What follows belongs to an exercise in optimizing a design on an open flow for small area; a production flow would make more cautious choices. RTL that was checked went through simulation tests only; none was proved equivalent to the original. The series may have gaps, and a smaller design here may also do less where the tests do not look. Function not checked in runs 9 to 12 and 22 to 25: the RTL went through the layout flow alone.

[design/flow/run.sh]
#!/bin/bash
# synth_recipe.tcl (not shown) runs the flow's synth.tcl, then flattens the netlist and writes it again
# the make line also repeats each setting of config.mk as NAME=value (left out here)
make -C /OpenROAD-flow-scripts/flow DESIGN_CONFIG=/design/flow/config.mk WORK_HOME=/design/flow/orfs CLKGATE_MAP_FILE= SYNTH_SCRIPT=/design/flow/synth_recipe.tcl finish
[design/flow/config.mk]
export PLATFORM = sky130hd
export DESIGN_NAME = FIR2
export DESIGN_NICKNAME = FIR2
export VERILOG_FILES = /design/flow/design.v
export SDC_FILE = /design/flow/constraint.sdc
export NUM_CORES = 4
export LEC_CHECK = 0
export CAP_MARGIN = 20
export CORE_MARGIN = 2
export CORE_UTILIZATION = 40
export SLEW_MARGIN = 20
export SYNTH_HIERARCHICAL = 1
[design/flow/constraint.sdc]
create_clock -name core_clock -period 15.0 [get_ports {clk}]
set_input_delay 3.0000 -clock core_clock [delete_from_list [all_inputs] [get_ports {clk}]]
set_output_delay 3.0000 -clock core_clock [all_outputs]
set_load 0.01 [all_outputs]
[design/flow/design.v]
module FIR2 (X, clk, Y, reset);
   input  [11:0] X;
   input  clk;
   output [13:0] Y;
   input  reset;
   reg [13:0] Y;
   reg [11:0] d1, d2, d3, d4, d5, d6, d7, d8, d9, d10, d11, d12, d13, d14, d15, d16, d17, d18, d19, d20, d21, d22, d23, d24, d25, d26, d27, d28, d29, d30, d31, d32, d33, d34, d35, d36, d37, d38, d39, d40, d41, d42, d43, d44, d45, d46, d47, d48, d49, d50, d51, d52, d53, d54, d55, d56, d57, d58;
   always @(posedge clk) begin
      d1 <= X;
      d2 <= d1;
      d3 <= d2;
      d4 <= d3;
      d5 <= d4;
      d6 <= d5;
      d7 <= d6;
      d8 <= d7;
      d9 <= d8;
      d10 <= d9;
      d11 <= d10;
      d12 <= d11;
      d13 <= d12;
      d14 <= d13;
      d15 <= d14;
      d16 <= d15;
      d17 <= d16;
      d18 <= d17;
      d19 <= d18;
      d20 <= d19;
      d21 <= d20;
      d22 <= d21;
      d23 <= d22;
      d24 <= d23;
      d25 <= d24;
      d26 <= d25;
      d27 <= d26;
      d28 <= d27;
      d29 <= d28;
      d30 <= d29;
      d31 <= d30;
      d32 <= d31;
      d33 <= d32;
      d34 <= d33;
      d35 <= d34;
      d36 <= d35;
      d37 <= d36;
      d38 <= d37;
      d39 <= d38;
      d40 <= d39;
      d41 <= d40;
      d42 <= d41;
      d43 <= d42;
      d44 <= d43;
      d45 <= d44;
      d46 <= d45;
      d47 <= d46;
      d48 <= d47;
      d49 <= d48;
      d50 <= d49;
      d51 <= d50;
      d52 <= d51;
      d53 <= d52;
      d54 <= d53;
      d55 <= d54;
      d56 <= d55;
      d57 <= d56;
      d58 <= d57;
   end
   reg [5:0] cnt;
   always @(posedge clk or posedge reset)
      if (reset) cnt <= 6'd0;
      else if (cnt != 6'd63) cnt <= cnt + 6'd1;
   wire v2 = (cnt[5] | (cnt[4] | (cnt[3] | (cnt[2] | cnt[1]))));
   wire [11:0] m2 = ~(d2 & {12{v2}});
   wire v4 = (cnt[5] | (cnt[4] | (cnt[3] | cnt[2])));
   wire [11:0] m4 = ~(d4 & {12{v4}});
   wire v6 = (cnt[5] | (cnt[4] | (cnt[3] | (cnt[2] & cnt[1]))));
   wire [11:0] m6 = ~(d6 & {12{v6}});
   wire v8 = (cnt[5] | (cnt[4] | cnt[3]));
   wire [11:0] m8 = ~(d8 & {12{v8}});
   wire v10 = (cnt[5] | (cnt[4] | (cnt[3] & (cnt[2] | cnt[1]))));
   wire [11:0] m10 = ~(d10 & {12{v10}});
   wire v12 = (cnt[5] | (cnt[4] | (cnt[3] & cnt[2])));
   wire [11:0] m12 = ~(d12 & {12{v12}});
   wire v14 = (cnt[5] | (cnt[4] | (cnt[3] & (cnt[2] & cnt[1]))));
   wire [11:0] m14 = ~(d14 & {12{v14}});
   wire v16 = (cnt[5] | cnt[4]);
   wire [11:0] m16 = ~(d16 & {12{v16}});
   wire v18 = (cnt[5] | (cnt[4] & (cnt[3] | (cnt[2] | cnt[1]))));
   wire [11:0] m18 = ~(d18 & {12{v18}});
   wire v20 = (cnt[5] | (cnt[4] & (cnt[3] | cnt[2])));
   wire [11:0] m20 = ~(d20 & {12{v20}});
   wire v22 = (cnt[5] | (cnt[4] & (cnt[3] | (cnt[2] & cnt[1]))));
   wire [11:0] m22 = ~(d22 & {12{v22}});
   wire v24 = (cnt[5] | (cnt[4] & cnt[3]));
   wire [11:0] m24 = ~(d24 & {12{v24}});
   wire v26 = (cnt[5] | (cnt[4] & (cnt[3] & (cnt[2] | cnt[1]))));
   wire [11:0] m26 = ~(d26 & {12{v26}});
   wire v28 = (cnt[5] | (cnt[4] & (cnt[3] & cnt[2])));
   wire [11:0] m28 = ~(d28 & {12{v28}});
   wire v29 = (cnt[5] | (cnt[4] & (cnt[3] & (cnt[2] & (cnt[1] | cnt[0])))));
   wire [11:0] m29 = ~(d29 & {12{v29}});
   wire v30 = (cnt[5] | (cnt[4] & (cnt[3] & (cnt[2] & cnt[1]))));
   wire [11:0] m30 = ~(d30 & {12{v30}});
   wire v32 = cnt[5];
   wire [11:0] m32 = ~(d32 & {12{v32}});
   wire v34 = (cnt[5] & (cnt[4] | (cnt[3] | (cnt[2] | cnt[1]))));
   wire [11:0] m34 = ~(d34 & {12{v34}});
   wire v36 = (cnt[5] & (cnt[4] | (cnt[3] | cnt[2])));
   wire [11:0] m36 = ~(d36 & {12{v36}});
   wire v38 = (cnt[5] & (cnt[4] | (cnt[3] | (cnt[2] & cnt[1]))));
   wire [11:0] m38 = ~(d38 & {12{v38}});
   wire v40 = (cnt[5] & (cnt[4] | cnt[3]));
   wire [11:0] m40 = ~(d40 & {12{v40}});
   wire v42 = (cnt[5] & (cnt[4] | (cnt[3] & (cnt[2] | cnt[1]))));
   wire [11:0] m42 = ~(d42 & {12{v42}});
   wire v44 = (cnt[5] & (cnt[4] | (cnt[3] & cnt[2])));
   wire [11:0] m44 = ~(d44 & {12{v44}});
   wire v46 = (cnt[5] & (cnt[4] | (cnt[3] & (cnt[2] & cnt[1]))));
   wire [11:0] m46 = ~(d46 & {12{v46}});
   wire v48 = (cnt[5] & cnt[4]);
   wire [11:0] m48 = ~(d48 & {12{v48}});
   wire v50 = (cnt[5] & (cnt[4] & (cnt[3] | (cnt[2] | cnt[1]))));
   wire [11:0] m50 = ~(d50 & {12{v50}});
   wire v52 = (cnt[5] & (cnt[4] & (cnt[3] | cnt[2])));
   wire [11:0] m52 = ~(d52 & {12{v52}});
   wire v54 = (cnt[5] & (cnt[4] & (cnt[3] | (cnt[2] & cnt[1]))));
   wire [11:0] m54 = ~(d54 & {12{v54}});
   wire v56 = (cnt[5] & (cnt[4] & cnt[3]));
   wire [11:0] m56 = ~(d56 & {12{v56}});
   wire v58 = (cnt[5] & (cnt[4] & (cnt[3] & (cnt[2] | cnt[1]))));
   wire [11:0] m58 = ~(d58 & {12{v58}});
   wire n1, n2, n3, n4, n5, n6, n7, n8, n9, n10, n11, n12, n13, n14, n15, n16, n17, n18, n19, n20, n21, n22, n23, n24, n25, n26, n27, n28, n29, n30, n31, n32, n33, n34, n35, n36, n37, n38, n39, n40, n41, n42, n43, n44, n45, n46, n47, n48, n49, n50, n51, n52, n53, n54, n55, n56, n57, n58, n59, n60, n61, n62, n63, n64, n65, n66, n67, n68, n69, n70, n71, n72, n73, n74, n75, n76, n77, n78, n79, n80, n81, n82, n83, n84, n85, n86, n87, n88, n89, n90, n91, n92, n93, n94, n95, n96, n97, n98, n99, n100, n101, n102, n103, n104, n105, n106, n107, n108, n109, n110, n111, n112, n113, n114, n115, n116, n117, n118, n119, n120, n121, n122, n123, n124, n125, n126, n127, n128, n129, n130, n131, n132, n133, n134, n135, n136, n137, n138, n139, n140, n141, n142, n143, n144, n145, n146, n147, n148, n149, n150, n151, n152, n153, n154, n155, n156, n157, n158, n159, n160, n161, n162, n163, n164, n165, n166, n167, n168, n169, n170, n171, n172, n173, n174, n175, n176, n177, n178, n179, n180, n181, n182, n183, n184, n185, n186, n187, n188, n189, n190, n191, n192, n193, n194, n195, n196, n197, n198, n199, n200, n201, n202, n203, n204, n205, n206, n207, n208, n209, n210, n211, n212, n213, n214, n215, n216, n217, n218, n219, n220, n221, n222, n223, n224, n225, n226, n227, n228, n229, n230, n231, n232, n233, n234, n235, n236, n237, n238, n239, n240, n241, n242, n243, n244, n245, n246, n247, n248, n249, n250, n251, n252, n253, n254, n255, n256, n257, n258, n259, n260, n261, n262, n263, n264, n265, n266, n267, n268, n269, n270, n271, n272, n273, n274, n275, n276, n277, n278, n279, n280, n281, n282, n283, n284, n285, n286, n287, n288, n289, n290, n291, n292, n293, n294, n295, n296, n297, n298, n299, n300, n301, n302, n303, n304, n305, n306, n307, n308, n309, n310, n311, n312, n313, n314, n315, n316, n317, n318, n319, n320, n321, n322, n323, n324, n325, n326, n327, n328, n329, n330, n331, n332, n333, n334, n335, n336, n337, n338, n339, n340, n341, n342, n343, n344, n345, n346, n347, n348, n349, n350, n351, n352, n353, n354, n355, n356, n357, n358, n359, n360, n361, n362, n363, n364, n365, n366, n367, n368, n369, n370, n371, n372, n373, n374, n375, n376, n377, n378, n379, n380, n381, n382, n383, n384, n385, n386, n387, n388, n389, n390, n391, n392, n393, n394, n395, n396, n397, n398, n399, n400, n401, n402, n403, n404, n405, n406, n407, n408, n409, n410, n411, n412, n413, n414, n415, n416, n417, n418, n419, n420, n421, n422, n423, n424, n425, n426, n427, n428, n429, n430, n431, n432, n433, n434, n435, n436, n437, n438, n439, n440, n441, n442, n443, n444, n445, n446, n447, n448, n449, n450, n451, n452, n453, n454, n455, n456, n457, n458, n459, n460, n461, n462, n463, n464, n465, n466, n467, n468, n469, n470, n471, n472, n473, n474, n475, n476, n477, n478, n479, n480, n481, n482, n483, n484, n485, n486, n487, n488, n489, n490, n491, n492, n493, n494, n495, n496, n497, n498, n499, n500, n501, n502, n503, n504, n505, n506, n507, n508, n509, n510, n511, n512, n513, n514, n515, n516, n517, n518, n519, n520, n521, n522, n523, n524, n525, n526, n527, n528, n529, n530, n531, n532, n533, n534, n535, n536, n537, n538, n539, n540, n541, n542, n543, n544, n545, n546, n547, n548, n549, n550, n551, n552, n553, n554, n555, n556, n557, n558, n559, n560, n561, n562, n563, n564, n565, n566, n567, n568, n569, n570, n571, n572, n573, n574, n575, n576, n577, n578, n579, n580, n581, n582, n583, n584, n585, n586, n587, n588, n589, n590, n591, n592, n593, n594, n595, n596, n597, n598, n599, n600, n601, n602, n603, n604, n605, n606, n607, n608, n609, n610, n611, n612, n613, n614, n615, n616, n617, n618, n619, n620, n621, n622, n623, n624, n625, n626, n627, n628, n629, n630, n631, n632, n633, n634, n635, n636, n637, n638, n639, n640, n641, n642, n643, n644, n645, n646, n647, n648, n649, n650, n651, n652, n653, n654, n655, n656, n657, n658, n659, n660, n661, n662, n663, n664, n665, n666, n667, n668, n669, n670, n671, n672, n673, n674, n675, n676, n677, n678, n679, n680, n681, n682, n683, n684, n685, n686, n687, n688, n689, n690, n691, n692, n693, n694, n695, n696, n697, n698, n699, n700, n701, n702, n703, n704, n705, n706, n707, n708, n709, n710, n711, n712, n713, n714, n715, n716, n717, n718, n719, n720, n721, n722, n723, n724, n725, n726, n727, n728, n729, n730, n731, n732, n733, n734, n735, n736, n737, n738, n739, n740, n741, n742, n743, n744, n745, n746, n747, n748, n749, n750, n751, n752, n753, n754, n755, n756, n757, n758, n759, n760, n761, n762, n763, n764, n765, n766, n767, n768, n769, n770, n771, n772, n773, n774, n775, n776, n777, n778, n779, n780, n781, n782, n783, n784, n785, n786, n787, n788, n789, n790, n791, n792, n793, n794, n795, n796, n797, n798, n799, n800, n801, n802, n803, n804, n805, n806, n807, n808, n809, n810, n811, n812, n813, n814, n815, n816, n817, n818, n819, n820, n821, n822, n823, n824, n825, n826, n827, n828, n829, n830, n831, n832, n833, n834, n835, n836, n837, n838, n839, n840, n841, n842, n843, n844, n845, n846, n847, n848, n849, n850, n851, n852, n853, n854, n855, n856, n857, n858, n859, n860, n861, n862, n863, n864, n865, n866, n867, n868, n869, n870, n871, n872, n873, n874, n875, n876, n877, n878, n879, n880, n881, n882, n883, n884, n885, n886, n887, n888, n889, n890, n891, n892, n893, n894, n895, n896, n897, n898, n899, n900, n901, n902, n903, n904, n905, n906, n907, n908, n909, n910, n911, n912, n913, n914, n915, n916, n917, n918, n919, n920, n921, n922, n923, n924, n925, n926, n927, n928, n929, n930, n931, n932, n933, n934, n935, n936, n937, n938, n939, n940, n941, n942, n943, n944, n945, n946, n947, n948, n949, n950, n951, n952, n953, n954, n955, n956, n957, n958, n959, n960, n961, n962, n963, n964, n965, n966, n967, n968, n969, n970, n971, n972, n973, n974, n975, n976, n977, n978, n979, n980, n981, n982, n983, n984, n985, n986, n987, n988, n989, n990, n991, n992, n993, n994, n995, n996, n997, n998, n999, n1000, n1001, n1002, n1003, n1004, n1005, n1006, n1007, n1008, n1009, n1010, n1011, n1012, n1013, n1014, n1015, n1016, n1017, n1018, n1019, n1020, n1021, n1022, n1023, n1024, n1025, n1026, n1027, n1028, n1029, n1030, n1031, n1032, n1033, n1034, n1035, n1036, n1037, n1038, n1039, n1040, n1041, n1042, n1043, n1044, n1045, n1046, n1047, n1048, n1049, n1050, n1051, n1052, n1053, n1054, n1055, n1056, n1057, n1058, n1059, n1060, n1061, n1062, n1063, n1064, n1065, n1066, n1067, n1068, n1069, n1070, n1071, n1072, n1073, n1074, n1075, n1076, n1077, n1078, n1079, n1080, n1081, n1082, n1083, n1084, n1085, n1086, n1087, n1088, n1089, n1090, n1091, n1092, n1093, n1094, n1095, n1096, n1097, n1098, n1099, n1100, n1101, n1102, n1103, n1104, n1105, n1106, n1107, n1108, n1109, n1110, n1111, n1112, n1113, n1114, n1115, n1116, n1117, n1118, n1119, n1120, n1121, n1122, n1123, n1124, n1125, n1126, n1127, n1128, n1129, n1130, n1131, n1132, n1133, n1134, n1135, n1136, n1137, n1138, n1139, n1140, n1141, n1142, n1143, n1144, n1145, n1146, n1147, n1148, n1149, n1150, n1151, n1152, n1153, n1154, n1155, n1156, n1157, n1158, n1159, n1160, n1161, n1162, n1163, n1164, n1165, n1166, n1167, n1168, n1169, n1170, n1171, n1172, n1173, n1174, n1175, n1176, n1177, n1178, n1179, n1180, n1181, n1182, n1183, n1184, n1185, n1186, n1187, n1188, n1189, n1190, n1191, n1192, n1193, n1194, n1195, n1196, n1197, n1198, n1199, n1200, n1201, n1202, n1203, n1204, n1205, n1206, n1207, n1208, n1209, n1210, n1211, n1212, n1213, n1214, n1215, n1216, n1217, n1218, n1219, n1220, n1221, n1222, n1223, n1224, n1225, n1226, n1227, n1228, n1229, n1230, n1231, n1232, n1233, n1234, n1235, n1236, n1237, n1238, n1239, n1240, n1241, n1242, n1243, n1244, n1245, n1246, n1247, n1248, n1249, n1250, n1251, n1252, n1253, n1254, n1255, n1256, n1257, n1258, n1259, n1260, n1261, n1262, n1263, n1264, n1265, n1266, n1267, n1268, n1269, n1270, n1271, n1272, n1273, n1274, n1275, n1276, n1277, n1278, n1279, n1280, n1281, n1282, n1283, n1284, n1285, n1286, n1287, n1288, n1289, n1290, n1291, n1292, n1293, n1294, n1295, n1296, n1297, n1298, n1299, n1300, n1301, n1302, n1303, n1304, n1305, n1306, n1307, n1308, n1309, n1310, n1311, n1312, n1313, n1314, n1315, n1316, n1317, n1318, n1319, n1320, n1321, n1322, n1323, n1324, n1325, n1326, n1327, n1328, n1329, n1330, n1331, n1332, n1333, n1334, n1335, n1336, n1337, n1338, n1339, n1340, n1341, n1342, n1343, n1344, n1345, n1346, n1347, n1348, n1349, n1350, n1351, n1352, n1353, n1354, n1355, n1356, n1357, n1358, n1359, n1360, n1361, n1362, n1363, n1364, n1365, n1366, n1367, n1368, n1369, n1370, n1371, n1372, n1373, n1374, n1375, n1376, n1377, n1378, n1379, n1380, n1381, n1382, n1383, n1384, n1385, n1386, n1387, n1388, n1389, n1390, n1391, n1392, n1393, n1394, n1395, n1396, n1397, n1398, n1399, n1400, n1401, n1402, n1403, n1404, n1405, n1406, n1407, n1408, n1409, n1410, n1411, n1412, n1413, n1414, n1415, n1416, n1417, n1418, n1419, n1420, n1421, n1422, n1423, n1424, n1425, n1426, n1427, n1428, n1429, n1430, n1431, n1432, n1433, n1434, n1435, n1436, n1437, n1438, n1439, n1440, n1441, n1442, n1443, n1444, n1445, n1446, n1447, n1448, n1449, n1450, n1451, n1452, n1453, n1454, n1455, n1456, n1457, n1458, n1459, n1460, n1461, n1462, n1463, n1464, n1465, n1466, n1467, n1468, n1469, n1470, n1471, n1472, n1473, n1474, n1475, n1476, n1477, n1478, n1479, n1480, n1481, n1482, n1483, n1484, n1485, n1486, n1487, n1488, n1489, n1490, n1491, n1492, n1493, n1494, n1495, n1496, n1497, n1498, n1499, n1500, n1501, n1502, n1503, n1504, n1505, n1506, n1507, n1508, n1509, n1510, n1511, n1512, n1513, n1514, n1515, n1516, n1517, n1518, n1519, n1520, n1521, n1522, n1523, n1524, n1525, n1526, n1527, n1528, n1529, n1530, n1531, n1532, n1533, n1534, n1535, n1536, n1537, n1538, n1539, n1540, n1541, n1542, n1543, n1544, n1545, n1546, n1547, n1548, n1549, n1550, n1551, n1552, n1553, n1554, n1555, n1556, n1557, n1558, n1559, n1560, n1561, n1562, n1563, n1564, n1565, n1566, n1567, n1568, n1569, n1570, n1571, n1572, n1573, n1574, n1575, n1576, n1577, n1578, n1579, n1580, n1581, n1582, n1583, n1584, n1585, n1586, n1587, n1588, n1589, n1590, n1591, n1592, n1593, n1594, n1595, n1596, n1597, n1598, n1599, n1600, n1601, n1602, n1603, n1604, n1605, n1606, n1607, n1608, n1609, n1610, n1611, n1612, n1613, n1614, n1615, n1616, n1617, n1618, n1619, n1620, n1621, n1622, n1623, n1624, n1625, n1626, n1627, n1628, n1629, n1630, n1631, n1632, n1633, n1634, n1635, n1636, n1637, n1638, n1639, n1640, n1641, n1642, n1643, n1644, n1645, n1646, n1647, n1648, n1649, n1650, n1651, n1652, n1653, n1654, n1655, n1656, n1657, n1658, n1659, n1660, n1661, n1662, n1663, n1664, n1665, n1666, n1667, n1668, n1669, n1670, n1671, n1672, n1673, n1674, n1675, n1676, n1677, n1678, n1679, n1680, n1681, n1682, n1683, n1684, n1685, n1686, n1687, n1688, n1689, n1690, n1691, n1692, n1693, n1694, n1695, n1696, n1697, n1698, n1699, n1700, n1701, n1702, n1703, n1704, n1705, n1706, n1707, n1708, n1709, n1710, n1711, n1712, n1713, n1714, n1715, n1716, n1717, n1718, n1719, n1720, n1721, n1722, n1723, n1724, n1725, n1726, n1727, n1728, n1729, n1730, n1731, n1732, n1733, n1734, n1735, n1736, n1737, n1738, n1739, n1740, n1741, n1742, n1743, n1744, n1745, n1746, n1747, n1748, n1749, n1750, n1751, n1752, n1753, n1754, n1755, n1756, n1757, n1758, n1759, n1760, n1761, n1762, n1763, n1764, n1765, n1766, n1767, n1768, n1769, n1770, n1771, n1772, n1773, n1774, n1775, n1776, n1777, n1778, n1779, n1780, n1781, n1782, n1783, n1784, n1785, n1786, n1787, n1788, n1789, n1790, n1791, n1792, n1793, n1794, n1795, n1796, n1797, n1798, n1799, n1800, n1801, n1802, n1803, n1804, n1805, n1806, n1807, n1808, n1809, n1810, n1811, n1812, n1813, n1814, n1815, n1816, n1817, n1818, n1819, n1820, n1821, n1822, n1823, n1824, n1825, n1826, n1827, n1828, n1829, n1830, n1831, n1832, n1833, n1834, n1835, n1836, n1837, n1838, n1839;
   FIR2_ha un1 (.a(m2[0]), .b(m56[0]), .s(n1), .co(n2));
   FIR2_fa un3 (.a(m2[1]), .b(m56[1]), .c(n2), .s(n3), .co(n4));
   FIR2_fa un5 (.a(m2[2]), .b(m56[2]), .c(n4), .s(n5), .co(n6));
   FIR2_fa un7 (.a(m2[3]), .b(m56[3]), .c(n6), .s(n7), .co(n8));
   FIR2_fa un9 (.a(m2[4]), .b(m56[4]), .c(n8), .s(n9), .co(n10));
   FIR2_fa un11 (.a(m2[5]), .b(m56[5]), .c(n10), .s(n11), .co(n12));
   FIR2_fa un13 (.a(m2[6]), .b(m56[6]), .c(n12), .s(n13), .co(n14));
   FIR2_fa un15 (.a(m2[7]), .b(m56[7]), .c(n14), .s(n15), .co(n16));
   FIR2_fa un17 (.a(m2[8]), .b(m56[8]), .c(n16), .s(n17), .co(n18));
   FIR2_fa un19 (.a(m2[9]), .b(m56[9]), .c(n18), .s(n19), .co(n20));
   FIR2_fa un21 (.a(m2[10]), .b(m56[10]), .c(n20), .s(n21), .co(n22));
   assign n23 = ~n22;
   FIR2_fa un24 (.a(m2[11]), .b(m56[11]), .c(n23), .s(n24), .co(n25));
   FIR2_ha un26 (.a(m4[0]), .b(m54[0]), .s(n26), .co(n27));
   FIR2_fa un28 (.a(m4[1]), .b(m54[1]), .c(n27), .s(n28), .co(n29));
   FIR2_fa un30 (.a(m4[2]), .b(m54[2]), .c(n29), .s(n30), .co(n31));
   FIR2_fa un32 (.a(m4[3]), .b(m54[3]), .c(n31), .s(n32), .co(n33));
   FIR2_fa un34 (.a(m4[4]), .b(m54[4]), .c(n33), .s(n34), .co(n35));
   FIR2_fa un36 (.a(m4[5]), .b(m54[5]), .c(n35), .s(n36), .co(n37));
   FIR2_fa un38 (.a(m4[6]), .b(m54[6]), .c(n37), .s(n38), .co(n39));
   FIR2_fa un40 (.a(m4[7]), .b(m54[7]), .c(n39), .s(n40), .co(n41));
   FIR2_fa un42 (.a(m4[8]), .b(m54[8]), .c(n41), .s(n42), .co(n43));
   FIR2_fa un44 (.a(m4[9]), .b(m54[9]), .c(n43), .s(n44), .co(n45));
   FIR2_fa un46 (.a(m4[10]), .b(m54[10]), .c(n45), .s(n46), .co(n47));
   assign n48 = ~n47;
   FIR2_fa un49 (.a(m4[11]), .b(m54[11]), .c(n48), .s(n49), .co(n50));
   FIR2_ha un51 (.a(m6[0]), .b(m52[0]), .s(n51), .co(n52));
   FIR2_fa un53 (.a(m6[1]), .b(m52[1]), .c(n52), .s(n53), .co(n54));
   FIR2_fa un55 (.a(m6[2]), .b(m52[2]), .c(n54), .s(n55), .co(n56));
   FIR2_fa un57 (.a(m6[3]), .b(m52[3]), .c(n56), .s(n57), .co(n58));
   FIR2_fa un59 (.a(m6[4]), .b(m52[4]), .c(n58), .s(n59), .co(n60));
   FIR2_fa un61 (.a(m6[5]), .b(m52[5]), .c(n60), .s(n61), .co(n62));
   FIR2_fa un63 (.a(m6[6]), .b(m52[6]), .c(n62), .s(n63), .co(n64));
   FIR2_fa un65 (.a(m6[7]), .b(m52[7]), .c(n64), .s(n65), .co(n66));
   FIR2_fa un67 (.a(m6[8]), .b(m52[8]), .c(n66), .s(n67), .co(n68));
   FIR2_fa un69 (.a(m6[9]), .b(m52[9]), .c(n68), .s(n69), .co(n70));
   FIR2_fa un71 (.a(m6[10]), .b(m52[10]), .c(n70), .s(n71), .co(n72));
   assign n73 = ~n72;
   FIR2_fa un74 (.a(m6[11]), .b(m52[11]), .c(n73), .s(n74), .co(n75));
   FIR2_ha un76 (.a(m8[0]), .b(m50[0]), .s(n76), .co(n77));
   FIR2_fa un78 (.a(m8[1]), .b(m50[1]), .c(n77), .s(n78), .co(n79));
   FIR2_fa un80 (.a(m8[2]), .b(m50[2]), .c(n79), .s(n80), .co(n81));
   FIR2_fa un82 (.a(m8[3]), .b(m50[3]), .c(n81), .s(n82), .co(n83));
   FIR2_fa un84 (.a(m8[4]), .b(m50[4]), .c(n83), .s(n84), .co(n85));
   FIR2_fa un86 (.a(m8[5]), .b(m50[5]), .c(n85), .s(n86), .co(n87));
   FIR2_fa un88 (.a(m8[6]), .b(m50[6]), .c(n87), .s(n88), .co(n89));
   FIR2_fa un90 (.a(m8[7]), .b(m50[7]), .c(n89), .s(n90), .co(n91));
   FIR2_fa un92 (.a(m8[8]), .b(m50[8]), .c(n91), .s(n92), .co(n93));
   FIR2_fa un94 (.a(m8[9]), .b(m50[9]), .c(n93), .s(n94), .co(n95));
   FIR2_fa un96 (.a(m8[10]), .b(m50[10]), .c(n95), .s(n96), .co(n97));
   assign n98 = ~n97;
   FIR2_fa un99 (.a(m8[11]), .b(m50[11]), .c(n98), .s(n99), .co(n100));
   FIR2_ha un101 (.a(m10[0]), .b(m48[0]), .s(n101), .co(n102));
   FIR2_fa un103 (.a(m10[1]), .b(m48[1]), .c(n102), .s(n103), .co(n104));
   FIR2_fa un105 (.a(m10[2]), .b(m48[2]), .c(n104), .s(n105), .co(n106));
   FIR2_fa un107 (.a(m10[3]), .b(m48[3]), .c(n106), .s(n107), .co(n108));
   FIR2_fa un109 (.a(m10[4]), .b(m48[4]), .c(n108), .s(n109), .co(n110));
   FIR2_fa un111 (.a(m10[5]), .b(m48[5]), .c(n110), .s(n111), .co(n112));
   FIR2_fa un113 (.a(m10[6]), .b(m48[6]), .c(n112), .s(n113), .co(n114));
   FIR2_fa un115 (.a(m10[7]), .b(m48[7]), .c(n114), .s(n115), .co(n116));
   FIR2_fa un117 (.a(m10[8]), .b(m48[8]), .c(n116), .s(n117), .co(n118));
   FIR2_fa un119 (.a(m10[9]), .b(m48[9]), .c(n118), .s(n119), .co(n120));
   FIR2_fa un121 (.a(m10[10]), .b(m48[10]), .c(n120), .s(n121), .co(n122));
   assign n123 = ~n122;
   FIR2_fa un124 (.a(m10[11]), .b(m48[11]), .c(n123), .s(n124), .co(n125));
   FIR2_ha un126 (.a(m12[0]), .b(m46[0]), .s(n126), .co(n127));
   FIR2_fa un128 (.a(m12[1]), .b(m46[1]), .c(n127), .s(n128), .co(n129));
   FIR2_fa un130 (.a(m12[2]), .b(m46[2]), .c(n129), .s(n130), .co(n131));
   FIR2_fa un132 (.a(m12[3]), .b(m46[3]), .c(n131), .s(n132), .co(n133));
   FIR2_fa un134 (.a(m12[4]), .b(m46[4]), .c(n133), .s(n134), .co(n135));
   FIR2_fa un136 (.a(m12[5]), .b(m46[5]), .c(n135), .s(n136), .co(n137));
   FIR2_fa un138 (.a(m12[6]), .b(m46[6]), .c(n137), .s(n138), .co(n139));
   FIR2_fa un140 (.a(m12[7]), .b(m46[7]), .c(n139), .s(n140), .co(n141));
   FIR2_fa un142 (.a(m12[8]), .b(m46[8]), .c(n141), .s(n142), .co(n143));
   FIR2_fa un144 (.a(m12[9]), .b(m46[9]), .c(n143), .s(n144), .co(n145));
   FIR2_fa un146 (.a(m12[10]), .b(m46[10]), .c(n145), .s(n146), .co(n147));
   assign n148 = ~n147;
   FIR2_fa un149 (.a(m12[11]), .b(m46[11]), .c(n148), .s(n149), .co(n150));
   FIR2_ha un151 (.a(m14[0]), .b(m44[0]), .s(n151), .co(n152));
   FIR2_fa un153 (.a(m14[1]), .b(m44[1]), .c(n152), .s(n153), .co(n154));
   FIR2_fa un155 (.a(m14[2]), .b(m44[2]), .c(n154), .s(n155), .co(n156));
   FIR2_fa un157 (.a(m14[3]), .b(m44[3]), .c(n156), .s(n157), .co(n158));
   FIR2_fa un159 (.a(m14[4]), .b(m44[4]), .c(n158), .s(n159), .co(n160));
   FIR2_fa un161 (.a(m14[5]), .b(m44[5]), .c(n160), .s(n161), .co(n162));
   FIR2_fa un163 (.a(m14[6]), .b(m44[6]), .c(n162), .s(n163), .co(n164));
   FIR2_fa un165 (.a(m14[7]), .b(m44[7]), .c(n164), .s(n165), .co(n166));
   FIR2_fa un167 (.a(m14[8]), .b(m44[8]), .c(n166), .s(n167), .co(n168));
   FIR2_fa un169 (.a(m14[9]), .b(m44[9]), .c(n168), .s(n169), .co(n170));
   FIR2_fa un171 (.a(m14[10]), .b(m44[10]), .c(n170), .s(n171), .co(n172));
   assign n173 = ~n172;
   FIR2_fa un174 (.a(m14[11]), .b(m44[11]), .c(n173), .s(n174), .co(n175));
   FIR2_ha un176 (.a(m16[0]), .b(m42[0]), .s(n176), .co(n177));
   FIR2_fa un178 (.a(m16[1]), .b(m42[1]), .c(n177), .s(n178), .co(n179));
   FIR2_fa un180 (.a(m16[2]), .b(m42[2]), .c(n179), .s(n180), .co(n181));
   FIR2_fa un182 (.a(m16[3]), .b(m42[3]), .c(n181), .s(n182), .co(n183));
   FIR2_fa un184 (.a(m16[4]), .b(m42[4]), .c(n183), .s(n184), .co(n185));
   FIR2_fa un186 (.a(m16[5]), .b(m42[5]), .c(n185), .s(n186), .co(n187));
   FIR2_fa un188 (.a(m16[6]), .b(m42[6]), .c(n187), .s(n188), .co(n189));
   FIR2_fa un190 (.a(m16[7]), .b(m42[7]), .c(n189), .s(n190), .co(n191));
   FIR2_fa un192 (.a(m16[8]), .b(m42[8]), .c(n191), .s(n192), .co(n193));
   FIR2_fa un194 (.a(m16[9]), .b(m42[9]), .c(n193), .s(n194), .co(n195));
   FIR2_fa un196 (.a(m16[10]), .b(m42[10]), .c(n195), .s(n196), .co(n197));
   assign n198 = ~n197;
   FIR2_fa un199 (.a(m16[11]), .b(m42[11]), .c(n198), .s(n199), .co(n200));
   FIR2_ha un201 (.a(m18[0]), .b(m40[0]), .s(n201), .co(n202));
   FIR2_fa un203 (.a(m18[1]), .b(m40[1]), .c(n202), .s(n203), .co(n204));
   FIR2_fa un205 (.a(m18[2]), .b(m40[2]), .c(n204), .s(n205), .co(n206));
   FIR2_fa un207 (.a(m18[3]), .b(m40[3]), .c(n206), .s(n207), .co(n208));
   FIR2_fa un209 (.a(m18[4]), .b(m40[4]), .c(n208), .s(n209), .co(n210));
   FIR2_fa un211 (.a(m18[5]), .b(m40[5]), .c(n210), .s(n211), .co(n212));
   FIR2_fa un213 (.a(m18[6]), .b(m40[6]), .c(n212), .s(n213), .co(n214));
   FIR2_fa un215 (.a(m18[7]), .b(m40[7]), .c(n214), .s(n215), .co(n216));
   FIR2_fa un217 (.a(m18[8]), .b(m40[8]), .c(n216), .s(n217), .co(n218));
   FIR2_fa un219 (.a(m18[9]), .b(m40[9]), .c(n218), .s(n219), .co(n220));
   FIR2_fa un221 (.a(m18[10]), .b(m40[10]), .c(n220), .s(n221), .co(n222));
   assign n223 = ~n222;
   FIR2_fa un224 (.a(m18[11]), .b(m40[11]), .c(n223), .s(n224), .co(n225));
   FIR2_ha un226 (.a(m20[0]), .b(m38[0]), .s(n226), .co(n227));
   FIR2_fa un228 (.a(m20[1]), .b(m38[1]), .c(n227), .s(n228), .co(n229));
   FIR2_fa un230 (.a(m20[2]), .b(m38[2]), .c(n229), .s(n230), .co(n231));
   FIR2_fa un232 (.a(m20[3]), .b(m38[3]), .c(n231), .s(n232), .co(n233));
   FIR2_fa un234 (.a(m20[4]), .b(m38[4]), .c(n233), .s(n234), .co(n235));
   FIR2_fa un236 (.a(m20[5]), .b(m38[5]), .c(n235), .s(n236), .co(n237));
   FIR2_fa un238 (.a(m20[6]), .b(m38[6]), .c(n237), .s(n238), .co(n239));
   FIR2_fa un240 (.a(m20[7]), .b(m38[7]), .c(n239), .s(n240), .co(n241));
   FIR2_fa un242 (.a(m20[8]), .b(m38[8]), .c(n241), .s(n242), .co(n243));
   FIR2_fa un244 (.a(m20[9]), .b(m38[9]), .c(n243), .s(n244), .co(n245));
   FIR2_fa un246 (.a(m20[10]), .b(m38[10]), .c(n245), .s(n246), .co(n247));
   assign n248 = ~n247;
   FIR2_fa un249 (.a(m20[11]), .b(m38[11]), .c(n248), .s(n249), .co(n250));
   FIR2_ha un251 (.a(m22[0]), .b(m36[0]), .s(n251), .co(n252));
   FIR2_fa un253 (.a(m22[1]), .b(m36[1]), .c(n252), .s(n253), .co(n254));
   FIR2_fa un255 (.a(m22[2]), .b(m36[2]), .c(n254), .s(n255), .co(n256));
   FIR2_fa un257 (.a(m22[3]), .b(m36[3]), .c(n256), .s(n257), .co(n258));
   FIR2_fa un259 (.a(m22[4]), .b(m36[4]), .c(n258), .s(n259), .co(n260));
   FIR2_fa un261 (.a(m22[5]), .b(m36[5]), .c(n260), .s(n261), .co(n262));
   FIR2_fa un263 (.a(m22[6]), .b(m36[6]), .c(n262), .s(n263), .co(n264));
   FIR2_fa un265 (.a(m22[7]), .b(m36[7]), .c(n264), .s(n265), .co(n266));
   FIR2_fa un267 (.a(m22[8]), .b(m36[8]), .c(n266), .s(n267), .co(n268));
   FIR2_fa un269 (.a(m22[9]), .b(m36[9]), .c(n268), .s(n269), .co(n270));
   FIR2_fa un271 (.a(m22[10]), .b(m36[10]), .c(n270), .s(n271), .co(n272));
   assign n273 = ~n272;
   FIR2_fa un274 (.a(m22[11]), .b(m36[11]), .c(n273), .s(n274), .co(n275));
   FIR2_ha un276 (.a(m24[0]), .b(m34[0]), .s(n276), .co(n277));
   FIR2_fa un278 (.a(m24[1]), .b(m34[1]), .c(n277), .s(n278), .co(n279));
   FIR2_fa un280 (.a(m24[2]), .b(m34[2]), .c(n279), .s(n280), .co(n281));
   FIR2_fa un282 (.a(m24[3]), .b(m34[3]), .c(n281), .s(n282), .co(n283));
   FIR2_fa un284 (.a(m24[4]), .b(m34[4]), .c(n283), .s(n284), .co(n285));
   FIR2_fa un286 (.a(m24[5]), .b(m34[5]), .c(n285), .s(n286), .co(n287));
   FIR2_fa un288 (.a(m24[6]), .b(m34[6]), .c(n287), .s(n288), .co(n289));
   FIR2_fa un290 (.a(m24[7]), .b(m34[7]), .c(n289), .s(n290), .co(n291));
   FIR2_fa un292 (.a(m24[8]), .b(m34[8]), .c(n291), .s(n292), .co(n293));
   FIR2_fa un294 (.a(m24[9]), .b(m34[9]), .c(n293), .s(n294), .co(n295));
   FIR2_fa un296 (.a(m24[10]), .b(m34[10]), .c(n295), .s(n296), .co(n297));
   assign n298 = ~n297;
   FIR2_fa un299 (.a(m24[11]), .b(m34[11]), .c(n298), .s(n299), .co(n300));
   FIR2_ha un301 (.a(m26[0]), .b(m32[0]), .s(n301), .co(n302));
   FIR2_fa un303 (.a(m26[1]), .b(m32[1]), .c(n302), .s(n303), .co(n304));
   FIR2_fa un305 (.a(m26[2]), .b(m32[2]), .c(n304), .s(n305), .co(n306));
   FIR2_fa un307 (.a(m26[3]), .b(m32[3]), .c(n306), .s(n307), .co(n308));
   FIR2_fa un309 (.a(m26[4]), .b(m32[4]), .c(n308), .s(n309), .co(n310));
   FIR2_fa un311 (.a(m26[5]), .b(m32[5]), .c(n310), .s(n311), .co(n312));
   FIR2_fa un313 (.a(m26[6]), .b(m32[6]), .c(n312), .s(n313), .co(n314));
   FIR2_fa un315 (.a(m26[7]), .b(m32[7]), .c(n314), .s(n315), .co(n316));
   FIR2_fa un317 (.a(m26[8]), .b(m32[8]), .c(n316), .s(n317), .co(n318));
   FIR2_fa un319 (.a(m26[9]), .b(m32[9]), .c(n318), .s(n319), .co(n320));
   FIR2_fa un321 (.a(m26[10]), .b(m32[10]), .c(n320), .s(n321), .co(n322));
   assign n323 = ~n322;
   FIR2_fa un324 (.a(m26[11]), .b(m32[11]), .c(n323), .s(n324), .co(n325));
   FIR2_ha un326 (.a(m28[0]), .b(m30[0]), .s(n326), .co(n327));
   FIR2_fa un328 (.a(m28[1]), .b(m30[1]), .c(n327), .s(n328), .co(n329));
   FIR2_fa un330 (.a(m28[2]), .b(m30[2]), .c(n329), .s(n330), .co(n331));
   FIR2_fa un332 (.a(m28[3]), .b(m30[3]), .c(n331), .s(n332), .co(n333));
   FIR2_fa un334 (.a(m28[4]), .b(m30[4]), .c(n333), .s(n334), .co(n335));
   FIR2_fa un336 (.a(m28[5]), .b(m30[5]), .c(n335), .s(n336), .co(n337));
   FIR2_fa un338 (.a(m28[6]), .b(m30[6]), .c(n337), .s(n338), .co(n339));
   FIR2_fa un340 (.a(m28[7]), .b(m30[7]), .c(n339), .s(n340), .co(n341));
   FIR2_fa un342 (.a(m28[8]), .b(m30[8]), .c(n341), .s(n342), .co(n343));
   FIR2_fa un344 (.a(m28[9]), .b(m30[9]), .c(n343), .s(n344), .co(n345));
   FIR2_fa un346 (.a(m28[10]), .b(m30[10]), .c(n345), .s(n346), .co(n347));
   assign n348 = ~n347;
   FIR2_fa un349 (.a(m28[11]), .b(m30[11]), .c(n348), .s(n349), .co(n350));
   FIR2_ha un351 (.a(n226), .b(n301), .s(n351), .co(n352));
   FIR2_fa un353 (.a(n228), .b(n303), .c(n352), .s(n353), .co(n354));
   FIR2_fa un355 (.a(n230), .b(n305), .c(n354), .s(n355), .co(n356));
   FIR2_fa un357 (.a(n232), .b(n307), .c(n356), .s(n357), .co(n358));
   FIR2_fa un359 (.a(n234), .b(n309), .c(n358), .s(n359), .co(n360));
   FIR2_fa un361 (.a(n236), .b(n311), .c(n360), .s(n361), .co(n362));
   FIR2_fa un363 (.a(n238), .b(n313), .c(n362), .s(n363), .co(n364));
   FIR2_fa un365 (.a(n240), .b(n315), .c(n364), .s(n365), .co(n366));
   FIR2_fa un367 (.a(n242), .b(n317), .c(n366), .s(n367), .co(n368));
   FIR2_fa un369 (.a(n244), .b(n319), .c(n368), .s(n369), .co(n370));
   FIR2_fa un371 (.a(n246), .b(n321), .c(n370), .s(n371), .co(n372));
   assign n373 = ~n372;
   FIR2_fa un374 (.a(n249), .b(n324), .c(n373), .s(n374), .co(n375));
   FIR2_fa un376 (.a(n250), .b(n325), .c(n375), .s(n376), .co(n377));
   FIR2_ha un378 (.a(n251), .b(n176), .s(n378), .co(n379));
   FIR2_fa un380 (.a(n253), .b(n178), .c(n379), .s(n380), .co(n381));
   FIR2_fa un382 (.a(n255), .b(n180), .c(n381), .s(n382), .co(n383));
   FIR2_fa un384 (.a(n257), .b(n182), .c(n383), .s(n384), .co(n385));
   FIR2_fa un386 (.a(n259), .b(n184), .c(n385), .s(n386), .co(n387));
   FIR2_fa un388 (.a(n261), .b(n186), .c(n387), .s(n388), .co(n389));
   FIR2_fa un390 (.a(n263), .b(n188), .c(n389), .s(n390), .co(n391));
   FIR2_fa un392 (.a(n265), .b(n190), .c(n391), .s(n392), .co(n393));
   FIR2_fa un394 (.a(n267), .b(n192), .c(n393), .s(n394), .co(n395));
   FIR2_fa un396 (.a(n269), .b(n194), .c(n395), .s(n396), .co(n397));
   FIR2_fa un398 (.a(n271), .b(n196), .c(n397), .s(n398), .co(n399));
   assign n400 = ~n399;
   FIR2_fa un401 (.a(n274), .b(n199), .c(n400), .s(n401), .co(n402));
   FIR2_fa un403 (.a(n275), .b(n200), .c(n402), .s(n403), .co(n404));
   assign n405 = ~n76;
   FIR2_ha un406 (.a(n126), .b(n405), .s(n406), .co(n407));
   assign n408 = ~n78;
   FIR2_fa un409 (.a(n128), .b(n408), .c(n407), .s(n409), .co(n410));
   assign n411 = ~n80;
   FIR2_fa un412 (.a(n130), .b(n411), .c(n410), .s(n412), .co(n413));
   assign n414 = ~n82;
   FIR2_fa un415 (.a(n132), .b(n414), .c(n413), .s(n415), .co(n416));
   assign n417 = ~n84;
   FIR2_fa un418 (.a(n134), .b(n417), .c(n416), .s(n418), .co(n419));
   assign n420 = ~n86;
   FIR2_fa un421 (.a(n136), .b(n420), .c(n419), .s(n421), .co(n422));
   assign n423 = ~n88;
   FIR2_fa un424 (.a(n138), .b(n423), .c(n422), .s(n424), .co(n425));
   assign n426 = ~n90;
   FIR2_fa un427 (.a(n140), .b(n426), .c(n425), .s(n427), .co(n428));
   assign n429 = ~n92;
   FIR2_fa un430 (.a(n142), .b(n429), .c(n428), .s(n430), .co(n431));
   assign n432 = ~n94;
   FIR2_fa un433 (.a(n144), .b(n432), .c(n431), .s(n433), .co(n434));
   assign n435 = ~n96;
   FIR2_fa un436 (.a(n146), .b(n435), .c(n434), .s(n436), .co(n437));
   assign n438 = ~n149;
   FIR2_fa un439 (.a(n99), .b(n437), .c(n438), .s(n439), .co(n440));
   assign n441 = ~n150;
   FIR2_fa un442 (.a(n100), .b(n441), .c(n440), .s(n442), .co(n443));
   assign n444 = ~n151;
   FIR2_ha un445 (.a(n444), .b(n409), .s(n445), .co(n446));
   assign n447 = ~n153;
   FIR2_fa un448 (.a(n447), .b(n412), .c(n446), .s(n448), .co(n449));
   assign n450 = ~n155;
   FIR2_fa un451 (.a(n450), .b(n415), .c(n449), .s(n451), .co(n452));
   assign n453 = ~n157;
   FIR2_fa un454 (.a(n453), .b(n418), .c(n452), .s(n454), .co(n455));
   assign n456 = ~n159;
   FIR2_fa un457 (.a(n456), .b(n421), .c(n455), .s(n457), .co(n458));
   assign n459 = ~n161;
   FIR2_fa un460 (.a(n459), .b(n424), .c(n458), .s(n460), .co(n461));
   assign n462 = ~n163;
   FIR2_fa un463 (.a(n462), .b(n427), .c(n461), .s(n463), .co(n464));
   assign n465 = ~n165;
   FIR2_fa un466 (.a(n465), .b(n430), .c(n464), .s(n466), .co(n467));
   assign n468 = ~n167;
   FIR2_fa un469 (.a(n468), .b(n433), .c(n467), .s(n469), .co(n470));
   assign n471 = ~n169;
   FIR2_fa un472 (.a(n471), .b(n436), .c(n470), .s(n472), .co(n473));
   assign n474 = ~n171;
   FIR2_fa un475 (.a(n474), .b(n473), .c(n439), .s(n475), .co(n476));
   FIR2_fa un477 (.a(n174), .b(n442), .c(n476), .s(n477), .co(n478));
   FIR2_fa un479 (.a(n175), .b(n443), .c(n478), .s(n479), .co(n480));
   FIR2_ha un481 (.a(n276), .b(n326), .s(n481), .co(n482));
   FIR2_fa un483 (.a(n278), .b(n328), .c(n482), .s(n483), .co(n484));
   FIR2_fa un485 (.a(n280), .b(n330), .c(n484), .s(n485), .co(n486));
   FIR2_fa un487 (.a(n282), .b(n332), .c(n486), .s(n487), .co(n488));
   FIR2_fa un489 (.a(n284), .b(n334), .c(n488), .s(n489), .co(n490));
   FIR2_fa un491 (.a(n286), .b(n336), .c(n490), .s(n491), .co(n492));
   FIR2_fa un493 (.a(n288), .b(n338), .c(n492), .s(n493), .co(n494));
   FIR2_fa un495 (.a(n290), .b(n340), .c(n494), .s(n495), .co(n496));
   FIR2_fa un497 (.a(n292), .b(n342), .c(n496), .s(n497), .co(n498));
   FIR2_fa un499 (.a(n294), .b(n344), .c(n498), .s(n499), .co(n500));
   FIR2_fa un501 (.a(n296), .b(n346), .c(n500), .s(n501), .co(n502));
   assign n503 = ~n502;
   FIR2_fa un504 (.a(n299), .b(n349), .c(n503), .s(n504), .co(n505));
   FIR2_fa un506 (.a(n300), .b(n350), .c(n505), .s(n506), .co(n507));
   FIR2_ha un508 (.a(n301), .b(n26), .s(n508), .co(n509));
   FIR2_fa un510 (.a(n303), .b(n28), .c(n509), .s(n510), .co(n511));
   FIR2_fa un512 (.a(n305), .b(n30), .c(n511), .s(n512), .co(n513));
   FIR2_fa un514 (.a(n307), .b(n32), .c(n513), .s(n514), .co(n515));
   FIR2_fa un516 (.a(n309), .b(n34), .c(n515), .s(n516), .co(n517));
   FIR2_fa un518 (.a(n311), .b(n36), .c(n517), .s(n518), .co(n519));
   FIR2_fa un520 (.a(n313), .b(n38), .c(n519), .s(n520), .co(n521));
   FIR2_fa un522 (.a(n315), .b(n40), .c(n521), .s(n522), .co(n523));
   FIR2_fa un524 (.a(n317), .b(n42), .c(n523), .s(n524), .co(n525));
   FIR2_fa un526 (.a(n319), .b(n44), .c(n525), .s(n526), .co(n527));
   FIR2_fa un528 (.a(n321), .b(n46), .c(n527), .s(n528), .co(n529));
   assign n530 = ~n529;
   FIR2_fa un531 (.a(n324), .b(n49), .c(n530), .s(n531), .co(n532));
   FIR2_fa un533 (.a(n325), .b(n50), .c(n532), .s(n533), .co(n534));
   FIR2_ha un535 (.a(n101), .b(n512), .s(n535), .co(n536));
   FIR2_fa un537 (.a(n103), .b(n514), .c(n536), .s(n537), .co(n538));
   FIR2_fa un539 (.a(n105), .b(n516), .c(n538), .s(n539), .co(n540));
   FIR2_fa un541 (.a(n107), .b(n518), .c(n540), .s(n541), .co(n542));
   FIR2_fa un543 (.a(n109), .b(n520), .c(n542), .s(n543), .co(n544));
   FIR2_fa un545 (.a(n111), .b(n522), .c(n544), .s(n545), .co(n546));
   FIR2_fa un547 (.a(n113), .b(n524), .c(n546), .s(n547), .co(n548));
   FIR2_fa un549 (.a(n115), .b(n526), .c(n548), .s(n549), .co(n550));
   FIR2_fa un551 (.a(n117), .b(n528), .c(n550), .s(n551), .co(n552));
   assign n553 = ~n531;
   FIR2_fa un554 (.a(n119), .b(n552), .c(n553), .s(n554), .co(n555));
   assign n556 = ~n533;
   FIR2_fa un557 (.a(n121), .b(n556), .c(n555), .s(n557), .co(n558));
   assign n559 = ~n558;
   FIR2_fa un560 (.a(n124), .b(n534), .c(n559), .s(n560), .co(n561));
   FIR2_ha un562 (.a(n125), .b(n561), .s(n562), .co(n563));
   FIR2_ha un564 (.a(n326), .b(n278), .s(n564), .co(n565));
   FIR2_fa un566 (.a(n328), .b(n280), .c(n565), .s(n566), .co(n567));
   FIR2_fa un568 (.a(n330), .b(n282), .c(n567), .s(n568), .co(n569));
   FIR2_fa un570 (.a(n332), .b(n284), .c(n569), .s(n570), .co(n571));
   FIR2_fa un572 (.a(n334), .b(n286), .c(n571), .s(n572), .co(n573));
   FIR2_fa un574 (.a(n336), .b(n288), .c(n573), .s(n574), .co(n575));
   FIR2_fa un576 (.a(n338), .b(n290), .c(n575), .s(n576), .co(n577));
   FIR2_fa un578 (.a(n340), .b(n292), .c(n577), .s(n578), .co(n579));
   FIR2_fa un580 (.a(n342), .b(n294), .c(n579), .s(n580), .co(n581));
   FIR2_fa un582 (.a(n344), .b(n296), .c(n581), .s(n582), .co(n583));
   assign n584 = ~n299;
   FIR2_fa un585 (.a(n346), .b(n583), .c(n584), .s(n585), .co(n586));
   assign n587 = ~n586;
   FIR2_fa un588 (.a(n300), .b(n349), .c(n587), .s(n588), .co(n589));
   FIR2_ha un590 (.a(n350), .b(n589), .s(n590), .co(n591));
   FIR2_ha un592 (.a(n176), .b(n568), .s(n592), .co(n593));
   FIR2_fa un594 (.a(n178), .b(n570), .c(n593), .s(n594), .co(n595));
   FIR2_fa un596 (.a(n180), .b(n572), .c(n595), .s(n596), .co(n597));
   FIR2_fa un598 (.a(n182), .b(n574), .c(n597), .s(n598), .co(n599));
   FIR2_fa un600 (.a(n184), .b(n576), .c(n599), .s(n600), .co(n601));
   FIR2_fa un602 (.a(n186), .b(n578), .c(n601), .s(n602), .co(n603));
   FIR2_fa un604 (.a(n188), .b(n580), .c(n603), .s(n604), .co(n605));
   FIR2_fa un606 (.a(n190), .b(n582), .c(n605), .s(n606), .co(n607));
   FIR2_fa un608 (.a(n192), .b(n607), .c(n585), .s(n608), .co(n609));
   assign n610 = ~n588;
   FIR2_fa un611 (.a(n194), .b(n609), .c(n610), .s(n611), .co(n612));
   assign n613 = ~n590;
   FIR2_fa un614 (.a(n196), .b(n613), .c(n612), .s(n614), .co(n615));
   assign n616 = ~n615;
   FIR2_fa un617 (.a(n199), .b(n591), .c(n616), .s(n617), .co(n618));
   FIR2_ha un619 (.a(n200), .b(n618), .s(n619), .co(n620));
   FIR2_ha un621 (.a(n251), .b(n109), .s(n621), .co(n622));
   FIR2_fa un623 (.a(n253), .b(n111), .c(n622), .s(n623), .co(n624));
   FIR2_fa un625 (.a(n255), .b(n113), .c(n624), .s(n625), .co(n626));
   FIR2_fa un627 (.a(n257), .b(n115), .c(n626), .s(n627), .co(n628));
   FIR2_fa un629 (.a(n259), .b(n117), .c(n628), .s(n629), .co(n630));
   FIR2_fa un631 (.a(n261), .b(n119), .c(n630), .s(n631), .co(n632));
   FIR2_fa un633 (.a(n263), .b(n121), .c(n632), .s(n633), .co(n634));
   assign n635 = ~n124;
   FIR2_fa un636 (.a(n265), .b(n634), .c(n635), .s(n636), .co(n637));
   assign n638 = ~n125;
   FIR2_fa un639 (.a(n267), .b(n638), .c(n637), .s(n639), .co(n640));
   FIR2_ha un641 (.a(n269), .b(n640), .s(n641), .co(n642));
   FIR2_ha un643 (.a(n271), .b(n642), .s(n643), .co(n644));
   assign n645 = ~n644;
   FIR2_ha un646 (.a(n274), .b(n645), .s(n646), .co(n647));
   FIR2_ha un648 (.a(n275), .b(n647), .s(n648), .co(n649));
   assign n650 = ~n357;
   FIR2_ha un651 (.a(n481), .b(n650), .s(n651), .co(n652));
   assign n653 = ~n359;
   FIR2_fa un654 (.a(n483), .b(n653), .c(n652), .s(n654), .co(n655));
   assign n656 = ~n361;
   FIR2_fa un657 (.a(n485), .b(n656), .c(n655), .s(n657), .co(n658));
   assign n659 = ~n363;
   FIR2_fa un660 (.a(n487), .b(n659), .c(n658), .s(n660), .co(n661));
   assign n662 = ~n365;
   FIR2_fa un663 (.a(n489), .b(n662), .c(n661), .s(n663), .co(n664));
   assign n665 = ~n367;
   FIR2_fa un666 (.a(n491), .b(n665), .c(n664), .s(n666), .co(n667));
   assign n668 = ~n369;
   FIR2_fa un669 (.a(n493), .b(n668), .c(n667), .s(n669), .co(n670));
   assign n671 = ~n371;
   FIR2_fa un672 (.a(n495), .b(n671), .c(n670), .s(n672), .co(n673));
   FIR2_fa un674 (.a(n497), .b(n374), .c(n673), .s(n674), .co(n675));
   FIR2_fa un676 (.a(n499), .b(n376), .c(n675), .s(n676), .co(n677));
   FIR2_fa un678 (.a(n501), .b(n377), .c(n677), .s(n678), .co(n679));
   assign n680 = ~n504;
   FIR2_ha un681 (.a(n680), .b(n679), .s(n681), .co(n682));
   assign n683 = ~n506;
   FIR2_ha un684 (.a(n683), .b(n682), .s(n684), .co(n685));
   assign n686 = ~n507;
   FIR2_ha un687 (.a(n686), .b(n685), .s(n687), .co(n688));
   FIR2_fa un689 (.a(n1), .b(n276), .c(X[0]), .s(n689), .co(n690));
   FIR2_fa un691 (.a(n3), .b(n564), .c(X[1]), .s(n691), .co(n692));
   FIR2_fa un693 (.a(n251), .b(n508), .c(n5), .s(n693), .co(n694));
   FIR2_fa un695 (.a(n566), .b(n693), .c(X[2]), .s(n695), .co(n696));
   FIR2_fa un697 (.a(X[0]), .b(n692), .c(n695), .s(n697), .co(n698));
   FIR2_fa un699 (.a(n253), .b(n510), .c(n7), .s(n699), .co(n700));
   FIR2_fa un701 (.a(n694), .b(n699), .c(X[3]), .s(n701), .co(n702));
   FIR2_fa un703 (.a(X[1]), .b(n592), .c(n696), .s(n703), .co(n704));
   FIR2_fa un705 (.a(n651), .b(n701), .c(n698), .s(n705), .co(n706));
   FIR2_fa un707 (.a(n1), .b(n126), .c(n508), .s(n707), .co(n708));
   FIR2_fa un709 (.a(n255), .b(n707), .c(n9), .s(n709), .co(n710));
   FIR2_fa un711 (.a(n700), .b(X[4]), .c(X[2]), .s(n711), .co(n712));
   FIR2_fa un713 (.a(n535), .b(n709), .c(n702), .s(n713), .co(n714));
   FIR2_fa un715 (.a(n711), .b(n594), .c(n704), .s(n715), .co(n716));
   FIR2_fa un717 (.a(n654), .b(n713), .c(n715), .s(n717), .co(n718));
   FIR2_fa un719 (.a(n3), .b(n128), .c(n510), .s(n719), .co(n720));
   FIR2_fa un721 (.a(n708), .b(n257), .c(n719), .s(n721), .co(n722));
   FIR2_fa un723 (.a(X[5]), .b(X[3]), .c(n721), .s(n723), .co(n724));
   FIR2_fa un725 (.a(n11), .b(n710), .c(n537), .s(n725), .co(n726));
   FIR2_fa un727 (.a(n712), .b(n723), .c(n714), .s(n727), .co(n728));
   FIR2_fa un729 (.a(n725), .b(n596), .c(n716), .s(n729), .co(n730));
   FIR2_fa un731 (.a(n657), .b(n727), .c(n718), .s(n731), .co(n732));
   FIR2_fa un733 (.a(n201), .b(n5), .c(n130), .s(n733), .co(n734));
   FIR2_fa un735 (.a(n720), .b(n733), .c(n259), .s(n735), .co(n736));
   FIR2_fa un737 (.a(X[6]), .b(X[4]), .c(n535), .s(n737), .co(n738));
   FIR2_fa un739 (.a(n722), .b(n735), .c(n724), .s(n739), .co(n740));
   FIR2_fa un741 (.a(n737), .b(n13), .c(n539), .s(n741), .co(n742));
   FIR2_fa un743 (.a(n726), .b(n739), .c(n728), .s(n743), .co(n744));
   FIR2_fa un745 (.a(n741), .b(n598), .c(n730), .s(n745), .co(n746));
   FIR2_fa un747 (.a(n660), .b(n743), .c(n732), .s(n747), .co(n748));
   FIR2_fa un749 (.a(n51), .b(n203), .c(n378), .s(n749), .co(n750));
   FIR2_fa un751 (.a(n749), .b(n7), .c(n132), .s(n751), .co(n752));
   FIR2_fa un753 (.a(n734), .b(n751), .c(X[7]), .s(n753), .co(n754));
   FIR2_fa un755 (.a(X[5]), .b(n261), .c(n736), .s(n755), .co(n756));
   FIR2_fa un757 (.a(n537), .b(n738), .c(n753), .s(n757), .co(n758));
   FIR2_fa un759 (.a(n755), .b(n740), .c(n15), .s(n759), .co(n760));
   FIR2_fa un761 (.a(n757), .b(n541), .c(n742), .s(n761), .co(n762));
   FIR2_fa un763 (.a(n759), .b(n744), .c(n761), .s(n763), .co(n764));
   FIR2_fa un765 (.a(n600), .b(n746), .c(n663), .s(n765), .co(n766));
   FIR2_fa un767 (.a(n763), .b(n748), .c(n765), .s(n767), .co(n768));
   FIR2_fa un769 (.a(n101), .b(n53), .c(n205), .s(n769), .co(n770));
   FIR2_fa un771 (.a(n380), .b(n750), .c(n769), .s(n771), .co(n772));
   FIR2_fa un773 (.a(n9), .b(n134), .c(n752), .s(n773), .co(n774));
   FIR2_fa un775 (.a(X[8]), .b(X[6]), .c(n771), .s(n775), .co(n776));
   FIR2_fa un777 (.a(n773), .b(n754), .c(n775), .s(n777), .co(n778));
   FIR2_fa un779 (.a(n263), .b(n756), .c(n539), .s(n779), .co(n780));
   FIR2_fa un781 (.a(n758), .b(n777), .c(n779), .s(n781), .co(n782));
   FIR2_fa un783 (.a(n17), .b(n760), .c(n543), .s(n783), .co(n784));
   FIR2_fa un785 (.a(n762), .b(n781), .c(n764), .s(n785), .co(n786));
   FIR2_fa un787 (.a(n783), .b(n602), .c(n666), .s(n787), .co(n788));
   FIR2_fa un789 (.a(n766), .b(n785), .c(n768), .s(n789), .co(n790));
   FIR2_fa un791 (.a(n103), .b(n378), .c(n55), .s(n791), .co(n792));
   FIR2_fa un793 (.a(n207), .b(n770), .c(n382), .s(n793), .co(n794));
   FIR2_fa un795 (.a(n791), .b(n772), .c(X[9]), .s(n795), .co(n796));
   FIR2_fa un797 (.a(X[7]), .b(n793), .c(n11), .s(n797), .co(n798));
   FIR2_fa un799 (.a(n136), .b(n774), .c(n776), .s(n799), .co(n800));
   FIR2_fa un801 (.a(n795), .b(n797), .c(n778), .s(n801), .co(n802));
   FIR2_fa un803 (.a(n799), .b(n265), .c(n541), .s(n803), .co(n804));
   FIR2_fa un805 (.a(n780), .b(n801), .c(n782), .s(n805), .co(n806));
   FIR2_fa un807 (.a(n803), .b(n19), .c(n545), .s(n807), .co(n808));
   FIR2_fa un809 (.a(n784), .b(n805), .c(n807), .s(n809), .co(n810));
   FIR2_fa un811 (.a(n786), .b(n604), .c(n669), .s(n811), .co(n812));
   FIR2_fa un813 (.a(n788), .b(n809), .c(n790), .s(n813), .co(n814));
   FIR2_fa un815 (.a(n151), .b(n276), .c(n351), .s(n815), .co(n816));
   FIR2_fa un817 (.a(n105), .b(n380), .c(n815), .s(n817), .co(n818));
   FIR2_fa un819 (.a(n57), .b(n792), .c(n817), .s(n819), .co(n820));
   FIR2_fa un821 (.a(n209), .b(n384), .c(n794), .s(n821), .co(n822));
   FIR2_fa un823 (.a(X[10]), .b(X[8]), .c(n819), .s(n823), .co(n824));
   FIR2_fa un825 (.a(n796), .b(n821), .c(n13), .s(n825), .co(n826));
   FIR2_fa un827 (.a(n138), .b(n798), .c(n823), .s(n827), .co(n828));
   FIR2_fa un829 (.a(n800), .b(n825), .c(n827), .s(n829), .co(n830));
   FIR2_fa un831 (.a(n802), .b(n267), .c(n543), .s(n831), .co(n832));
   FIR2_fa un833 (.a(n804), .b(n829), .c(n806), .s(n833), .co(n834));
   FIR2_fa un835 (.a(n831), .b(n21), .c(n547), .s(n835), .co(n836));
   FIR2_fa un837 (.a(n808), .b(n833), .c(n810), .s(n837), .co(n838));
   FIR2_fa un839 (.a(n835), .b(n606), .c(n672), .s(n839), .co(n840));
   FIR2_fa un841 (.a(n812), .b(n837), .c(n814), .s(n841), .co(n842));
   FIR2_fa un843 (.a(m58[11]), .b(n201), .c(n153), .s(n843), .co(n844));
   FIR2_fa un845 (.a(n278), .b(n353), .c(n816), .s(n845), .co(n846));
   FIR2_fa un847 (.a(n843), .b(n107), .c(n382), .s(n847), .co(n848));
   FIR2_fa un849 (.a(n818), .b(n845), .c(n59), .s(n849), .co(n850));
   FIR2_fa un851 (.a(X[9]), .b(n847), .c(n820), .s(n851), .co(n852));
   FIR2_fa un853 (.a(n211), .b(n386), .c(n822), .s(n853), .co(n854));
   FIR2_fa un855 (.a(n849), .b(n824), .c(n851), .s(n855), .co(n856));
   FIR2_fa un857 (.a(n853), .b(n15), .c(n140), .s(n857), .co(n858));
   FIR2_fa un859 (.a(n826), .b(n828), .c(n855), .s(n859), .co(n860));
   FIR2_fa un861 (.a(n857), .b(n830), .c(n859), .s(n861), .co(n862));
   FIR2_fa un863 (.a(n269), .b(n545), .c(n832), .s(n863), .co(n864));
   FIR2_fa un865 (.a(n861), .b(n834), .c(n863), .s(n865), .co(n866));
   FIR2_fa un867 (.a(n549), .b(n836), .c(n865), .s(n867), .co(n868));
   FIR2_fa un869 (.a(n401), .b(n838), .c(n867), .s(n869), .co(n870));
   FIR2_fa un871 (.a(n674), .b(n840), .c(n608), .s(n871), .co(n872));
   FIR2_fa un873 (.a(n869), .b(n842), .c(n871), .s(n873), .co(n874));
   FIR2_fa un875 (.a(n203), .b(n155), .c(n280), .s(n875), .co(n876));
   FIR2_fa un877 (.a(n844), .b(n355), .c(n846), .s(n877), .co(n878));
   FIR2_fa un879 (.a(n875), .b(n384), .c(n848), .s(n879), .co(n880));
   FIR2_fa un881 (.a(X[10]), .b(n877), .c(n61), .s(n881), .co(n882));
   FIR2_fa un883 (.a(n850), .b(n621), .c(n879), .s(n883), .co(n884));
   FIR2_fa un885 (.a(n852), .b(n213), .c(n388), .s(n885), .co(n886));
   FIR2_fa un887 (.a(n854), .b(n881), .c(n883), .s(n887), .co(n888));
   FIR2_fa un889 (.a(n856), .b(n885), .c(n17), .s(n889), .co(n890));
   FIR2_fa un891 (.a(n142), .b(n858), .c(n887), .s(n891), .co(n892));
   FIR2_fa un893 (.a(n860), .b(n889), .c(n891), .s(n893), .co(n894));
   FIR2_fa un895 (.a(n862), .b(n271), .c(n547), .s(n895), .co(n896));
   FIR2_fa un897 (.a(n893), .b(n864), .c(n895), .s(n897), .co(n898));
   FIR2_fa un899 (.a(n866), .b(n551), .c(n897), .s(n899), .co(n900));
   FIR2_fa un901 (.a(n868), .b(n403), .c(n899), .s(n901), .co(n902));
   FIR2_fa un903 (.a(n870), .b(n676), .c(n872), .s(n903), .co(n904));
   FIR2_fa un905 (.a(n611), .b(n901), .c(n874), .s(n905), .co(n906));
   FIR2_fa un907 (.a(m58[11]), .b(n205), .c(n157), .s(n907), .co(n908));
   FIR2_fa un909 (.a(n282), .b(n876), .c(n878), .s(n909), .co(n910));
   FIR2_fa un911 (.a(n907), .b(n386), .c(n880), .s(n911), .co(n912));
   FIR2_fa un913 (.a(n909), .b(n63), .c(n882), .s(n913), .co(n914));
   FIR2_fa un915 (.a(n623), .b(n884), .c(n911), .s(n915), .co(n916));
   FIR2_fa un917 (.a(n215), .b(n390), .c(n886), .s(n917), .co(n918));
   FIR2_fa un919 (.a(n913), .b(n915), .c(n888), .s(n919), .co(n920));
   FIR2_fa un921 (.a(n917), .b(n19), .c(n144), .s(n921), .co(n922));
   FIR2_fa un923 (.a(n890), .b(n892), .c(n919), .s(n923), .co(n924));
   FIR2_fa un925 (.a(n921), .b(n894), .c(n923), .s(n925), .co(n926));
   FIR2_fa un927 (.a(n549), .b(n896), .c(n925), .s(n927), .co(n928));
   FIR2_fa un929 (.a(n898), .b(n927), .c(n404), .s(n929), .co(n930));
   FIR2_fa un931 (.a(n554), .b(n900), .c(n929), .s(n931), .co(n932));
   FIR2_fa un933 (.a(n902), .b(n931), .c(n678), .s(n933), .co(n934));
   FIR2_fa un935 (.a(n904), .b(n614), .c(n933), .s(n935), .co(n936));
   FIR2_fa un937 (.a(n301), .b(n207), .c(n159), .s(n937), .co(n938));
   FIR2_fa un939 (.a(n284), .b(n908), .c(n910), .s(n939), .co(n940));
   FIR2_fa un941 (.a(n937), .b(n388), .c(n912), .s(n941), .co(n942));
   FIR2_fa un943 (.a(n939), .b(n65), .c(n914), .s(n943), .co(n944));
   FIR2_fa un945 (.a(n625), .b(n916), .c(n941), .s(n945), .co(n946));
   FIR2_fa un947 (.a(n217), .b(n392), .c(n918), .s(n947), .co(n948));
   FIR2_fa un949 (.a(n943), .b(n945), .c(n920), .s(n949), .co(n950));
   FIR2_fa un951 (.a(n947), .b(n21), .c(n146), .s(n951), .co(n952));
   FIR2_fa un953 (.a(n922), .b(n924), .c(n949), .s(n953), .co(n954));
   FIR2_fa un955 (.a(n249), .b(n951), .c(n926), .s(n955), .co(n956));
   FIR2_fa un957 (.a(n953), .b(n551), .c(n928), .s(n957), .co(n958));
   FIR2_fa un959 (.a(n955), .b(n957), .c(n930), .s(n959), .co(n960));
   FIR2_fa un961 (.a(n557), .b(n932), .c(n959), .s(n961), .co(n962));
   FIR2_fa un963 (.a(n961), .b(n681), .c(n934), .s(n963), .co(n964));
   FIR2_fa un965 (.a(n303), .b(n209), .c(n161), .s(n965), .co(n966));
   FIR2_fa un967 (.a(n286), .b(n938), .c(n940), .s(n967), .co(n968));
   FIR2_fa un969 (.a(n965), .b(n390), .c(n942), .s(n969), .co(n970));
   FIR2_fa un971 (.a(n967), .b(n67), .c(n944), .s(n971), .co(n972));
   FIR2_fa un973 (.a(n627), .b(n946), .c(n969), .s(n973), .co(n974));
   FIR2_fa un975 (.a(n219), .b(n394), .c(n948), .s(n975), .co(n976));
   FIR2_fa un977 (.a(n971), .b(n973), .c(n950), .s(n977), .co(n978));
   FIR2_fa un979 (.a(n975), .b(n250), .c(n952), .s(n979), .co(n980));
   FIR2_fa un981 (.a(n954), .b(n977), .c(n979), .s(n981), .co(n982));
   FIR2_fa un983 (.a(n956), .b(n981), .c(n958), .s(n983), .co(n984));
   FIR2_fa un985 (.a(n554), .b(n983), .c(n960), .s(n985), .co(n986));
   FIR2_fa un987 (.a(n962), .b(n985), .c(n646), .s(n987), .co(n988));
   FIR2_fa un989 (.a(n684), .b(n964), .c(n987), .s(n989), .co(n990));
   FIR2_fa un991 (.a(n305), .b(n211), .c(n163), .s(n991), .co(n992));
   FIR2_fa un993 (.a(n288), .b(n966), .c(n968), .s(n993), .co(n994));
   FIR2_fa un995 (.a(n991), .b(n392), .c(n970), .s(n995), .co(n996));
   FIR2_fa un997 (.a(n993), .b(n69), .c(n972), .s(n997), .co(n998));
   FIR2_fa un999 (.a(n629), .b(n995), .c(n974), .s(n999), .co(n1000));
   FIR2_fa un1001 (.a(n221), .b(n396), .c(n976), .s(n1001), .co(n1002));
   FIR2_fa un1003 (.a(n997), .b(n999), .c(n978), .s(n1003), .co(n1004));
   FIR2_fa un1005 (.a(n74), .b(n1001), .c(n980), .s(n1005), .co(n1006));
   FIR2_fa un1007 (.a(n1003), .b(n982), .c(n1005), .s(n1007), .co(n1008));
   FIR2_fa un1009 (.a(n1007), .b(n984), .c(n557), .s(n1009), .co(n1010));
   FIR2_fa un1011 (.a(n1009), .b(n986), .c(n988), .s(n1011), .co(n1012));
   FIR2_fa un1013 (.a(n648), .b(n687), .c(n990), .s(n1013), .co(n1014));
   FIR2_fa un1015 (.a(n307), .b(n213), .c(n165), .s(n1015), .co(n1016));
   FIR2_fa un1017 (.a(n290), .b(n992), .c(n994), .s(n1017), .co(n1018));
   FIR2_fa un1019 (.a(n1015), .b(n394), .c(n996), .s(n1019), .co(n1020));
   FIR2_fa un1021 (.a(n1017), .b(n71), .c(n998), .s(n1021), .co(n1022));
   FIR2_fa un1023 (.a(n631), .b(n1019), .c(n1000), .s(n1023), .co(n1024));
   FIR2_fa un1025 (.a(n75), .b(n49), .c(n249), .s(n1025), .co(n1026));
   FIR2_fa un1027 (.a(n349), .b(n398), .c(n1002), .s(n1027), .co(n1028));
   FIR2_fa un1029 (.a(n1021), .b(n1023), .c(n1004), .s(n1029), .co(n1030));
   FIR2_fa un1031 (.a(n1025), .b(n1027), .c(n1006), .s(n1031), .co(n1032));
   FIR2_fa un1033 (.a(n1029), .b(n1008), .c(n1031), .s(n1033), .co(n1034));
   FIR2_fa un1035 (.a(n1033), .b(n1010), .c(n649), .s(n1035), .co(n1036));
   FIR2_fa un1037 (.a(n688), .b(n1012), .c(n1035), .s(n1037), .co(n1038));
   FIR2_fa un1039 (.a(n309), .b(n215), .c(n167), .s(n1039), .co(n1040));
   FIR2_fa un1041 (.a(n292), .b(n1016), .c(n1039), .s(n1041), .co(n1042));
   FIR2_fa un1043 (.a(n1018), .b(n396), .c(n1020), .s(n1043), .co(n1044));
   FIR2_fa un1045 (.a(n1041), .b(n50), .c(n250), .s(n1045), .co(n1046));
   FIR2_fa un1047 (.a(n350), .b(n1022), .c(n174), .s(n1047), .co(n1048));
   FIR2_fa un1049 (.a(n633), .b(n1043), .c(n1024), .s(n1049), .co(n1050));
   FIR2_fa un1051 (.a(n1026), .b(n1045), .c(n1028), .s(n1051), .co(n1052));
   FIR2_fa un1053 (.a(n1047), .b(n1049), .c(n1030), .s(n1053), .co(n1054));
   FIR2_fa un1055 (.a(n1051), .b(n1032), .c(n1053), .s(n1055), .co(n1056));
   FIR2_fa un1057 (.a(n1034), .b(n1055), .c(n1036), .s(n1057), .co(n1058));
   FIR2_fa un1059 (.a(n311), .b(n217), .c(n169), .s(n1059), .co(n1060));
   FIR2_fa un1061 (.a(n294), .b(n1040), .c(n1042), .s(n1061), .co(n1062));
   FIR2_fa un1063 (.a(n1059), .b(n175), .c(n99), .s(n1063), .co(n1064));
   FIR2_fa un1065 (.a(n398), .b(n1044), .c(n1061), .s(n1065), .co(n1066));
   FIR2_fa un1067 (.a(n1046), .b(n1048), .c(n1063), .s(n1067), .co(n1068));
   FIR2_fa un1069 (.a(n636), .b(n1050), .c(n1065), .s(n1069), .co(n1070));
   FIR2_fa un1071 (.a(n1052), .b(n1067), .c(n1054), .s(n1071), .co(n1072));
   FIR2_fa un1073 (.a(n1069), .b(n1056), .c(n1071), .s(n1073), .co(n1074));
   FIR2_fa un1075 (.a(n313), .b(n219), .c(n171), .s(n1075), .co(n1076));
   FIR2_fa un1077 (.a(n296), .b(n1060), .c(n100), .s(n1077), .co(n1078));
   FIR2_fa un1079 (.a(n149), .b(n1062), .c(n1075), .s(n1079), .co(n1080));
   FIR2_fa un1081 (.a(n1064), .b(n1077), .c(n1066), .s(n1081), .co(n1082));
   FIR2_fa un1083 (.a(n1079), .b(n1068), .c(n639), .s(n1083), .co(n1084));
   FIR2_fa un1085 (.a(n1070), .b(n1081), .c(n1083), .s(n1085), .co(n1086));
   FIR2_fa un1087 (.a(n1072), .b(n1085), .c(n1074), .s(n1087), .co(n1088));
   FIR2_fa un1089 (.a(n315), .b(n221), .c(n150), .s(n1089), .co(n1090));
   FIR2_fa un1091 (.a(n1076), .b(n1078), .c(n1089), .s(n1091), .co(n1092));
   FIR2_fa un1093 (.a(n1080), .b(n1091), .c(n1082), .s(n1093), .co(n1094));
   FIR2_fa un1095 (.a(n641), .b(n1084), .c(n1093), .s(n1095), .co(n1096));
   FIR2_fa un1097 (.a(n1086), .b(n1095), .c(n1088), .s(n1097), .co(n1098));
   FIR2_fa un1099 (.a(n317), .b(n1090), .c(n1092), .s(n1099), .co(n1100));
   FIR2_fa un1101 (.a(n1099), .b(n1094), .c(n643), .s(n1101), .co(n1102));
   FIR2_fa un1103 (.a(n1096), .b(n1101), .c(n617), .s(n1103), .co(n1104));
   FIR2_fa un1105 (.a(n319), .b(n374), .c(n1100), .s(n1105), .co(n1106));
   FIR2_fa un1107 (.a(n1105), .b(n1102), .c(n1104), .s(n1107), .co(n1108));
   FIR2_fa un1109 (.a(n321), .b(n376), .c(n1106), .s(n1109), .co(n1110));
   FIR2_fa un1111 (.a(n1109), .b(n620), .c(n1108), .s(n1111), .co(n1112));
   FIR2_fa un1113 (.a(n377), .b(n1110), .c(n1112), .s(n1113), .co(n1114));
   FIR2_fa un1115 (.a(m58[0]), .b(n101), .c(n378), .s(n1115), .co(n1116));
   FIR2_fa un1117 (.a(n351), .b(n406), .c(n1115), .s(n1117), .co(n1118));
   FIR2_fa un1119 (.a(m58[1]), .b(n103), .c(n380), .s(n1119), .co(n1120));
   FIR2_fa un1121 (.a(n353), .b(n1116), .c(n1118), .s(n1121), .co(n1122));
   FIR2_fa un1123 (.a(n1119), .b(n445), .c(n1121), .s(n1123), .co(n1124));
   FIR2_fa un1125 (.a(m58[2]), .b(m58[0]), .c(n406), .s(n1125), .co(n1126));
   FIR2_fa un1127 (.a(n105), .b(n1125), .c(n382), .s(n1127), .co(n1128));
   FIR2_fa un1129 (.a(n355), .b(n1120), .c(n1122), .s(n1129), .co(n1130));
   FIR2_fa un1131 (.a(n1127), .b(n448), .c(n1124), .s(n1131), .co(n1132));
   FIR2_fa un1133 (.a(m58[3]), .b(m58[1]), .c(n226), .s(n1133), .co(n1134));
   FIR2_fa un1135 (.a(n1133), .b(n1126), .c(n107), .s(n1135), .co(n1136));
   FIR2_fa un1137 (.a(n445), .b(n384), .c(n1128), .s(n1137), .co(n1138));
   FIR2_fa un1139 (.a(n1135), .b(n1130), .c(n1137), .s(n1139), .co(n1140));
   FIR2_fa un1141 (.a(n451), .b(n1132), .c(n1139), .s(n1141), .co(n1142));
   FIR2_fa un1143 (.a(m58[4]), .b(m58[2]), .c(n228), .s(n1143), .co(n1144));
   FIR2_fa un1145 (.a(n1134), .b(n1143), .c(n1136), .s(n1145), .co(n1146));
   FIR2_fa un1147 (.a(n448), .b(n386), .c(n621), .s(n1147), .co(n1148));
   FIR2_fa un1149 (.a(n1138), .b(n1145), .c(n1140), .s(n1149), .co(n1150));
   FIR2_fa un1151 (.a(n1147), .b(n454), .c(n1149), .s(n1151), .co(n1152));
   FIR2_fa un1153 (.a(m58[5]), .b(m58[3]), .c(n51), .s(n1153), .co(n1154));
   FIR2_fa un1155 (.a(n1153), .b(n230), .c(n1144), .s(n1155), .co(n1156));
   FIR2_fa un1157 (.a(n1155), .b(n1146), .c(n451), .s(n1157), .co(n1158));
   FIR2_fa un1159 (.a(n388), .b(n623), .c(n1148), .s(n1159), .co(n1160));
   FIR2_fa un1161 (.a(n1157), .b(n1150), .c(n1159), .s(n1161), .co(n1162));
   FIR2_fa un1163 (.a(n457), .b(n1152), .c(n1161), .s(n1163), .co(n1164));
   FIR2_fa un1165 (.a(m58[6]), .b(m58[4]), .c(n26), .s(n1165), .co(n1166));
   FIR2_fa un1167 (.a(n226), .b(n326), .c(n53), .s(n1167), .co(n1168));
   FIR2_fa un1169 (.a(n1154), .b(n1165), .c(n406), .s(n1169), .co(n1170));
   FIR2_fa un1171 (.a(n1167), .b(n1169), .c(n232), .s(n1171), .co(n1172));
   FIR2_fa un1173 (.a(n1156), .b(n1171), .c(n454), .s(n1173), .co(n1174));
   FIR2_fa un1175 (.a(n1158), .b(n390), .c(n625), .s(n1175), .co(n1176));
   FIR2_fa un1177 (.a(n1160), .b(n1173), .c(n1162), .s(n1177), .co(n1178));
   FIR2_fa un1179 (.a(n1175), .b(n460), .c(n1164), .s(n1179), .co(n1180));
   FIR2_fa un1181 (.a(m58[7]), .b(m58[5]), .c(n151), .s(n1181), .co(n1182));
   FIR2_fa un1183 (.a(n28), .b(n228), .c(n328), .s(n1183), .co(n1184));
   FIR2_fa un1185 (.a(n1166), .b(n1181), .c(n55), .s(n1185), .co(n1186));
   FIR2_fa un1187 (.a(n1168), .b(n1183), .c(n409), .s(n1187), .co(n1188));
   FIR2_fa un1189 (.a(n1170), .b(n1185), .c(n1187), .s(n1189), .co(n1190));
   FIR2_fa un1191 (.a(n234), .b(n1172), .c(n1189), .s(n1191), .co(n1192));
   FIR2_fa un1193 (.a(n1191), .b(n457), .c(n1174), .s(n1193), .co(n1194));
   FIR2_fa un1195 (.a(n392), .b(n627), .c(n1176), .s(n1195), .co(n1196));
   FIR2_fa un1197 (.a(n1193), .b(n1195), .c(n1178), .s(n1197), .co(n1198));
   FIR2_fa un1199 (.a(n463), .b(n1180), .c(n1197), .s(n1199), .co(n1200));
   FIR2_fa un1201 (.a(m58[8]), .b(m58[6]), .c(n76), .s(n1201), .co(n1202));
   FIR2_fa un1203 (.a(n276), .b(n153), .c(n1182), .s(n1203), .co(n1204));
   FIR2_fa un1205 (.a(n1201), .b(n30), .c(n230), .s(n1205), .co(n1206));
   FIR2_fa un1207 (.a(n330), .b(n1184), .c(n1203), .s(n1207), .co(n1208));
   FIR2_fa un1209 (.a(n57), .b(n1186), .c(n1205), .s(n1209), .co(n1210));
   FIR2_fa un1211 (.a(n412), .b(n1188), .c(n1207), .s(n1211), .co(n1212));
   FIR2_fa un1213 (.a(n1209), .b(n1190), .c(n1211), .s(n1213), .co(n1214));
   FIR2_fa un1215 (.a(n236), .b(n1192), .c(n1213), .s(n1215), .co(n1216));
   FIR2_fa un1217 (.a(n1215), .b(n460), .c(n1194), .s(n1217), .co(n1218));
   FIR2_fa un1219 (.a(n394), .b(n629), .c(n1196), .s(n1219), .co(n1220));
   FIR2_fa un1221 (.a(n1217), .b(n1219), .c(n1198), .s(n1221), .co(n1222));
   FIR2_fa un1223 (.a(n466), .b(n1200), .c(n1221), .s(n1223), .co(n1224));
   FIR2_fa un1225 (.a(m58[9]), .b(m58[7]), .c(n126), .s(n1225), .co(n1226));
   FIR2_fa un1227 (.a(n78), .b(n1202), .c(n1225), .s(n1227), .co(n1228));
   FIR2_fa un1229 (.a(n155), .b(n1204), .c(n564), .s(n1229), .co(n1230));
   FIR2_fa un1231 (.a(n1227), .b(n32), .c(n232), .s(n1231), .co(n1232));
   FIR2_fa un1233 (.a(n332), .b(n1206), .c(n1208), .s(n1233), .co(n1234));
   FIR2_fa un1235 (.a(n1229), .b(n59), .c(n1210), .s(n1235), .co(n1236));
   FIR2_fa un1237 (.a(n1231), .b(n415), .c(n1212), .s(n1237), .co(n1238));
   FIR2_fa un1239 (.a(n1233), .b(n1235), .c(n1214), .s(n1239), .co(n1240));
   FIR2_fa un1241 (.a(n1237), .b(n238), .c(n1216), .s(n1241), .co(n1242));
   FIR2_fa un1243 (.a(n1239), .b(n1241), .c(n463), .s(n1243), .co(n1244));
   FIR2_fa un1245 (.a(n1218), .b(n396), .c(n631), .s(n1245), .co(n1246));
   FIR2_fa un1247 (.a(n1220), .b(n1243), .c(n1245), .s(n1247), .co(n1248));
   FIR2_fa un1249 (.a(n1222), .b(n469), .c(n1247), .s(n1249), .co(n1250));
   FIR2_fa un1251 (.a(m58[10]), .b(m58[8]), .c(n128), .s(n1251), .co(n1252));
   FIR2_fa un1253 (.a(n1226), .b(n80), .c(n1228), .s(n1253), .co(n1254));
   FIR2_fa un1255 (.a(n1251), .b(n157), .c(n566), .s(n1255), .co(n1256));
   FIR2_fa un1257 (.a(n1230), .b(n1253), .c(n34), .s(n1257), .co(n1258));
   FIR2_fa un1259 (.a(n234), .b(n334), .c(n1232), .s(n1259), .co(n1260));
   FIR2_fa un1261 (.a(n1234), .b(n1255), .c(n61), .s(n1261), .co(n1262));
   FIR2_fa un1263 (.a(n1236), .b(n1257), .c(n1259), .s(n1263), .co(n1264));
   FIR2_fa un1265 (.a(n418), .b(n1238), .c(n1261), .s(n1265), .co(n1266));
   FIR2_fa un1267 (.a(n1263), .b(n1240), .c(n240), .s(n1267), .co(n1268));
   FIR2_fa un1269 (.a(n1265), .b(n1242), .c(n1267), .s(n1269), .co(n1270));
   FIR2_fa un1271 (.a(n1269), .b(n466), .c(n1244), .s(n1271), .co(n1272));
   FIR2_fa un1273 (.a(n398), .b(n633), .c(n1246), .s(n1273), .co(n1274));
   FIR2_fa un1275 (.a(n1271), .b(n1248), .c(n1273), .s(n1275), .co(n1276));
   FIR2_fa un1277 (.a(n472), .b(n1250), .c(n1275), .s(n1277), .co(n1278));
   FIR2_fa un1279 (.a(m58[9]), .b(n130), .c(n1252), .s(n1279), .co(n1280));
   FIR2_fa un1281 (.a(n82), .b(n1254), .c(n1279), .s(n1281), .co(n1282));
   FIR2_fa un1283 (.a(n159), .b(n1256), .c(X[11]), .s(n1283), .co(n1284));
   FIR2_fa un1285 (.a(n1281), .b(n36), .c(n236), .s(n1285), .co(n1286));
   FIR2_fa un1287 (.a(n336), .b(n1258), .c(n1260), .s(n1287), .co(n1288));
   FIR2_fa un1289 (.a(n592), .b(n1283), .c(n63), .s(n1289), .co(n1290));
   FIR2_fa un1291 (.a(n1262), .b(n1264), .c(n1285), .s(n1291), .co(n1292));
   FIR2_fa un1293 (.a(n1287), .b(n421), .c(n1266), .s(n1293), .co(n1294));
   FIR2_fa un1295 (.a(n1289), .b(n1291), .c(n242), .s(n1295), .co(n1296));
   FIR2_fa un1297 (.a(n1268), .b(n1293), .c(n1295), .s(n1297), .co(n1298));
   FIR2_fa un1299 (.a(n1270), .b(n1297), .c(n24), .s(n1299), .co(n1300));
   FIR2_fa un1301 (.a(n469), .b(n1272), .c(n1274), .s(n1301), .co(n1302));
   FIR2_fa un1303 (.a(n1299), .b(n636), .c(n1276), .s(n1303), .co(n1304));
   FIR2_fa un1305 (.a(n1301), .b(n475), .c(n1278), .s(n1305), .co(n1306));
   FIR2_fa un1307 (.a(m58[10]), .b(n351), .c(n132), .s(n1307), .co(n1308));
   FIR2_fa un1309 (.a(n1280), .b(n84), .c(n1282), .s(n1309), .co(n1310));
   FIR2_fa un1311 (.a(n1307), .b(n161), .c(n1284), .s(n1311), .co(n1312));
   FIR2_fa un1313 (.a(n1309), .b(n38), .c(n238), .s(n1313), .co(n1314));
   FIR2_fa un1315 (.a(n338), .b(n1286), .c(n1288), .s(n1315), .co(n1316));
   FIR2_fa un1317 (.a(n594), .b(n1311), .c(n65), .s(n1317), .co(n1318));
   FIR2_fa un1319 (.a(n1290), .b(n1292), .c(n1313), .s(n1319), .co(n1320));
   FIR2_fa un1321 (.a(n1315), .b(n424), .c(n1294), .s(n1321), .co(n1322));
   FIR2_fa un1323 (.a(n1317), .b(n1319), .c(n244), .s(n1323), .co(n1324));
   FIR2_fa un1325 (.a(n1296), .b(n1321), .c(n1298), .s(n1325), .co(n1326));
   FIR2_fa un1327 (.a(n1323), .b(n25), .c(n1325), .s(n1327), .co(n1328));
   FIR2_fa un1329 (.a(n1300), .b(n472), .c(n1327), .s(n1329), .co(n1330));
   FIR2_fa un1331 (.a(n1302), .b(n639), .c(n1329), .s(n1331), .co(n1332));
   FIR2_fa un1333 (.a(n1304), .b(n477), .c(n1331), .s(n1333), .co(n1334));
   FIR2_fa un1335 (.a(n353), .b(n134), .c(n1308), .s(n1335), .co(n1336));
   FIR2_fa un1337 (.a(X[11]), .b(n86), .c(n1310), .s(n1337), .co(n1338));
   FIR2_fa un1339 (.a(n1335), .b(n651), .c(n163), .s(n1339), .co(n1340));
   FIR2_fa un1341 (.a(n1312), .b(n1337), .c(n40), .s(n1341), .co(n1342));
   FIR2_fa un1343 (.a(n240), .b(n340), .c(n1314), .s(n1343), .co(n1344));
   FIR2_fa un1345 (.a(n1316), .b(n1339), .c(n596), .s(n1345), .co(n1346));
   FIR2_fa un1347 (.a(n67), .b(n1318), .c(n1320), .s(n1347), .co(n1348));
   FIR2_fa un1349 (.a(n1341), .b(n1343), .c(n427), .s(n1349), .co(n1350));
   FIR2_fa un1351 (.a(n1345), .b(n1322), .c(n1347), .s(n1351), .co(n1352));
   FIR2_fa un1353 (.a(n1349), .b(n246), .c(n1324), .s(n1353), .co(n1354));
   FIR2_fa un1355 (.a(n1351), .b(n274), .c(n1326), .s(n1355), .co(n1356));
   FIR2_fa un1357 (.a(n1353), .b(n1328), .c(n1355), .s(n1357), .co(n1358));
   FIR2_fa un1359 (.a(n475), .b(n1330), .c(n1357), .s(n1359), .co(n1360));
   FIR2_fa un1361 (.a(n641), .b(n1332), .c(n1359), .s(n1361), .co(n1362));
   FIR2_fa un1363 (.a(n479), .b(n1334), .c(n1361), .s(n1363), .co(n1364));
   FIR2_fa un1365 (.a(n355), .b(n136), .c(n1336), .s(n1365), .co(n1366));
   FIR2_fa un1367 (.a(n88), .b(n1338), .c(n1365), .s(n1367), .co(n1368));
   FIR2_fa un1369 (.a(n654), .b(n165), .c(n1340), .s(n1369), .co(n1370));
   FIR2_fa un1371 (.a(n1367), .b(n42), .c(n242), .s(n1371), .co(n1372));
   FIR2_fa un1373 (.a(n342), .b(n1342), .c(n1344), .s(n1373), .co(n1374));
   FIR2_fa un1375 (.a(n1369), .b(n598), .c(n1346), .s(n1375), .co(n1376));
   FIR2_fa un1377 (.a(n69), .b(n1371), .c(n1348), .s(n1377), .co(n1378));
   FIR2_fa un1379 (.a(n1373), .b(n430), .c(n1350), .s(n1379), .co(n1380));
   FIR2_fa un1381 (.a(n1375), .b(n1352), .c(n1377), .s(n1381), .co(n1382));
   FIR2_fa un1383 (.a(n1379), .b(n275), .c(n1354), .s(n1383), .co(n1384));
   FIR2_fa un1385 (.a(n1381), .b(n1356), .c(n1383), .s(n1385), .co(n1386));
   FIR2_fa un1387 (.a(n1358), .b(n1385), .c(n477), .s(n1387), .co(n1388));
   FIR2_fa un1389 (.a(n1360), .b(n480), .c(n643), .s(n1389), .co(n1390));
   FIR2_fa un1391 (.a(n1362), .b(n1387), .c(n1389), .s(n1391), .co(n1392));
   FIR2_fa un1393 (.a(n617), .b(n1364), .c(n1391), .s(n1393), .co(n1394));
   FIR2_fa un1395 (.a(n326), .b(n357), .c(n138), .s(n1395), .co(n1396));
   FIR2_fa un1397 (.a(n1366), .b(n90), .c(n1368), .s(n1397), .co(n1398));
   FIR2_fa un1399 (.a(n1395), .b(n657), .c(n167), .s(n1399), .co(n1400));
   FIR2_fa un1401 (.a(n1370), .b(n1397), .c(n44), .s(n1401), .co(n1402));
   FIR2_fa un1403 (.a(n244), .b(n344), .c(n1372), .s(n1403), .co(n1404));
   FIR2_fa un1405 (.a(n1374), .b(n1399), .c(n600), .s(n1405), .co(n1406));
   FIR2_fa un1407 (.a(n1376), .b(n71), .c(n1401), .s(n1407), .co(n1408));
   FIR2_fa un1409 (.a(n1403), .b(n1378), .c(n433), .s(n1409), .co(n1410));
   FIR2_fa un1411 (.a(n1380), .b(n1405), .c(n24), .s(n1411), .co(n1412));
   FIR2_fa un1413 (.a(n149), .b(n1407), .c(n1382), .s(n1413), .co(n1414));
   FIR2_fa un1415 (.a(n1409), .b(n1384), .c(n1411), .s(n1415), .co(n1416));
   FIR2_fa un1417 (.a(n1413), .b(n1386), .c(n1415), .s(n1417), .co(n1418));
   FIR2_fa un1419 (.a(n1417), .b(n479), .c(n1388), .s(n1419), .co(n1420));
   FIR2_fa un1421 (.a(n560), .b(n1390), .c(n1419), .s(n1421), .co(n1422));
   FIR2_fa un1423 (.a(n1392), .b(n619), .c(n1421), .s(n1423), .co(n1424));
   FIR2_fa un1425 (.a(m29[0]), .b(n328), .c(n359), .s(n1425), .co(n1426));
   FIR2_fa un1427 (.a(n1425), .b(n140), .c(n1396), .s(n1427), .co(n1428));
   FIR2_fa un1429 (.a(n92), .b(n1398), .c(n1427), .s(n1429), .co(n1430));
   FIR2_fa un1431 (.a(n660), .b(n169), .c(n1400), .s(n1431), .co(n1432));
   FIR2_fa un1433 (.a(n1429), .b(n46), .c(n246), .s(n1433), .co(n1434));
   FIR2_fa un1435 (.a(n346), .b(n1402), .c(n1404), .s(n1435), .co(n1436));
   FIR2_fa un1437 (.a(n1431), .b(n602), .c(n1406), .s(n1437), .co(n1438));
   FIR2_fa un1439 (.a(n25), .b(n150), .c(n1408), .s(n1439), .co(n1440));
   FIR2_fa un1441 (.a(n1433), .b(n1435), .c(n436), .s(n1441), .co(n1442));
   FIR2_fa un1443 (.a(n1410), .b(n1437), .c(n1412), .s(n1443), .co(n1444));
   FIR2_fa un1445 (.a(n1439), .b(n1414), .c(n1441), .s(n1445), .co(n1446));
   FIR2_fa un1447 (.a(n1416), .b(n1443), .c(n1445), .s(n1447), .co(n1448));
   FIR2_fa un1449 (.a(n1418), .b(n1447), .c(n480), .s(n1449), .co(n1450));
   FIR2_fa un1451 (.a(n1420), .b(n1449), .c(n562), .s(n1451), .co(n1452));
   FIR2_fa un1453 (.a(n620), .b(n1422), .c(n1451), .s(n1453), .co(n1454));
   FIR2_fa un1455 (.a(m29[1]), .b(n330), .c(n361), .s(n1455), .co(n1456));
   FIR2_fa un1457 (.a(n1426), .b(n1455), .c(n142), .s(n1457), .co(n1458));
   FIR2_fa un1459 (.a(n1428), .b(n94), .c(n1457), .s(n1459), .co(n1460));
   FIR2_fa un1461 (.a(n1430), .b(n663), .c(n171), .s(n1461), .co(n1462));
   FIR2_fa un1463 (.a(n1432), .b(n1459), .c(n1434), .s(n1463), .co(n1464));
   FIR2_fa un1465 (.a(n1436), .b(n224), .c(n1461), .s(n1465), .co(n1466));
   FIR2_fa un1467 (.a(n604), .b(n1438), .c(n1440), .s(n1467), .co(n1468));
   FIR2_fa un1469 (.a(n1463), .b(n1442), .c(n439), .s(n1469), .co(n1470));
   FIR2_fa un1471 (.a(n1465), .b(n1444), .c(n1467), .s(n1471), .co(n1472));
   FIR2_fa un1473 (.a(n1446), .b(n1469), .c(n1471), .s(n1473), .co(n1474));
   FIR2_fa un1475 (.a(n1448), .b(n560), .c(n1473), .s(n1475), .co(n1476));
   FIR2_fa un1477 (.a(n1450), .b(n563), .c(n1475), .s(n1477), .co(n1478));
   FIR2_fa un1479 (.a(n1452), .b(n1477), .c(n1454), .s(n1479), .co(n1480));
   FIR2_fa un1481 (.a(m29[2]), .b(n332), .c(n363), .s(n1481), .co(n1482));
   FIR2_fa un1483 (.a(n1456), .b(n1481), .c(n144), .s(n1483), .co(n1484));
   FIR2_fa un1485 (.a(n1458), .b(n96), .c(n1460), .s(n1485), .co(n1486));
   FIR2_fa un1487 (.a(n1483), .b(n666), .c(n225), .s(n1487), .co(n1488));
   FIR2_fa un1489 (.a(n1462), .b(n74), .c(n1485), .s(n1489), .co(n1490));
   FIR2_fa un1491 (.a(n1464), .b(n1487), .c(n1466), .s(n1491), .co(n1492));
   FIR2_fa un1493 (.a(n401), .b(n606), .c(n1489), .s(n1493), .co(n1494));
   FIR2_fa un1495 (.a(n1468), .b(n442), .c(n1470), .s(n1495), .co(n1496));
   FIR2_fa un1497 (.a(n1491), .b(n1493), .c(n1472), .s(n1497), .co(n1498));
   FIR2_fa un1499 (.a(n1495), .b(n1474), .c(n1497), .s(n1499), .co(n1500));
   FIR2_fa un1501 (.a(n562), .b(n1476), .c(n1499), .s(n1501), .co(n1502));
   FIR2_fa un1503 (.a(n1478), .b(n1501), .c(n1480), .s(n1503), .co(n1504));
   FIR2_fa un1505 (.a(m29[3]), .b(n334), .c(n365), .s(n1505), .co(n1506));
   FIR2_fa un1507 (.a(n1482), .b(n1505), .c(n146), .s(n1507), .co(n1508));
   FIR2_fa un1509 (.a(n1484), .b(n75), .c(n1486), .s(n1509), .co(n1510));
   FIR2_fa un1511 (.a(n1507), .b(n669), .c(n1488), .s(n1511), .co(n1512));
   FIR2_fa un1513 (.a(n1490), .b(n1509), .c(n1511), .s(n1513), .co(n1514));
   FIR2_fa un1515 (.a(n443), .b(n1492), .c(n403), .s(n1515), .co(n1516));
   FIR2_fa un1517 (.a(n608), .b(n1494), .c(n1513), .s(n1517), .co(n1518));
   FIR2_fa un1519 (.a(n1496), .b(n1515), .c(n1498), .s(n1519), .co(n1520));
   FIR2_fa un1521 (.a(n1517), .b(n563), .c(n1500), .s(n1521), .co(n1522));
   FIR2_fa un1523 (.a(n1519), .b(n1502), .c(n1521), .s(n1523), .co(n1524));
   FIR2_fa un1525 (.a(m29[4]), .b(n336), .c(n367), .s(n1525), .co(n1526));
   FIR2_fa un1527 (.a(n1506), .b(n1525), .c(n1508), .s(n1527), .co(n1528));
   FIR2_fa un1529 (.a(n1510), .b(n1527), .c(n401), .s(n1529), .co(n1530));
   FIR2_fa un1531 (.a(n672), .b(n1512), .c(n404), .s(n1531), .co(n1532));
   FIR2_fa un1533 (.a(n1529), .b(n1514), .c(n1516), .s(n1533), .co(n1534));
   FIR2_fa un1535 (.a(n1531), .b(n611), .c(n1518), .s(n1535), .co(n1536));
   FIR2_fa un1537 (.a(n1533), .b(n1520), .c(n1535), .s(n1537), .co(n1538));
   FIR2_fa un1539 (.a(n1522), .b(n1537), .c(n1524), .s(n1539), .co(n1540));
   FIR2_fa un1541 (.a(m29[5]), .b(n338), .c(n369), .s(n1541), .co(n1542));
   FIR2_fa un1543 (.a(n1526), .b(n174), .c(n299), .s(n1543), .co(n1544));
   FIR2_fa un1545 (.a(n1541), .b(n1528), .c(n1543), .s(n1545), .co(n1546));
   FIR2_fa un1547 (.a(n403), .b(n1530), .c(n1545), .s(n1547), .co(n1548));
   FIR2_fa un1549 (.a(n674), .b(n1532), .c(n1547), .s(n1549), .co(n1550));
   FIR2_fa un1551 (.a(n1534), .b(n614), .c(n1549), .s(n1551), .co(n1552));
   FIR2_fa un1553 (.a(n1536), .b(n1551), .c(n1538), .s(n1553), .co(n1554));
   FIR2_fa un1555 (.a(m29[6]), .b(n340), .c(n175), .s(n1555), .co(n1556));
   FIR2_fa un1557 (.a(n300), .b(n224), .c(n371), .s(n1557), .co(n1558));
   FIR2_fa un1559 (.a(n1542), .b(n1544), .c(n1555), .s(n1559), .co(n1560));
   FIR2_fa un1561 (.a(n1557), .b(n404), .c(n1546), .s(n1561), .co(n1562));
   FIR2_fa un1563 (.a(n1559), .b(n1548), .c(n1561), .s(n1563), .co(n1564));
   FIR2_fa un1565 (.a(n676), .b(n1550), .c(n1563), .s(n1565), .co(n1566));
   FIR2_fa un1567 (.a(n1552), .b(n1565), .c(n1554), .s(n1567), .co(n1568));
   FIR2_fa un1569 (.a(m29[7]), .b(n342), .c(n225), .s(n1569), .co(n1570));
   FIR2_fa un1571 (.a(n1556), .b(n1569), .c(n1558), .s(n1571), .co(n1572));
   FIR2_fa un1573 (.a(n1560), .b(n1571), .c(n1562), .s(n1573), .co(n1574));
   FIR2_fa un1575 (.a(n1564), .b(n1573), .c(n678), .s(n1575), .co(n1576));
   FIR2_fa un1577 (.a(n646), .b(n1566), .c(n1575), .s(n1577), .co(n1578));
   FIR2_fa un1579 (.a(m29[8]), .b(n344), .c(n1570), .s(n1579), .co(n1580));
   FIR2_fa un1581 (.a(n1579), .b(n1572), .c(n1574), .s(n1581), .co(n1582));
   FIR2_fa un1583 (.a(n1581), .b(n681), .c(n1576), .s(n1583), .co(n1584));
   FIR2_fa un1585 (.a(n648), .b(n1578), .c(n1583), .s(n1585), .co(n1586));
   FIR2_fa un1587 (.a(m29[9]), .b(n346), .c(n324), .s(n1587), .co(n1588));
   FIR2_fa un1589 (.a(n1587), .b(n1580), .c(n1582), .s(n1589), .co(n1590));
   FIR2_fa un1591 (.a(n649), .b(n684), .c(n1584), .s(n1591), .co(n1592));
   FIR2_fa un1593 (.a(n1589), .b(n1591), .c(n1586), .s(n1593), .co(n1594));
   FIR2_fa un1595 (.a(m29[10]), .b(n325), .c(n1588), .s(n1595), .co(n1596));
   FIR2_fa un1597 (.a(n1595), .b(n1590), .c(n687), .s(n1597), .co(n1598));
   FIR2_fa un1599 (.a(n1592), .b(n1597), .c(n1594), .s(n1599), .co(n1600));
   FIR2_fa un1601 (.a(n1596), .b(n688), .c(n1598), .s(n1601), .co(n1602));
   assign n1603 = ~n1117;
   assign n1604 = ~n1123;
   assign n1605 = ~n1129;
   assign n1606 = ~n1131;
   assign n1607 = ~n1141;
   assign n1608 = ~n1142;
   assign n1609 = ~n1151;
   assign n1610 = ~n1163;
   assign n1611 = ~n1177;
   assign n1612 = ~n1179;
   assign n1613 = ~n1199;
   assign n1614 = ~n1223;
   assign n1615 = ~n1224;
   assign n1616 = ~n1249;
   assign n1617 = ~n1277;
   assign n1618 = ~n1303;
   assign n1619 = ~n1305;
   assign n1620 = ~n1306;
   assign n1621 = ~n1333;
   assign n1622 = ~n1363;
   assign n1623 = ~n1393;
   assign n1624 = ~n1394;
   assign n1625 = ~n1423;
   assign n1626 = ~n1424;
   assign n1627 = ~n1453;
   assign n1628 = ~n1479;
   assign n1629 = ~n1503;
   assign n1630 = ~n1504;
   assign n1631 = ~n1523;
   assign n1632 = ~n1539;
   assign n1633 = ~n1540;
   assign n1634 = ~n1553;
   assign n1635 = ~n1567;
   assign n1636 = ~n1568;
   assign n1637 = ~n1577;
   assign n1638 = ~n1585;
   assign n1639 = ~n1593;
   assign n1640 = ~n1599;
   assign n1641 = ~n1600;
   assign n1642 = ~n1601;
   assign n1643 = ~n1602;
   assign n1644 = ~(n1603 ^ n689);
   assign n1645 = n1603 | n689;
   assign n1646 = ~(n690 ^ n691);
   assign n1647 = n690 | n691;
   FIR2_fa un1648 (.a(n1604), .b(n1645), .c(n1646), .s(n1648), .co(n1649));
   FIR2_fa un1650 (.a(n1605), .b(n1647), .c(n697), .s(n1650), .co(n1651));
   FIR2_fa un1652 (.a(n1606), .b(n1649), .c(n1650), .s(n1652), .co(n1653));
   assign n1654 = ~(n703 ^ n705);
   assign n1655 = n703 | n705;
   FIR2_fa un1656 (.a(n1651), .b(n1607), .c(n1654), .s(n1656), .co(n1657));
   FIR2_fa un1658 (.a(n706), .b(n1608), .c(n717), .s(n1658), .co(n1659));
   FIR2_fa un1660 (.a(n1655), .b(n1609), .c(n1658), .s(n1660), .co(n1661));
   assign n1662 = ~(n729 ^ n731);
   assign n1663 = n729 | n731;
   FIR2_fa un1664 (.a(n1659), .b(n1610), .c(n1661), .s(n1664), .co(n1665));
   assign n1666 = ~(n745 ^ n1611);
   assign n1667 = n745 | n1611;
   FIR2_fa un1668 (.a(n747), .b(n1663), .c(n1612), .s(n1668), .co(n1669));
   FIR2_fa un1670 (.a(n1666), .b(n1665), .c(n1668), .s(n1670), .co(n1671));
   FIR2_fa un1672 (.a(n1667), .b(n767), .c(n1613), .s(n1672), .co(n1673));
   FIR2_fa un1674 (.a(n1669), .b(n1671), .c(n1672), .s(n1674), .co(n1675));
   assign n1676 = ~(n787 ^ n789);
   assign n1677 = n787 | n789;
   FIR2_fa un1678 (.a(n1614), .b(n1673), .c(n1675), .s(n1678), .co(n1679));
   FIR2_fa un1680 (.a(n811), .b(n1615), .c(n1616), .s(n1680), .co(n1681));
   FIR2_fa un1682 (.a(n813), .b(n1677), .c(n1680), .s(n1682), .co(n1683));
   assign n1684 = ~(n839 ^ n1617);
   assign n1685 = n839 | n1617;
   FIR2_fa un1686 (.a(n1681), .b(n841), .c(n1683), .s(n1686), .co(n1687));
   FIR2_fa un1688 (.a(n1618), .b(n1619), .c(n1685), .s(n1688), .co(n1689));
   FIR2_fa un1690 (.a(n873), .b(n1687), .c(n1688), .s(n1690), .co(n1691));
   assign n1692 = ~(n1620 ^ n903);
   assign n1693 = n1620 | n903;
   FIR2_fa un1694 (.a(n1621), .b(n1689), .c(n905), .s(n1694), .co(n1695));
   FIR2_fa un1696 (.a(n1692), .b(n1691), .c(n1694), .s(n1696), .co(n1697));
   assign n1698 = ~(n906 ^ n1693);
   assign n1699 = n906 | n1693;
   FIR2_fa un1700 (.a(n1622), .b(n935), .c(n1695), .s(n1700), .co(n1701));
   FIR2_fa un1702 (.a(n1698), .b(n1697), .c(n1700), .s(n1702), .co(n1703));
   FIR2_fa un1704 (.a(n936), .b(n963), .c(n1699), .s(n1704), .co(n1705));
   FIR2_fa un1706 (.a(n1701), .b(n1704), .c(n1623), .s(n1706), .co(n1707));
   assign n1708 = ~(n1705 ^ n989);
   assign n1709 = n1705 | n989;
   FIR2_fa un1710 (.a(n1624), .b(n1625), .c(n1708), .s(n1710), .co(n1711));
   FIR2_fa un1712 (.a(n1011), .b(n1626), .c(n1627), .s(n1712), .co(n1713));
   FIR2_fa un1714 (.a(n1013), .b(n1709), .c(n1712), .s(n1714), .co(n1715));
   FIR2_fa un1716 (.a(n1014), .b(n1037), .c(n1628), .s(n1716), .co(n1717));
   FIR2_fa un1718 (.a(n1713), .b(n1715), .c(n1716), .s(n1718), .co(n1719));
   FIR2_fa un1720 (.a(n1038), .b(n1057), .c(n1629), .s(n1720), .co(n1721));
   FIR2_fa un1722 (.a(n1717), .b(n1719), .c(n1720), .s(n1722), .co(n1723));
   FIR2_fa un1724 (.a(n1073), .b(n1058), .c(n1631), .s(n1724), .co(n1725));
   FIR2_fa un1726 (.a(n1724), .b(n1630), .c(n1721), .s(n1726), .co(n1727));
   FIR2_fa un1728 (.a(n1087), .b(n1632), .c(n1725), .s(n1728), .co(n1729));
   FIR2_fa un1730 (.a(n1097), .b(n1634), .c(n1633), .s(n1730), .co(n1731));
   FIR2_fa un1732 (.a(n1098), .b(n1103), .c(n1635), .s(n1732), .co(n1733));
   assign n1734 = ~(n619 ^ n1637);
   assign n1735 = n619 | n1637;
   FIR2_fa un1736 (.a(n1107), .b(n1734), .c(n1636), .s(n1736), .co(n1737));
   assign n1738 = ~(n1735 ^ n1638);
   assign n1739 = n1735 | n1638;
   FIR2_fa un1740 (.a(n1111), .b(n1738), .c(n1737), .s(n1740), .co(n1741));
   FIR2_fa un1742 (.a(n1639), .b(n1739), .c(n1113), .s(n1742), .co(n1743));
   FIR2_fa un1744 (.a(n349), .b(n1114), .c(n1640), .s(n1744), .co(n1745));
   assign n1746 = ~(m29[11] ^ n350);
   assign n1747 = m29[11] | n350;
   FIR2_fa un1748 (.a(n1746), .b(n1642), .c(n1641), .s(n1748), .co(n1749));
   assign n1750 = ~(n1747 ^ n1643);
   assign n1751 = n1747 | n1643;
   assign n1752 = n1653 & n1656;
   assign n1753 = (n1657 & n1752) | (n1657 & n1660) | (n1752 & n1660);
   assign n1754 = (n1662 & n1753) | (n1662 & n1664) | (n1753 & n1664);
   assign n1755 = n1754 & n1670;
   assign n1756 = n1755 & n1674;
   assign n1757 = (n1676 & n1756) | (n1676 & n1678) | (n1756 & n1678);
   assign n1758 = (n1679 & n1757) | (n1679 & n1682) | (n1757 & n1682);
   assign n1759 = (n1684 & n1758) | (n1684 & n1686) | (n1758 & n1686);
   assign n1760 = n1759 & n1690;
   assign n1761 = n1760 & n1696;
   assign n1762 = n1761 & n1702;
   assign n1763 = (n1703 & n1706) | (n1703 & n1762) | (n1706 & n1762);
   assign n1764 = (n1707 & n1710) | (n1707 & n1763) | (n1710 & n1763);
   assign n1765 = n1711 & n1714;
   assign n1766 = n1711 ^ n1714;
   assign n1767 = n1723 & n1726;
   assign n1768 = n1723 ^ n1726;
   assign n1769 = n1727 & n1728;
   assign n1770 = n1727 ^ n1728;
   assign n1771 = n1729 & n1730;
   assign n1772 = n1729 ^ n1730;
   assign n1773 = n1731 & n1732;
   assign n1774 = n1731 ^ n1732;
   assign n1775 = n1733 & n1736;
   assign n1776 = n1733 ^ n1736;
   assign n1777 = n1741 & n1742;
   assign n1778 = n1741 ^ n1742;
   assign n1779 = n1743 & n1744;
   assign n1780 = n1743 ^ n1744;
   assign n1781 = n1745 & n1748;
   assign n1782 = n1745 ^ n1748;
   assign n1783 = n1749 & n1750;
   assign n1784 = n1749 ^ n1750;
   assign n1785 = n1765 | (n1766 & n1764);
   assign n1786 = n1722 & n1718;
   assign n1787 = n1769 | (n1770 & n1767);
   assign n1788 = n1770 & n1768;
   assign n1789 = n1773 | (n1774 & n1771);
   assign n1790 = n1774 & n1772;
   assign n1791 = (n1740 & n1775);
   assign n1792 = n1740 & n1776;
   assign n1793 = n1779 | (n1780 & n1777);
   assign n1794 = n1780 & n1778;
   assign n1795 = n1783 | (n1784 & n1781);
   assign n1796 = n1784 & n1782;
   assign n1797 = (n1718 & n1785);
   assign n1798 = (n1786 & n1785);
   assign n1799 = n1771 | (n1772 & n1787);
   assign n1800 = n1772 & n1788;
   assign n1801 = n1789 | (n1790 & n1787);
   assign n1802 = n1790 & n1788;
   assign n1803 = n1777 | (n1778 & n1791);
   assign n1804 = n1778 & n1792;
   assign n1805 = n1793 | (n1794 & n1791);
   assign n1806 = n1794 & n1792;
   assign n1807 = (n1751 & n1795);
   assign n1808 = n1751 & n1796;
   assign n1809 = n1767 | (n1768 & n1798);
   assign n1810 = n1787 | (n1788 & n1798);
   assign n1811 = n1799 | (n1800 & n1798);
   assign n1812 = n1801 | (n1802 & n1798);
   assign n1813 = n1781 | (n1782 & n1805);
   assign n1814 = n1782 & n1806;
   assign n1815 = n1795 | (n1796 & n1805);
   assign n1816 = n1796 & n1806;
   assign n1817 = n1807 | (n1808 & n1805);
   assign n1818 = n1808 & n1806;
   assign n1819 = n1775 | (n1776 & n1812);
   assign n1820 = n1791 | (n1792 & n1812);
   assign n1821 = n1803 | (n1804 & n1812);
   assign n1822 = n1805 | (n1806 & n1812);
   assign n1823 = n1813 | (n1814 & n1812);
   assign n1824 = n1815 | (n1816 & n1812);
   assign n1825 = n1817 | (n1818 & n1812);
   assign n1826 = n1766 ^ n1764;
   assign n1827 = n1718 ^ n1785;
   assign n1828 = n1722 ^ n1797;
   assign n1829 = n1768 ^ n1798;
   assign n1830 = n1770 ^ n1809;
   assign n1831 = n1772 ^ n1810;
   assign n1832 = n1774 ^ n1811;
   assign n1833 = n1776 ^ n1812;
   assign n1834 = n1740 ^ n1819;
   assign n1835 = n1778 ^ n1820;
   assign n1836 = n1780 ^ n1821;
   assign n1837 = n1782 ^ n1822;
   assign n1838 = n1784 ^ n1823;
   assign n1839 = n1751 ^ n1824;
   wire [13:0] S = {n1839, n1838, n1837, n1836, n1835, n1834, n1833, n1832, n1831, n1830, n1829, n1828, n1827, n1826};
   always @(posedge clk or posedge reset)
      if (reset) Y <= 14'd0;
      else Y <= S;
endmodule
module FIR2_fa (a, b, c, s, co);
   input a, b, c;
   output s, co;
   assign s = a ^ b ^ c;
   assign co = (a & b) | (a & c) | (b & c);
endmodule
module FIR2_ha (a, b, s, co);
   input a, b;
   output s, co;
   assign s = a ^ b;
   assign co = a & b;
endmodule
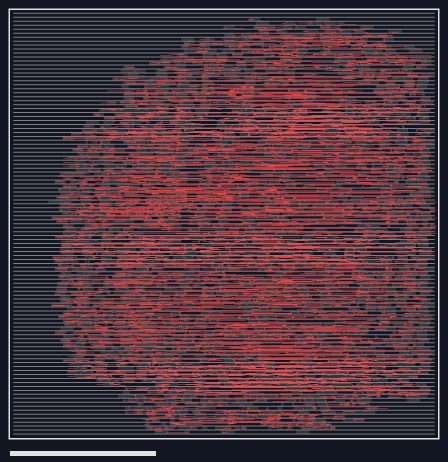
Figure 1: run 1, signal wires on met1.
The bar under the picture is 100 um long. Supply wires on this layer in gray. Cells faint in the background.
share of all routed wire: 44%
nets with wire on the layer: 2,947
wire length on this layer: 43.2 mm
longest straight run: 117 um
DRT Wirelength: 97,800 um
met1 Use GR: 33.1%
Vias: 16,787

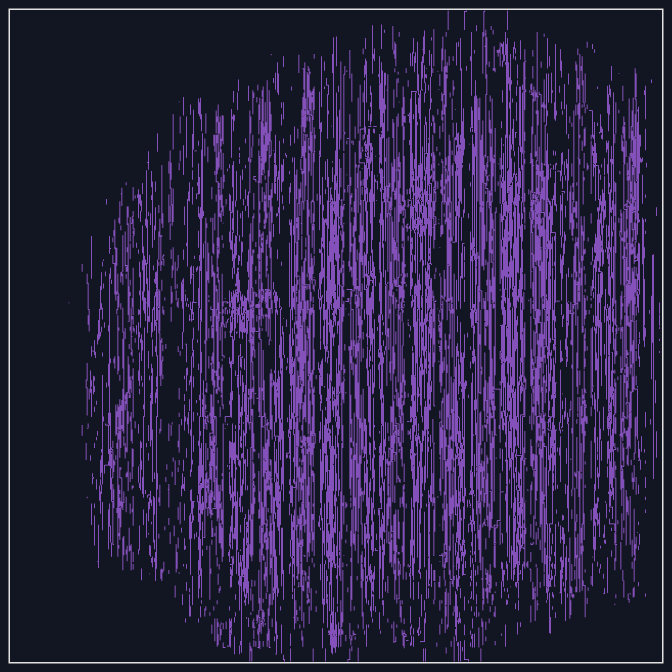
Figure 2: run 1, met2 routing.
longest straight run: 122 um
share of all routed wire: 47%
main direction: vertical

==> flow_summary.ini, run 1 <==
[run_status]
status = complete, no violations

[placement]
gp_congestion = 0.987

[layout]
multi_input_area_share_pct = 48.7
drive_gt1_share_pct = 6.10
syn2layout_area_growth_pct = 12.4
final_cell_mix = 777 x fa_1, 696 x dfxtp_1, 375 x nand2_1
seq_area_um2 = 14400
final-nonclk-buf-share_pct = 1.16
final_area_um2 = 37600

[sta]
hold-worst-slack_ps = 300
period_share_pct = 92.6
slew_violations = 0
fin_worst_skew_ps = 41.2

[die]
coreArea_um2 = 83300

[worst_setup_path]
cp_slowest_cell = nor2_1
worstPathRequired_ps = 15540
endpoint_kind = flip-flop
rr_worst_depth = 32

[clock_network]
cts_buffers = 72
clk_latency_ps = 660

[global_routing]
grt-ovfl-total = 0

[min_path]
worstHoldStart = d41[3]

[yosys]
synth-simple-area-share_pct = 4.96
netlist_top_cells_count = 777 x fa_1, 696 x dfxtp_1, 375 x nand2_1, 147 x inv_1, 60 x ha_1

[routing]
viasPerCell = 4.88
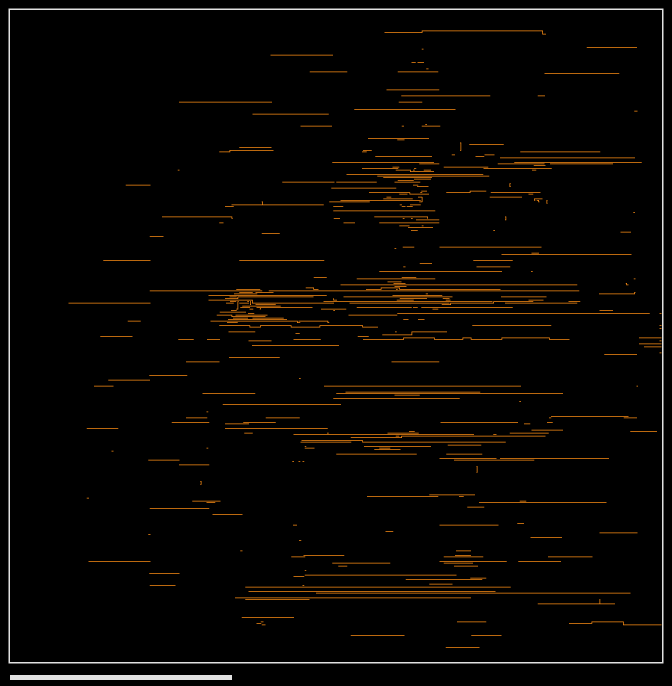
Figure 3: run 1, M3 wires.
The bar under the picture is 100 um long.
wire length on this layer: 6,260 um
share of all routed wire: 6.4%
longest straight run: 141 um

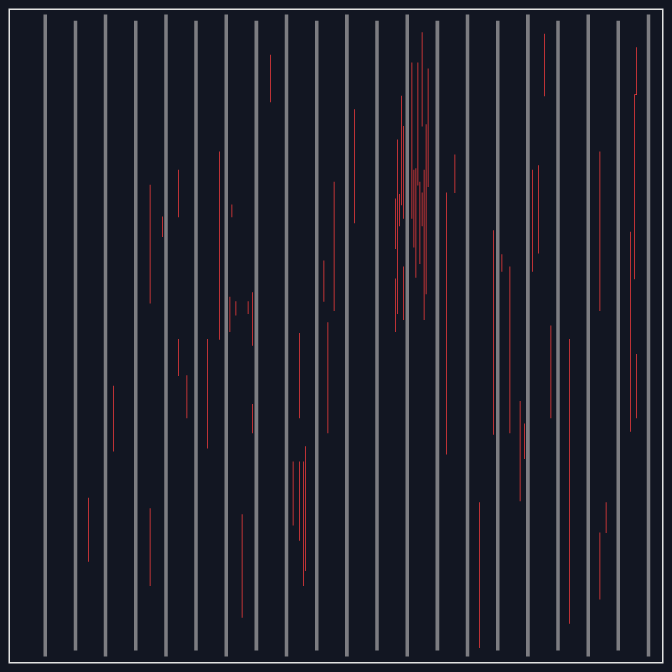
Figure 4: run 1, the metal 4 layer.
Supply wires on this layer in gray.
main direction: vertical
longest straight run: 128 um

==> run 2: changes to the inputs <==
--- a/design/flow/config.mk
+++ b/design/flow/config.mk
@@ -10,2 +10,3 @@
 export CORE_UTILIZATION = 40
+export GPL_TIMING_DRIVEN = 0
 export SLEW_MARGIN = 20
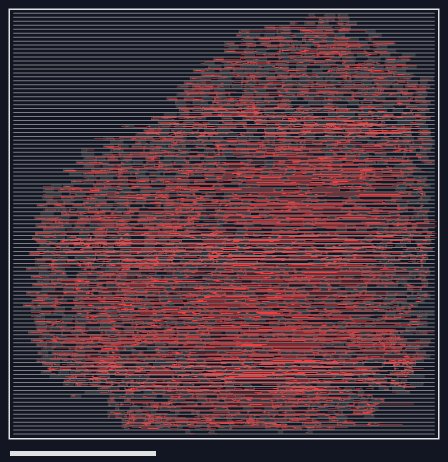
Figure 5: run 2, signal wires on met1.
The bar under the picture is 100 um long. Supply wires on this layer in gray. Cells faint in the background.
share of all routed wire: 44%
nets with wire on the layer: 2,939

==> flow_summary.ini, run 2 <==
[layout]
multi_input_area_share_pct = 48.9
drive_gt1_share_pct = 6.10
syn2layout_area_growth_pct = 12.1
seq_area_um2 = 14400
final-nonclk-buf-share_pct = 1.19
final_area_um2 = 37500
final_cell_mix = 777 x fa_1, 696 x dfxtp_1, 375 x nand2_1

[global_routing]
grtUsageMet1_pct = 32.7
antenna_found_initial = 0
grt-ovfl-total = 0

[die]
coreArea_um2 = 83300

[worst_setup_path]
startpoint_type = flip-flop
cp_slowest_cell = a211oi_2
endpoint_kind = flip-flop
rr_worst_depth = 37

[routing]
vias = 16646
wl_um = 97700
viasPerCell = 4.82

[clock_network]
cts_buffers = 73
clk_latency_ps = 640

[sta]
fin_worst_skew_ps = 36.6
hold-worst-slack_ps = 301
slew_violations = 0

[yosys]
netlist_top_cells_count = 777 x fa_1, 696 x dfxtp_1, 375 x nand2_1, 147 x inv_1, 60 x ha_1
synth-simple-area-share_pct = 4.96
synth_most_common_cell = fa_1

[placement]
gp_congestion = 0.974

[run_status]
status = complete, no violations
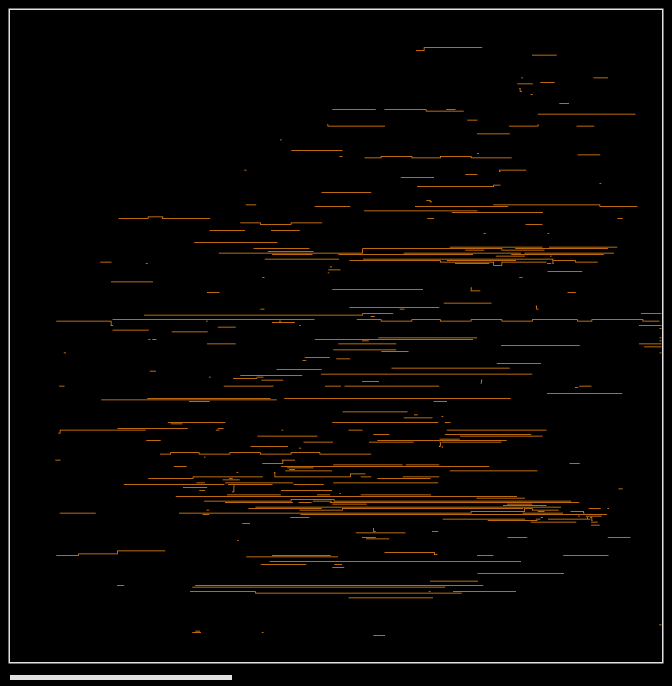
Figure 6: run 2, M3 wires.
The bar under the picture is 100 um long.
longest straight run: 153 um
share of all routed wire: 6.7%
main direction: horizontal

Figure 7. The metal 4 layer (run 2).
Supply wires on this layer in gray.
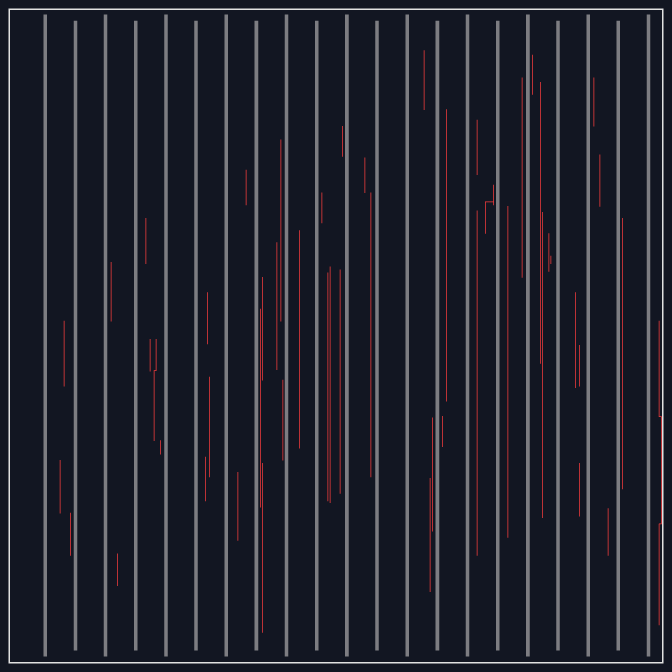

==> run 3: changes to the inputs <==
--- a/design/flow/config.mk
+++ b/design/flow/config.mk
@@ -10,3 +10,4 @@
 export CORE_UTILIZATION = 40
-export GPL_TIMING_DRIVEN = 0
+export CTS_CLUSTER_DIAMETER = 100
+export CTS_CLUSTER_SIZE = 30
 export SLEW_MARGIN = 20
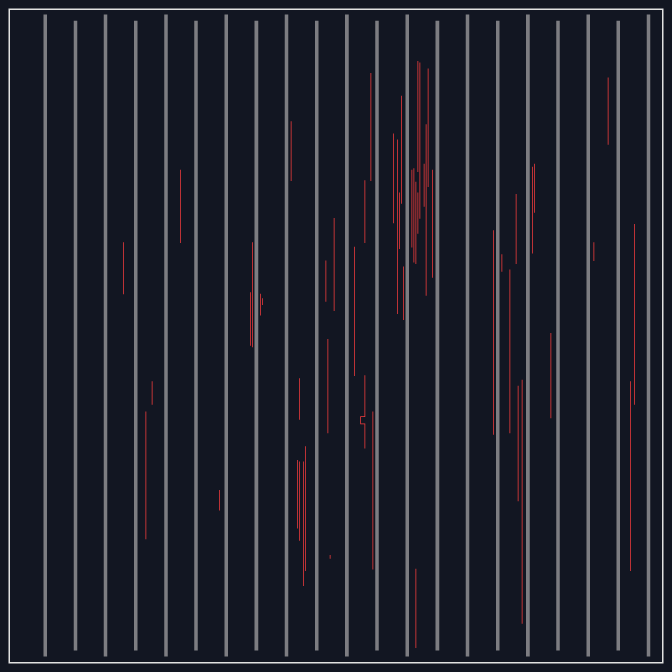
Figure 8: run 3, the metal 4 layer.
Supply wires on this layer in gray.
wire length on this layer: 2,150 um
main direction: vertical
longest straight run: 110 um
nets with wire on the layer: 41
share of all routed wire: 2.2%

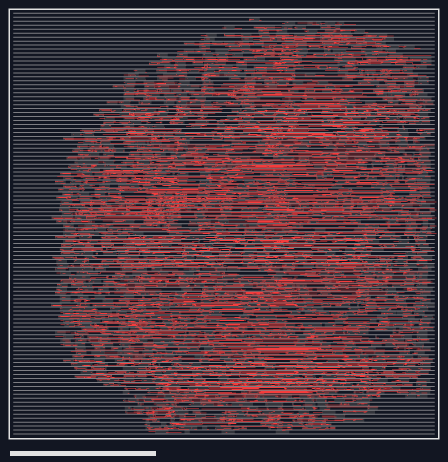
Figure 9: run 3, signal wires on met1.
The bar under the picture is 100 um long. Supply wires on this layer in gray. Cells faint in the background.
DRT Wirelength: 96,400 um
Vias: 16,392
met1 Use GR: 32.9%

==> flow_summary.ini, run 3 <==
[placement]
post-place-ws_ps = 1110
gp_congestion = 0.987
postPlaceCellArea_um2 = 35100

[routing]
viasPerCell = 4.89
wl_met2_um = 45300
drc_errors = 0

[clock_network]
clk_latency_ps = 660
postCtsHoldBufs = 0
cts_num_sinks = 716
cts_buffers = 31
cts_buffer_depth = 3

[sta]
setup_tns_ps = 0
fin_worst_skew_ps = 47.8
period_needed_ps = 13940
slew_violations = 0
worstMarginPinSlew_ps = 1060
period_share_pct = 93.0
hold-worst-slack_ps = 318

[worst_setup_path]
cp_slowest_cell = nor2_1
path_depth = 32
startpoint_type = flip-flop
rr_worst_depth = 32
endpoint_kind = flip-flop
worstPathRequired_ps = 15560
endpoint = Y[7]
cp-startpoint = cnt[5]

[layout]
final-nonclk-buf-share_pct = 1.21
instances_no_fill = 3350
final_cell_mix = 777 x fa_1, 696 x dfxtp_1, 375 x nand2_1
layout_commonest_cell = fa_1
seq_area_um2 = 14400
final-clk-cell-share_pct = 2.57
multi_input_gates = 1315
drive_gt1_share_pct = 2.95
syn2layout_area_growth_pct = 7.63
multi_input_area_share_pct = 50.9
final_area_um2 = 36000

[yosys]
synth_most_common_cell = fa_1
synthArstFlopShare_pct = 2.79
synth_area_leader_cell = fa_1
netlist_top_cells_count = 777 x fa_1, 696 x dfxtp_1, 375 x nand2_1, 147 x inv_1, 60 x ha_1
synth-simple-area-share_pct = 4.96

[die]
die_height_um = 293
coreArea_um2 = 83300
rows = 106

[global_routing]
grt-ovfl-total = 0
grt_max_degree = 32
antenna_found_initial = 13
grt.busiest_layer = met2

[min_path]
worstHoldStart = d21[8]

[run_status]
status = complete, no violations
Figure 10. M3 wires (run 3).
The bar under the picture is 100 um long.
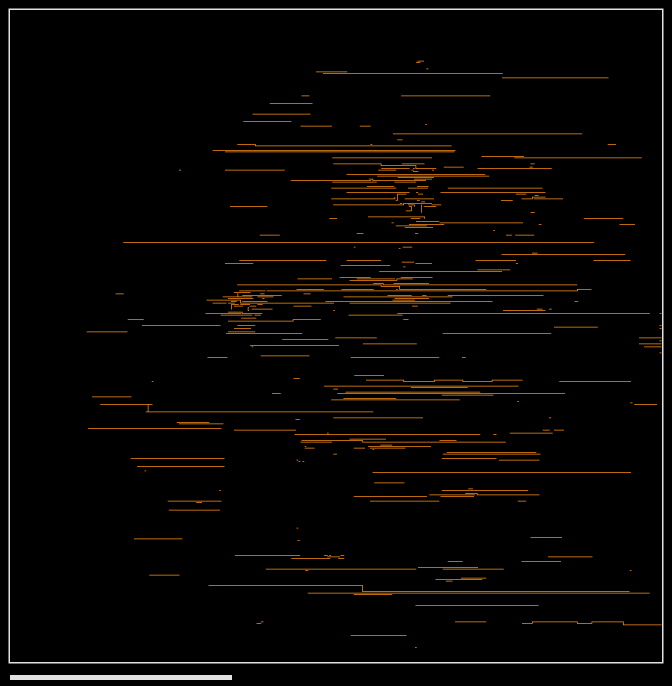

==> run 4: changes to the inputs <==
--- a/design/flow/config.mk
+++ b/design/flow/config.mk
@@ -10,4 +10,4 @@
 export CORE_UTILIZATION = 40
-export CTS_CLUSTER_DIAMETER = 100
-export CTS_CLUSTER_SIZE = 30
+export CTS_CLUSTER_DIAMETER = 80
+export CTS_CLUSTER_SIZE = 20
 export SLEW_MARGIN = 20
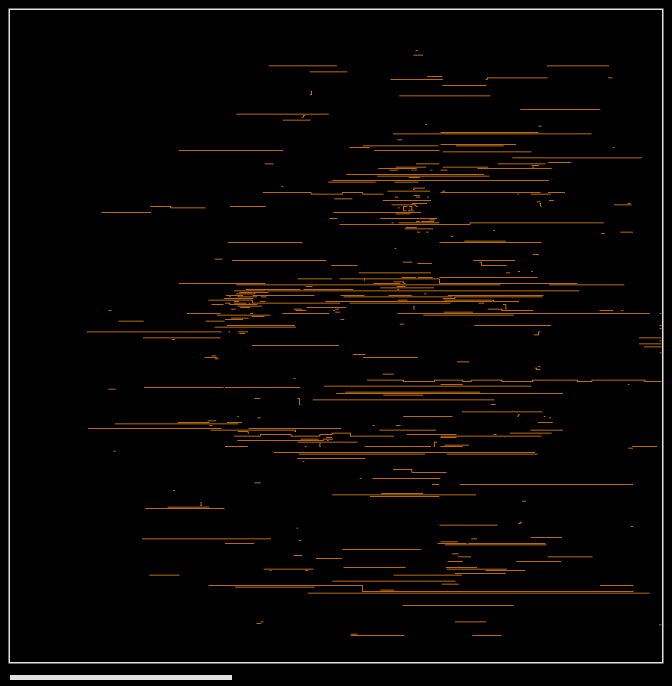
Figure 11: run 4, M3 wires.
The bar under the picture is 100 um long.
main direction: horizontal
longest straight run: 154 um
wire length on this layer: 6,510 um
M3 GR Usage: 4.51%
DRT Wirelength: 96,800 um

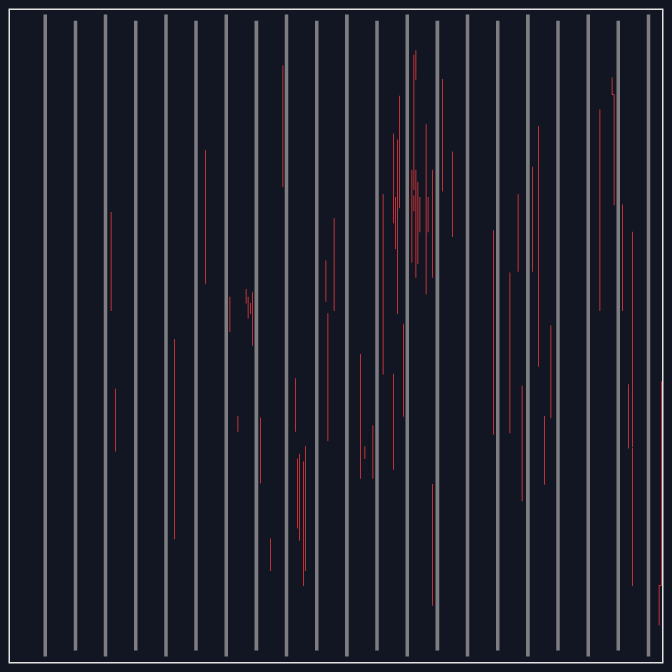
Figure 12: run 4, the metal 4 layer.
Supply wires on this layer in gray.
main direction: vertical
nets with wire on the layer: 46
wire length on this layer: 2,630 um
share of all routed wire: 2.7%
Vias: 16,634

==> flow_summary.ini, run 4 <==
[sta]
setup_tns_ps = 0
period_share_pct = 92.9

[global_routing]
grtUsageMet1_pct = 32.8
antenna_found_initial = 11

[routing]
viasPerCell = 4.94

[layout]
layout_commonest_cell = fa_1
final-clk-cell-share_pct = 3.62
syn2layout_area_growth_pct = 8.80
instances_no_fill = 3368
multi_input_area_share_pct = 50.3
final-nonclk-buf-share_pct = 1.20

[clock_network]
clk_latency_ps = 620
postCtsHoldBufs = 0
cts_buffer_depth = 3

[yosys]
synth_area_leader_cell = fa_1
synth-simple-area-share_pct = 4.96
synth_most_common_cell = fa_1
netlist_top_cells_count = 777 x fa_1, 696 x dfxtp_1, 375 x nand2_1, 147 x inv_1, 60 x ha_1

[die]
coreArea_um2 = 83300
die_height_um = 293

[placement]
gp_congestion = 0.987

[worst_setup_path]
startpoint_type = flip-flop
endpoint_kind = flip-flop

[run_status]
status = complete, no violations
Figure 13. Signal wires on met1 (run 4).
The bar under the picture is 100 um long. Supply wires on this layer in gray. Cells faint in the background.
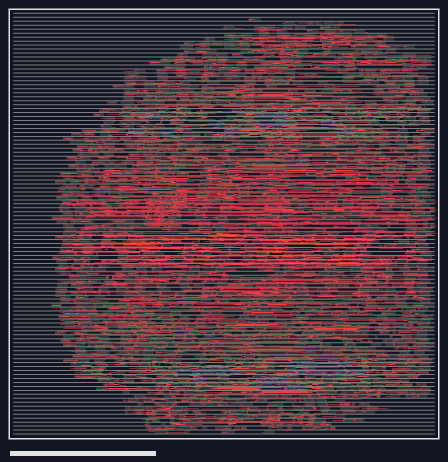

==> run 5: changes to the inputs <==
--- a/design/flow/config.mk
+++ b/design/flow/config.mk
@@ -10,4 +10,4 @@
 export CORE_UTILIZATION = 40
-export CTS_CLUSTER_DIAMETER = 80
-export CTS_CLUSTER_SIZE = 20
+export CTS_CLUSTER_DIAMETER = 90
+export CTS_CLUSTER_SIZE = 25
 export SLEW_MARGIN = 20
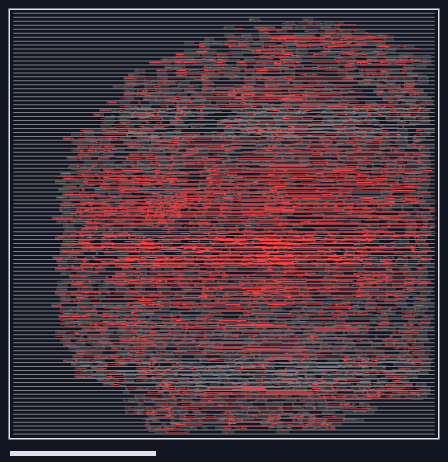
Figure 14: run 5, signal wires on met1.
The bar under the picture is 100 um long. Supply wires on this layer in gray. Cells faint in the background.
met1 Use GR: 33.1%
DRT Wirelength: 96,700 um

==> flow_summary.ini, run 5 <==
[layout]
multi_input_area_share_pct = 50.6
layout_commonest_cell = fa_1
final_cell_mix = 777 x fa_1, 696 x dfxtp_1, 375 x nand2_1
multi_input_gates = 1315
seq_area_um2 = 14400
final_area_um2 = 36200
syn2layout_area_growth_pct = 8.19
final-nonclk-buf-share_pct = 1.20

[min_path]
worstHoldStart = d45[3]

[routing]
drc_errors = 0
wl_met2_um = 45300
viasPerCell = 4.92

[sta]
fin_worst_skew_ps = 44.6
setup_tns_ps = 0
worstMarginPinSlew_ps = 1000
hold-worst-slack_ps = 309
slew_violations = 0

[yosys]
synthArstFlopShare_pct = 2.79
synth_area_leader_cell = fa_1
synth-simple-area-share_pct = 4.96

[clock_network]
cts_buffers = 37
cts_buffer_depth = 3
cts_num_sinks = 716
postCtsHoldBufs = 0

[worst_setup_path]
startpoint_type = flip-flop
cp_slowest_cell = nor2_1
endpoint = Y[7]
cp-startpoint = cnt[5]
endpoint_kind = flip-flop

[global_routing]
antenna_found_initial = 12
met3_usage_pct = 4.27
grt.busiest_layer = met2

[run_status]
status = complete, no violations

[placement]
post-place-ws_ps = 1110
postPlaceCellArea_um2 = 35100
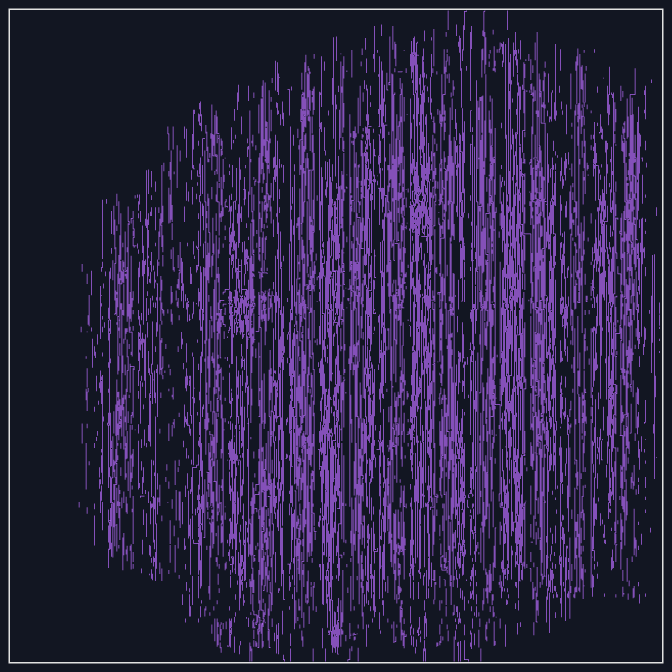
Figure 15: run 5, met2 routing.
longest straight run: 127 um
main direction: vertical
nets with wire on the layer: 2,843

Figure 16. The metal 4 layer (run 5).
Supply wires on this layer in gray.
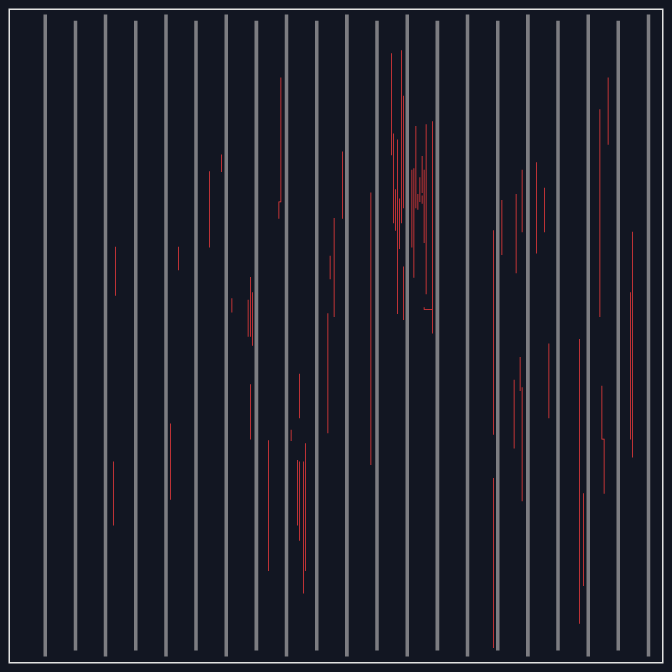

==> run 6: changes to the inputs <==
--- a/design/flow/config.mk
+++ b/design/flow/config.mk
@@ -10,4 +10,5 @@
 export CORE_UTILIZATION = 40
-export CTS_CLUSTER_DIAMETER = 90
-export CTS_CLUSTER_SIZE = 25
+export CTS_BUF_LIST = sky130_fd_sc_hd__clkbuf_8
+export CTS_CLUSTER_DIAMETER = 60
+export CTS_CLUSTER_SIZE = 16
 export SLEW_MARGIN = 20
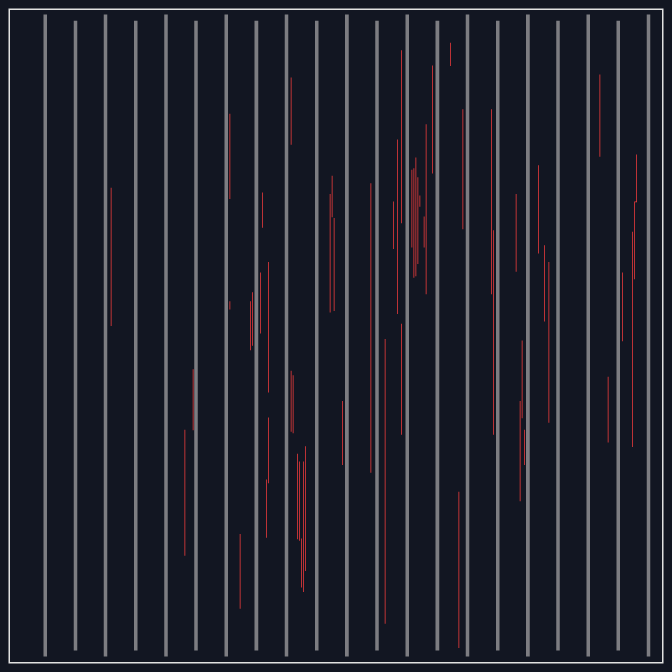
Figure 17: run 6, the metal 4 layer.
Supply wires on this layer in gray.
share of all routed wire: 2.6%
nets with wire on the layer: 44
DRT Wirelength: 96,700 um
Vias: 16,591

==> flow_summary.ini, run 6 <==
[run_status]
status = complete, no violations

[worst_setup_path]
cp-startpoint = cnt[5]
worstPathRequired_ps = 15580
rr_worst_depth = 35
endpoint_kind = flip-flop
cp_slowest_cell = nor2_1
path_depth = 35

[yosys]
synth_most_common_cell = fa_1
netlist_top_cells_count = 777 x fa_1, 696 x dfxtp_1, 375 x nand2_1, 147 x inv_1, 60 x ha_1
synthArstFlopShare_pct = 2.79

[die]
rows = 106
coreArea_um2 = 83300
die_height_um = 293

[global_routing]
grt.busiest_layer = met2
grt_max_degree = 21
antenna_found_initial = 9
met3_usage_pct = 6.22
grtUsageMet1_pct = 31.8

[clock_network]
cts_num_sinks = 716
cts_buffers = 56
clk_latency_ps = 700
postCtsHoldBufs = 0

[layout]
final_area_um2 = 36100
seq_area_um2 = 14400
syn2layout_area_growth_pct = 7.85
multi_input_area_share_pct = 50.8
final_cell_mix = 777 x fa_1, 696 x dfxtp_1, 375 x nand2_1
final-nonclk-buf-share_pct = 1.21
drive_gt1_share_pct = 4.46
instances_no_fill = 3390

[placement]
postPlaceCellArea_um2 = 35100
gp_congestion = 0.987
post-place-ws_ps = 1110

[routing]
wl_met2_um = 45200
drc_errors = 0

[min_path]
worstHoldStart = d47[10]

[sta]
setup_tns_ps = 0
hold-worst-slack_ps = 321
slew_violations = 0
period_needed_ps = 13910
worstMarginPinSlew_ps = 1030
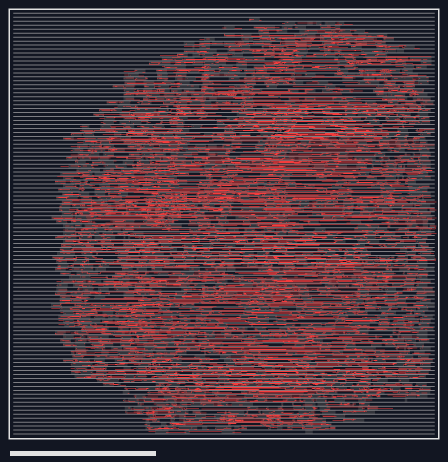
Figure 18: run 6, signal wires on met1.
The bar under the picture is 100 um long. Supply wires on this layer in gray. Cells faint in the background.
longest straight run: 109 um
share of all routed wire: 43%
wire length on this layer: 41.5 mm
nets with wire on the layer: 2,912
main direction: horizontal

Figure 19. M3 wires (run 6).
The bar under the picture is 100 um long.
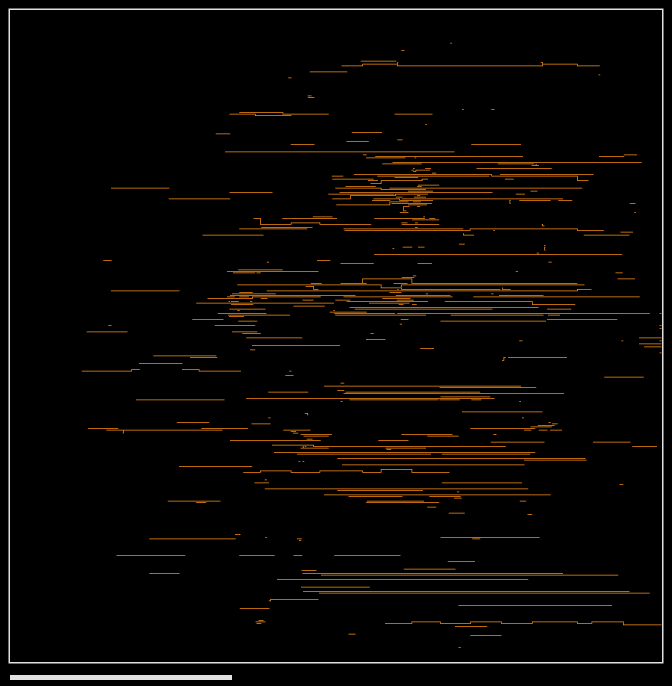

==> run 7: changes to the inputs <==
--- a/design/flow/config.mk
+++ b/design/flow/config.mk
@@ -9,6 +9,6 @@
 export CORE_MARGIN = 2
-export CORE_UTILIZATION = 40
+export CORE_UTILIZATION = 65
 export CTS_BUF_LIST = sky130_fd_sc_hd__clkbuf_8
 export CTS_CLUSTER_DIAMETER = 60
-export CTS_CLUSTER_SIZE = 16
+export CTS_CLUSTER_SIZE = 20
 export SLEW_MARGIN = 20
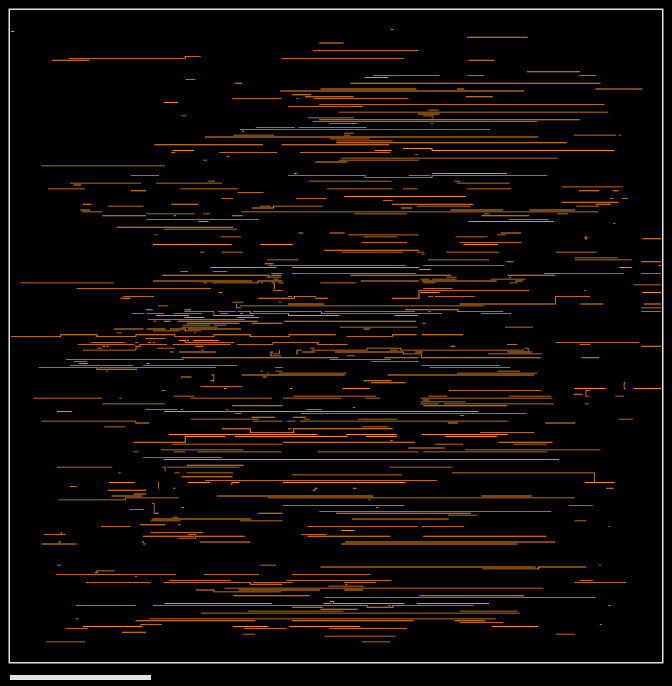
Figure 20: run 7, M3 wires.
The bar under the picture is 50 um long.
nets with wire on the layer: 355
longest straight run: 140 um
share of all routed wire: 10%
wire length on this layer: 10,200 um
main direction: horizontal

==> flow_summary.ini, run 7 <==
[placement]
post-place-ws_ps = 1530
gp_congestion = 1.01

[layout]
seq_area_um2 = 14400
final_area_um2 = 35700
final_cell_mix = 777 x fa_1, 696 x dfxtp_1, 375 x nand2_1
final-nonclk-buf-share_pct = 1.35

[yosys]
synthArstFlopShare_pct = 2.79
synth-simple-area-share_pct = 4.96
synth_most_common_cell = fa_1
netlist_top_cells_count = 777 x fa_1, 696 x dfxtp_1, 375 x nand2_1, 147 x inv_1, 60 x ha_1

[sta]
hold-worst-slack_ps = 323
period_needed_ps = 13750
period_share_pct = 91.7
worstMarginPinSlew_ps = 987
slew_violations = 0
fin_worst_skew_ps = 32.3
setup_tns_ps = 0

[global_routing]
grt_max_degree = 22
antenna_found_initial = 4
met3_usage_pct = 9.77

[die]
coreArea_um2 = 51100
die_height_um = 231
rows = 83

[worst_setup_path]
endpoint = Y[7]
startpoint_type = flip-flop
path_depth = 35
cp-startpoint = cnt[5]

[routing]
drc_errors = 0
wl_met2_um = 44100

[min_path]
worstHoldStart = d51[6]

[clock_network]
cts_buffer_depth = 3
clk_latency_ps = 730
postCtsHoldBufs = 0
cts_num_sinks = 716

[run_status]
status = complete, no violations
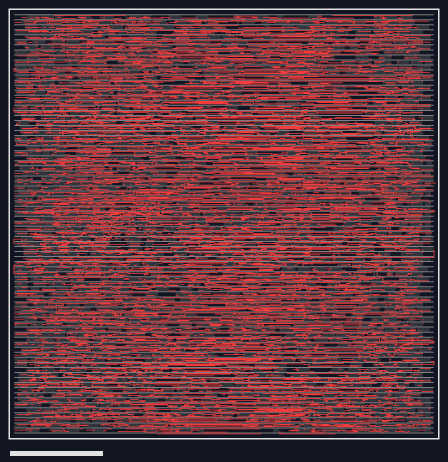
Figure 21: run 7, signal wires on met1.
The bar under the picture is 50 um long. Supply wires on this layer in gray. Cells faint in the background.
DRT Wirelength: 97,300 um
Vias: 17,510

Figure 22. The metal 4 layer (run 7).
Supply wires on this layer in gray.
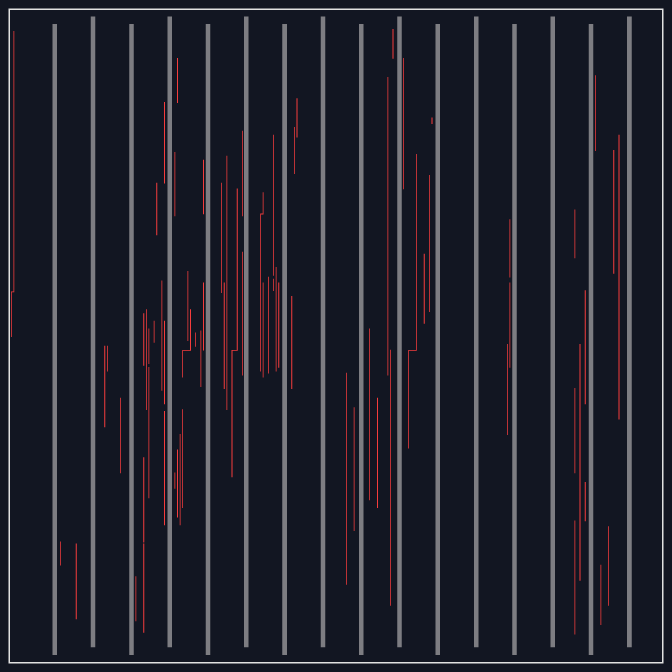

==> run 8: changes to the inputs <==
--- a/design/flow/config.mk
+++ b/design/flow/config.mk
@@ -9,3 +9,3 @@
 export CORE_MARGIN = 2
-export CORE_UTILIZATION = 65
+export CORE_UTILIZATION = 50
 export CTS_BUF_LIST = sky130_fd_sc_hd__clkbuf_8
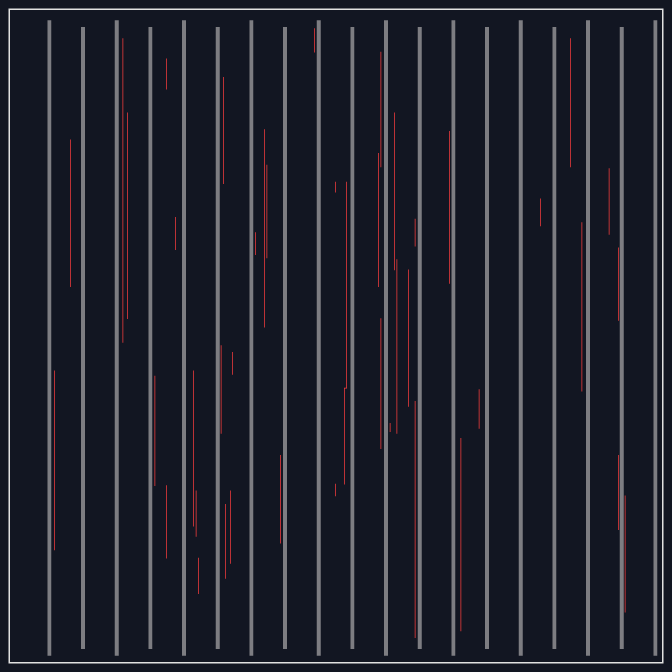
Figure 23: run 8, the metal 4 layer.
Supply wires on this layer in gray.
wire length on this layer: 1,850 um
main direction: vertical
nets with wire on the layer: 30
share of all routed wire: 1.9%
longest straight run: 122 um
Vias: 16,493
DRT Wirelength: 97,800 um

==> flow_summary.ini, run 8 <==
[run_status]
status = complete, no violations

[clock_network]
cts_buffer_depth = 3
cts_num_sinks = 716
cts_buffers = 50
clk_latency_ps = 710

[layout]
final_area_um2 = 35800
multi_input_gates = 1315
syn2layout_area_growth_pct = 6.95
final_cell_mix = 777 x fa_1, 696 x dfxtp_1, 375 x nand2_1
final-nonclk-buf-share_pct = 1.11
multi_input_area_share_pct = 51.2
instances_no_fill = 3163
layout_commonest_cell = fa_1

[sta]
period_needed_ps = 13890
worstMarginPinSlew_ps = 1120
fin_worst_skew_ps = 52.3
hold-worst-slack_ps = 307
setup_tns_ps = 0
slew_violations = 0

[yosys]
synthArstFlopShare_pct = 2.79
synth-simple-area-share_pct = 4.96
synth_area_leader_cell = fa_1
netlist_top_cells_count = 777 x fa_1, 696 x dfxtp_1, 375 x nand2_1, 147 x inv_1, 60 x ha_1

[worst_setup_path]
cp-startpoint = cnt[5]
worstPathRequired_ps = 15600

[routing]
viasPerCell = 5.21

[global_routing]
grt_max_degree = 21
grt-ovfl-total = 0

[placement]
postPlaceCellArea_um2 = 34800

[power_and_ir_drop]
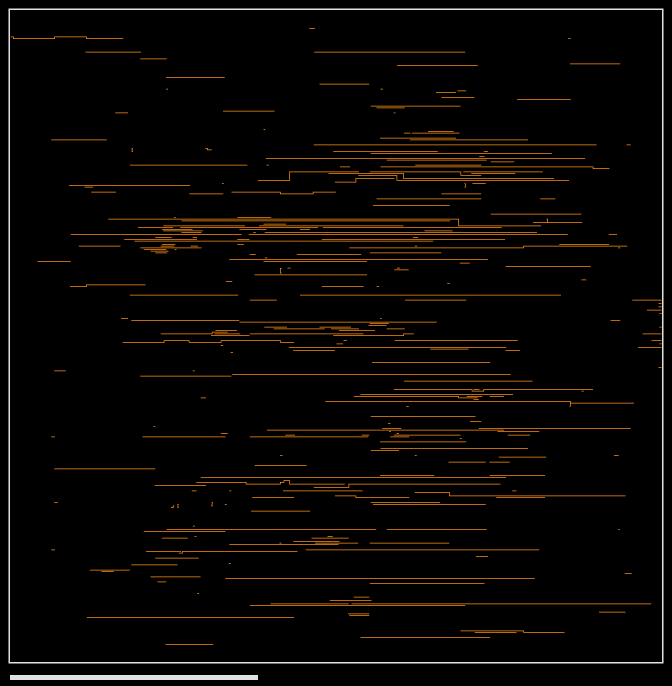
Figure 24: run 8, M3 wires.
The bar under the picture is 100 um long.
wire length on this layer: 7,230 um
main direction: horizontal
M3 GR Usage: 7.33%

Figure 25. Met2 routing (run 8).
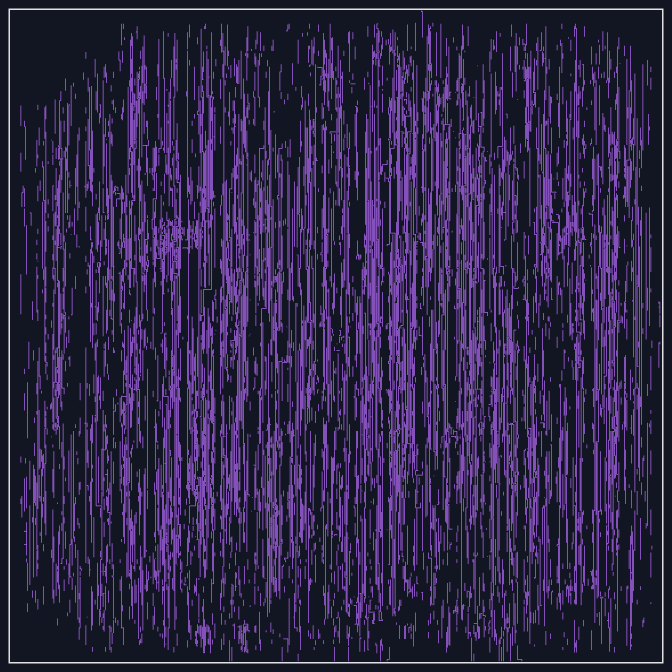

==> run 9: too many edits to list; what changed since run 8 <==
design/flow/design.v: 1179 -> 1208 lines; modules unchanged: 2
  FIR2: edited, 1167 -> 1196 lines
==> design/flow/config.mk (replaced) <==
export PLATFORM = sky130hd
export DESIGN_NAME = FIR2
export DESIGN_NICKNAME = FIR2
export VERILOG_FILES = /design/flow/design.v
export SDC_FILE = /design/flow/constraint.sdc
export NUM_CORES = 4
export LEC_CHECK = 0
export CAP_MARGIN = 20
export CORE_MARGIN = 2
export CORE_UTILIZATION = 60
export CTS_BUF_LIST = sky130_fd_sc_hd__clkbuf_4 sky130_fd_sc_hd__clkbuf_8
export SLEW_MARGIN = 20
export SYNTH_HIERARCHICAL = 1
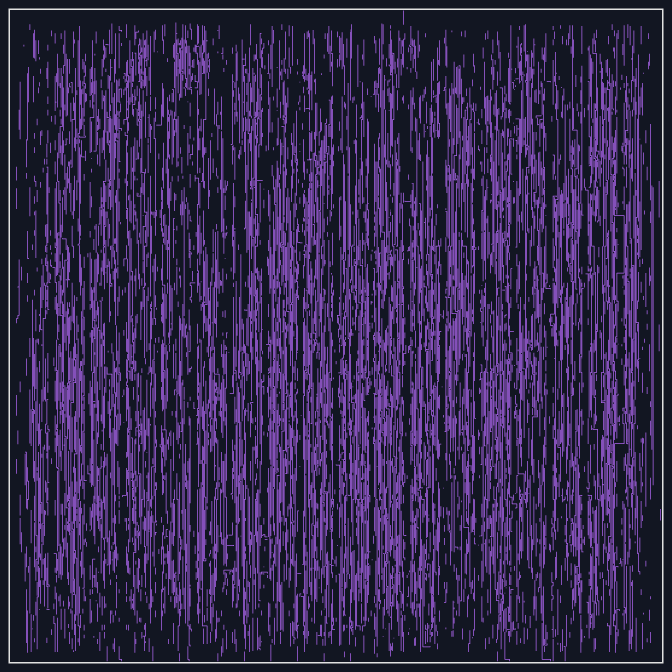
Figure 26: run 9, met2 routing.
nets with wire on the layer: 3,291
main direction: vertical

==> flow_summary.ini, run 9 <==
[die]
rows = 89

[clock_network]
cts_num_sinks = 716
postCtsHoldBufs = 0
cts_buffers = 106

[placement]
postPlaceCellArea_um2 = 38600

[worst_setup_path]
cp_slowest_cell = fa_2
cp-startpoint = cnt[4]
endpoint = Y[12]
worstPathRequired_ps = 15620

[yosys]
synth-simple-area-share_pct = 4.37
synth_area_leader_cell = fa_1
netlist_top_cells_count = 945 x fa_1, 696 x dfxtp_1, 375 x nand2_1, 70 x inv_1, 31 x ha_1

[sta]
worstMarginPinSlew_ps = 694
hold-worst-slack_ps = 302
fin_worst_skew_ps = 66.1
slew_violations = 0
period_share_pct = 97.9

[layout]
seq_area_um2 = 14400
final-nonclk-buf-share_pct = 4.79
final_cell_mix = 875 x fa_1, 696 x dfxtp_1, 372 x nand2_1
syn2layout_area_growth_pct = 15.4
multi_input_gates = 1413
drive_gt1_share_pct = 19.2
multi_input_area_share_pct = 51.4

[global_routing]
grt.busiest_layer = met2

[run_status]
status = complete, no violations

[routing]
wl_met2_um = 48000
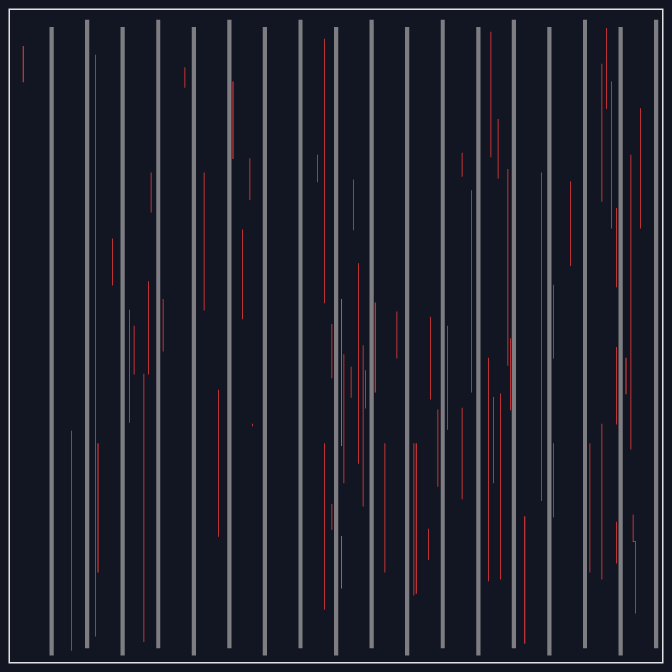
Figure 27: run 9, the metal 4 layer.
Supply wires on this layer in gray.
main direction: vertical
nets with wire on the layer: 49

Figure 28. M3 wires (run 9).
The bar under the picture is 50 um long.
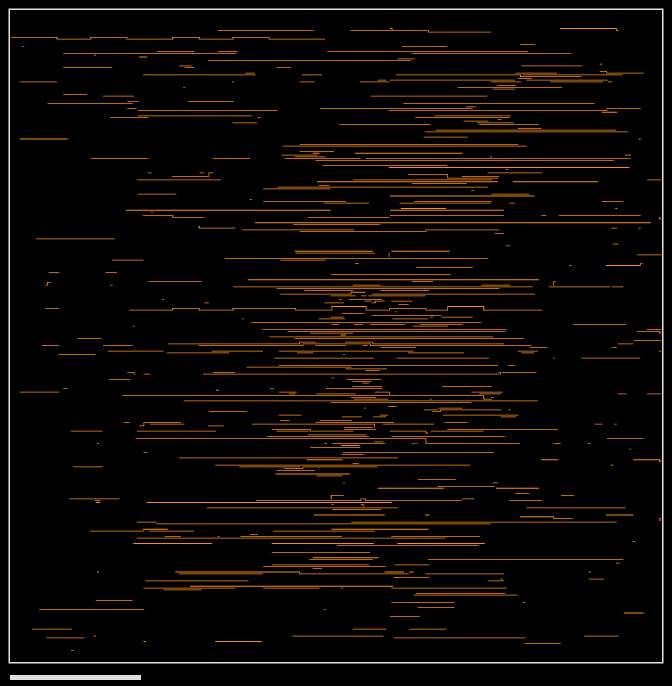

==> run 10: changes to the inputs <==
--- a/design/flow/config.mk
+++ b/design/flow/config.mk
@@ -9,4 +9,3 @@
 export CORE_MARGIN = 2
-export CORE_UTILIZATION = 60
-export CTS_BUF_LIST = sky130_fd_sc_hd__clkbuf_4 sky130_fd_sc_hd__clkbuf_8
+export CORE_UTILIZATION = 40
 export SLEW_MARGIN = 20
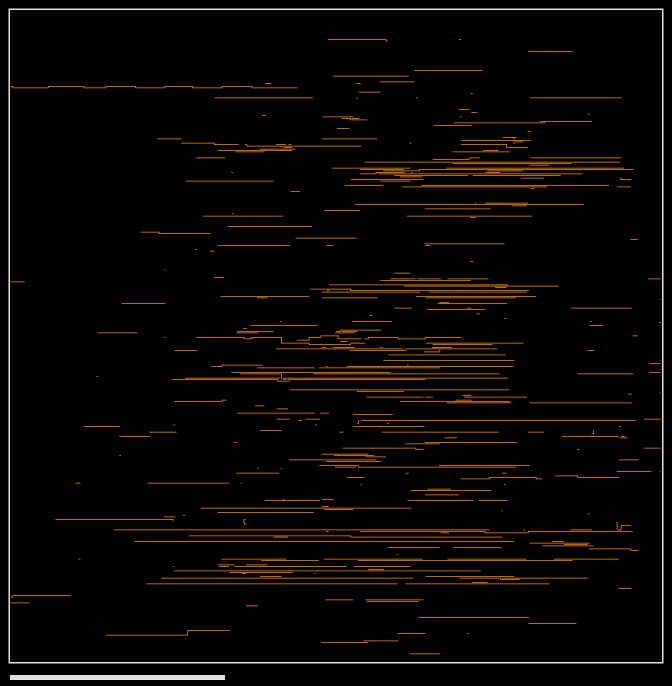
Figure 29: run 10, M3 wires.
The bar under the picture is 100 um long.
Vias: 18,064
DRT Wirelength: 108,000 um
M3 GR Usage: 6.82%

==> flow_summary.ini, run 10 <==
[global_routing]
grtUsageMet1_pct = 33.9
antenna_found_initial = 4
grt.busiest_layer = met2
grt-ovfl-total = 0
grt_max_degree = 21
grt_pass1_vias = 21783

[worst_setup_path]
cp-startpoint = cnt[3]
rr_worst_depth = 36
endpoint_kind = flip-flop
endpoint = Y[12]
cp_slowest_cell = fa_2
worstPathRequired_ps = 15520

[clock_network]
postCtsHoldBufs = 0
cts_buffers = 75
cts_buffer_depth = 3
cts_num_sinks = 716

[sta]
setup_tns_ps = 0
period_needed_ps = 14670
worstMarginPinSlew_ps = 687
fin_worst_skew_ps = 27.4
slew_violations = 0
hold-worst-slack_ps = 311

[yosys]
netlist_top_cells_count = 945 x fa_1, 696 x dfxtp_1, 375 x nand2_1, 70 x inv_1, 31 x ha_1
synthArstFlopShare_pct = 2.79
synth_area_leader_cell = fa_1
synth_most_common_cell = fa_1
avgSynthCellArea_um2 = 16.1
synth-simple-area-share_pct = 4.37
netlist-cell-type-count = 32
synth_compound_area_share_pct = 0.435

[routing]
postRouteAntennaNets = 0
viasPerCell = 4.80
drc_errors = 0
wl_met2_um = 49600

[min_path]
worstHoldStart = d55[2]

[die]
rows = 109
die_height_um = 304
coreArea_um2 = 88800

[layout]
final-nonclk-buf-share_pct = 5.42
multi_input_area_share_pct = 50.4
multi_input_gates = 1413
inverters = 71
drive_gt1_share_pct = 16.4
syn2layout_area_growth_pct = 17.1
final-clk-cell-share_pct = 5.76
final_cell_mix = 900 x fa_1, 696 x dfxtp_1, 373 x nand2_1
instances_no_fill = 3764
nNetsFinal = 3537
seq_area_um2 = 14400
final_area_um2 = 42100

[run_status]
status = complete, no violations

[placement]
post-place-ws_ps = -159
gp_congestion = 0.966
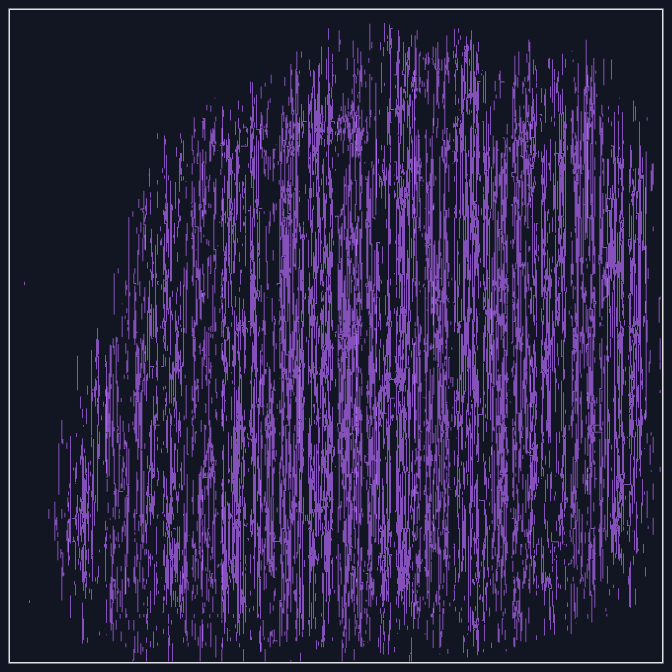
Figure 30: run 10, met2 routing.
longest straight run: 156 um
nets with wire on the layer: 3,215
main direction: vertical
grt met2 use: 37.6%

Figure 31. Signal wires on met1 (run 10).
The bar under the picture is 100 um long. Supply wires on this layer in gray. Cells faint in the background.
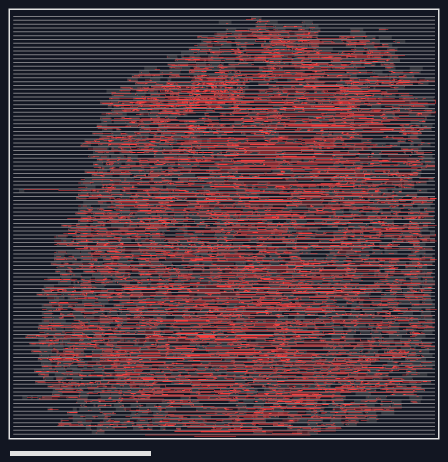

--- run 11: outline of the changes from run 10 ---
design/flow/design.v: 1208 -> 1208 lines; modules unchanged: 2
  FIR2: edited, 1196 -> 1196 lines
--- a/design/flow/config.mk
+++ b/design/flow/config.mk
@@ -9,4 +9,5 @@
 export CORE_MARGIN = 2
 export CORE_UTILIZATION = 40
+export GPL_TIMING_DRIVEN = 0
 export SLEW_MARGIN = 20
 export SYNTH_HIERARCHICAL = 1
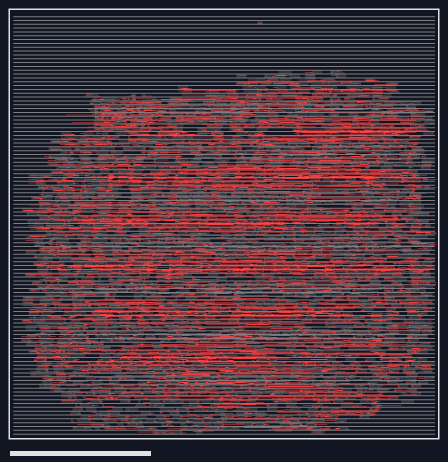
Figure 32: run 11, signal wires on met1.
The bar under the picture is 100 um long. Supply wires on this layer in gray. Cells faint in the background.
longest straight run: 117 um
nets with wire on the layer: 3,098
wire length on this layer: 44.2 mm

==> flow_summary.ini, run 11 <==
[clock_network]
clk_latency_ps = 640
postCtsHoldBufs = 0
cts_num_sinks = 716

[worst_setup_path]
endpoint_kind = flip-flop
startpoint_type = flip-flop
cp-startpoint = cnt[2]

[sta]
slew_violations = 0
period_needed_ps = 14650
period_share_pct = 97.6

[yosys]
avgSynthCellArea_um2 = 16.1
synth_most_common_cell = fa_1
netlist-cell-type-count = 33
synth_compound_area_share_pct = 0.414

[layout]
inverters = 72
final_area_um2 = 41700

[placement]
post-place-ws_ps = -741
postPlaceCellArea_um2 = 37700

[routing]
viasPerCell = 4.89
wl_um = 104000

[die]
coreArea_um2 = 88800
rows = 109

[global_routing]
grt-ovfl-total = 0
met3_usage_pct = 5.84

[run_status]
status = complete, no violations
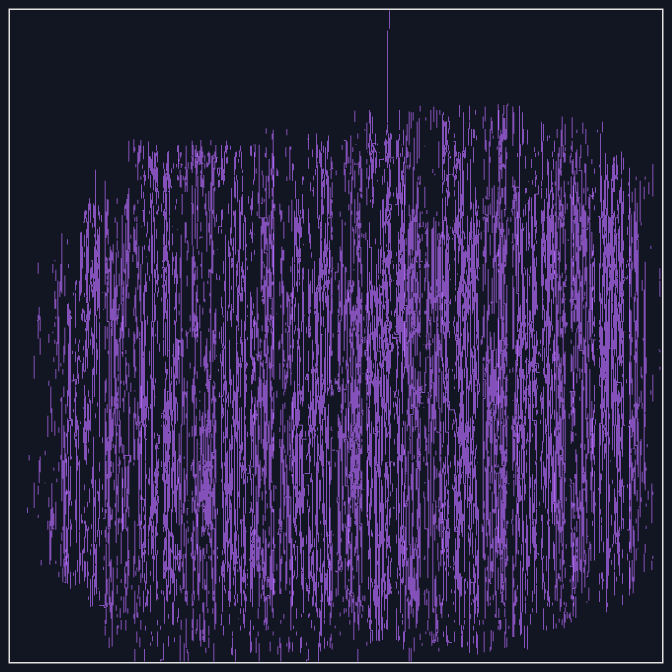
Figure 33: run 11, met2 routing.
nets with wire on the layer: 3,127
longest straight run: 205 um
Vias: 17,816
grt met2 use: 36.6%

Figure 34. M3 wires (run 11).
The bar under the picture is 100 um long.
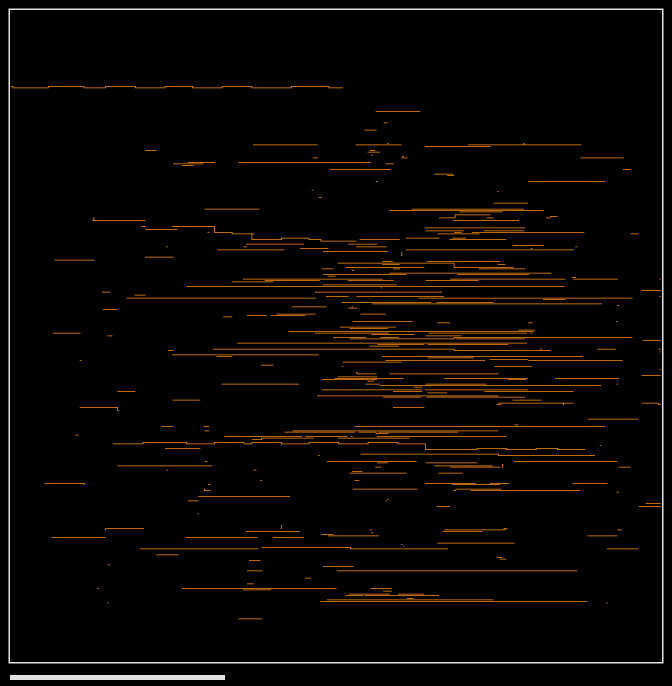

--- run 12: outline of the changes from run 11 ---
design/flow/design.v: 1208 -> 1168 lines; modules unchanged: 2
  FIR2: edited, 1196 -> 1156 lines
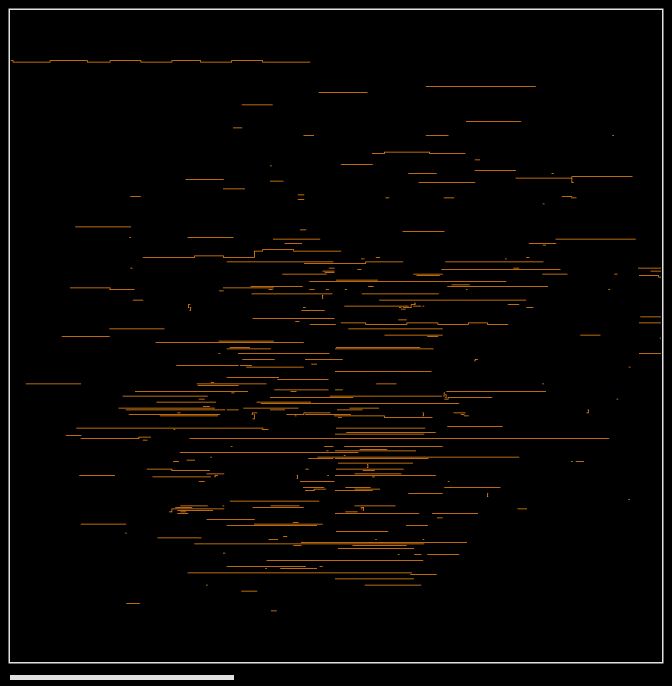
Figure 35: run 12, M3 wires.
The bar under the picture is 100 um long.
M3 GR Usage: 3.60%
DRT Wirelength: 93,700 um
Vias: 16,479

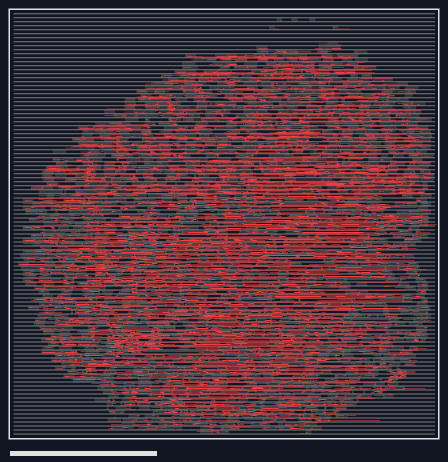
Figure 36: run 12, signal wires on met1.
The bar under the picture is 100 um long. Supply wires on this layer in gray. Cells faint in the background.
share of all routed wire: 42%
nets with wire on the layer: 2,964
met1 Use GR: 30.9%

==> flow_summary.ini, run 12 <==
[run_status]
status = finished with violations
failed_checks = setup timing

[clock_network]
cts_buffer_depth = 3
clk_latency_ps = 630
postCtsHoldBufs = 0
cts_buffers = 71
cts_num_sinks = 716

[worst_setup_path]
endpoint_kind = flip-flop
cp-startpoint = cnt[1]
endpoint = Y[13]
cp_slowest_cell = fa_2
startpoint_type = flip-flop

[sta]
hold-worst-slack_ps = 301
setup_viol = 5
setup_ws_ps = -1320
setup_tns_ps = -4140

[placement]
postPlaceCellArea_um2 = 34900

[die]
rows = 105
coreArea_um2 = 81800

[yosys]
synth_compound_area_share_pct = 0.475
synth_most_common_cell = fa_1
avgSynthCellArea_um2 = 14.8
netlist_top_cells_count = 734 x fa_1, 696 x dfxtp_1, 374 x nand2_1, 213 x inv_1, 79 x ha_1

[layout]
instances_no_fill = 3481
syn2layout_area_growth_pct = 15.1
final_cell_mix = 696 x dfxtp_1, 611 x fa_1, 369 x nand2_1
nNetsFinal = 3185
final-nonclk-buf-share_pct = 2.16
multi_input_gates = 1255

[min_path]
worstHoldStart = d43[9]

[routing]
viasPerCell = 4.73
postRouteAntennaNets = 0

[global_routing]
grt.met2_usage_pct = 37.8
Figure 37. Met2 routing (run 12).
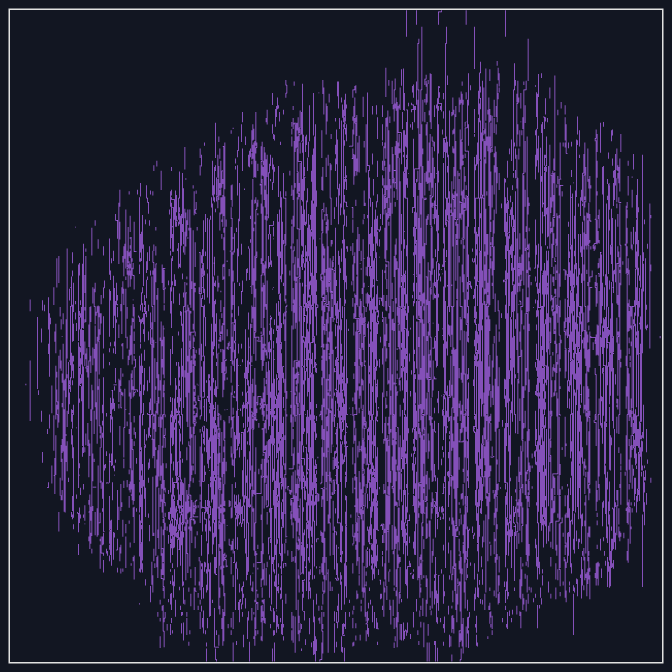

==> run 13: too many edits to list; what changed since run 12 <==
design/flow/design.v: 1168 -> 1169 lines; modules unchanged: 2
  FIR2: edited, 1156 -> 1157 lines
==> design/flow/flow/run.sh (new file) <==
#!/bin/bash
# Standard ORFS flow (standard.sh), with the port buffers that
# buffer_ports inserts on every input and output made the smallest buffer.
set -o pipefail
export BUFFER_PORTS_ARGS="-buffer_cell sky130_fd_sc_hd__buf_1"
bash standard.sh > standard_flow.log 2>&1
==> design/flow/standard.sh (new file) <==
#!/bin/bash
# synth_recipe.tcl (not shown) runs the flow's synth.tcl, then flattens the netlist and writes it again
# the make line also repeats each setting of config.mk as NAME=value (left out here)
make -C /OpenROAD-flow-scripts/flow DESIGN_CONFIG=/design/flow/config.mk WORK_HOME=/design/flow/orfs CLKGATE_MAP_FILE= SYNTH_SCRIPT=/design/flow/synth_recipe.tcl "${@:-finish}"
--- a/design/flow/config.mk
+++ b/design/flow/config.mk
@@ -9,5 +9,7 @@
 export CORE_MARGIN = 2
 export CORE_UTILIZATION = 40
-export GPL_TIMING_DRIVEN = 0
+export CTS_BUF_LIST = sky130_fd_sc_hd__clkbuf_8
+export CTS_CLUSTER_DIAMETER = 60
+export CTS_CLUSTER_SIZE = 16
 export SLEW_MARGIN = 20
 export SYNTH_HIERARCHICAL = 1
removed: design/flow/run.sh
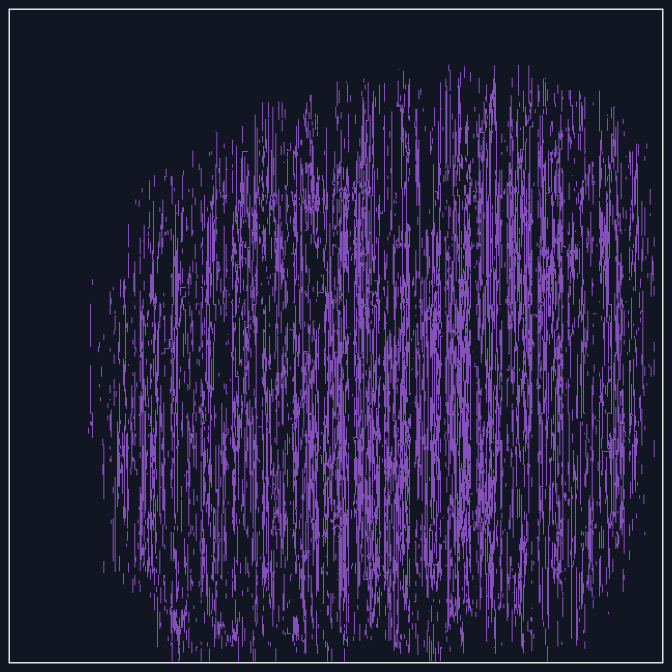
Figure 38: run 13, met2 routing.
longest straight run: 91.6 um
nets with wire on the layer: 2,751
Vias: 15,749
grt met2 use: 33.4%
DRT Wirelength: 83,200 um

==> flow_summary.ini, run 13 <==
[run_status]
status = complete, no violations

[sta]
period_share_pct = 91.7
worstMarginPinSlew_ps = 846
setup_viol = 0
period_needed_ps = 13760
setup_tns_ps = 0

[placement]
post-place-ws_ps = 1180
gp_congestion = 0.973
postPlaceCellArea_um2 = 34000

[routing]
viasPerCell = 4.74
postRouteAntennaNets = 0

[clock_network]
postCtsHoldBufs = 0
cts_num_sinks = 716
cts_buffer_depth = 3
clk_latency_ps = 710

[yosys]
avgSynthCellArea_um2 = 15.1
synth_compound_area_share_pct = 0.857
synth_area_leader_cell = fa_1
synth_most_common_cell = fa_1

[die]
rows = 104

[layout]
nNetsFinal = 3044
multi_input_area_share_pct = 49.4
drive_gt1_share_pct = 4.86
final-clk-cell-share_pct = 3.41
instances_no_fill = 3324
final_cell_mix = 732 x fa_1, 696 x dfxtp_1, 366 x nand2_1
final-nonclk-buf-share_pct = 0.827
final_area_um2 = 35200
layout_commonest_cell = fa_1

[global_routing]
grt_max_degree = 21
grt-ovfl-total = 0
grt.busiest_layer = met2
grt_pass1_vias = 18413
met3_usage_pct = 5.77
antenna_found_initial = 1

[worst_setup_path]
worstPathRequired_ps = 15570
endpoint_kind = flip-flop
rr_worst_depth = 35

[power_and_ir_drop]
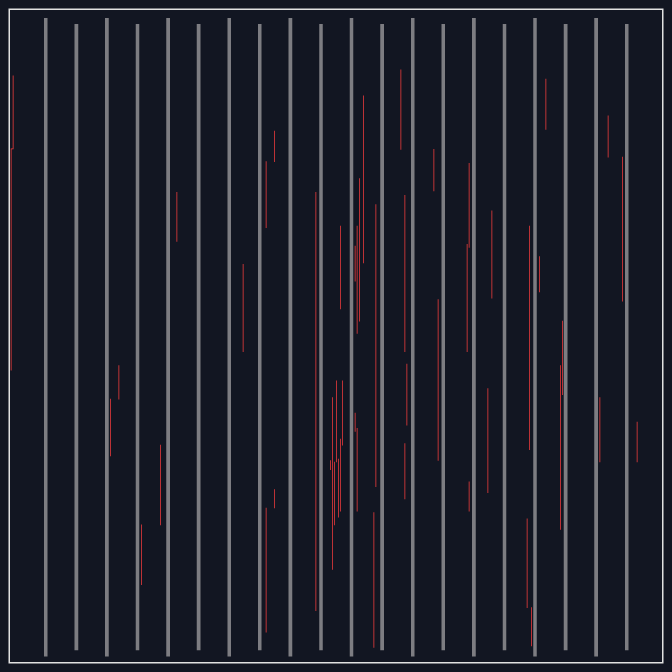
Figure 39: run 13, the metal 4 layer.
Supply wires on this layer in gray.

Figure 40. M3 wires (run 13).
The bar under the picture is 100 um long.
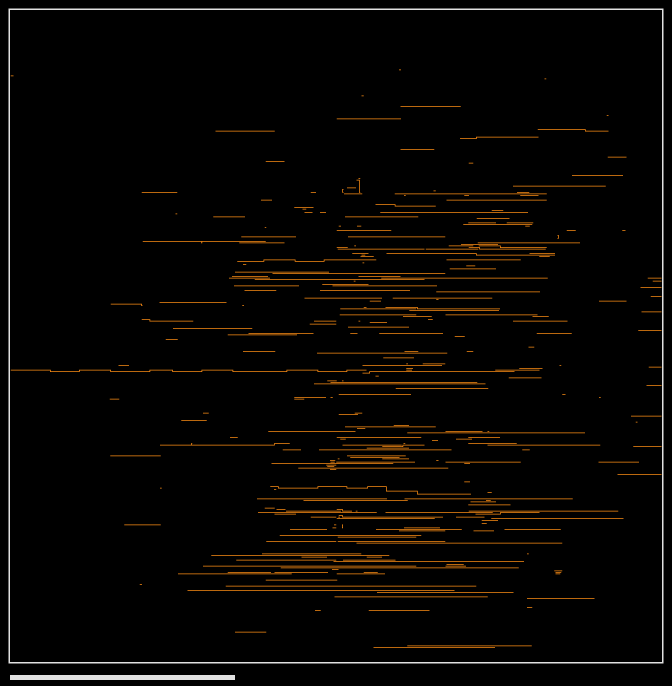

==> run 14: changes to the inputs <==
==> design/flow/run.sh (new file) <==
#!/bin/bash
# synth_recipe.tcl (not shown) runs the flow's synth.tcl, then flattens the netlist and writes it again
# the make line also repeats each setting of config.mk as NAME=value (left out here)
make -C /OpenROAD-flow-scripts/flow DESIGN_CONFIG=/design/flow/config.mk WORK_HOME=/design/flow/orfs CLKGATE_MAP_FILE= SYNTH_SCRIPT=/design/flow/synth_recipe.tcl finish
removed: design/flow/flow/run.sh
removed: design/flow/standard.sh
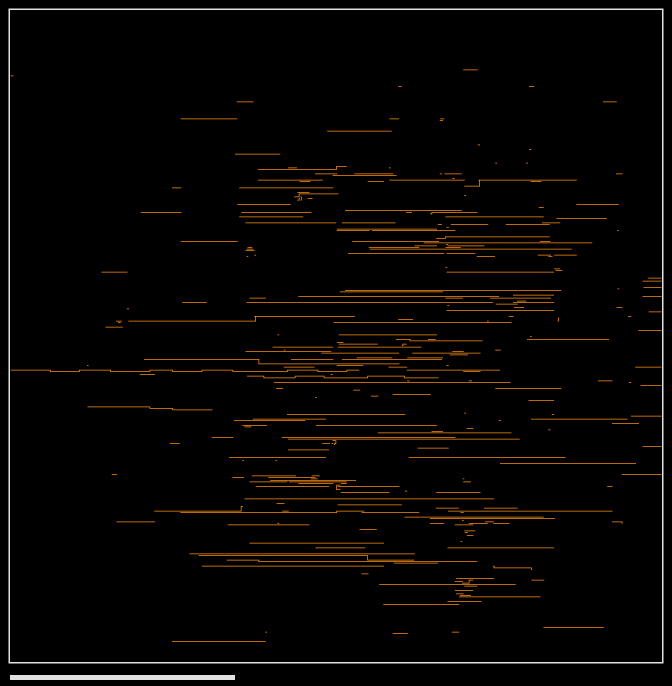
Figure 41: run 14, M3 wires.
The bar under the picture is 100 um long.
Vias: 15,782
DRT Wirelength: 84,200 um
M3 GR Usage: 4.48%

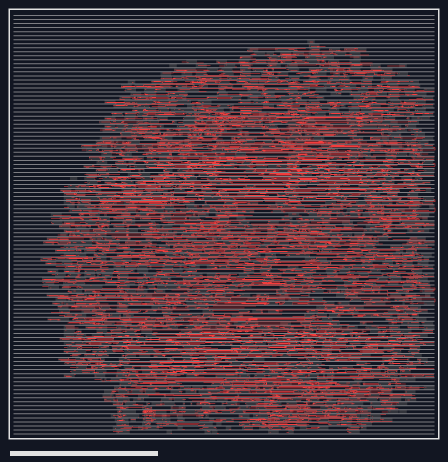
Figure 42: run 14, signal wires on met1.
The bar under the picture is 100 um long. Supply wires on this layer in gray. Cells faint in the background.
met1 Use GR: 29.5%

==> flow_summary.ini, run 14 <==
[clock_network]
clk_latency_ps = 720
cts_buffers = 59
postCtsHoldBufs = 0
cts_num_sinks = 716

[yosys]
avgSynthCellArea_um2 = 15.1
synth_compound_area_share_pct = 0.857
synth_most_common_cell = fa_1
synth_area_leader_cell = fa_1
netlist_top_cells_count = 732 x fa_1, 696 x dfxtp_1, 366 x nand2_1, 149 x inv_1, 59 x ha_1
synthArstFlopShare_pct = 2.79

[placement]
gp_congestion = 0.949
postPlaceCellArea_um2 = 34200

[run_status]
status = complete, no violations

[global_routing]
grt_pass1_vias = 18341
grt.busiest_layer = met2
grt_max_degree = 21
grt.met2_usage_pct = 33.4

[sta]
worstMarginPinSlew_ps = 885
period_needed_ps = 13800
slew_violations = 0
setup_viol = 0
setup_ws_ps = 1200
period_share_pct = 92.0
hold-worst-slack_ps = 293
setup_tns_ps = 0
fin_worst_skew_ps = 52.9

[die]
coreArea_um2 = 80500
die_height_um = 289

[layout]
final_area_um2 = 35300
final-clk-cell-share_pct = 3.24
layout_commonest_cell = fa_1
multi_input_gates = 1260
multi_input_area_share_pct = 49.3
nNetsFinal = 3042
drive_gt1_share_pct = 4.87
final_cell_mix = 732 x fa_1, 696 x dfxtp_1, 366 x nand2_1
final-nonclk-buf-share_pct = 1.23
syn2layout_area_growth_pct = 8.50
instances_no_fill = 3322

[worst_setup_path]
endpoint = Y[13]
path_depth = 35
cp-startpoint = cnt[5]
worstPathRequired_ps = 15590
endpoint_kind = flip-flop

[routing]
postRouteAntennaNets = 0
wl_met2_um = 39300
drc_errors = 0
Figure 43. The metal 4 layer (run 14).
Supply wires on this layer in gray.
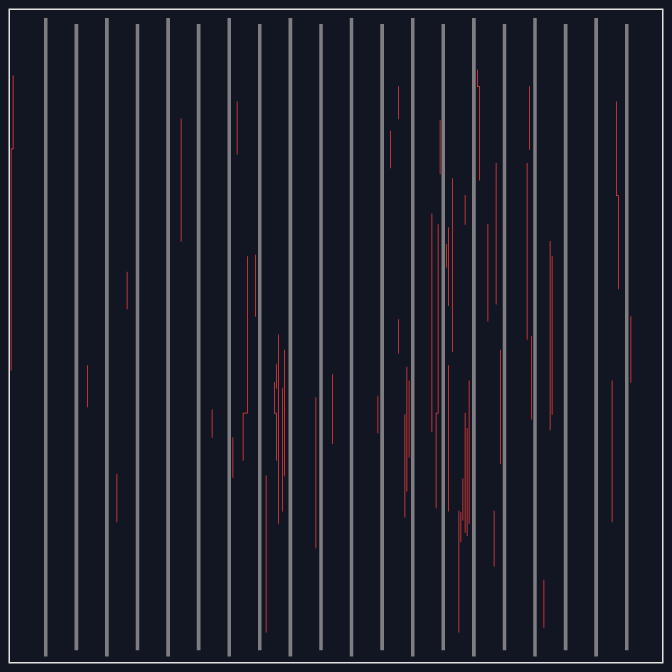

--- run 15: outline of the changes from run 14 ---
design/flow/design.v: 1169 -> 1176 lines; modules unchanged: 2
  FIR2: edited, 1157 -> 1164 lines
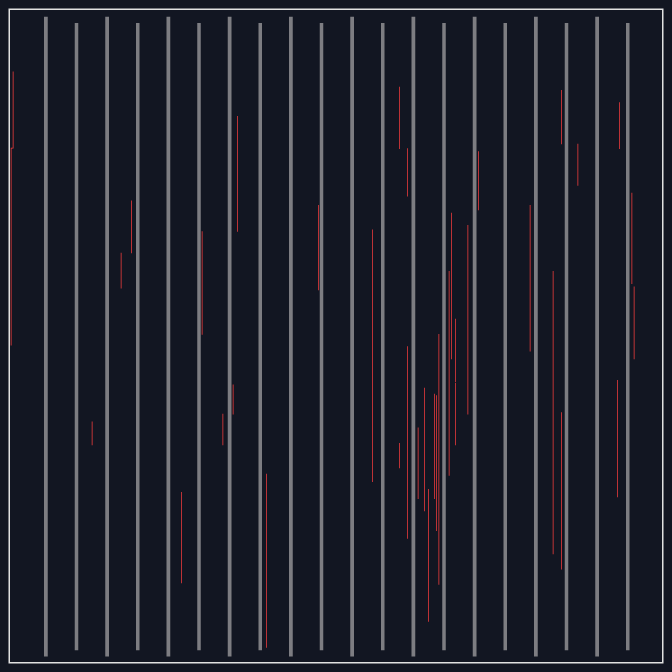
Figure 44: run 15, the metal 4 layer.
Supply wires on this layer in gray.
main direction: vertical
longest straight run: 125 um
nets with wire on the layer: 20
share of all routed wire: 2.3%
wire length on this layer: 1,830 um

==> flow_summary.ini, run 15 <==
[worst_setup_path]
rr_worst_depth = 36
worstPathRequired_ps = 15580
path_depth = 36
startpoint_type = flip-flop
cp-startpoint = cnt[2]
cp_slowest_cell = fa_1

[min_path]
worstHoldStart = d45[4]

[yosys]
avgSynthCellArea_um2 = 14.8
synth_most_common_cell = fa_1
netlist-cell-type-count = 42
synth-simple-area-share_pct = 5.07
synth_compound_area_share_pct = 0.948
netlist_top_cells_count = 711 x fa_1, 696 x dfxtp_1, 366 x nand2_1, 176 x inv_1, 72 x ha_1
synth_area_leader_cell = fa_1

[routing]
wl_met2_um = 38200
viasPerCell = 4.67
drc_errors = 0

[global_routing]
grt.met2_usage_pct = 32.5
grt.busiest_layer = met2
grtUsageMet1_pct = 29.6
grt_pass1_vias = 18098
grt_max_degree = 21
grt-ovfl-total = 0

[sta]
setup_viol = 0
setup_tns_ps = 0
period_needed_ps = 14440
slew_violations = 0
period_share_pct = 96.3

[layout]
instances_no_fill = 3356
final_cell_mix = 711 x fa_1, 696 x dfxtp_1, 366 x nand2_1
inverters = 178
final-nonclk-buf-share_pct = 1.41
final-clk-cell-share_pct = 2.96
multi_input_area_share_pct = 48.9
nNetsFinal = 3067
multi_input_gates = 1260
seq_area_um2 = 14400
syn2layout_area_growth_pct = 8.32

[clock_network]
clk_latency_ps = 730
cts_num_sinks = 716
postCtsHoldBufs = 0
cts_buffer_depth = 3
cts_buffers = 57

[placement]
gp_congestion = 0.936
post-place-ws_ps = 126
postPlaceCellArea_um2 = 34100

[run_status]
status = complete, no violations

[die]
coreArea_um2 = 80400
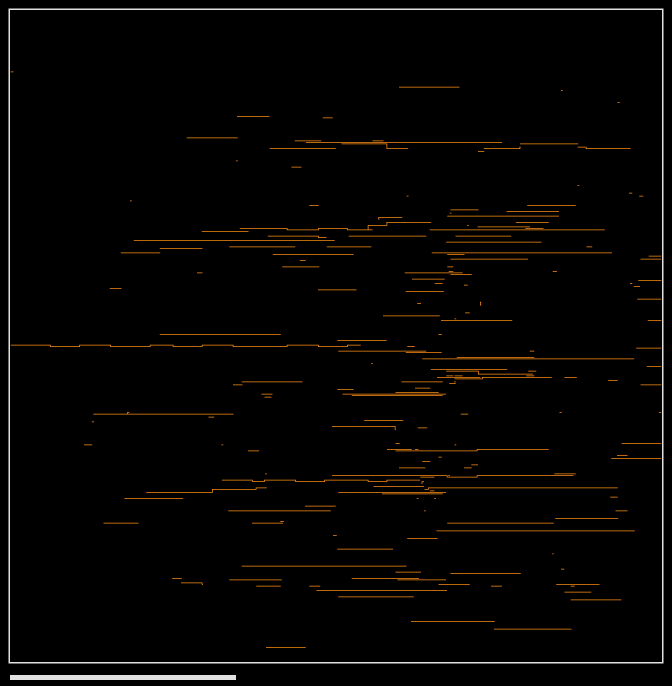
Figure 45: run 15, M3 wires.
The bar under the picture is 100 um long.
Vias: 15,680
M3 GR Usage: 3.36%
DRT Wirelength: 81,300 um

Figure 46. Signal wires on met1 (run 15).
The bar under the picture is 100 um long. Supply wires on this layer in gray. Cells faint in the background.
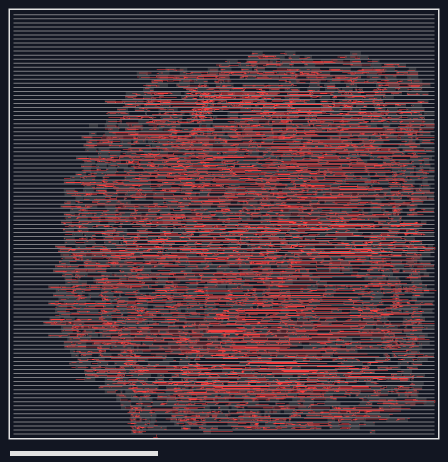

==> run 16: changes to the inputs <==
==> design/flow/flow/run.sh (new file) <==
#!/bin/bash
# Standard ORFS flow (standard.sh), with the port buffers that
# buffer_ports inserts on every input and output made the smallest buffer.
set -o pipefail
export BUFFER_PORTS_ARGS="-buffer_cell sky130_fd_sc_hd__buf_1"
bash standard.sh > standard_flow.log 2>&1
==> design/flow/standard.sh (new file) <==
#!/bin/bash
# synth_recipe.tcl (not shown) runs the flow's synth.tcl, then flattens the netlist and writes it again
# the make line also repeats each setting of config.mk as NAME=value (left out here)
make -C /OpenROAD-flow-scripts/flow DESIGN_CONFIG=/design/flow/config.mk WORK_HOME=/design/flow/orfs CLKGATE_MAP_FILE= SYNTH_SCRIPT=/design/flow/synth_recipe.tcl "${@:-finish}"
removed: design/flow/run.sh
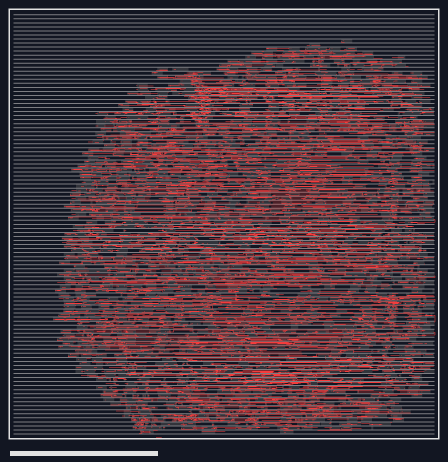
Figure 47: run 16, signal wires on met1.
The bar under the picture is 100 um long. Supply wires on this layer in gray. Cells faint in the background.
share of all routed wire: 45%
wire length on this layer: 36.3 mm
longest straight run: 123 um
main direction: horizontal
nets with wire on the layer: 2,818

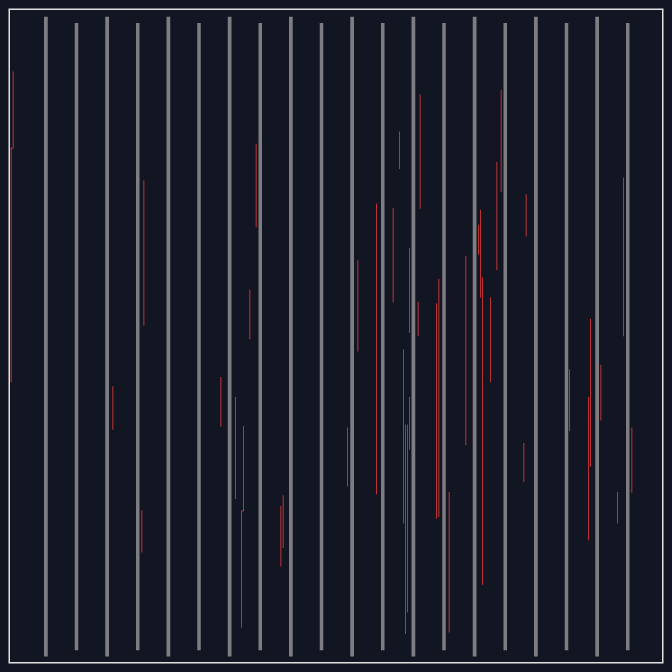
Figure 48: run 16, the metal 4 layer.
Supply wires on this layer in gray.
main direction: vertical
nets with wire on the layer: 27
share of all routed wire: 2.6%
wire length on this layer: 2,130 um
Vias: 15,534
DRT Wirelength: 81,100 um

==> flow_summary.ini, run 16 <==
[sta]
setup_viol = 0
period_needed_ps = 14270
fin_worst_skew_ps = 49.0
setup_tns_ps = 0
worstMarginPinSlew_ps = 967
setup_ws_ps = 730
period_share_pct = 95.1
hold-worst-slack_ps = 299

[routing]
postRouteAntennaNets = 0
wl_met2_um = 38000
viasPerCell = 4.63
drc_errors = 0

[placement]
postPlaceCellArea_um2 = 33900
post-place-ws_ps = 461
gp_congestion = 0.965

[yosys]
avgSynthCellArea_um2 = 14.8
synth_compound_area_share_pct = 0.948
netlist-cell-type-count = 42
netlist_top_cells_count = 711 x fa_1, 696 x dfxtp_1, 366 x nand2_1, 176 x inv_1, 72 x ha_1
synth_most_common_cell = fa_1
synthArstFlopShare_pct = 2.79

[worst_setup_path]
path_depth = 36
rr_worst_depth = 36
cp_slowest_cell = fa_1
endpoint = Y[12]
cp-startpoint = cnt[4]
worstPathRequired_ps = 15570
startpoint_type = flip-flop

[layout]
layout_commonest_cell = fa_1
multi_input_area_share_pct = 49.1
seq_area_um2 = 14400
final_area_um2 = 35000
drive_gt1_share_pct = 4.93
final-clk-cell-share_pct = 3.13
final_cell_mix = 711 x fa_1, 696 x dfxtp_1, 366 x nand2_1
nNetsFinal = 3066
final-nonclk-buf-share_pct = 0.889
multi_input_gates = 1260
inverters = 178
instances_no_fill = 3352

[clock_network]
postCtsHoldBufs = 0
cts_num_sinks = 716
cts_buffers = 58

[global_routing]
grt.met2_usage_pct = 32.5
grt_max_degree = 21
grt.busiest_layer = met2
antenna_found_initial = 5
met3_usage_pct = 4.13
grtUsageMet1_pct = 28.4

[die]
die_height_um = 289
coreArea_um2 = 80400
rows = 104

[min_path]
worstHoldStart = d45[4]

[run_status]
status = complete, no violations
Figure 49. Met2 routing (run 16).
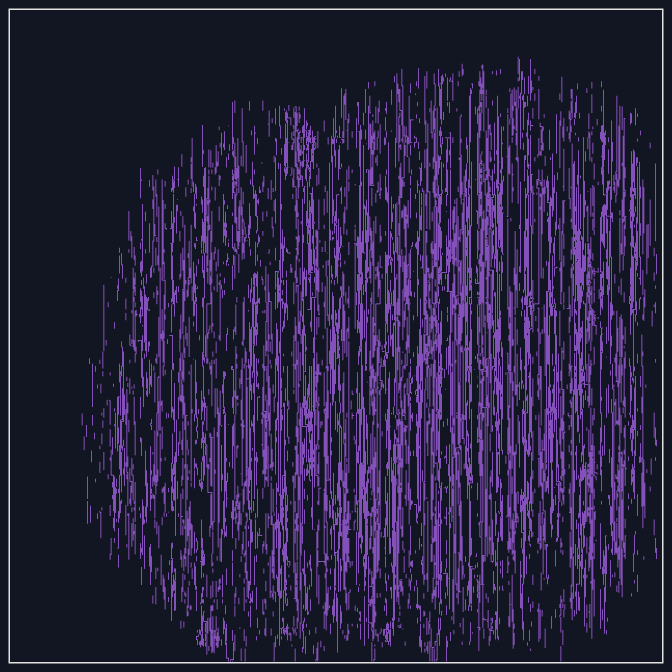

==> run 17: changes to the inputs <==
--- a/design/flow/config.mk
+++ b/design/flow/config.mk
@@ -7,2 +7,3 @@
 export LEC_CHECK = 0
+export ABC_AREA = 1
 export CAP_MARGIN = 20
@@ -13,2 +14,3 @@
 export CTS_CLUSTER_SIZE = 16
+export GPL_TIMING_DRIVEN = 0
 export SLEW_MARGIN = 20
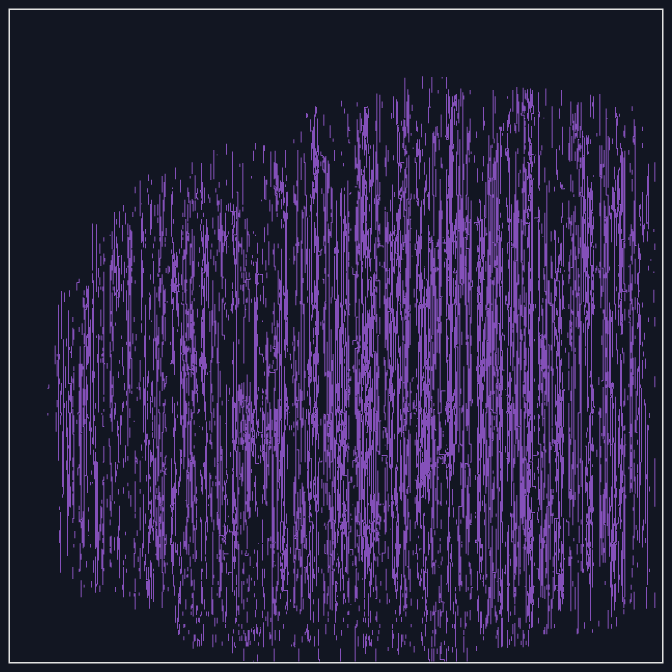
Figure 50: run 17, met2 routing.
share of all routed wire: 48%
longest straight run: 155 um
DRT Wirelength: 85,400 um
grt met2 use: 35.0%
Vias: 15,912

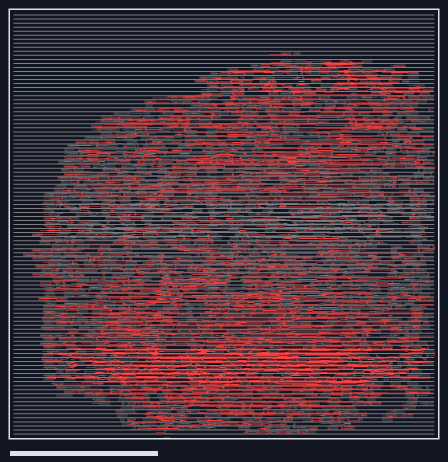
Figure 51: run 17, signal wires on met1.
The bar under the picture is 100 um long. Supply wires on this layer in gray. Cells faint in the background.
nets with wire on the layer: 2,887
main direction: horizontal
longest straight run: 103 um
wire length on this layer: 39.0 mm

==> flow_summary.ini, run 17 <==
[run_status]
status = complete, no violations

[worst_setup_path]
worstPathRequired_ps = 15590
cp-startpoint = cnt[3]
endpoint_kind = flip-flop
cp_slowest_cell = fa_1
startpoint_type = flip-flop

[min_path]
worstHoldStart = d7[8]

[placement]
post-place-ws_ps = 102
gp_congestion = 0.971
postPlaceCellArea_um2 = 33900

[routing]
postRouteAntennaNets = 0
drc_errors = 0
viasPerCell = 4.67

[global_routing]
grt_pass1_vias = 18152
antenna_found_initial = 2
grt.busiest_layer = met2
grtUsageMet1_pct = 30.9
grt-ovfl-total = 0

[sta]
worstMarginPinSlew_ps = 983
hold-worst-slack_ps = 314
slew_violations = 0
period_share_pct = 96.5

[die]
die_height_um = 289
coreArea_um2 = 80400

[layout]
final-nonclk-buf-share_pct = 0.702
inverters = 214
nNetsFinal = 3115
final-clk-cell-share_pct = 3.35
layout_commonest_cell = fa_1
final_cell_mix = 711 x fa_1, 696 x dfxtp_1, 399 x nand2_1
instances_no_fill = 3406
drive_gt1_share_pct = 5.08

[yosys]
netlist_top_cells_count = 711 x fa_1, 696 x dfxtp_1, 399 x nand2_1, 203 x inv_1, 72 x ha_1
netlist-cell-type-count = 31
synth_compound_area_share_pct = 0.562
synth_area_leader_cell = fa_1
synth-simple-area-share_pct = 5.28
avgSynthCellArea_um2 = 14.6

[clock_network]
cts_num_sinks = 716
cts_buffers = 58
clk_latency_ps = 710
cts_buffer_depth = 3
Figure 52. The metal 4 layer (run 17).
Supply wires on this layer in gray.
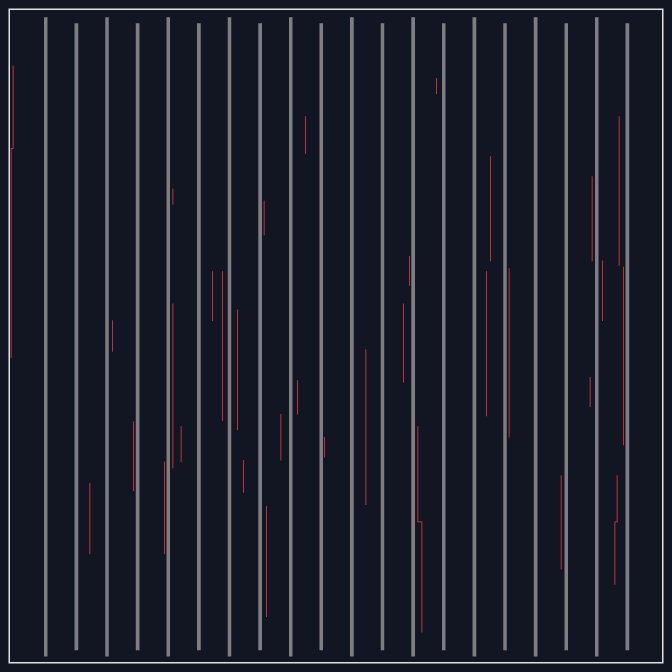

==> run 18: changes to the inputs <==
--- a/design/flow/config.mk
+++ b/design/flow/config.mk
@@ -7,3 +7,2 @@
 export LEC_CHECK = 0
-export ABC_AREA = 1
 export CAP_MARGIN = 20
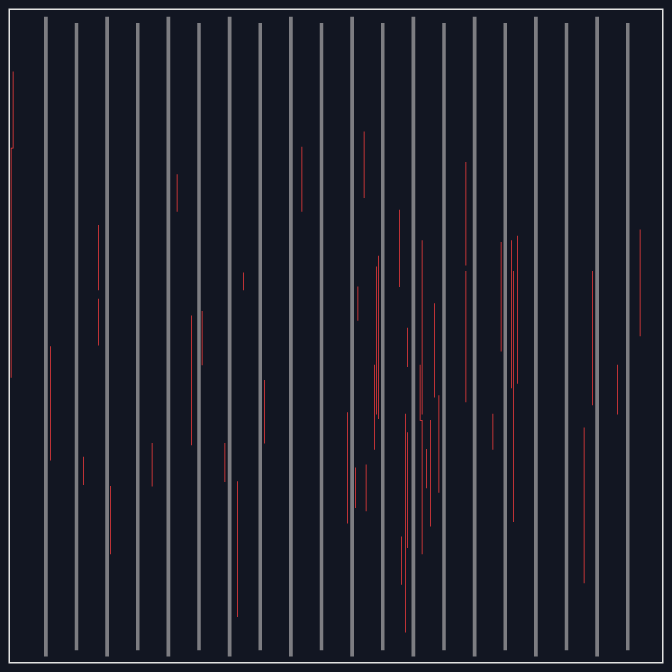
Figure 53: run 18, the metal 4 layer.
Supply wires on this layer in gray.
nets with wire on the layer: 27
main direction: vertical
share of all routed wire: 2.4%
DRT Wirelength: 84,000 um
Vias: 15,760

==> flow_summary.ini, run 18 <==
[run_status]
status = complete, no violations

[worst_setup_path]
cp_slowest_cell = fa_1
worstPathRequired_ps = 15570
cp-startpoint = cnt[5]

[yosys]
synth-simple-area-share_pct = 5.07
synth_most_common_cell = fa_1
synth_area_leader_cell = fa_1
netlist_top_cells_count = 711 x fa_1, 696 x dfxtp_1, 366 x nand2_1, 176 x inv_1, 72 x ha_1
netlist-cell-type-count = 42

[layout]
final_cell_mix = 709 x fa_1, 696 x dfxtp_1, 366 x nand2_1
instances_no_fill = 3351
inverters = 178
final_area_um2 = 34800
syn2layout_area_growth_pct = 7.28
nNetsFinal = 3071

[placement]
post-place-ws_ps = 329
postPlaceCellArea_um2 = 33900

[routing]
postRouteAntennaNets = 0
wl_met2_um = 39600
drc_errors = 0

[global_routing]
grt-ovfl-total = 0
antenna_found_initial = 2
met3_usage_pct = 3.69
grt_pass1_vias = 18067
grt_max_degree = 21

[sta]
period_share_pct = 96.6
setup_viol = 0

[clock_network]
cts_buffers = 55
cts_num_sinks = 716
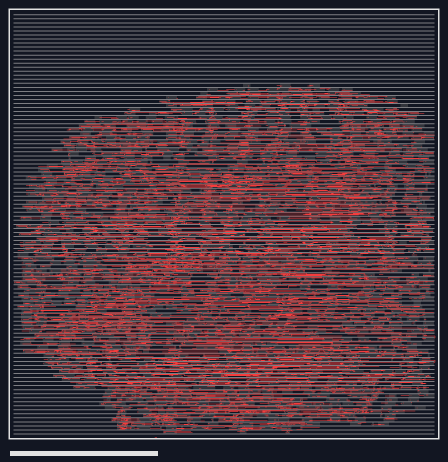
Figure 54: run 18, signal wires on met1.
The bar under the picture is 100 um long. Supply wires on this layer in gray. Cells faint in the background.
met1 Use GR: 29.9%

Figure 55. Met2 routing (run 18).
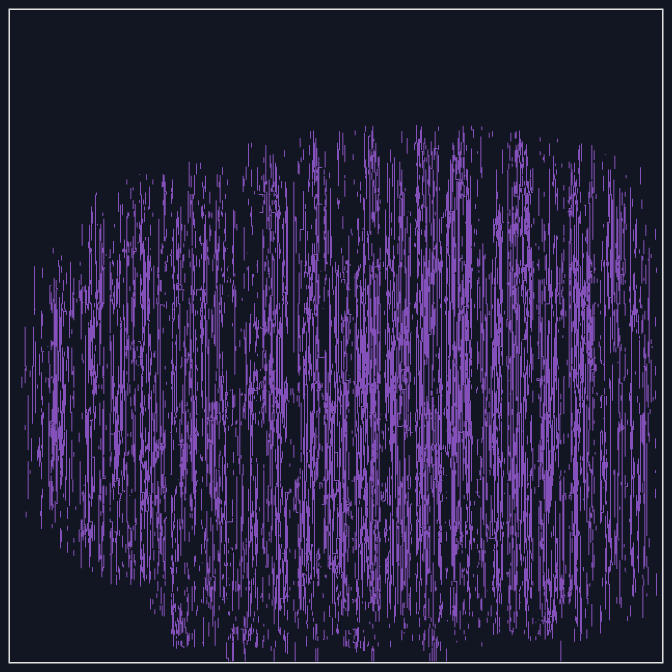

==> run 19: changes to the inputs <==
--- a/design/flow/config.mk
+++ b/design/flow/config.mk
@@ -9,3 +9,3 @@
 export CORE_MARGIN = 2
-export CORE_UTILIZATION = 40
+export CORE_UTILIZATION = 55
 export CTS_BUF_LIST = sky130_fd_sc_hd__clkbuf_8
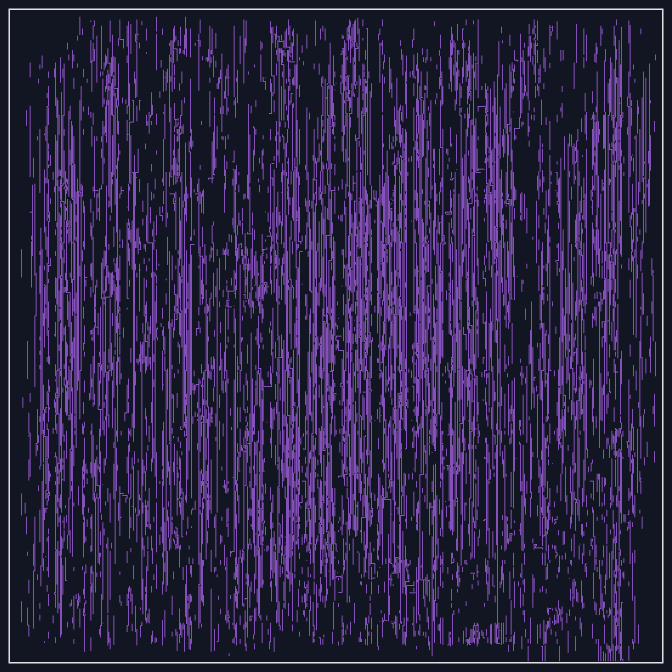
Figure 56: run 19, met2 routing.
wire length on this layer: 39.1 mm
longest straight run: 117 um
nets with wire on the layer: 2,770
Vias: 15,944
DRT Wirelength: 85,500 um
grt met2 use: 45.4%

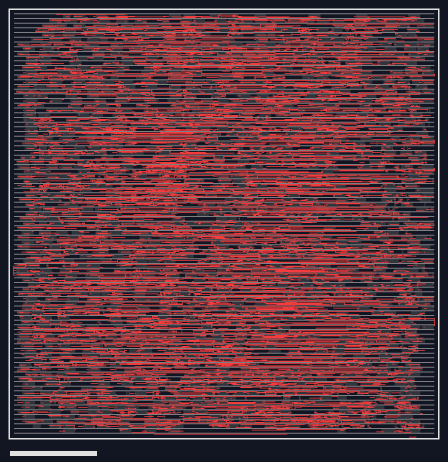
Figure 57: run 19, signal wires on met1.
The bar under the picture is 50 um long. Supply wires on this layer in gray. Cells faint in the background.
share of all routed wire: 46%
nets with wire on the layer: 2,824
longest straight run: 96.1 um
wire length on this layer: 39.1 mm
main direction: horizontal

==> flow_summary.ini, run 19 <==
[run_status]
status = complete, no violations

[yosys]
synth_mux_area_share_pct = 0.0655
synthArstFlopShare_pct = 2.79
netlist_top_cells_count = 711 x fa_1, 696 x dfxtp_1, 366 x nand2_1, 176 x inv_1, 72 x ha_1
synth_area_leader_cell = fa_1
avgSynthCellArea_um2 = 14.8
synth_most_common_cell = fa_1
synth.ff_latch_count = 716
synth_compound_area_share_pct = 0.948

[global_routing]
met3_usage_pct = 5.19
grt.busiest_layer = met2
antenna_found_initial = 3
grt-ovfl-total = 0
grtUsageMet1_pct = 43.5
grt_pass1_vias = 17969
grt_max_degree = 21

[sta]
setup_tns_ps = 0
period_needed_ps = 14490
slew_violations = 0
period_share_pct = 96.6
worstMarginPinSlew_ps = 1020
hold-worst-slack_ps = 303
setup_ws_ps = 515

[clock_network]
clk_latency_ps = 720
cts_buffers = 55
cts_num_sinks = 716
cts_buffer_depth = 3
postCtsHoldBufs = 0

[routing]
wl_met2_um = 39100
drc_errors = 0
postRouteAntennaNets = 0

[min_path]
worstHoldStart = d1[5]

[worst_setup_path]
cp-startpoint = cnt[5]
path_depth = 35
endpoint_kind = flip-flop
rr_worst_depth = 35

[layout]
multi_input_gates = 1260
inverters = 178
nNetsFinal = 3071
instances_no_fill = 3062
seq_area_um2 = 14400
syn2layout_area_growth_pct = 6.27
drive_gt1_share_pct = 4.15
final_cell_mix = 711 x fa_1, 696 x dfxtp_1, 366 x nand2_1
multi_input_area_share_pct = 49.8
final-nonclk-buf-share_pct = 0.769

[placement]
postPlaceCellArea_um2 = 33500
post-place-ws_ps = 275
gp_congestion = 0.987

[die]
rows = 89
die_height_um = 247
coreArea_um2 = 58700
Figure 58. The metal 4 layer (run 19).
Supply wires on this layer in gray.
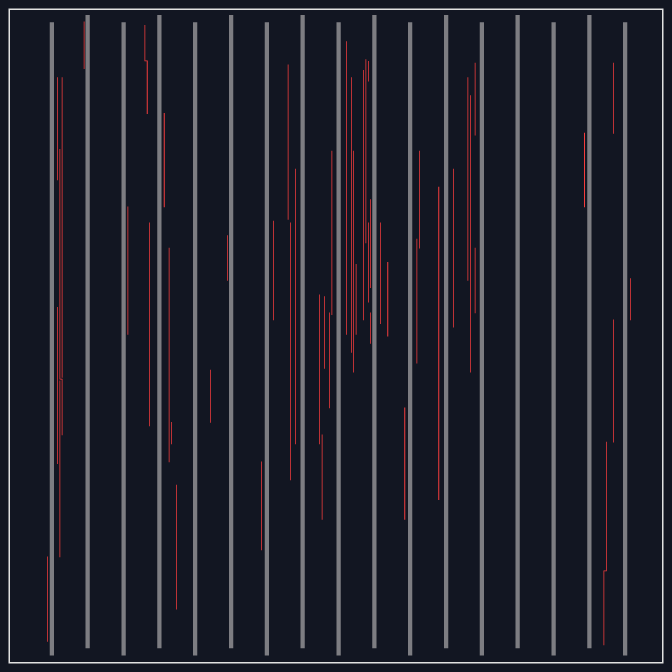

==> run 20: changes to the inputs <==
--- a/design/flow/config.mk
+++ b/design/flow/config.mk
@@ -9,7 +9,6 @@
 export CORE_MARGIN = 2
-export CORE_UTILIZATION = 55
-export CTS_BUF_LIST = sky130_fd_sc_hd__clkbuf_8
-export CTS_CLUSTER_DIAMETER = 60
-export CTS_CLUSTER_SIZE = 16
-export GPL_TIMING_DRIVEN = 0
+export CORE_UTILIZATION = 40
+export CTS_BUF_LIST = sky130_fd_sc_hd__clkbuf_4
+export CTS_CLUSTER_DIAMETER = 50
+export CTS_CLUSTER_SIZE = 10
 export SLEW_MARGIN = 20
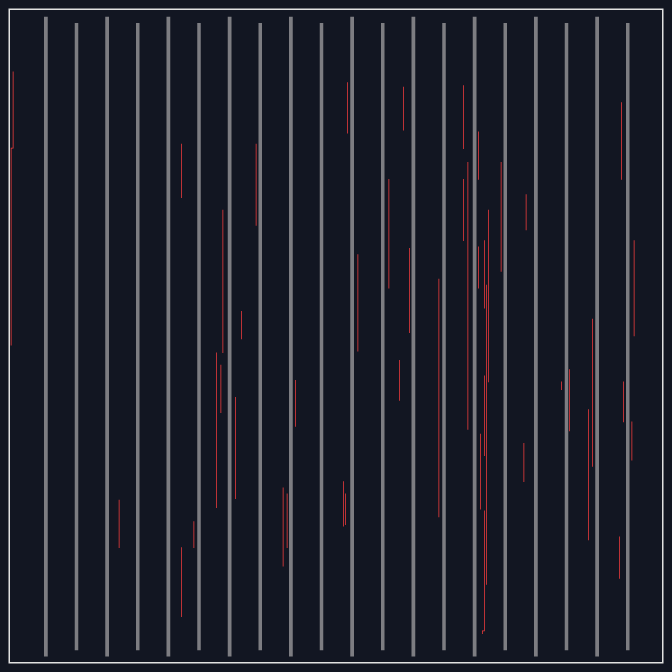
Figure 59: run 20, the metal 4 layer.
Supply wires on this layer in gray.
DRT Wirelength: 81,500 um
Vias: 15,800

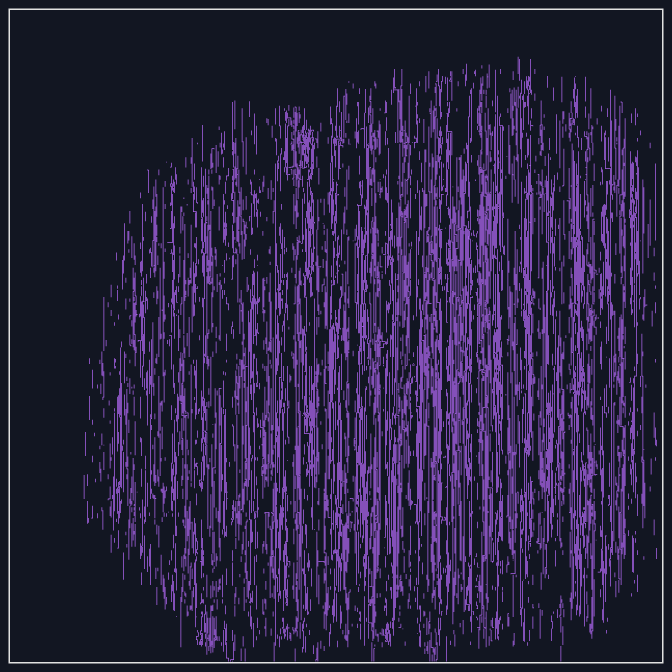
Figure 60: run 20, met2 routing.
longest straight run: 214 um
main direction: vertical
nets with wire on the layer: 2,753
share of all routed wire: 47%
wire length on this layer: 38.5 mm
grt met2 use: 32.9%

==> flow_summary.ini, run 20 <==
[placement]
postPlaceCellArea_um2 = 33900
gp_congestion = 0.965

[clock_network]
clk_latency_ps = 900

[yosys]
netlist_top_cells_count = 711 x fa_1, 696 x dfxtp_1, 366 x nand2_1, 176 x inv_1, 72 x ha_1
synth_mux_area_share_pct = 0.0655
synth-simple-area-share_pct = 5.07
synth_area_leader_cell = fa_1

[routing]
postRouteAntennaNets = 0
drc_errors = 0

[layout]
final_cell_mix = 711 x fa_1, 696 x dfxtp_1, 366 x nand2_1
multi_input_gates = 1260
seq_area_um2 = 14400

[global_routing]
grtUsageMet1_pct = 28.4
grt.busiest_layer = met2
grt_pass1_vias = 18244

[sta]
setup_ws_ps = 691
hold-worst-slack_ps = 258
setup_tns_ps = 0
worstMarginPinSlew_ps = 970

[worst_setup_path]
startpoint_type = flip-flop
endpoint = Y[13]
endpoint_kind = flip-flop
rr_worst_depth = 34

[run_status]
status = complete, no violations

[die]
rows = 104

[min_path]
worstHoldStart = d31[0]
Figure 61. M3 wires (run 20).
The bar under the picture is 100 um long.
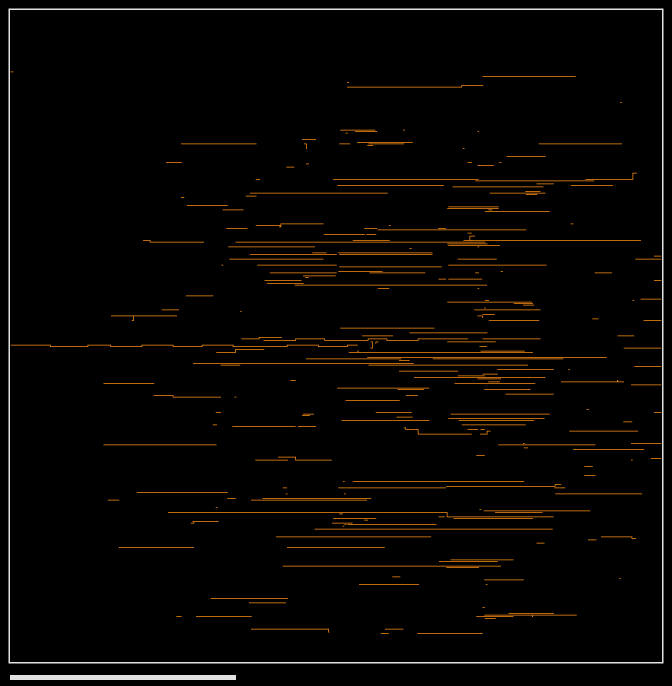

==> run 21: changes to the inputs <==
--- a/design/flow/config.mk
+++ b/design/flow/config.mk
@@ -10,5 +10,5 @@
 export CORE_UTILIZATION = 40
-export CTS_BUF_LIST = sky130_fd_sc_hd__clkbuf_4
+export CTS_BUF_LIST = sky130_fd_sc_hd__clkbuf_4 sky130_fd_sc_hd__clkbuf_8
 export CTS_CLUSTER_DIAMETER = 50
-export CTS_CLUSTER_SIZE = 10
+export CTS_CLUSTER_SIZE = 12
 export SLEW_MARGIN = 20
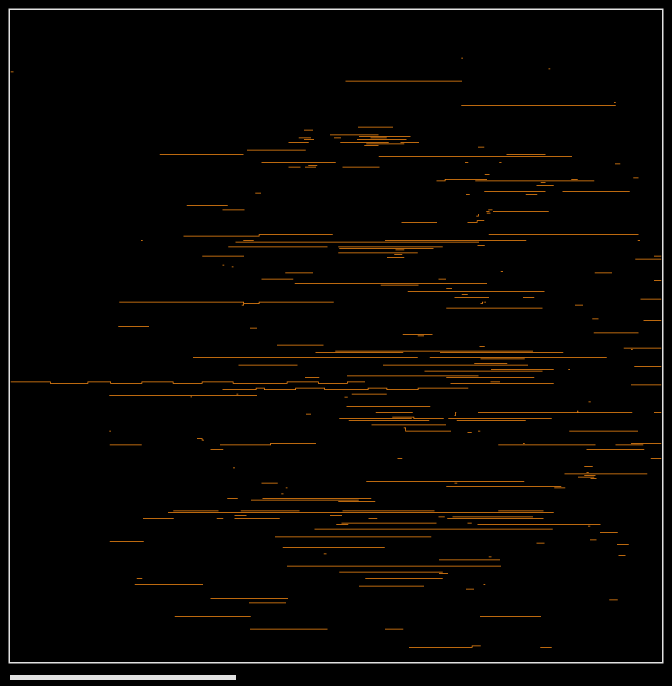
Figure 62: run 21, M3 wires.
The bar under the picture is 100 um long.
M3 GR Usage: 4.32%
Vias: 15,711
DRT Wirelength: 81,800 um

==> flow_summary.ini, run 21 <==
[run_status]
status = complete, no violations

[sta]
fin_worst_skew_ps = 58.3
setup_tns_ps = 0
setup_viol = 0
setup_ws_ps = 657
hold-worst-slack_ps = 287
worstMarginPinSlew_ps = 960
slew_violations = 0
period_needed_ps = 14340
period_share_pct = 95.6

[die]
rows = 104
coreArea_um2 = 80400
die_height_um = 289

[routing]
wl_met2_um = 38700
postRouteAntennaNets = 0
drc_errors = 0

[yosys]
synth.ff_latch_count = 716
synthArstFlopShare_pct = 2.79
netlist-cell-type-count = 42
netlist_top_cells_count = 711 x fa_1, 696 x dfxtp_1, 366 x nand2_1, 176 x inv_1, 72 x ha_1
synth_most_common_cell = fa_1
avgSynthCellArea_um2 = 14.8
synth-simple-area-share_pct = 5.07
synth_area_leader_cell = fa_1
syn_inst = 2191

[clock_network]
cts_buffer_depth = 3
cts_buffers = 83
clk_latency_ps = 710
postCtsHoldBufs = 0

[placement]
gp_congestion = 0.965
post-place-ws_ps = 461

[global_routing]
grt-ovfl-total = 0
grt.busiest_layer = met2
antenna_found_initial = 3
grt_pass1_vias = 18213
grtUsageMet1_pct = 28.6

[layout]
seq_area_um2 = 14400
final_area_um2 = 35600
drive_gt1_share_pct = 6.85
final-clk-cell-share_pct = 4.58
nNetsFinal = 3091
layout_commonest_cell = fa_1
multi_input_area_share_pct = 48.3
multi_input_gates = 1260
final-nonclk-buf-share_pct = 0.876
syn2layout_area_growth_pct = 9.57

[worst_setup_path]
rr_worst_depth = 34
cp-startpoint = cnt[4]
path_depth = 34

[min_path]
min_path_cells = 0
worstHoldStart = d15[5]
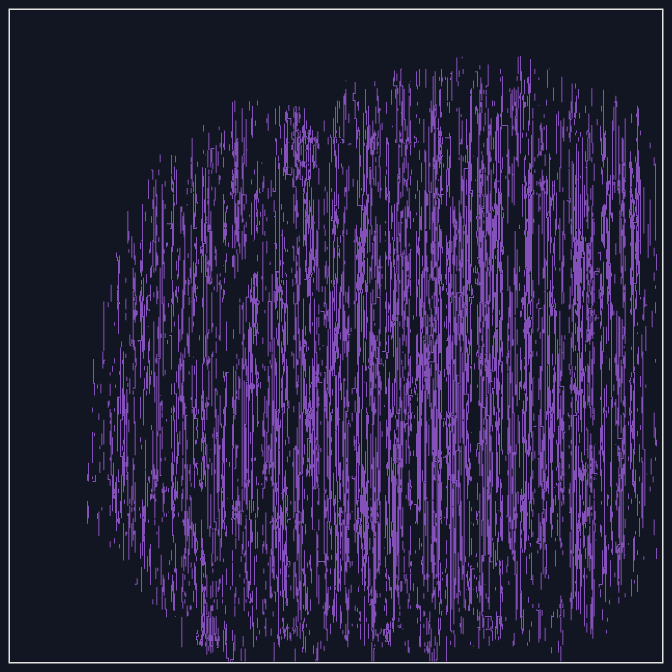
Figure 63: run 21, met2 routing.
nets with wire on the layer: 2,748
main direction: vertical
wire length on this layer: 38.7 mm
longest straight run: 111 um
share of all routed wire: 47%
grt met2 use: 32.9%

Figure 64. Signal wires on met1 (run 21).
The bar under the picture is 100 um long. Supply wires on this layer in gray. Cells faint in the background.
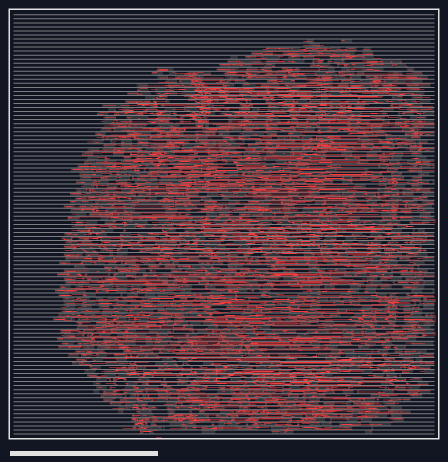

## Run 22: files that changed since run 21, shown whole
removed: design/flow/flow/run.sh
removed: design/flow/standard.sh
==> design/flow/design.v <==
module FIR2_MultiplyBlock (
   X,
   Y1,
   Y2,
   Y3,
   Y4,
   Y5,
   Y6,
   Y7,
   Y8,
   Y9,
   Y10,
   Y11,
   Y12,
   Y13,
   Y14,
   Y15,
   Y16,
   Y17,
   Y18,
   Y19,
   Y20,
   Y21,
   Y22,
   Y23,
   Y24,
   Y25,
   Y26,
   Y27,
   Y28,
   Y29,
   Y30,
   Y31,
   Y32,
   Y33,
   Y34,
   Y35,
   Y36,
   Y37,
   Y38,
   Y39,
   Y40,
   Y41,
   Y42,
   Y43,
   Y44,
   Y45,
   Y46,
   Y47,
   Y48,
   Y49,
   Y50,
   Y51,
   Y52,
   Y53,
   Y54,
   Y55,
   Y56,
   Y57,
   Y58,
   Y59
);
   input signed   [11:0] X;
   output signed [11:0] Y2,  Y4,  Y6,  Y8,  Y10, Y12, Y14, Y16, Y18, Y20, Y22, Y24, Y26, Y28,
                       Y32, Y34, Y36, Y38, Y40, Y42, Y44, Y46, Y48, Y50, Y52, Y54, Y56, Y58;
   output signed [14:0] Y1, Y59;
   output signed [16:0] Y3, Y57;
   output signed [17:0] Y5, Y55;
   output signed [18:0] Y7, Y53;
   output signed [19:0] Y9, Y51;
   output signed [20:0] Y11, Y49;
   output signed [21:0] Y13, Y47;
   output signed [22:0] Y15, Y17, Y43, Y45;
   output signed [23:0] Y19, Y41;
   output signed [24:0] Y21, Y23, Y37, Y39;
   output signed [25:0] Y25, Y27, Y33, Y35;
   output signed [27:0] Y29, Y30, Y31;
   wire signed [11:0] W1,  W3,  W5,  W7,  W9, W11, W13, W15, W17, W19, W21, W23, W25, W27,
                        W31, W33, W35, W37, W39, W41, W43, W45, W47, W49, W51, W53, W55, W57;
   wire signed [14:0] W0, W58;
   wire signed [16:0] W2, W56;
   wire signed [17:0] W4, W54;
   wire signed [18:0] W6, W52;
   wire signed [19:0] W8, W50;
   wire signed [20:0] W10, W48;
   wire signed [21:0] W12, W46;
   wire signed [22:0] W14, W16, W42, W44;
   wire signed [23:0] W18, W40;
   wire signed [24:0] W20, W22, W36, W38;
   wire signed [25:0] W24, W26, W32, W34;
   wire signed [27:0] W28, W29, W30;
   assign Y1 = W0;
   assign Y2 = W1;
   assign Y3 = W2;
   assign Y4 = W3;
   assign Y5 = W4;
   assign Y6 = W5;
   assign Y7 = W6;
   assign Y8 = W7;
   assign Y9 = W8;
   assign Y10 = W9;
   assign Y11 = W10;
   assign Y12 = W11;
   assign Y13 = W12;
   assign Y14 = W13;
   assign Y15 = W14;
   assign Y16 = W15;
   assign Y17 = W16;
   assign Y18 = W17;
   assign Y19 = W18;
   assign Y20 = W19;
   assign Y21 = W20;
   assign Y22 = W21;
   assign Y23 = W22;
   assign Y24 = W23;
   assign Y25 = W24;
   assign Y26 = W25;
   assign Y27 = W26;
   assign Y28 = W27;
   assign Y29 = W28;
   assign Y30 = W29;
   assign Y31 = W30;
   assign Y32 = W31;
   assign Y33 = W32;
   assign Y34 = W33;
   assign Y35 = W34;
   assign Y36 = W35;
   assign Y37 = W36;
   assign Y38 = W37;
   assign Y39 = W38;
   assign Y40 = W39;
   assign Y41 = W40;
   assign Y42 = W41;
   assign Y43 = W42;
   assign Y44 = W43;
   assign Y45 = W44;
   assign Y46 = W45;
   assign Y47 = W46;
   assign Y48 = W47;
   assign Y49 = W48;
   assign Y50 = W49;
   assign Y51 = W50;
   assign Y52 = W51;
   assign Y53 = W52;
   assign Y54 = W53;
   assign Y55 = W54;
   assign Y56 = W55;
   assign Y57 = W56;
   assign Y58 = W57;
   assign Y59 = W58;
   wire signed [11:0] w0, w1;
   wire signed [13:0] w3, w4;
   wire signed [14:0] w5, w7, w8;
   wire signed [15:0] w11, w16;
   wire signed [16:0] w17, w17_, w32;
   wire signed [17:0] w33, w44;
   wire signed [18:0] w96, w96_, w112;
   wire signed [19:0] w187, w192;
   wire signed [20:0] w264, w269, w272, w335, w335_, w352;
   wire signed [21:0] w453, w565, w640, w885, w896;
   wire signed [22:0] w906, w906_, w1401, w1408;
   wire signed [23:0] w2112, w2112_, w2260;
   wire signed [24:0] w3145, w4723, w4723_, w7080, w7168;
   wire signed [25:0] w7415, w8608, w13331, w13331_, w13595, w14160;
   wire signed [26:0] w20763;
   wire signed [27:0] w41526, w65536;
   assign w1 = X;
   assign w0 = 0;
   assign w11 = w3 + w8;
   assign w112 = w7 << 4;
   assign w13331 = w13595 - w264;
   assign w13331_ = -1 * w13331;
   assign w13595 = w14160 - w565;
   assign w1401 = w1408 - w7;
   assign w1408 = w11 << 7;
   assign w14160 = w885 << 4;
   assign w16 = w1 << 4;
   assign w17 = w1 + w16;
   assign w17_ = -1 * w17;
   assign w187 = w192 - w5;
   assign w192 = w3 << 6;
   assign w20763 = w13595 + w7168;
   assign w2112 = w33 << 6;
   assign w2112_ = -1 * w2112;
   assign w2260 = w565 << 2;
   assign w264 = w33 << 3;
   assign w269 = w272 - w3;
   assign w272 = w17 << 4;
   assign w3 = w4 - w1;
   assign w3145 = w885 + w2260;
   assign w32 = w1 << 5;
   assign w33 = w1 + w32;
   assign w335 = w352 - w17;
   assign w335_ = -1 * w335;
   assign w352 = w11 << 5;
   assign w4 = w1 << 2;
   assign w41526 = w20763 << 1;
   assign w44 = w11 << 2;
   assign w453 = w640 - w187;
   assign w4723 = w13331 - w8608;
   assign w4723_ = -1 * w4723;
   assign w5 = w1 + w4;
   assign w565 = w453 + w112;
   assign w640 = w5 << 7;
   assign w65536 = w1 << 16;
   assign w7 = w8 - w1;
   assign w7080 = w885 << 3;
   assign w7168 = w7 << 10;
   assign w7415 = w335 + w7080;
   assign w8 = w1 << 3;
   assign w8608 = w269 << 5;
   assign w885 = w896 - w11;
   assign w896 = w7 << 7;
   assign w906 = w453 << 1;
   assign w906_ = -1 * w906;
   assign w96 = w3 << 5;
   assign w96_ = -1 * w96;
   assign W0 = w5;
   assign W1 = w0;
   assign W2 = w17_;
   assign W3 = w0;
   assign W4 = w44;
   assign W5 = w0;
   assign W6 = w96_;
   assign W7 = w0;
   assign W8 = w187;
   assign W9 = w0;
   assign W10 = w335_;
   assign W11 = w0;
   assign W12 = w565;
   assign W13 = w0;
   assign W14 = w906_;
   assign W15 = w0;
   assign W16 = w1401;
   assign W17 = w0;
   assign W18 = w2112_;
   assign W19 = w0;
   assign W20 = w3145;
   assign W21 = w0;
   assign W22 = w4723_;
   assign W23 = w0;
   assign W24 = w7415; 
   assign W25 = w0;
   assign W26 = w13331_;
   assign W27 = w0;
   assign W28 = w41526;
   assign W29 = w65536;
   assign W30 = w41526;
   assign W31 = w0;
   assign W32 = w13331_;
   assign W33 = w0;
   assign W34 = w7415;
   assign W35 = w0;
   assign W36 = w4723_;
   assign W37 = w0;
   assign W38 = w3145;
   assign W39 = w0;
   assign W40 = w2112_;
   assign W41 = w0;
   assign W42 = w1401;
   assign W43 = w0;
   assign W44 = w906_;
   assign W45 = w0;
   assign W46 = w565;
   assign W47 = w0;
   assign W48 = w335_;
   assign W49 = w0;
   assign W50 = w187;
   assign W51 = w0;
   assign W52 = w96_;
   assign W53 = w0;
   assign W54 = w44;
   assign W55 = w0;
   assign W56 = w17_;
   assign W57 = w0;
   assign W58 = w5;
endmodule
module FIR2 (
   X,
   clk,
   Y,
   reset
);
   input  [11:0] X;
   input  clk;
   output [13:0] Y;
   input  reset;
   reg [13:0] Y;
   wire [29:0] Y_in;
   always@(posedge clk or posedge reset) begin
      if(reset) begin
         Y <= 14'h0000;
      end  else begin
         Y <= Y_in[29:16];
      end
   end
   wire signed [11:0] multProducts1,  multProducts3,  multProducts5,  multProducts7,  multProducts9, 
                      multProducts11, multProducts13, multProducts15, multProducts17, multProducts19, 
                      multProducts21, multProducts23, multProducts25, multProducts27, multProducts31, 
                      multProducts33, multProducts35, multProducts37, multProducts39, multProducts41, 
                      multProducts43, multProducts45, multProducts47, multProducts49, multProducts51, 
                      multProducts53, multProducts55, multProducts57;
   wire signed [14:0] multProducts0,  multProducts58;
   wire signed [16:0] multProducts2,  multProducts56;
   wire signed [17:0] multProducts4,  multProducts54;
   wire signed [18:0] multProducts6,  multProducts52;
   wire signed [19:0] multProducts8,  multProducts50;
   wire signed [20:0] multProducts10, multProducts48;
   wire signed [21:0] multProducts12, multProducts46;
   wire signed [22:0] multProducts14, multProducts16, multProducts42, multProducts44;
   wire signed [23:0] multProducts18, multProducts40;
   wire signed [24:0] multProducts20, multProducts22, multProducts36, multProducts38;
   wire signed [25:0] multProducts24, multProducts26, multProducts32, multProducts34;
   wire signed [27:0] multProducts28, multProducts29, multProducts30;
   FIR2_MultiplyBlock fir_multiply(
      .X(X),
      .Y1(multProducts0),
      .Y2(multProducts1),
      .Y3(multProducts2),
      .Y4(multProducts3),
      .Y5(multProducts4),
      .Y6(multProducts5),
      .Y7(multProducts6),
      .Y8(multProducts7),
      .Y9(multProducts8),
      .Y10(multProducts9),
      .Y11(multProducts10),
      .Y12(multProducts11),
      .Y13(multProducts12),
      .Y14(multProducts13),
      .Y15(multProducts14),
      .Y16(multProducts15),
      .Y17(multProducts16),
      .Y18(multProducts17),
      .Y19(multProducts18),
      .Y20(multProducts19),
      .Y21(multProducts20),
      .Y22(multProducts21),
      .Y23(multProducts22),
      .Y24(multProducts23),
      .Y25(multProducts24),
      .Y26(multProducts25),
      .Y27(multProducts26),
      .Y28(multProducts27),
      .Y29(multProducts28),
      .Y30(multProducts29),
      .Y31(multProducts30),
      .Y32(multProducts31),
      .Y33(multProducts32),
      .Y34(multProducts33),
      .Y35(multProducts34),
      .Y36(multProducts35),
      .Y37(multProducts36),
      .Y38(multProducts37),
      .Y39(multProducts38),
      .Y40(multProducts39),
      .Y41(multProducts40),
      .Y42(multProducts41),
      .Y43(multProducts42),
      .Y44(multProducts43),
      .Y45(multProducts44),
      .Y46(multProducts45),
      .Y47(multProducts46),
      .Y48(multProducts47),
      .Y49(multProducts48),
      .Y50(multProducts49),
      .Y51(multProducts50),
      .Y52(multProducts51),
      .Y53(multProducts52),
      .Y54(multProducts53),
      .Y55(multProducts54),
      .Y56(multProducts55),
      .Y57(multProducts56),
      .Y58(multProducts57),
      .Y59(multProducts58)
  );
   reg signed [14:0] firStep0, firStep1;
   reg signed [16:0] firStep2, firStep3;
   reg signed [18:0] firStep4, firStep5;
   reg signed [19:0] firStep6, firStep7;
   reg signed [20:0] firStep8, firStep9;
   reg signed [21:0] firStep10, firStep11;
   reg signed [22:0] firStep12, firStep13;
   reg signed [23:0] firStep14, firStep15, firStep16, firStep17;
   reg signed [24:0] firStep18, firStep19;
   reg signed [25:0] firStep20, firStep21, firStep22, firStep23;
   reg signed [26:0] firStep24, firStep25;
   reg signed [27:0] firStep26, firStep27;
   reg signed [28:0] firStep28;
   reg signed [29:0] firStep29;
   reg signed [29:0] firStep30, firStep31, firStep32, firStep33, firStep34, firStep35, firStep36, firStep37,
                     firStep38, firStep39, firStep40, firStep41, firStep42, firStep43, firStep44, firStep45,
                     firStep46, firStep47, firStep48, firStep49, firStep50, firStep51, firStep52, firStep53,
                     firStep54, firStep55, firStep56, firStep57;
   always@(posedge clk or posedge reset) begin
      if(reset) begin
         firStep0  <= 15'h0000;
         firStep1  <= 15'h0000;
         firStep2  <= 17'h00000;
         firStep3  <= 17'h00000;
         firStep4  <= 18'h00000;
         firStep5  <= 18'h00000;
         firStep6  <= 19'h00000;
         firStep7  <= 19'h00000;
         firStep8  <= 20'h00000;
         firStep9  <= 20'h00000;
         firStep10 <= 21'h000000;
         firStep11 <= 21'h000000;
         firStep12 <= 22'h000000;
         firStep13 <= 22'h000000;
         firStep14 <= 22'h000000;
         firStep15 <= 22'h000000;
         firStep16 <= 23'h000000;
         firStep17 <= 23'h000000;
         firStep18 <= 24'h000000;
         firStep19 <= 24'h000000;
         firStep20 <= 24'h000000;
         firStep21 <= 24'h000000;
         firStep22 <= 25'h0000000;
         firStep23 <= 25'h0000000;
         firStep24 <= 25'h0000000;
         firStep25 <= 25'h0000000;
         firStep26 <= 26'h0000000;
         firStep27 <= 26'h0000000;
         firStep28 <= 28'h0000000;
         firStep29 <= 29'h00000000;
         firStep30 <= 30'h00000000;
         firStep31 <= 30'h00000000;
         firStep32 <= 30'h00000000;
         firStep33 <= 30'h00000000;
         firStep34 <= 30'h00000000;
         firStep35 <= 30'h00000000;
         firStep36 <= 30'h00000000;
         firStep37 <= 30'h00000000;
         firStep38 <= 30'h00000000;
         firStep39 <= 30'h00000000;
         firStep40 <= 30'h00000000;
         firStep41 <= 30'h00000000;
         firStep42 <= 30'h00000000;
         firStep43 <= 30'h00000000;
         firStep44 <= 30'h00000000;
         firStep45 <= 30'h00000000;
         firStep46 <= 30'h00000000;
         firStep47 <= 30'h00000000;
         firStep48 <= 30'h00000000;
         firStep49 <= 30'h00000000;
         firStep50 <= 30'h00000000;
         firStep51 <= 30'h00000000;
         firStep52 <= 30'h00000000;
         firStep53 <= 30'h00000000;
         firStep54 <= 30'h00000000;
         firStep55 <= 30'h00000000;
         firStep56 <= 30'h00000000;
         firStep57 <= 30'h00000000;
      end
      else begin
         firStep0  <=  multProducts0;
         firStep1  <=  firStep0 + multProducts1;
         firStep2  <=  firStep1 + multProducts2;
         firStep3  <=  firStep2 + multProducts3;
         firStep4  <=  firStep3 + multProducts4;
         firStep5  <=  firStep4 + multProducts5;
         firStep6  <=  firStep5 + multProducts6;
         firStep7  <=  firStep6 + multProducts7;
         firStep8  <=  firStep7 + multProducts8;
         firStep9  <=  firStep8 + multProducts9;
         firStep10 <=  firStep9 + multProducts10;
         firStep11 <=  firStep10 + multProducts11;
         firStep12 <=  firStep11 + multProducts12;
         firStep13 <=  firStep12 + multProducts13;
         firStep14 <=  firStep13 + multProducts14;
         firStep15 <=  firStep14 + multProducts15;
         firStep16 <=  firStep15 + multProducts16;
         firStep17 <=  firStep16 + multProducts17;
         firStep18 <=  firStep17 + multProducts18;
         firStep19 <=  firStep18 + multProducts19;
         firStep20 <=  firStep19 + multProducts20;
         firStep21 <=  firStep20 + multProducts21;
         firStep22 <=  firStep21 + multProducts22;
         firStep23 <=  firStep22 + multProducts23;
         firStep24 <=  firStep23 + multProducts24;
         firStep25 <=  firStep24 + multProducts25;
         firStep26 <=  firStep25 + multProducts26;
         firStep27 <=  firStep26 + multProducts27;
         firStep28 <=  firStep27 + multProducts28;
         firStep29 <=  firStep28 + multProducts29;
         firStep30 <=  firStep29 + multProducts30;
         firStep31 <=  firStep30 + multProducts31;
         firStep32 <=  firStep31 + multProducts32;
         firStep33 <=  firStep32 + multProducts33;
         firStep34 <=  firStep33 + multProducts34;
         firStep35 <=  firStep34 + multProducts35;
         firStep36 <=  firStep35 + multProducts36;
         firStep37 <=  firStep36 + multProducts37;
         firStep38 <=  firStep37 + multProducts38;
         firStep39 <=  firStep38 + multProducts39;
         firStep40 <=  firStep39 + multProducts40;
         firStep41 <=  firStep40 + multProducts41;
         firStep42 <=  firStep41 + multProducts42;
         firStep43 <=  firStep42 + multProducts43;
         firStep44 <=  firStep43 + multProducts44;
         firStep45 <=  firStep44 + multProducts45;
         firStep46 <=  firStep45 + multProducts46;
         firStep47 <=  firStep46 + multProducts47;
         firStep48 <=  firStep47 + multProducts48;
         firStep49 <=  firStep48 + multProducts49;
         firStep50 <=  firStep49 + multProducts50;
         firStep51 <=  firStep50 + multProducts51;
         firStep52 <=  firStep51 + multProducts52;
         firStep53 <=  firStep52 + multProducts53;
         firStep54 <=  firStep53 + multProducts54;
         firStep55 <=  firStep54 + multProducts55;
         firStep56 <=  firStep55 + multProducts56;
         firStep57 <=  firStep56 + multProducts57;
      end
   end
   assign Y_in = firStep57+ multProducts58;
endmodule
==> design/flow/run.sh <==
#!/bin/bash
# synth_recipe.tcl (not shown) runs the flow's synth.tcl, then flattens the netlist and writes it again
# the make line also repeats each setting of config.mk as NAME=value (left out here)
make -C /OpenROAD-flow-scripts/flow DESIGN_CONFIG=/design/flow/config.mk WORK_HOME=/design/flow/orfs CLKGATE_MAP_FILE= SYNTH_SCRIPT=/design/flow/synth_recipe.tcl finish
==> design/flow/config.mk <==
export PLATFORM = sky130hd
export DESIGN_NAME = FIR2
export DESIGN_NICKNAME = FIR2
export VERILOG_FILES = /design/flow/design.v
export SDC_FILE = /design/flow/constraint.sdc
export NUM_CORES = 4
export LEC_CHECK = 0
export CAP_MARGIN = 20
export CORE_MARGIN = 2
export CORE_UTILIZATION = 40
export SLEW_MARGIN = 20
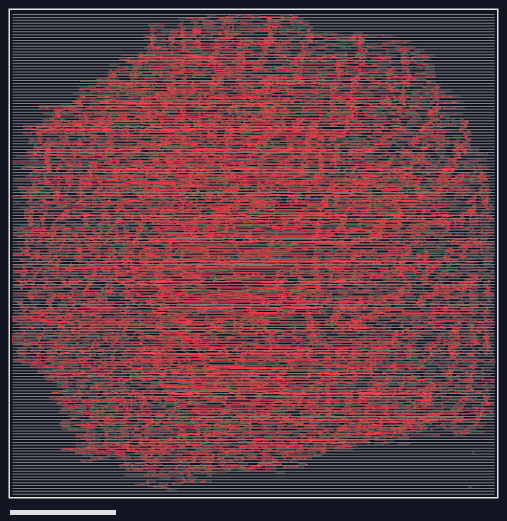
Figure 65: run 22, signal wires on met1.
The bar under the picture is 100 um long. Supply wires on this layer in gray. Cells faint in the background.
wire length on this layer: 119 mm
main direction: horizontal
share of all routed wire: 48%
met1 Use GR: 33.6%
Vias: 60,784
DRT Wirelength: 250,000 um

==> flow_summary.ini, run 22 <==
[run_status]
status = complete, no violations

[sta]
worstMarginPinSlew_ps = 1320
setup_ws_ps = 536
slew_violations = 0
fin_worst_skew_ps = 52.1
period_needed_ps = 14460
period_share_pct = 96.4

[yosys]
synth-simple-area-share_pct = 9.40
synthArstFlopShare_pct = 100
netlist_top_cells_count = 1,547 x dfrtp_1, 1,003 x ha_1, 768 x xnor2_1, 640 x a21oi_1, 494 x nor2_1
netlist-cell-type-count = 108
syn_inst = 7646
avgSynthCellArea_um2 = 10.9
synth.ff_latch_count = 1547

[worst_setup_path]
startpoint_type = input pin
cp-startpoint = X[3]
cp_slowest_cell = xnor2_1

[clock_network]
cts_buffers = 170
clk_latency_ps = 860

[layout]
seq_area_um2 = 38700
multi_input_gates = 5610
layout_commonest_cell = dfrtp_1
final_area_um2 = 98700
final-nonclk-buf-share_pct = 5.50
inverters = 452
final-clk-cell-share_pct = 6.22
drive_gt1_share_pct = 12.7

[global_routing]
grt-ovfl-total = 0
grt_pass1_vias = 62346
grt_max_degree = 180
grt.busiest_layer = met2

[routing]
drc_errors = 0

[placement]
post-place-ws_ps = -776
postPlaceCellArea_um2 = 92400

[die]
die_height_um = 461
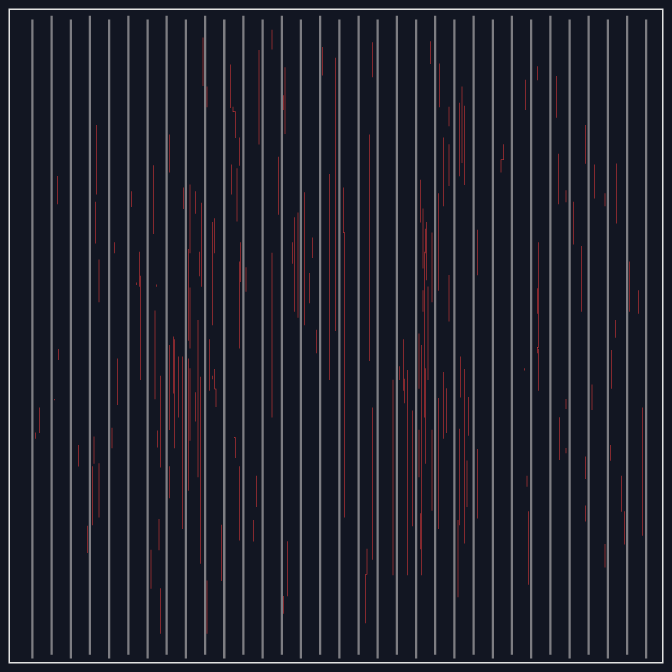
Figure 66: run 22, the metal 4 layer.
Supply wires on this layer in gray.

Figure 67. M3 wires (run 22).
The bar under the picture is 100 um long.
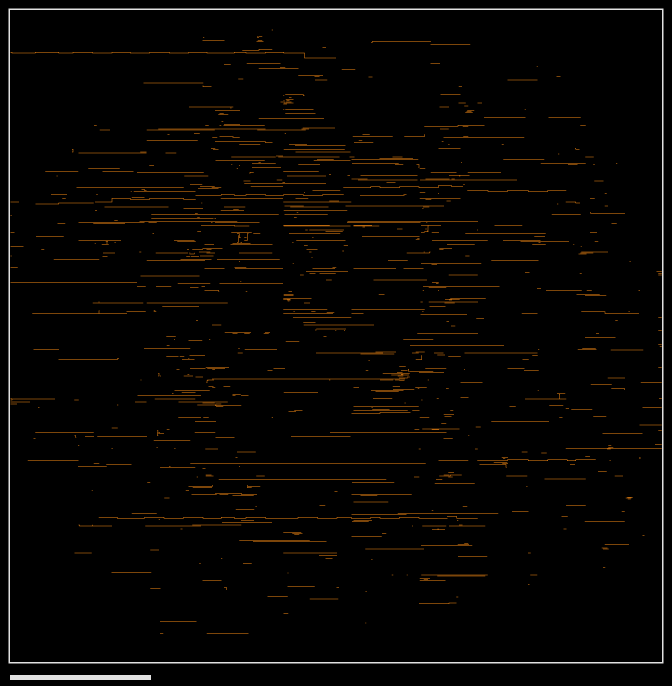

==> run 23: too many edits to list; what changed since run 22 <==
design/flow/design.v: 518 -> 1184 lines; modules unchanged: 0
  FIR2: edited, 241 -> 1172 lines
  FIR2_fa: new, 6 lines
  FIR2_ha: new, 6 lines
  removed: FIR2_MultiplyBlock
==> module FIR2_ha as of run 23 <==
module FIR2_ha (a, b, s, co);
   input a, b;
   output s, co;
   assign s = a ^ b;
   assign co = a & b;
endmodule
==> module FIR2_fa as of run 23 <==
module FIR2_fa (a, b, c, s, co);
   input a, b, c;
   output s, co;
   assign s = a ^ b ^ c;
   assign co = (a & b) | (a & c) | (b & c);
endmodule
--- a/design/flow/config.mk
+++ b/design/flow/config.mk
@@ -10,2 +10,3 @@
 export CORE_UTILIZATION = 40
 export SLEW_MARGIN = 20
+export SYNTH_HIERARCHICAL = 1
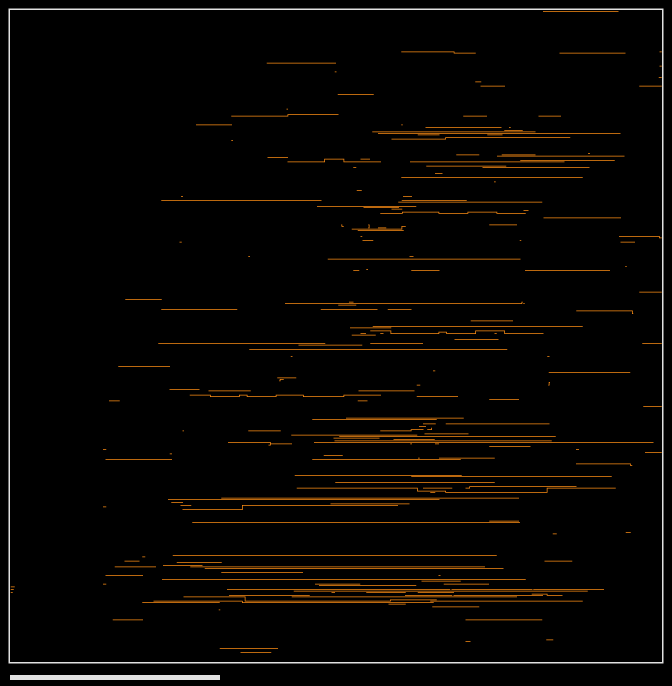
Figure 68: run 23, M3 wires.
The bar under the picture is 100 um long.
nets with wire on the layer: 125
longest straight run: 173 um
wire length on this layer: 6,650 um
share of all routed wire: 7.1%
main direction: horizontal

==> flow_summary.ini, run 23 <==
[layout]
final-nonclk-buf-share_pct = 4.77
nNetsFinal = 3080
syn2layout_area_growth_pct = 17.2
multi_input_gates = 996
final_area_um2 = 43900
multi_input_area_share_pct = 45.1
instances_no_fill = 3397
drive_gt1_share_pct = 19.8
layout_commonest_cell = fa_1

[sta]
setup_viol = 0
setup_ws_ps = 319
period_needed_ps = 14680
worstMarginPinSlew_ps = 828
hold-worst-slack_ps = 326
fin_worst_skew_ps = 32.5
slew_violations = 0
period_share_pct = 97.9
setup_tns_ps = 0

[worst_setup_path]
startpoint_type = input pin
cp-startpoint = X[0]
endpoint = Y[13]
cp_slowest_cell = fa_1
endpoint_kind = flip-flop

[placement]
gp_congestion = 0.902
postPlaceCellArea_um2 = 41100
post-place-ws_ps = -1130

[routing]
wl_met2_um = 44400
postRouteAntennaNets = 0
drc_errors = 0

[yosys]
netlist-cell-type-count = 5
syn_inst = 1750
synth-simple-area-share_pct = 0
netlist_top_cells_count = 954 x fa_1, 710 x dfrtp_1, 58 x inv_1, 27 x ha_1, 1 x conb_1
synth.ff_latch_count = 710
synth_mux_area_share_pct = 0
synthArstFlopShare_pct = 100
synth_most_common_cell = fa_1
synth_compound_area_share_pct = 0

[global_routing]
grt.met2_usage_pct = 32.3
met3_usage_pct = 6.48
grt-ovfl-total = 0
grt_pass1_vias = 20196
grt.busiest_layer = met2
grtUsageMet1_pct = 30.1
antenna_found_initial = 4

[die]
die_height_um = 310
coreArea_um2 = 93000

[clock_network]
cts_buffer_depth = 3
postCtsHoldBufs = 0
cts_num_sinks = 710

[run_status]
status = complete, no violations

[min_path]
min_path_cells = 0
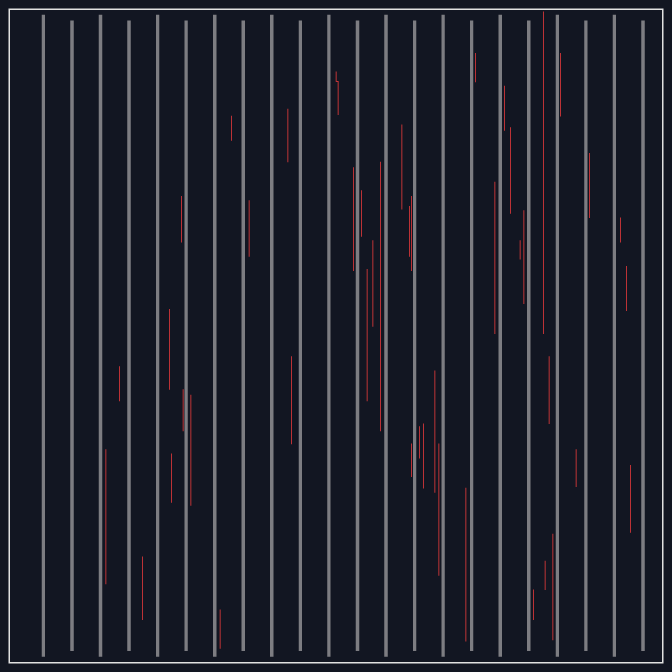
Figure 69: run 23, the metal 4 layer.
Supply wires on this layer in gray.
Vias: 15,708
DRT Wirelength: 93,300 um

Figure 70. Met2 routing (run 23).
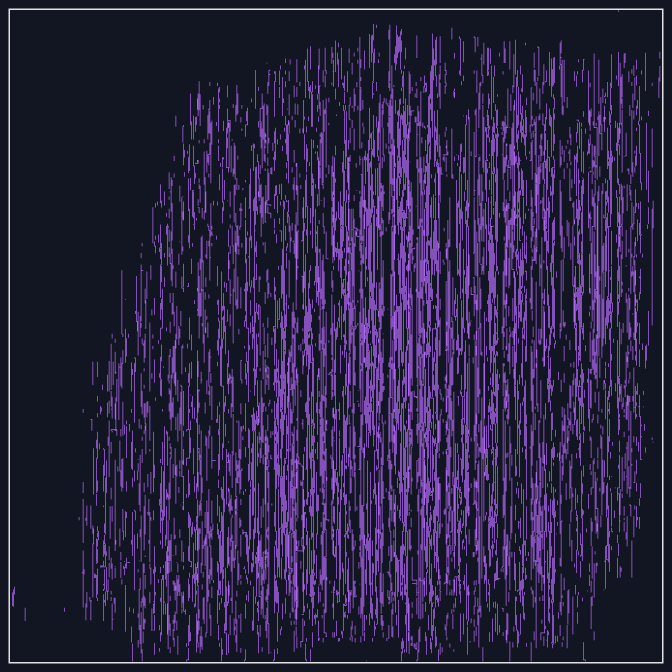

==> run 24: too many edits to list; what changed since run 23 <==
design/flow/design.v: 1184 -> 1177 lines; modules unchanged: 2
  FIR2: edited, 1172 -> 1165 lines
--- a/design/flow/config.mk
+++ b/design/flow/config.mk
@@ -9,4 +9,7 @@
 export CORE_MARGIN = 2
 export CORE_UTILIZATION = 40
+export CTS_BUF_LIST = sky130_fd_sc_hd__clkbuf_8
+export CTS_CLUSTER_DIAMETER = 60
+export CTS_CLUSTER_SIZE = 16
 export SLEW_MARGIN = 20
 export SYNTH_HIERARCHICAL = 1
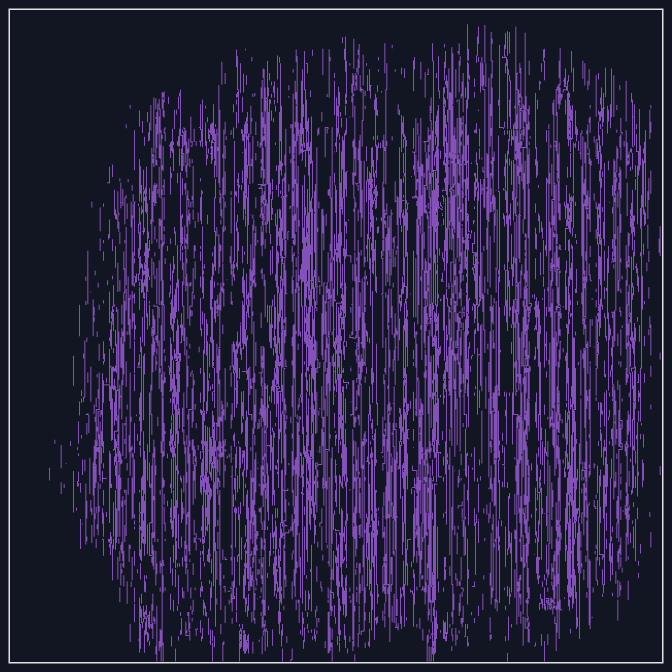
Figure 71: run 24, met2 routing.
longest straight run: 200 um
share of all routed wire: 47%
nets with wire on the layer: 2,777
main direction: vertical
grt met2 use: 35.5%
Vias: 15,851

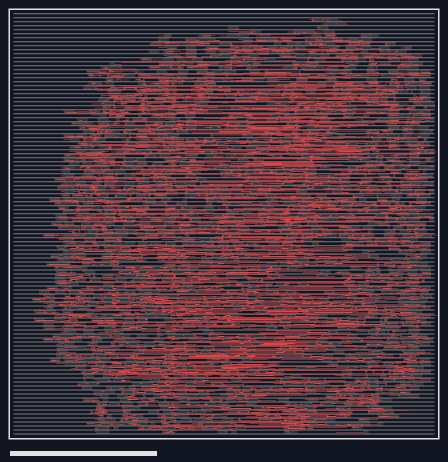
Figure 72: run 24, signal wires on met1.
The bar under the picture is 100 um long. Supply wires on this layer in gray. Cells faint in the background.
longest straight run: 161 um
main direction: horizontal
wire length on this layer: 40.8 mm
nets with wire on the layer: 2,841

==> flow_summary.ini, run 24 <==
[yosys]
netlist_top_cells_count = 753 x fa_1, 696 x dfxtp_1, 365 x nand2_1, 147 x inv_1, 57 x ha_1
synth_area_leader_cell = fa_1
synth.ff_latch_count = 716
synthArstFlopShare_pct = 2.79
avgSynthCellArea_um2 = 15.1
synth_compound_area_share_pct = 0.741
syn_inst = 2179
synth_most_common_cell = fa_1

[global_routing]
grt-ovfl-total = 0
grtUsageMet1_pct = 31.5
grt.busiest_layer = met2
met3_usage_pct = 5.22

[clock_network]
cts_num_sinks = 716
cts_buffers = 60
cts_buffer_depth = 3

[sta]
hold-worst-slack_ps = 317
period_share_pct = 92.0
setup_tns_ps = 0
slew_violations = 0
period_needed_ps = 13800
fin_worst_skew_ps = 36.5
setup_ws_ps = 1200

[die]
rows = 105

[worst_setup_path]
endpoint_kind = flip-flop
cp_slowest_cell = fa_1
worstPathRequired_ps = 15660
path_depth = 39

[layout]
seq_area_um2 = 14400
layout_commonest_cell = fa_1
drive_gt1_share_pct = 5.31
syn2layout_area_growth_pct = 8.54
final_cell_mix = 753 x fa_1, 696 x dfxtp_1, 365 x nand2_1
multi_input_area_share_pct = 49.8
final-clk-cell-share_pct = 3.26
multi_input_gates = 1277

[routing]
wl_um = 91600
wl_met2_um = 43100

[min_path]
worstHoldStart = d31[11]

[run_status]
status = complete, no violations

[placement]
postPlaceCellArea_um2 = 34600
gp_congestion = 0.922
Figure 73. M3 wires (run 24).
The bar under the picture is 100 um long.
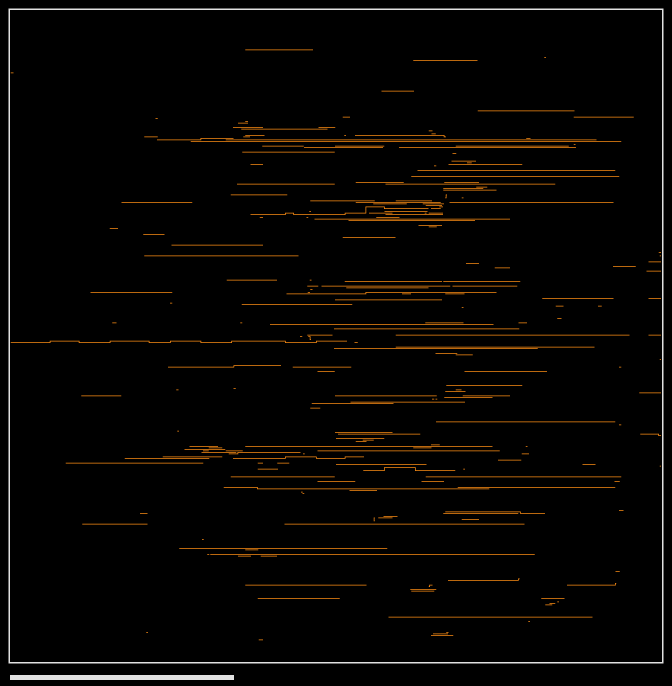

--- run 25: outline of the changes from run 24 ---
design/flow/design.v: 1177 -> 1157 lines; modules unchanged: 2
  FIR2: edited, 1165 -> 1145 lines
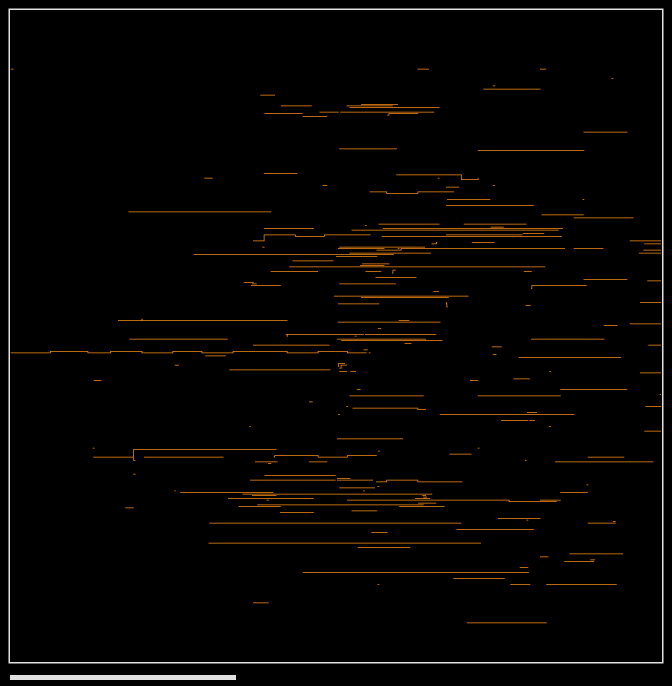
Figure 74: run 25, M3 wires.
The bar under the picture is 100 um long.
longest straight run: 121 um
nets with wire on the layer: 122
share of all routed wire: 5.0%
main direction: horizontal
M3 GR Usage: 3.68%
DRT Wirelength: 83,400 um

==> flow_summary.ini, run 25 <==
[die]
die_height_um = 289
coreArea_um2 = 80400
rows = 104

[layout]
drive_gt1_share_pct = 5.52
inverters = 155
final_area_um2 = 35200

[yosys]
synth_most_common_cell = fa_1
synth_mux_area_share_pct = 0.0655
syn_inst = 2163
synth_area_leader_cell = fa_1
avgSynthCellArea_um2 = 15.0

[sta]
slew_violations = 0
worstMarginPinSlew_ps = 1020
setup_tns_ps = 0
setup_viol = 0
period_needed_ps = 14520
fin_worst_skew_ps = 46.6

[min_path]
min_path_cells = 0
worstHoldStart = d41[3]

[run_status]
status = complete, no violations

[placement]
postPlaceCellArea_um2 = 34200
gp_congestion = 0.969

[global_routing]
grt-ovfl-total = 0
grtUsageMet1_pct = 30.0
antenna_found_initial = 3
grt_pass1_vias = 18109
grt.busiest_layer = met2

[clock_network]
cts_buffer_depth = 3

[routing]
postRouteAntennaNets = 0
wl_met2_um = 39600
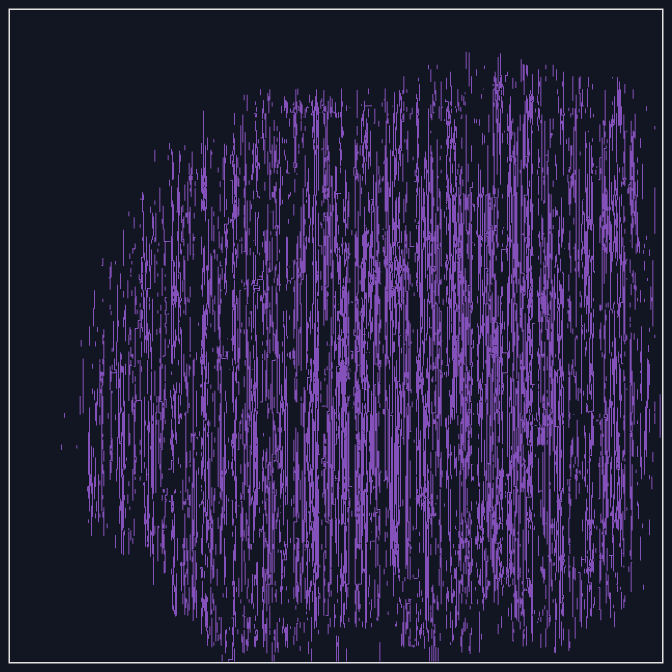
Figure 75: run 25, met2 routing.
longest straight run: 189 um
nets with wire on the layer: 2,780
Vias: 15,740
grt met2 use: 33.6%

-- separate check: timing with driven ports --
The results above use ideal ports. As a check the final layouts listed here were re-extracted and re-timed, cells and wires unchanged. Step 1: set_driving_cell puts a clkbuf_16 on clk and a buf_2 on each other input, an assumption about the parent block. Step 2 times the ports against the registers' clock, not the clock port: input delays grow and output delays shrink by t, the midpoint of the rising clock arrivals with the driver on. a / b / c = ideal ports / drivers / drivers and shift; a / b = the first two.
| run | t, ns | slack for setup (ns) | latest minus earliest clock arrival (ns) |
|---|---|---|---|
| run 1 | 0.700 | 1.112 / 1.112 / 1.112 | 0.049 / 0.049 |
| run 2 | 0.684 | 0.626 / 0.626 / 0.626 | 0.038 / 0.039 |
| run 3 | 0.698 | 1.056 / 1.056 / 1.056 | 0.048 / 0.048 |
| run 4 | 0.664 | 1.070 / 1.070 / 1.070 | 0.025 / 0.026 |
| run 5 | 0.659 | 1.099 / 1.099 / 1.099 | 0.045 / 0.045 |
| run 6 | 0.758 | 1.091 / 1.091 / 1.091 | 0.038 / 0.038 |
| run 7 | 0.760 | 1.250 / 1.250 / 1.250 | 0.041 / 0.041 |
| run 8 | 0.754 | 1.113 / 1.113 / 1.113 | 0.062 / 0.061 |
| run 9 | 0.813 | 0.314 / 0.314 / 0.149 | 0.068 / 0.068 |
| run 10 | 0.703 | 0.333 / 0.333 / 0.189 | 0.030 / 0.031 |
| run 11 | 0.691 | 0.355 / 0.355 / 0.013 | 0.034 / 0.034 |
| run 12 | 0.671 | -1.320 / -1.320 / -1.320 | 0.033 / 0.033 |
| run 13 | 0.741 | 1.244 / 1.244 / 1.228 | 0.053 / 0.054 |
| run 14 | 0.756 | 1.197 / 1.197 / 1.015 | 0.063 / 0.062 |
| run 15 | 0.767 | 0.561 / 0.561 / 0.171 | 0.056 / 0.056 |
| run 16 | 0.766 | 0.730 / 0.730 / 0.592 | 0.064 / 0.064 |
| run 17 | 0.752 | 0.519 / 0.519 / 0.401 | 0.033 / 0.033 |
| run 18 | 0.748 | 0.514 / 0.514 / 0.514 | 0.045 / 0.045 |
| run 19 | 0.759 | 0.515 / 0.515 / 0.515 | 0.050 / 0.050 |
| run 20 | 0.907 | 0.691 / 0.691 / 0.569 | 0.114 / 0.115 |
| run 21 | 0.740 | 0.657 / 0.657 / 0.585 | 0.068 / 0.068 |
| run 22 | 0.917 | 0.536 / 0.537 / -0.381 | 0.057 / 0.057 |
| run 23 | 0.695 | 0.319 / 0.327 / -0.332 | 0.035 / 0.035 |
| run 24 | 0.775 | 1.203 / 1.203 / 1.190 | 0.042 / 0.042 |
| run 25 | 0.743 | 0.476 / 0.508 / -0.235 | 0.050 / 0.050 |
Met with ideal ports but missed after step 2: setup timing in run 22, run 23 and run 25. For run 22, which loses most, drivers alone change the setup slack by +0.001 ns; drivers and shift together by -0.917 ns.
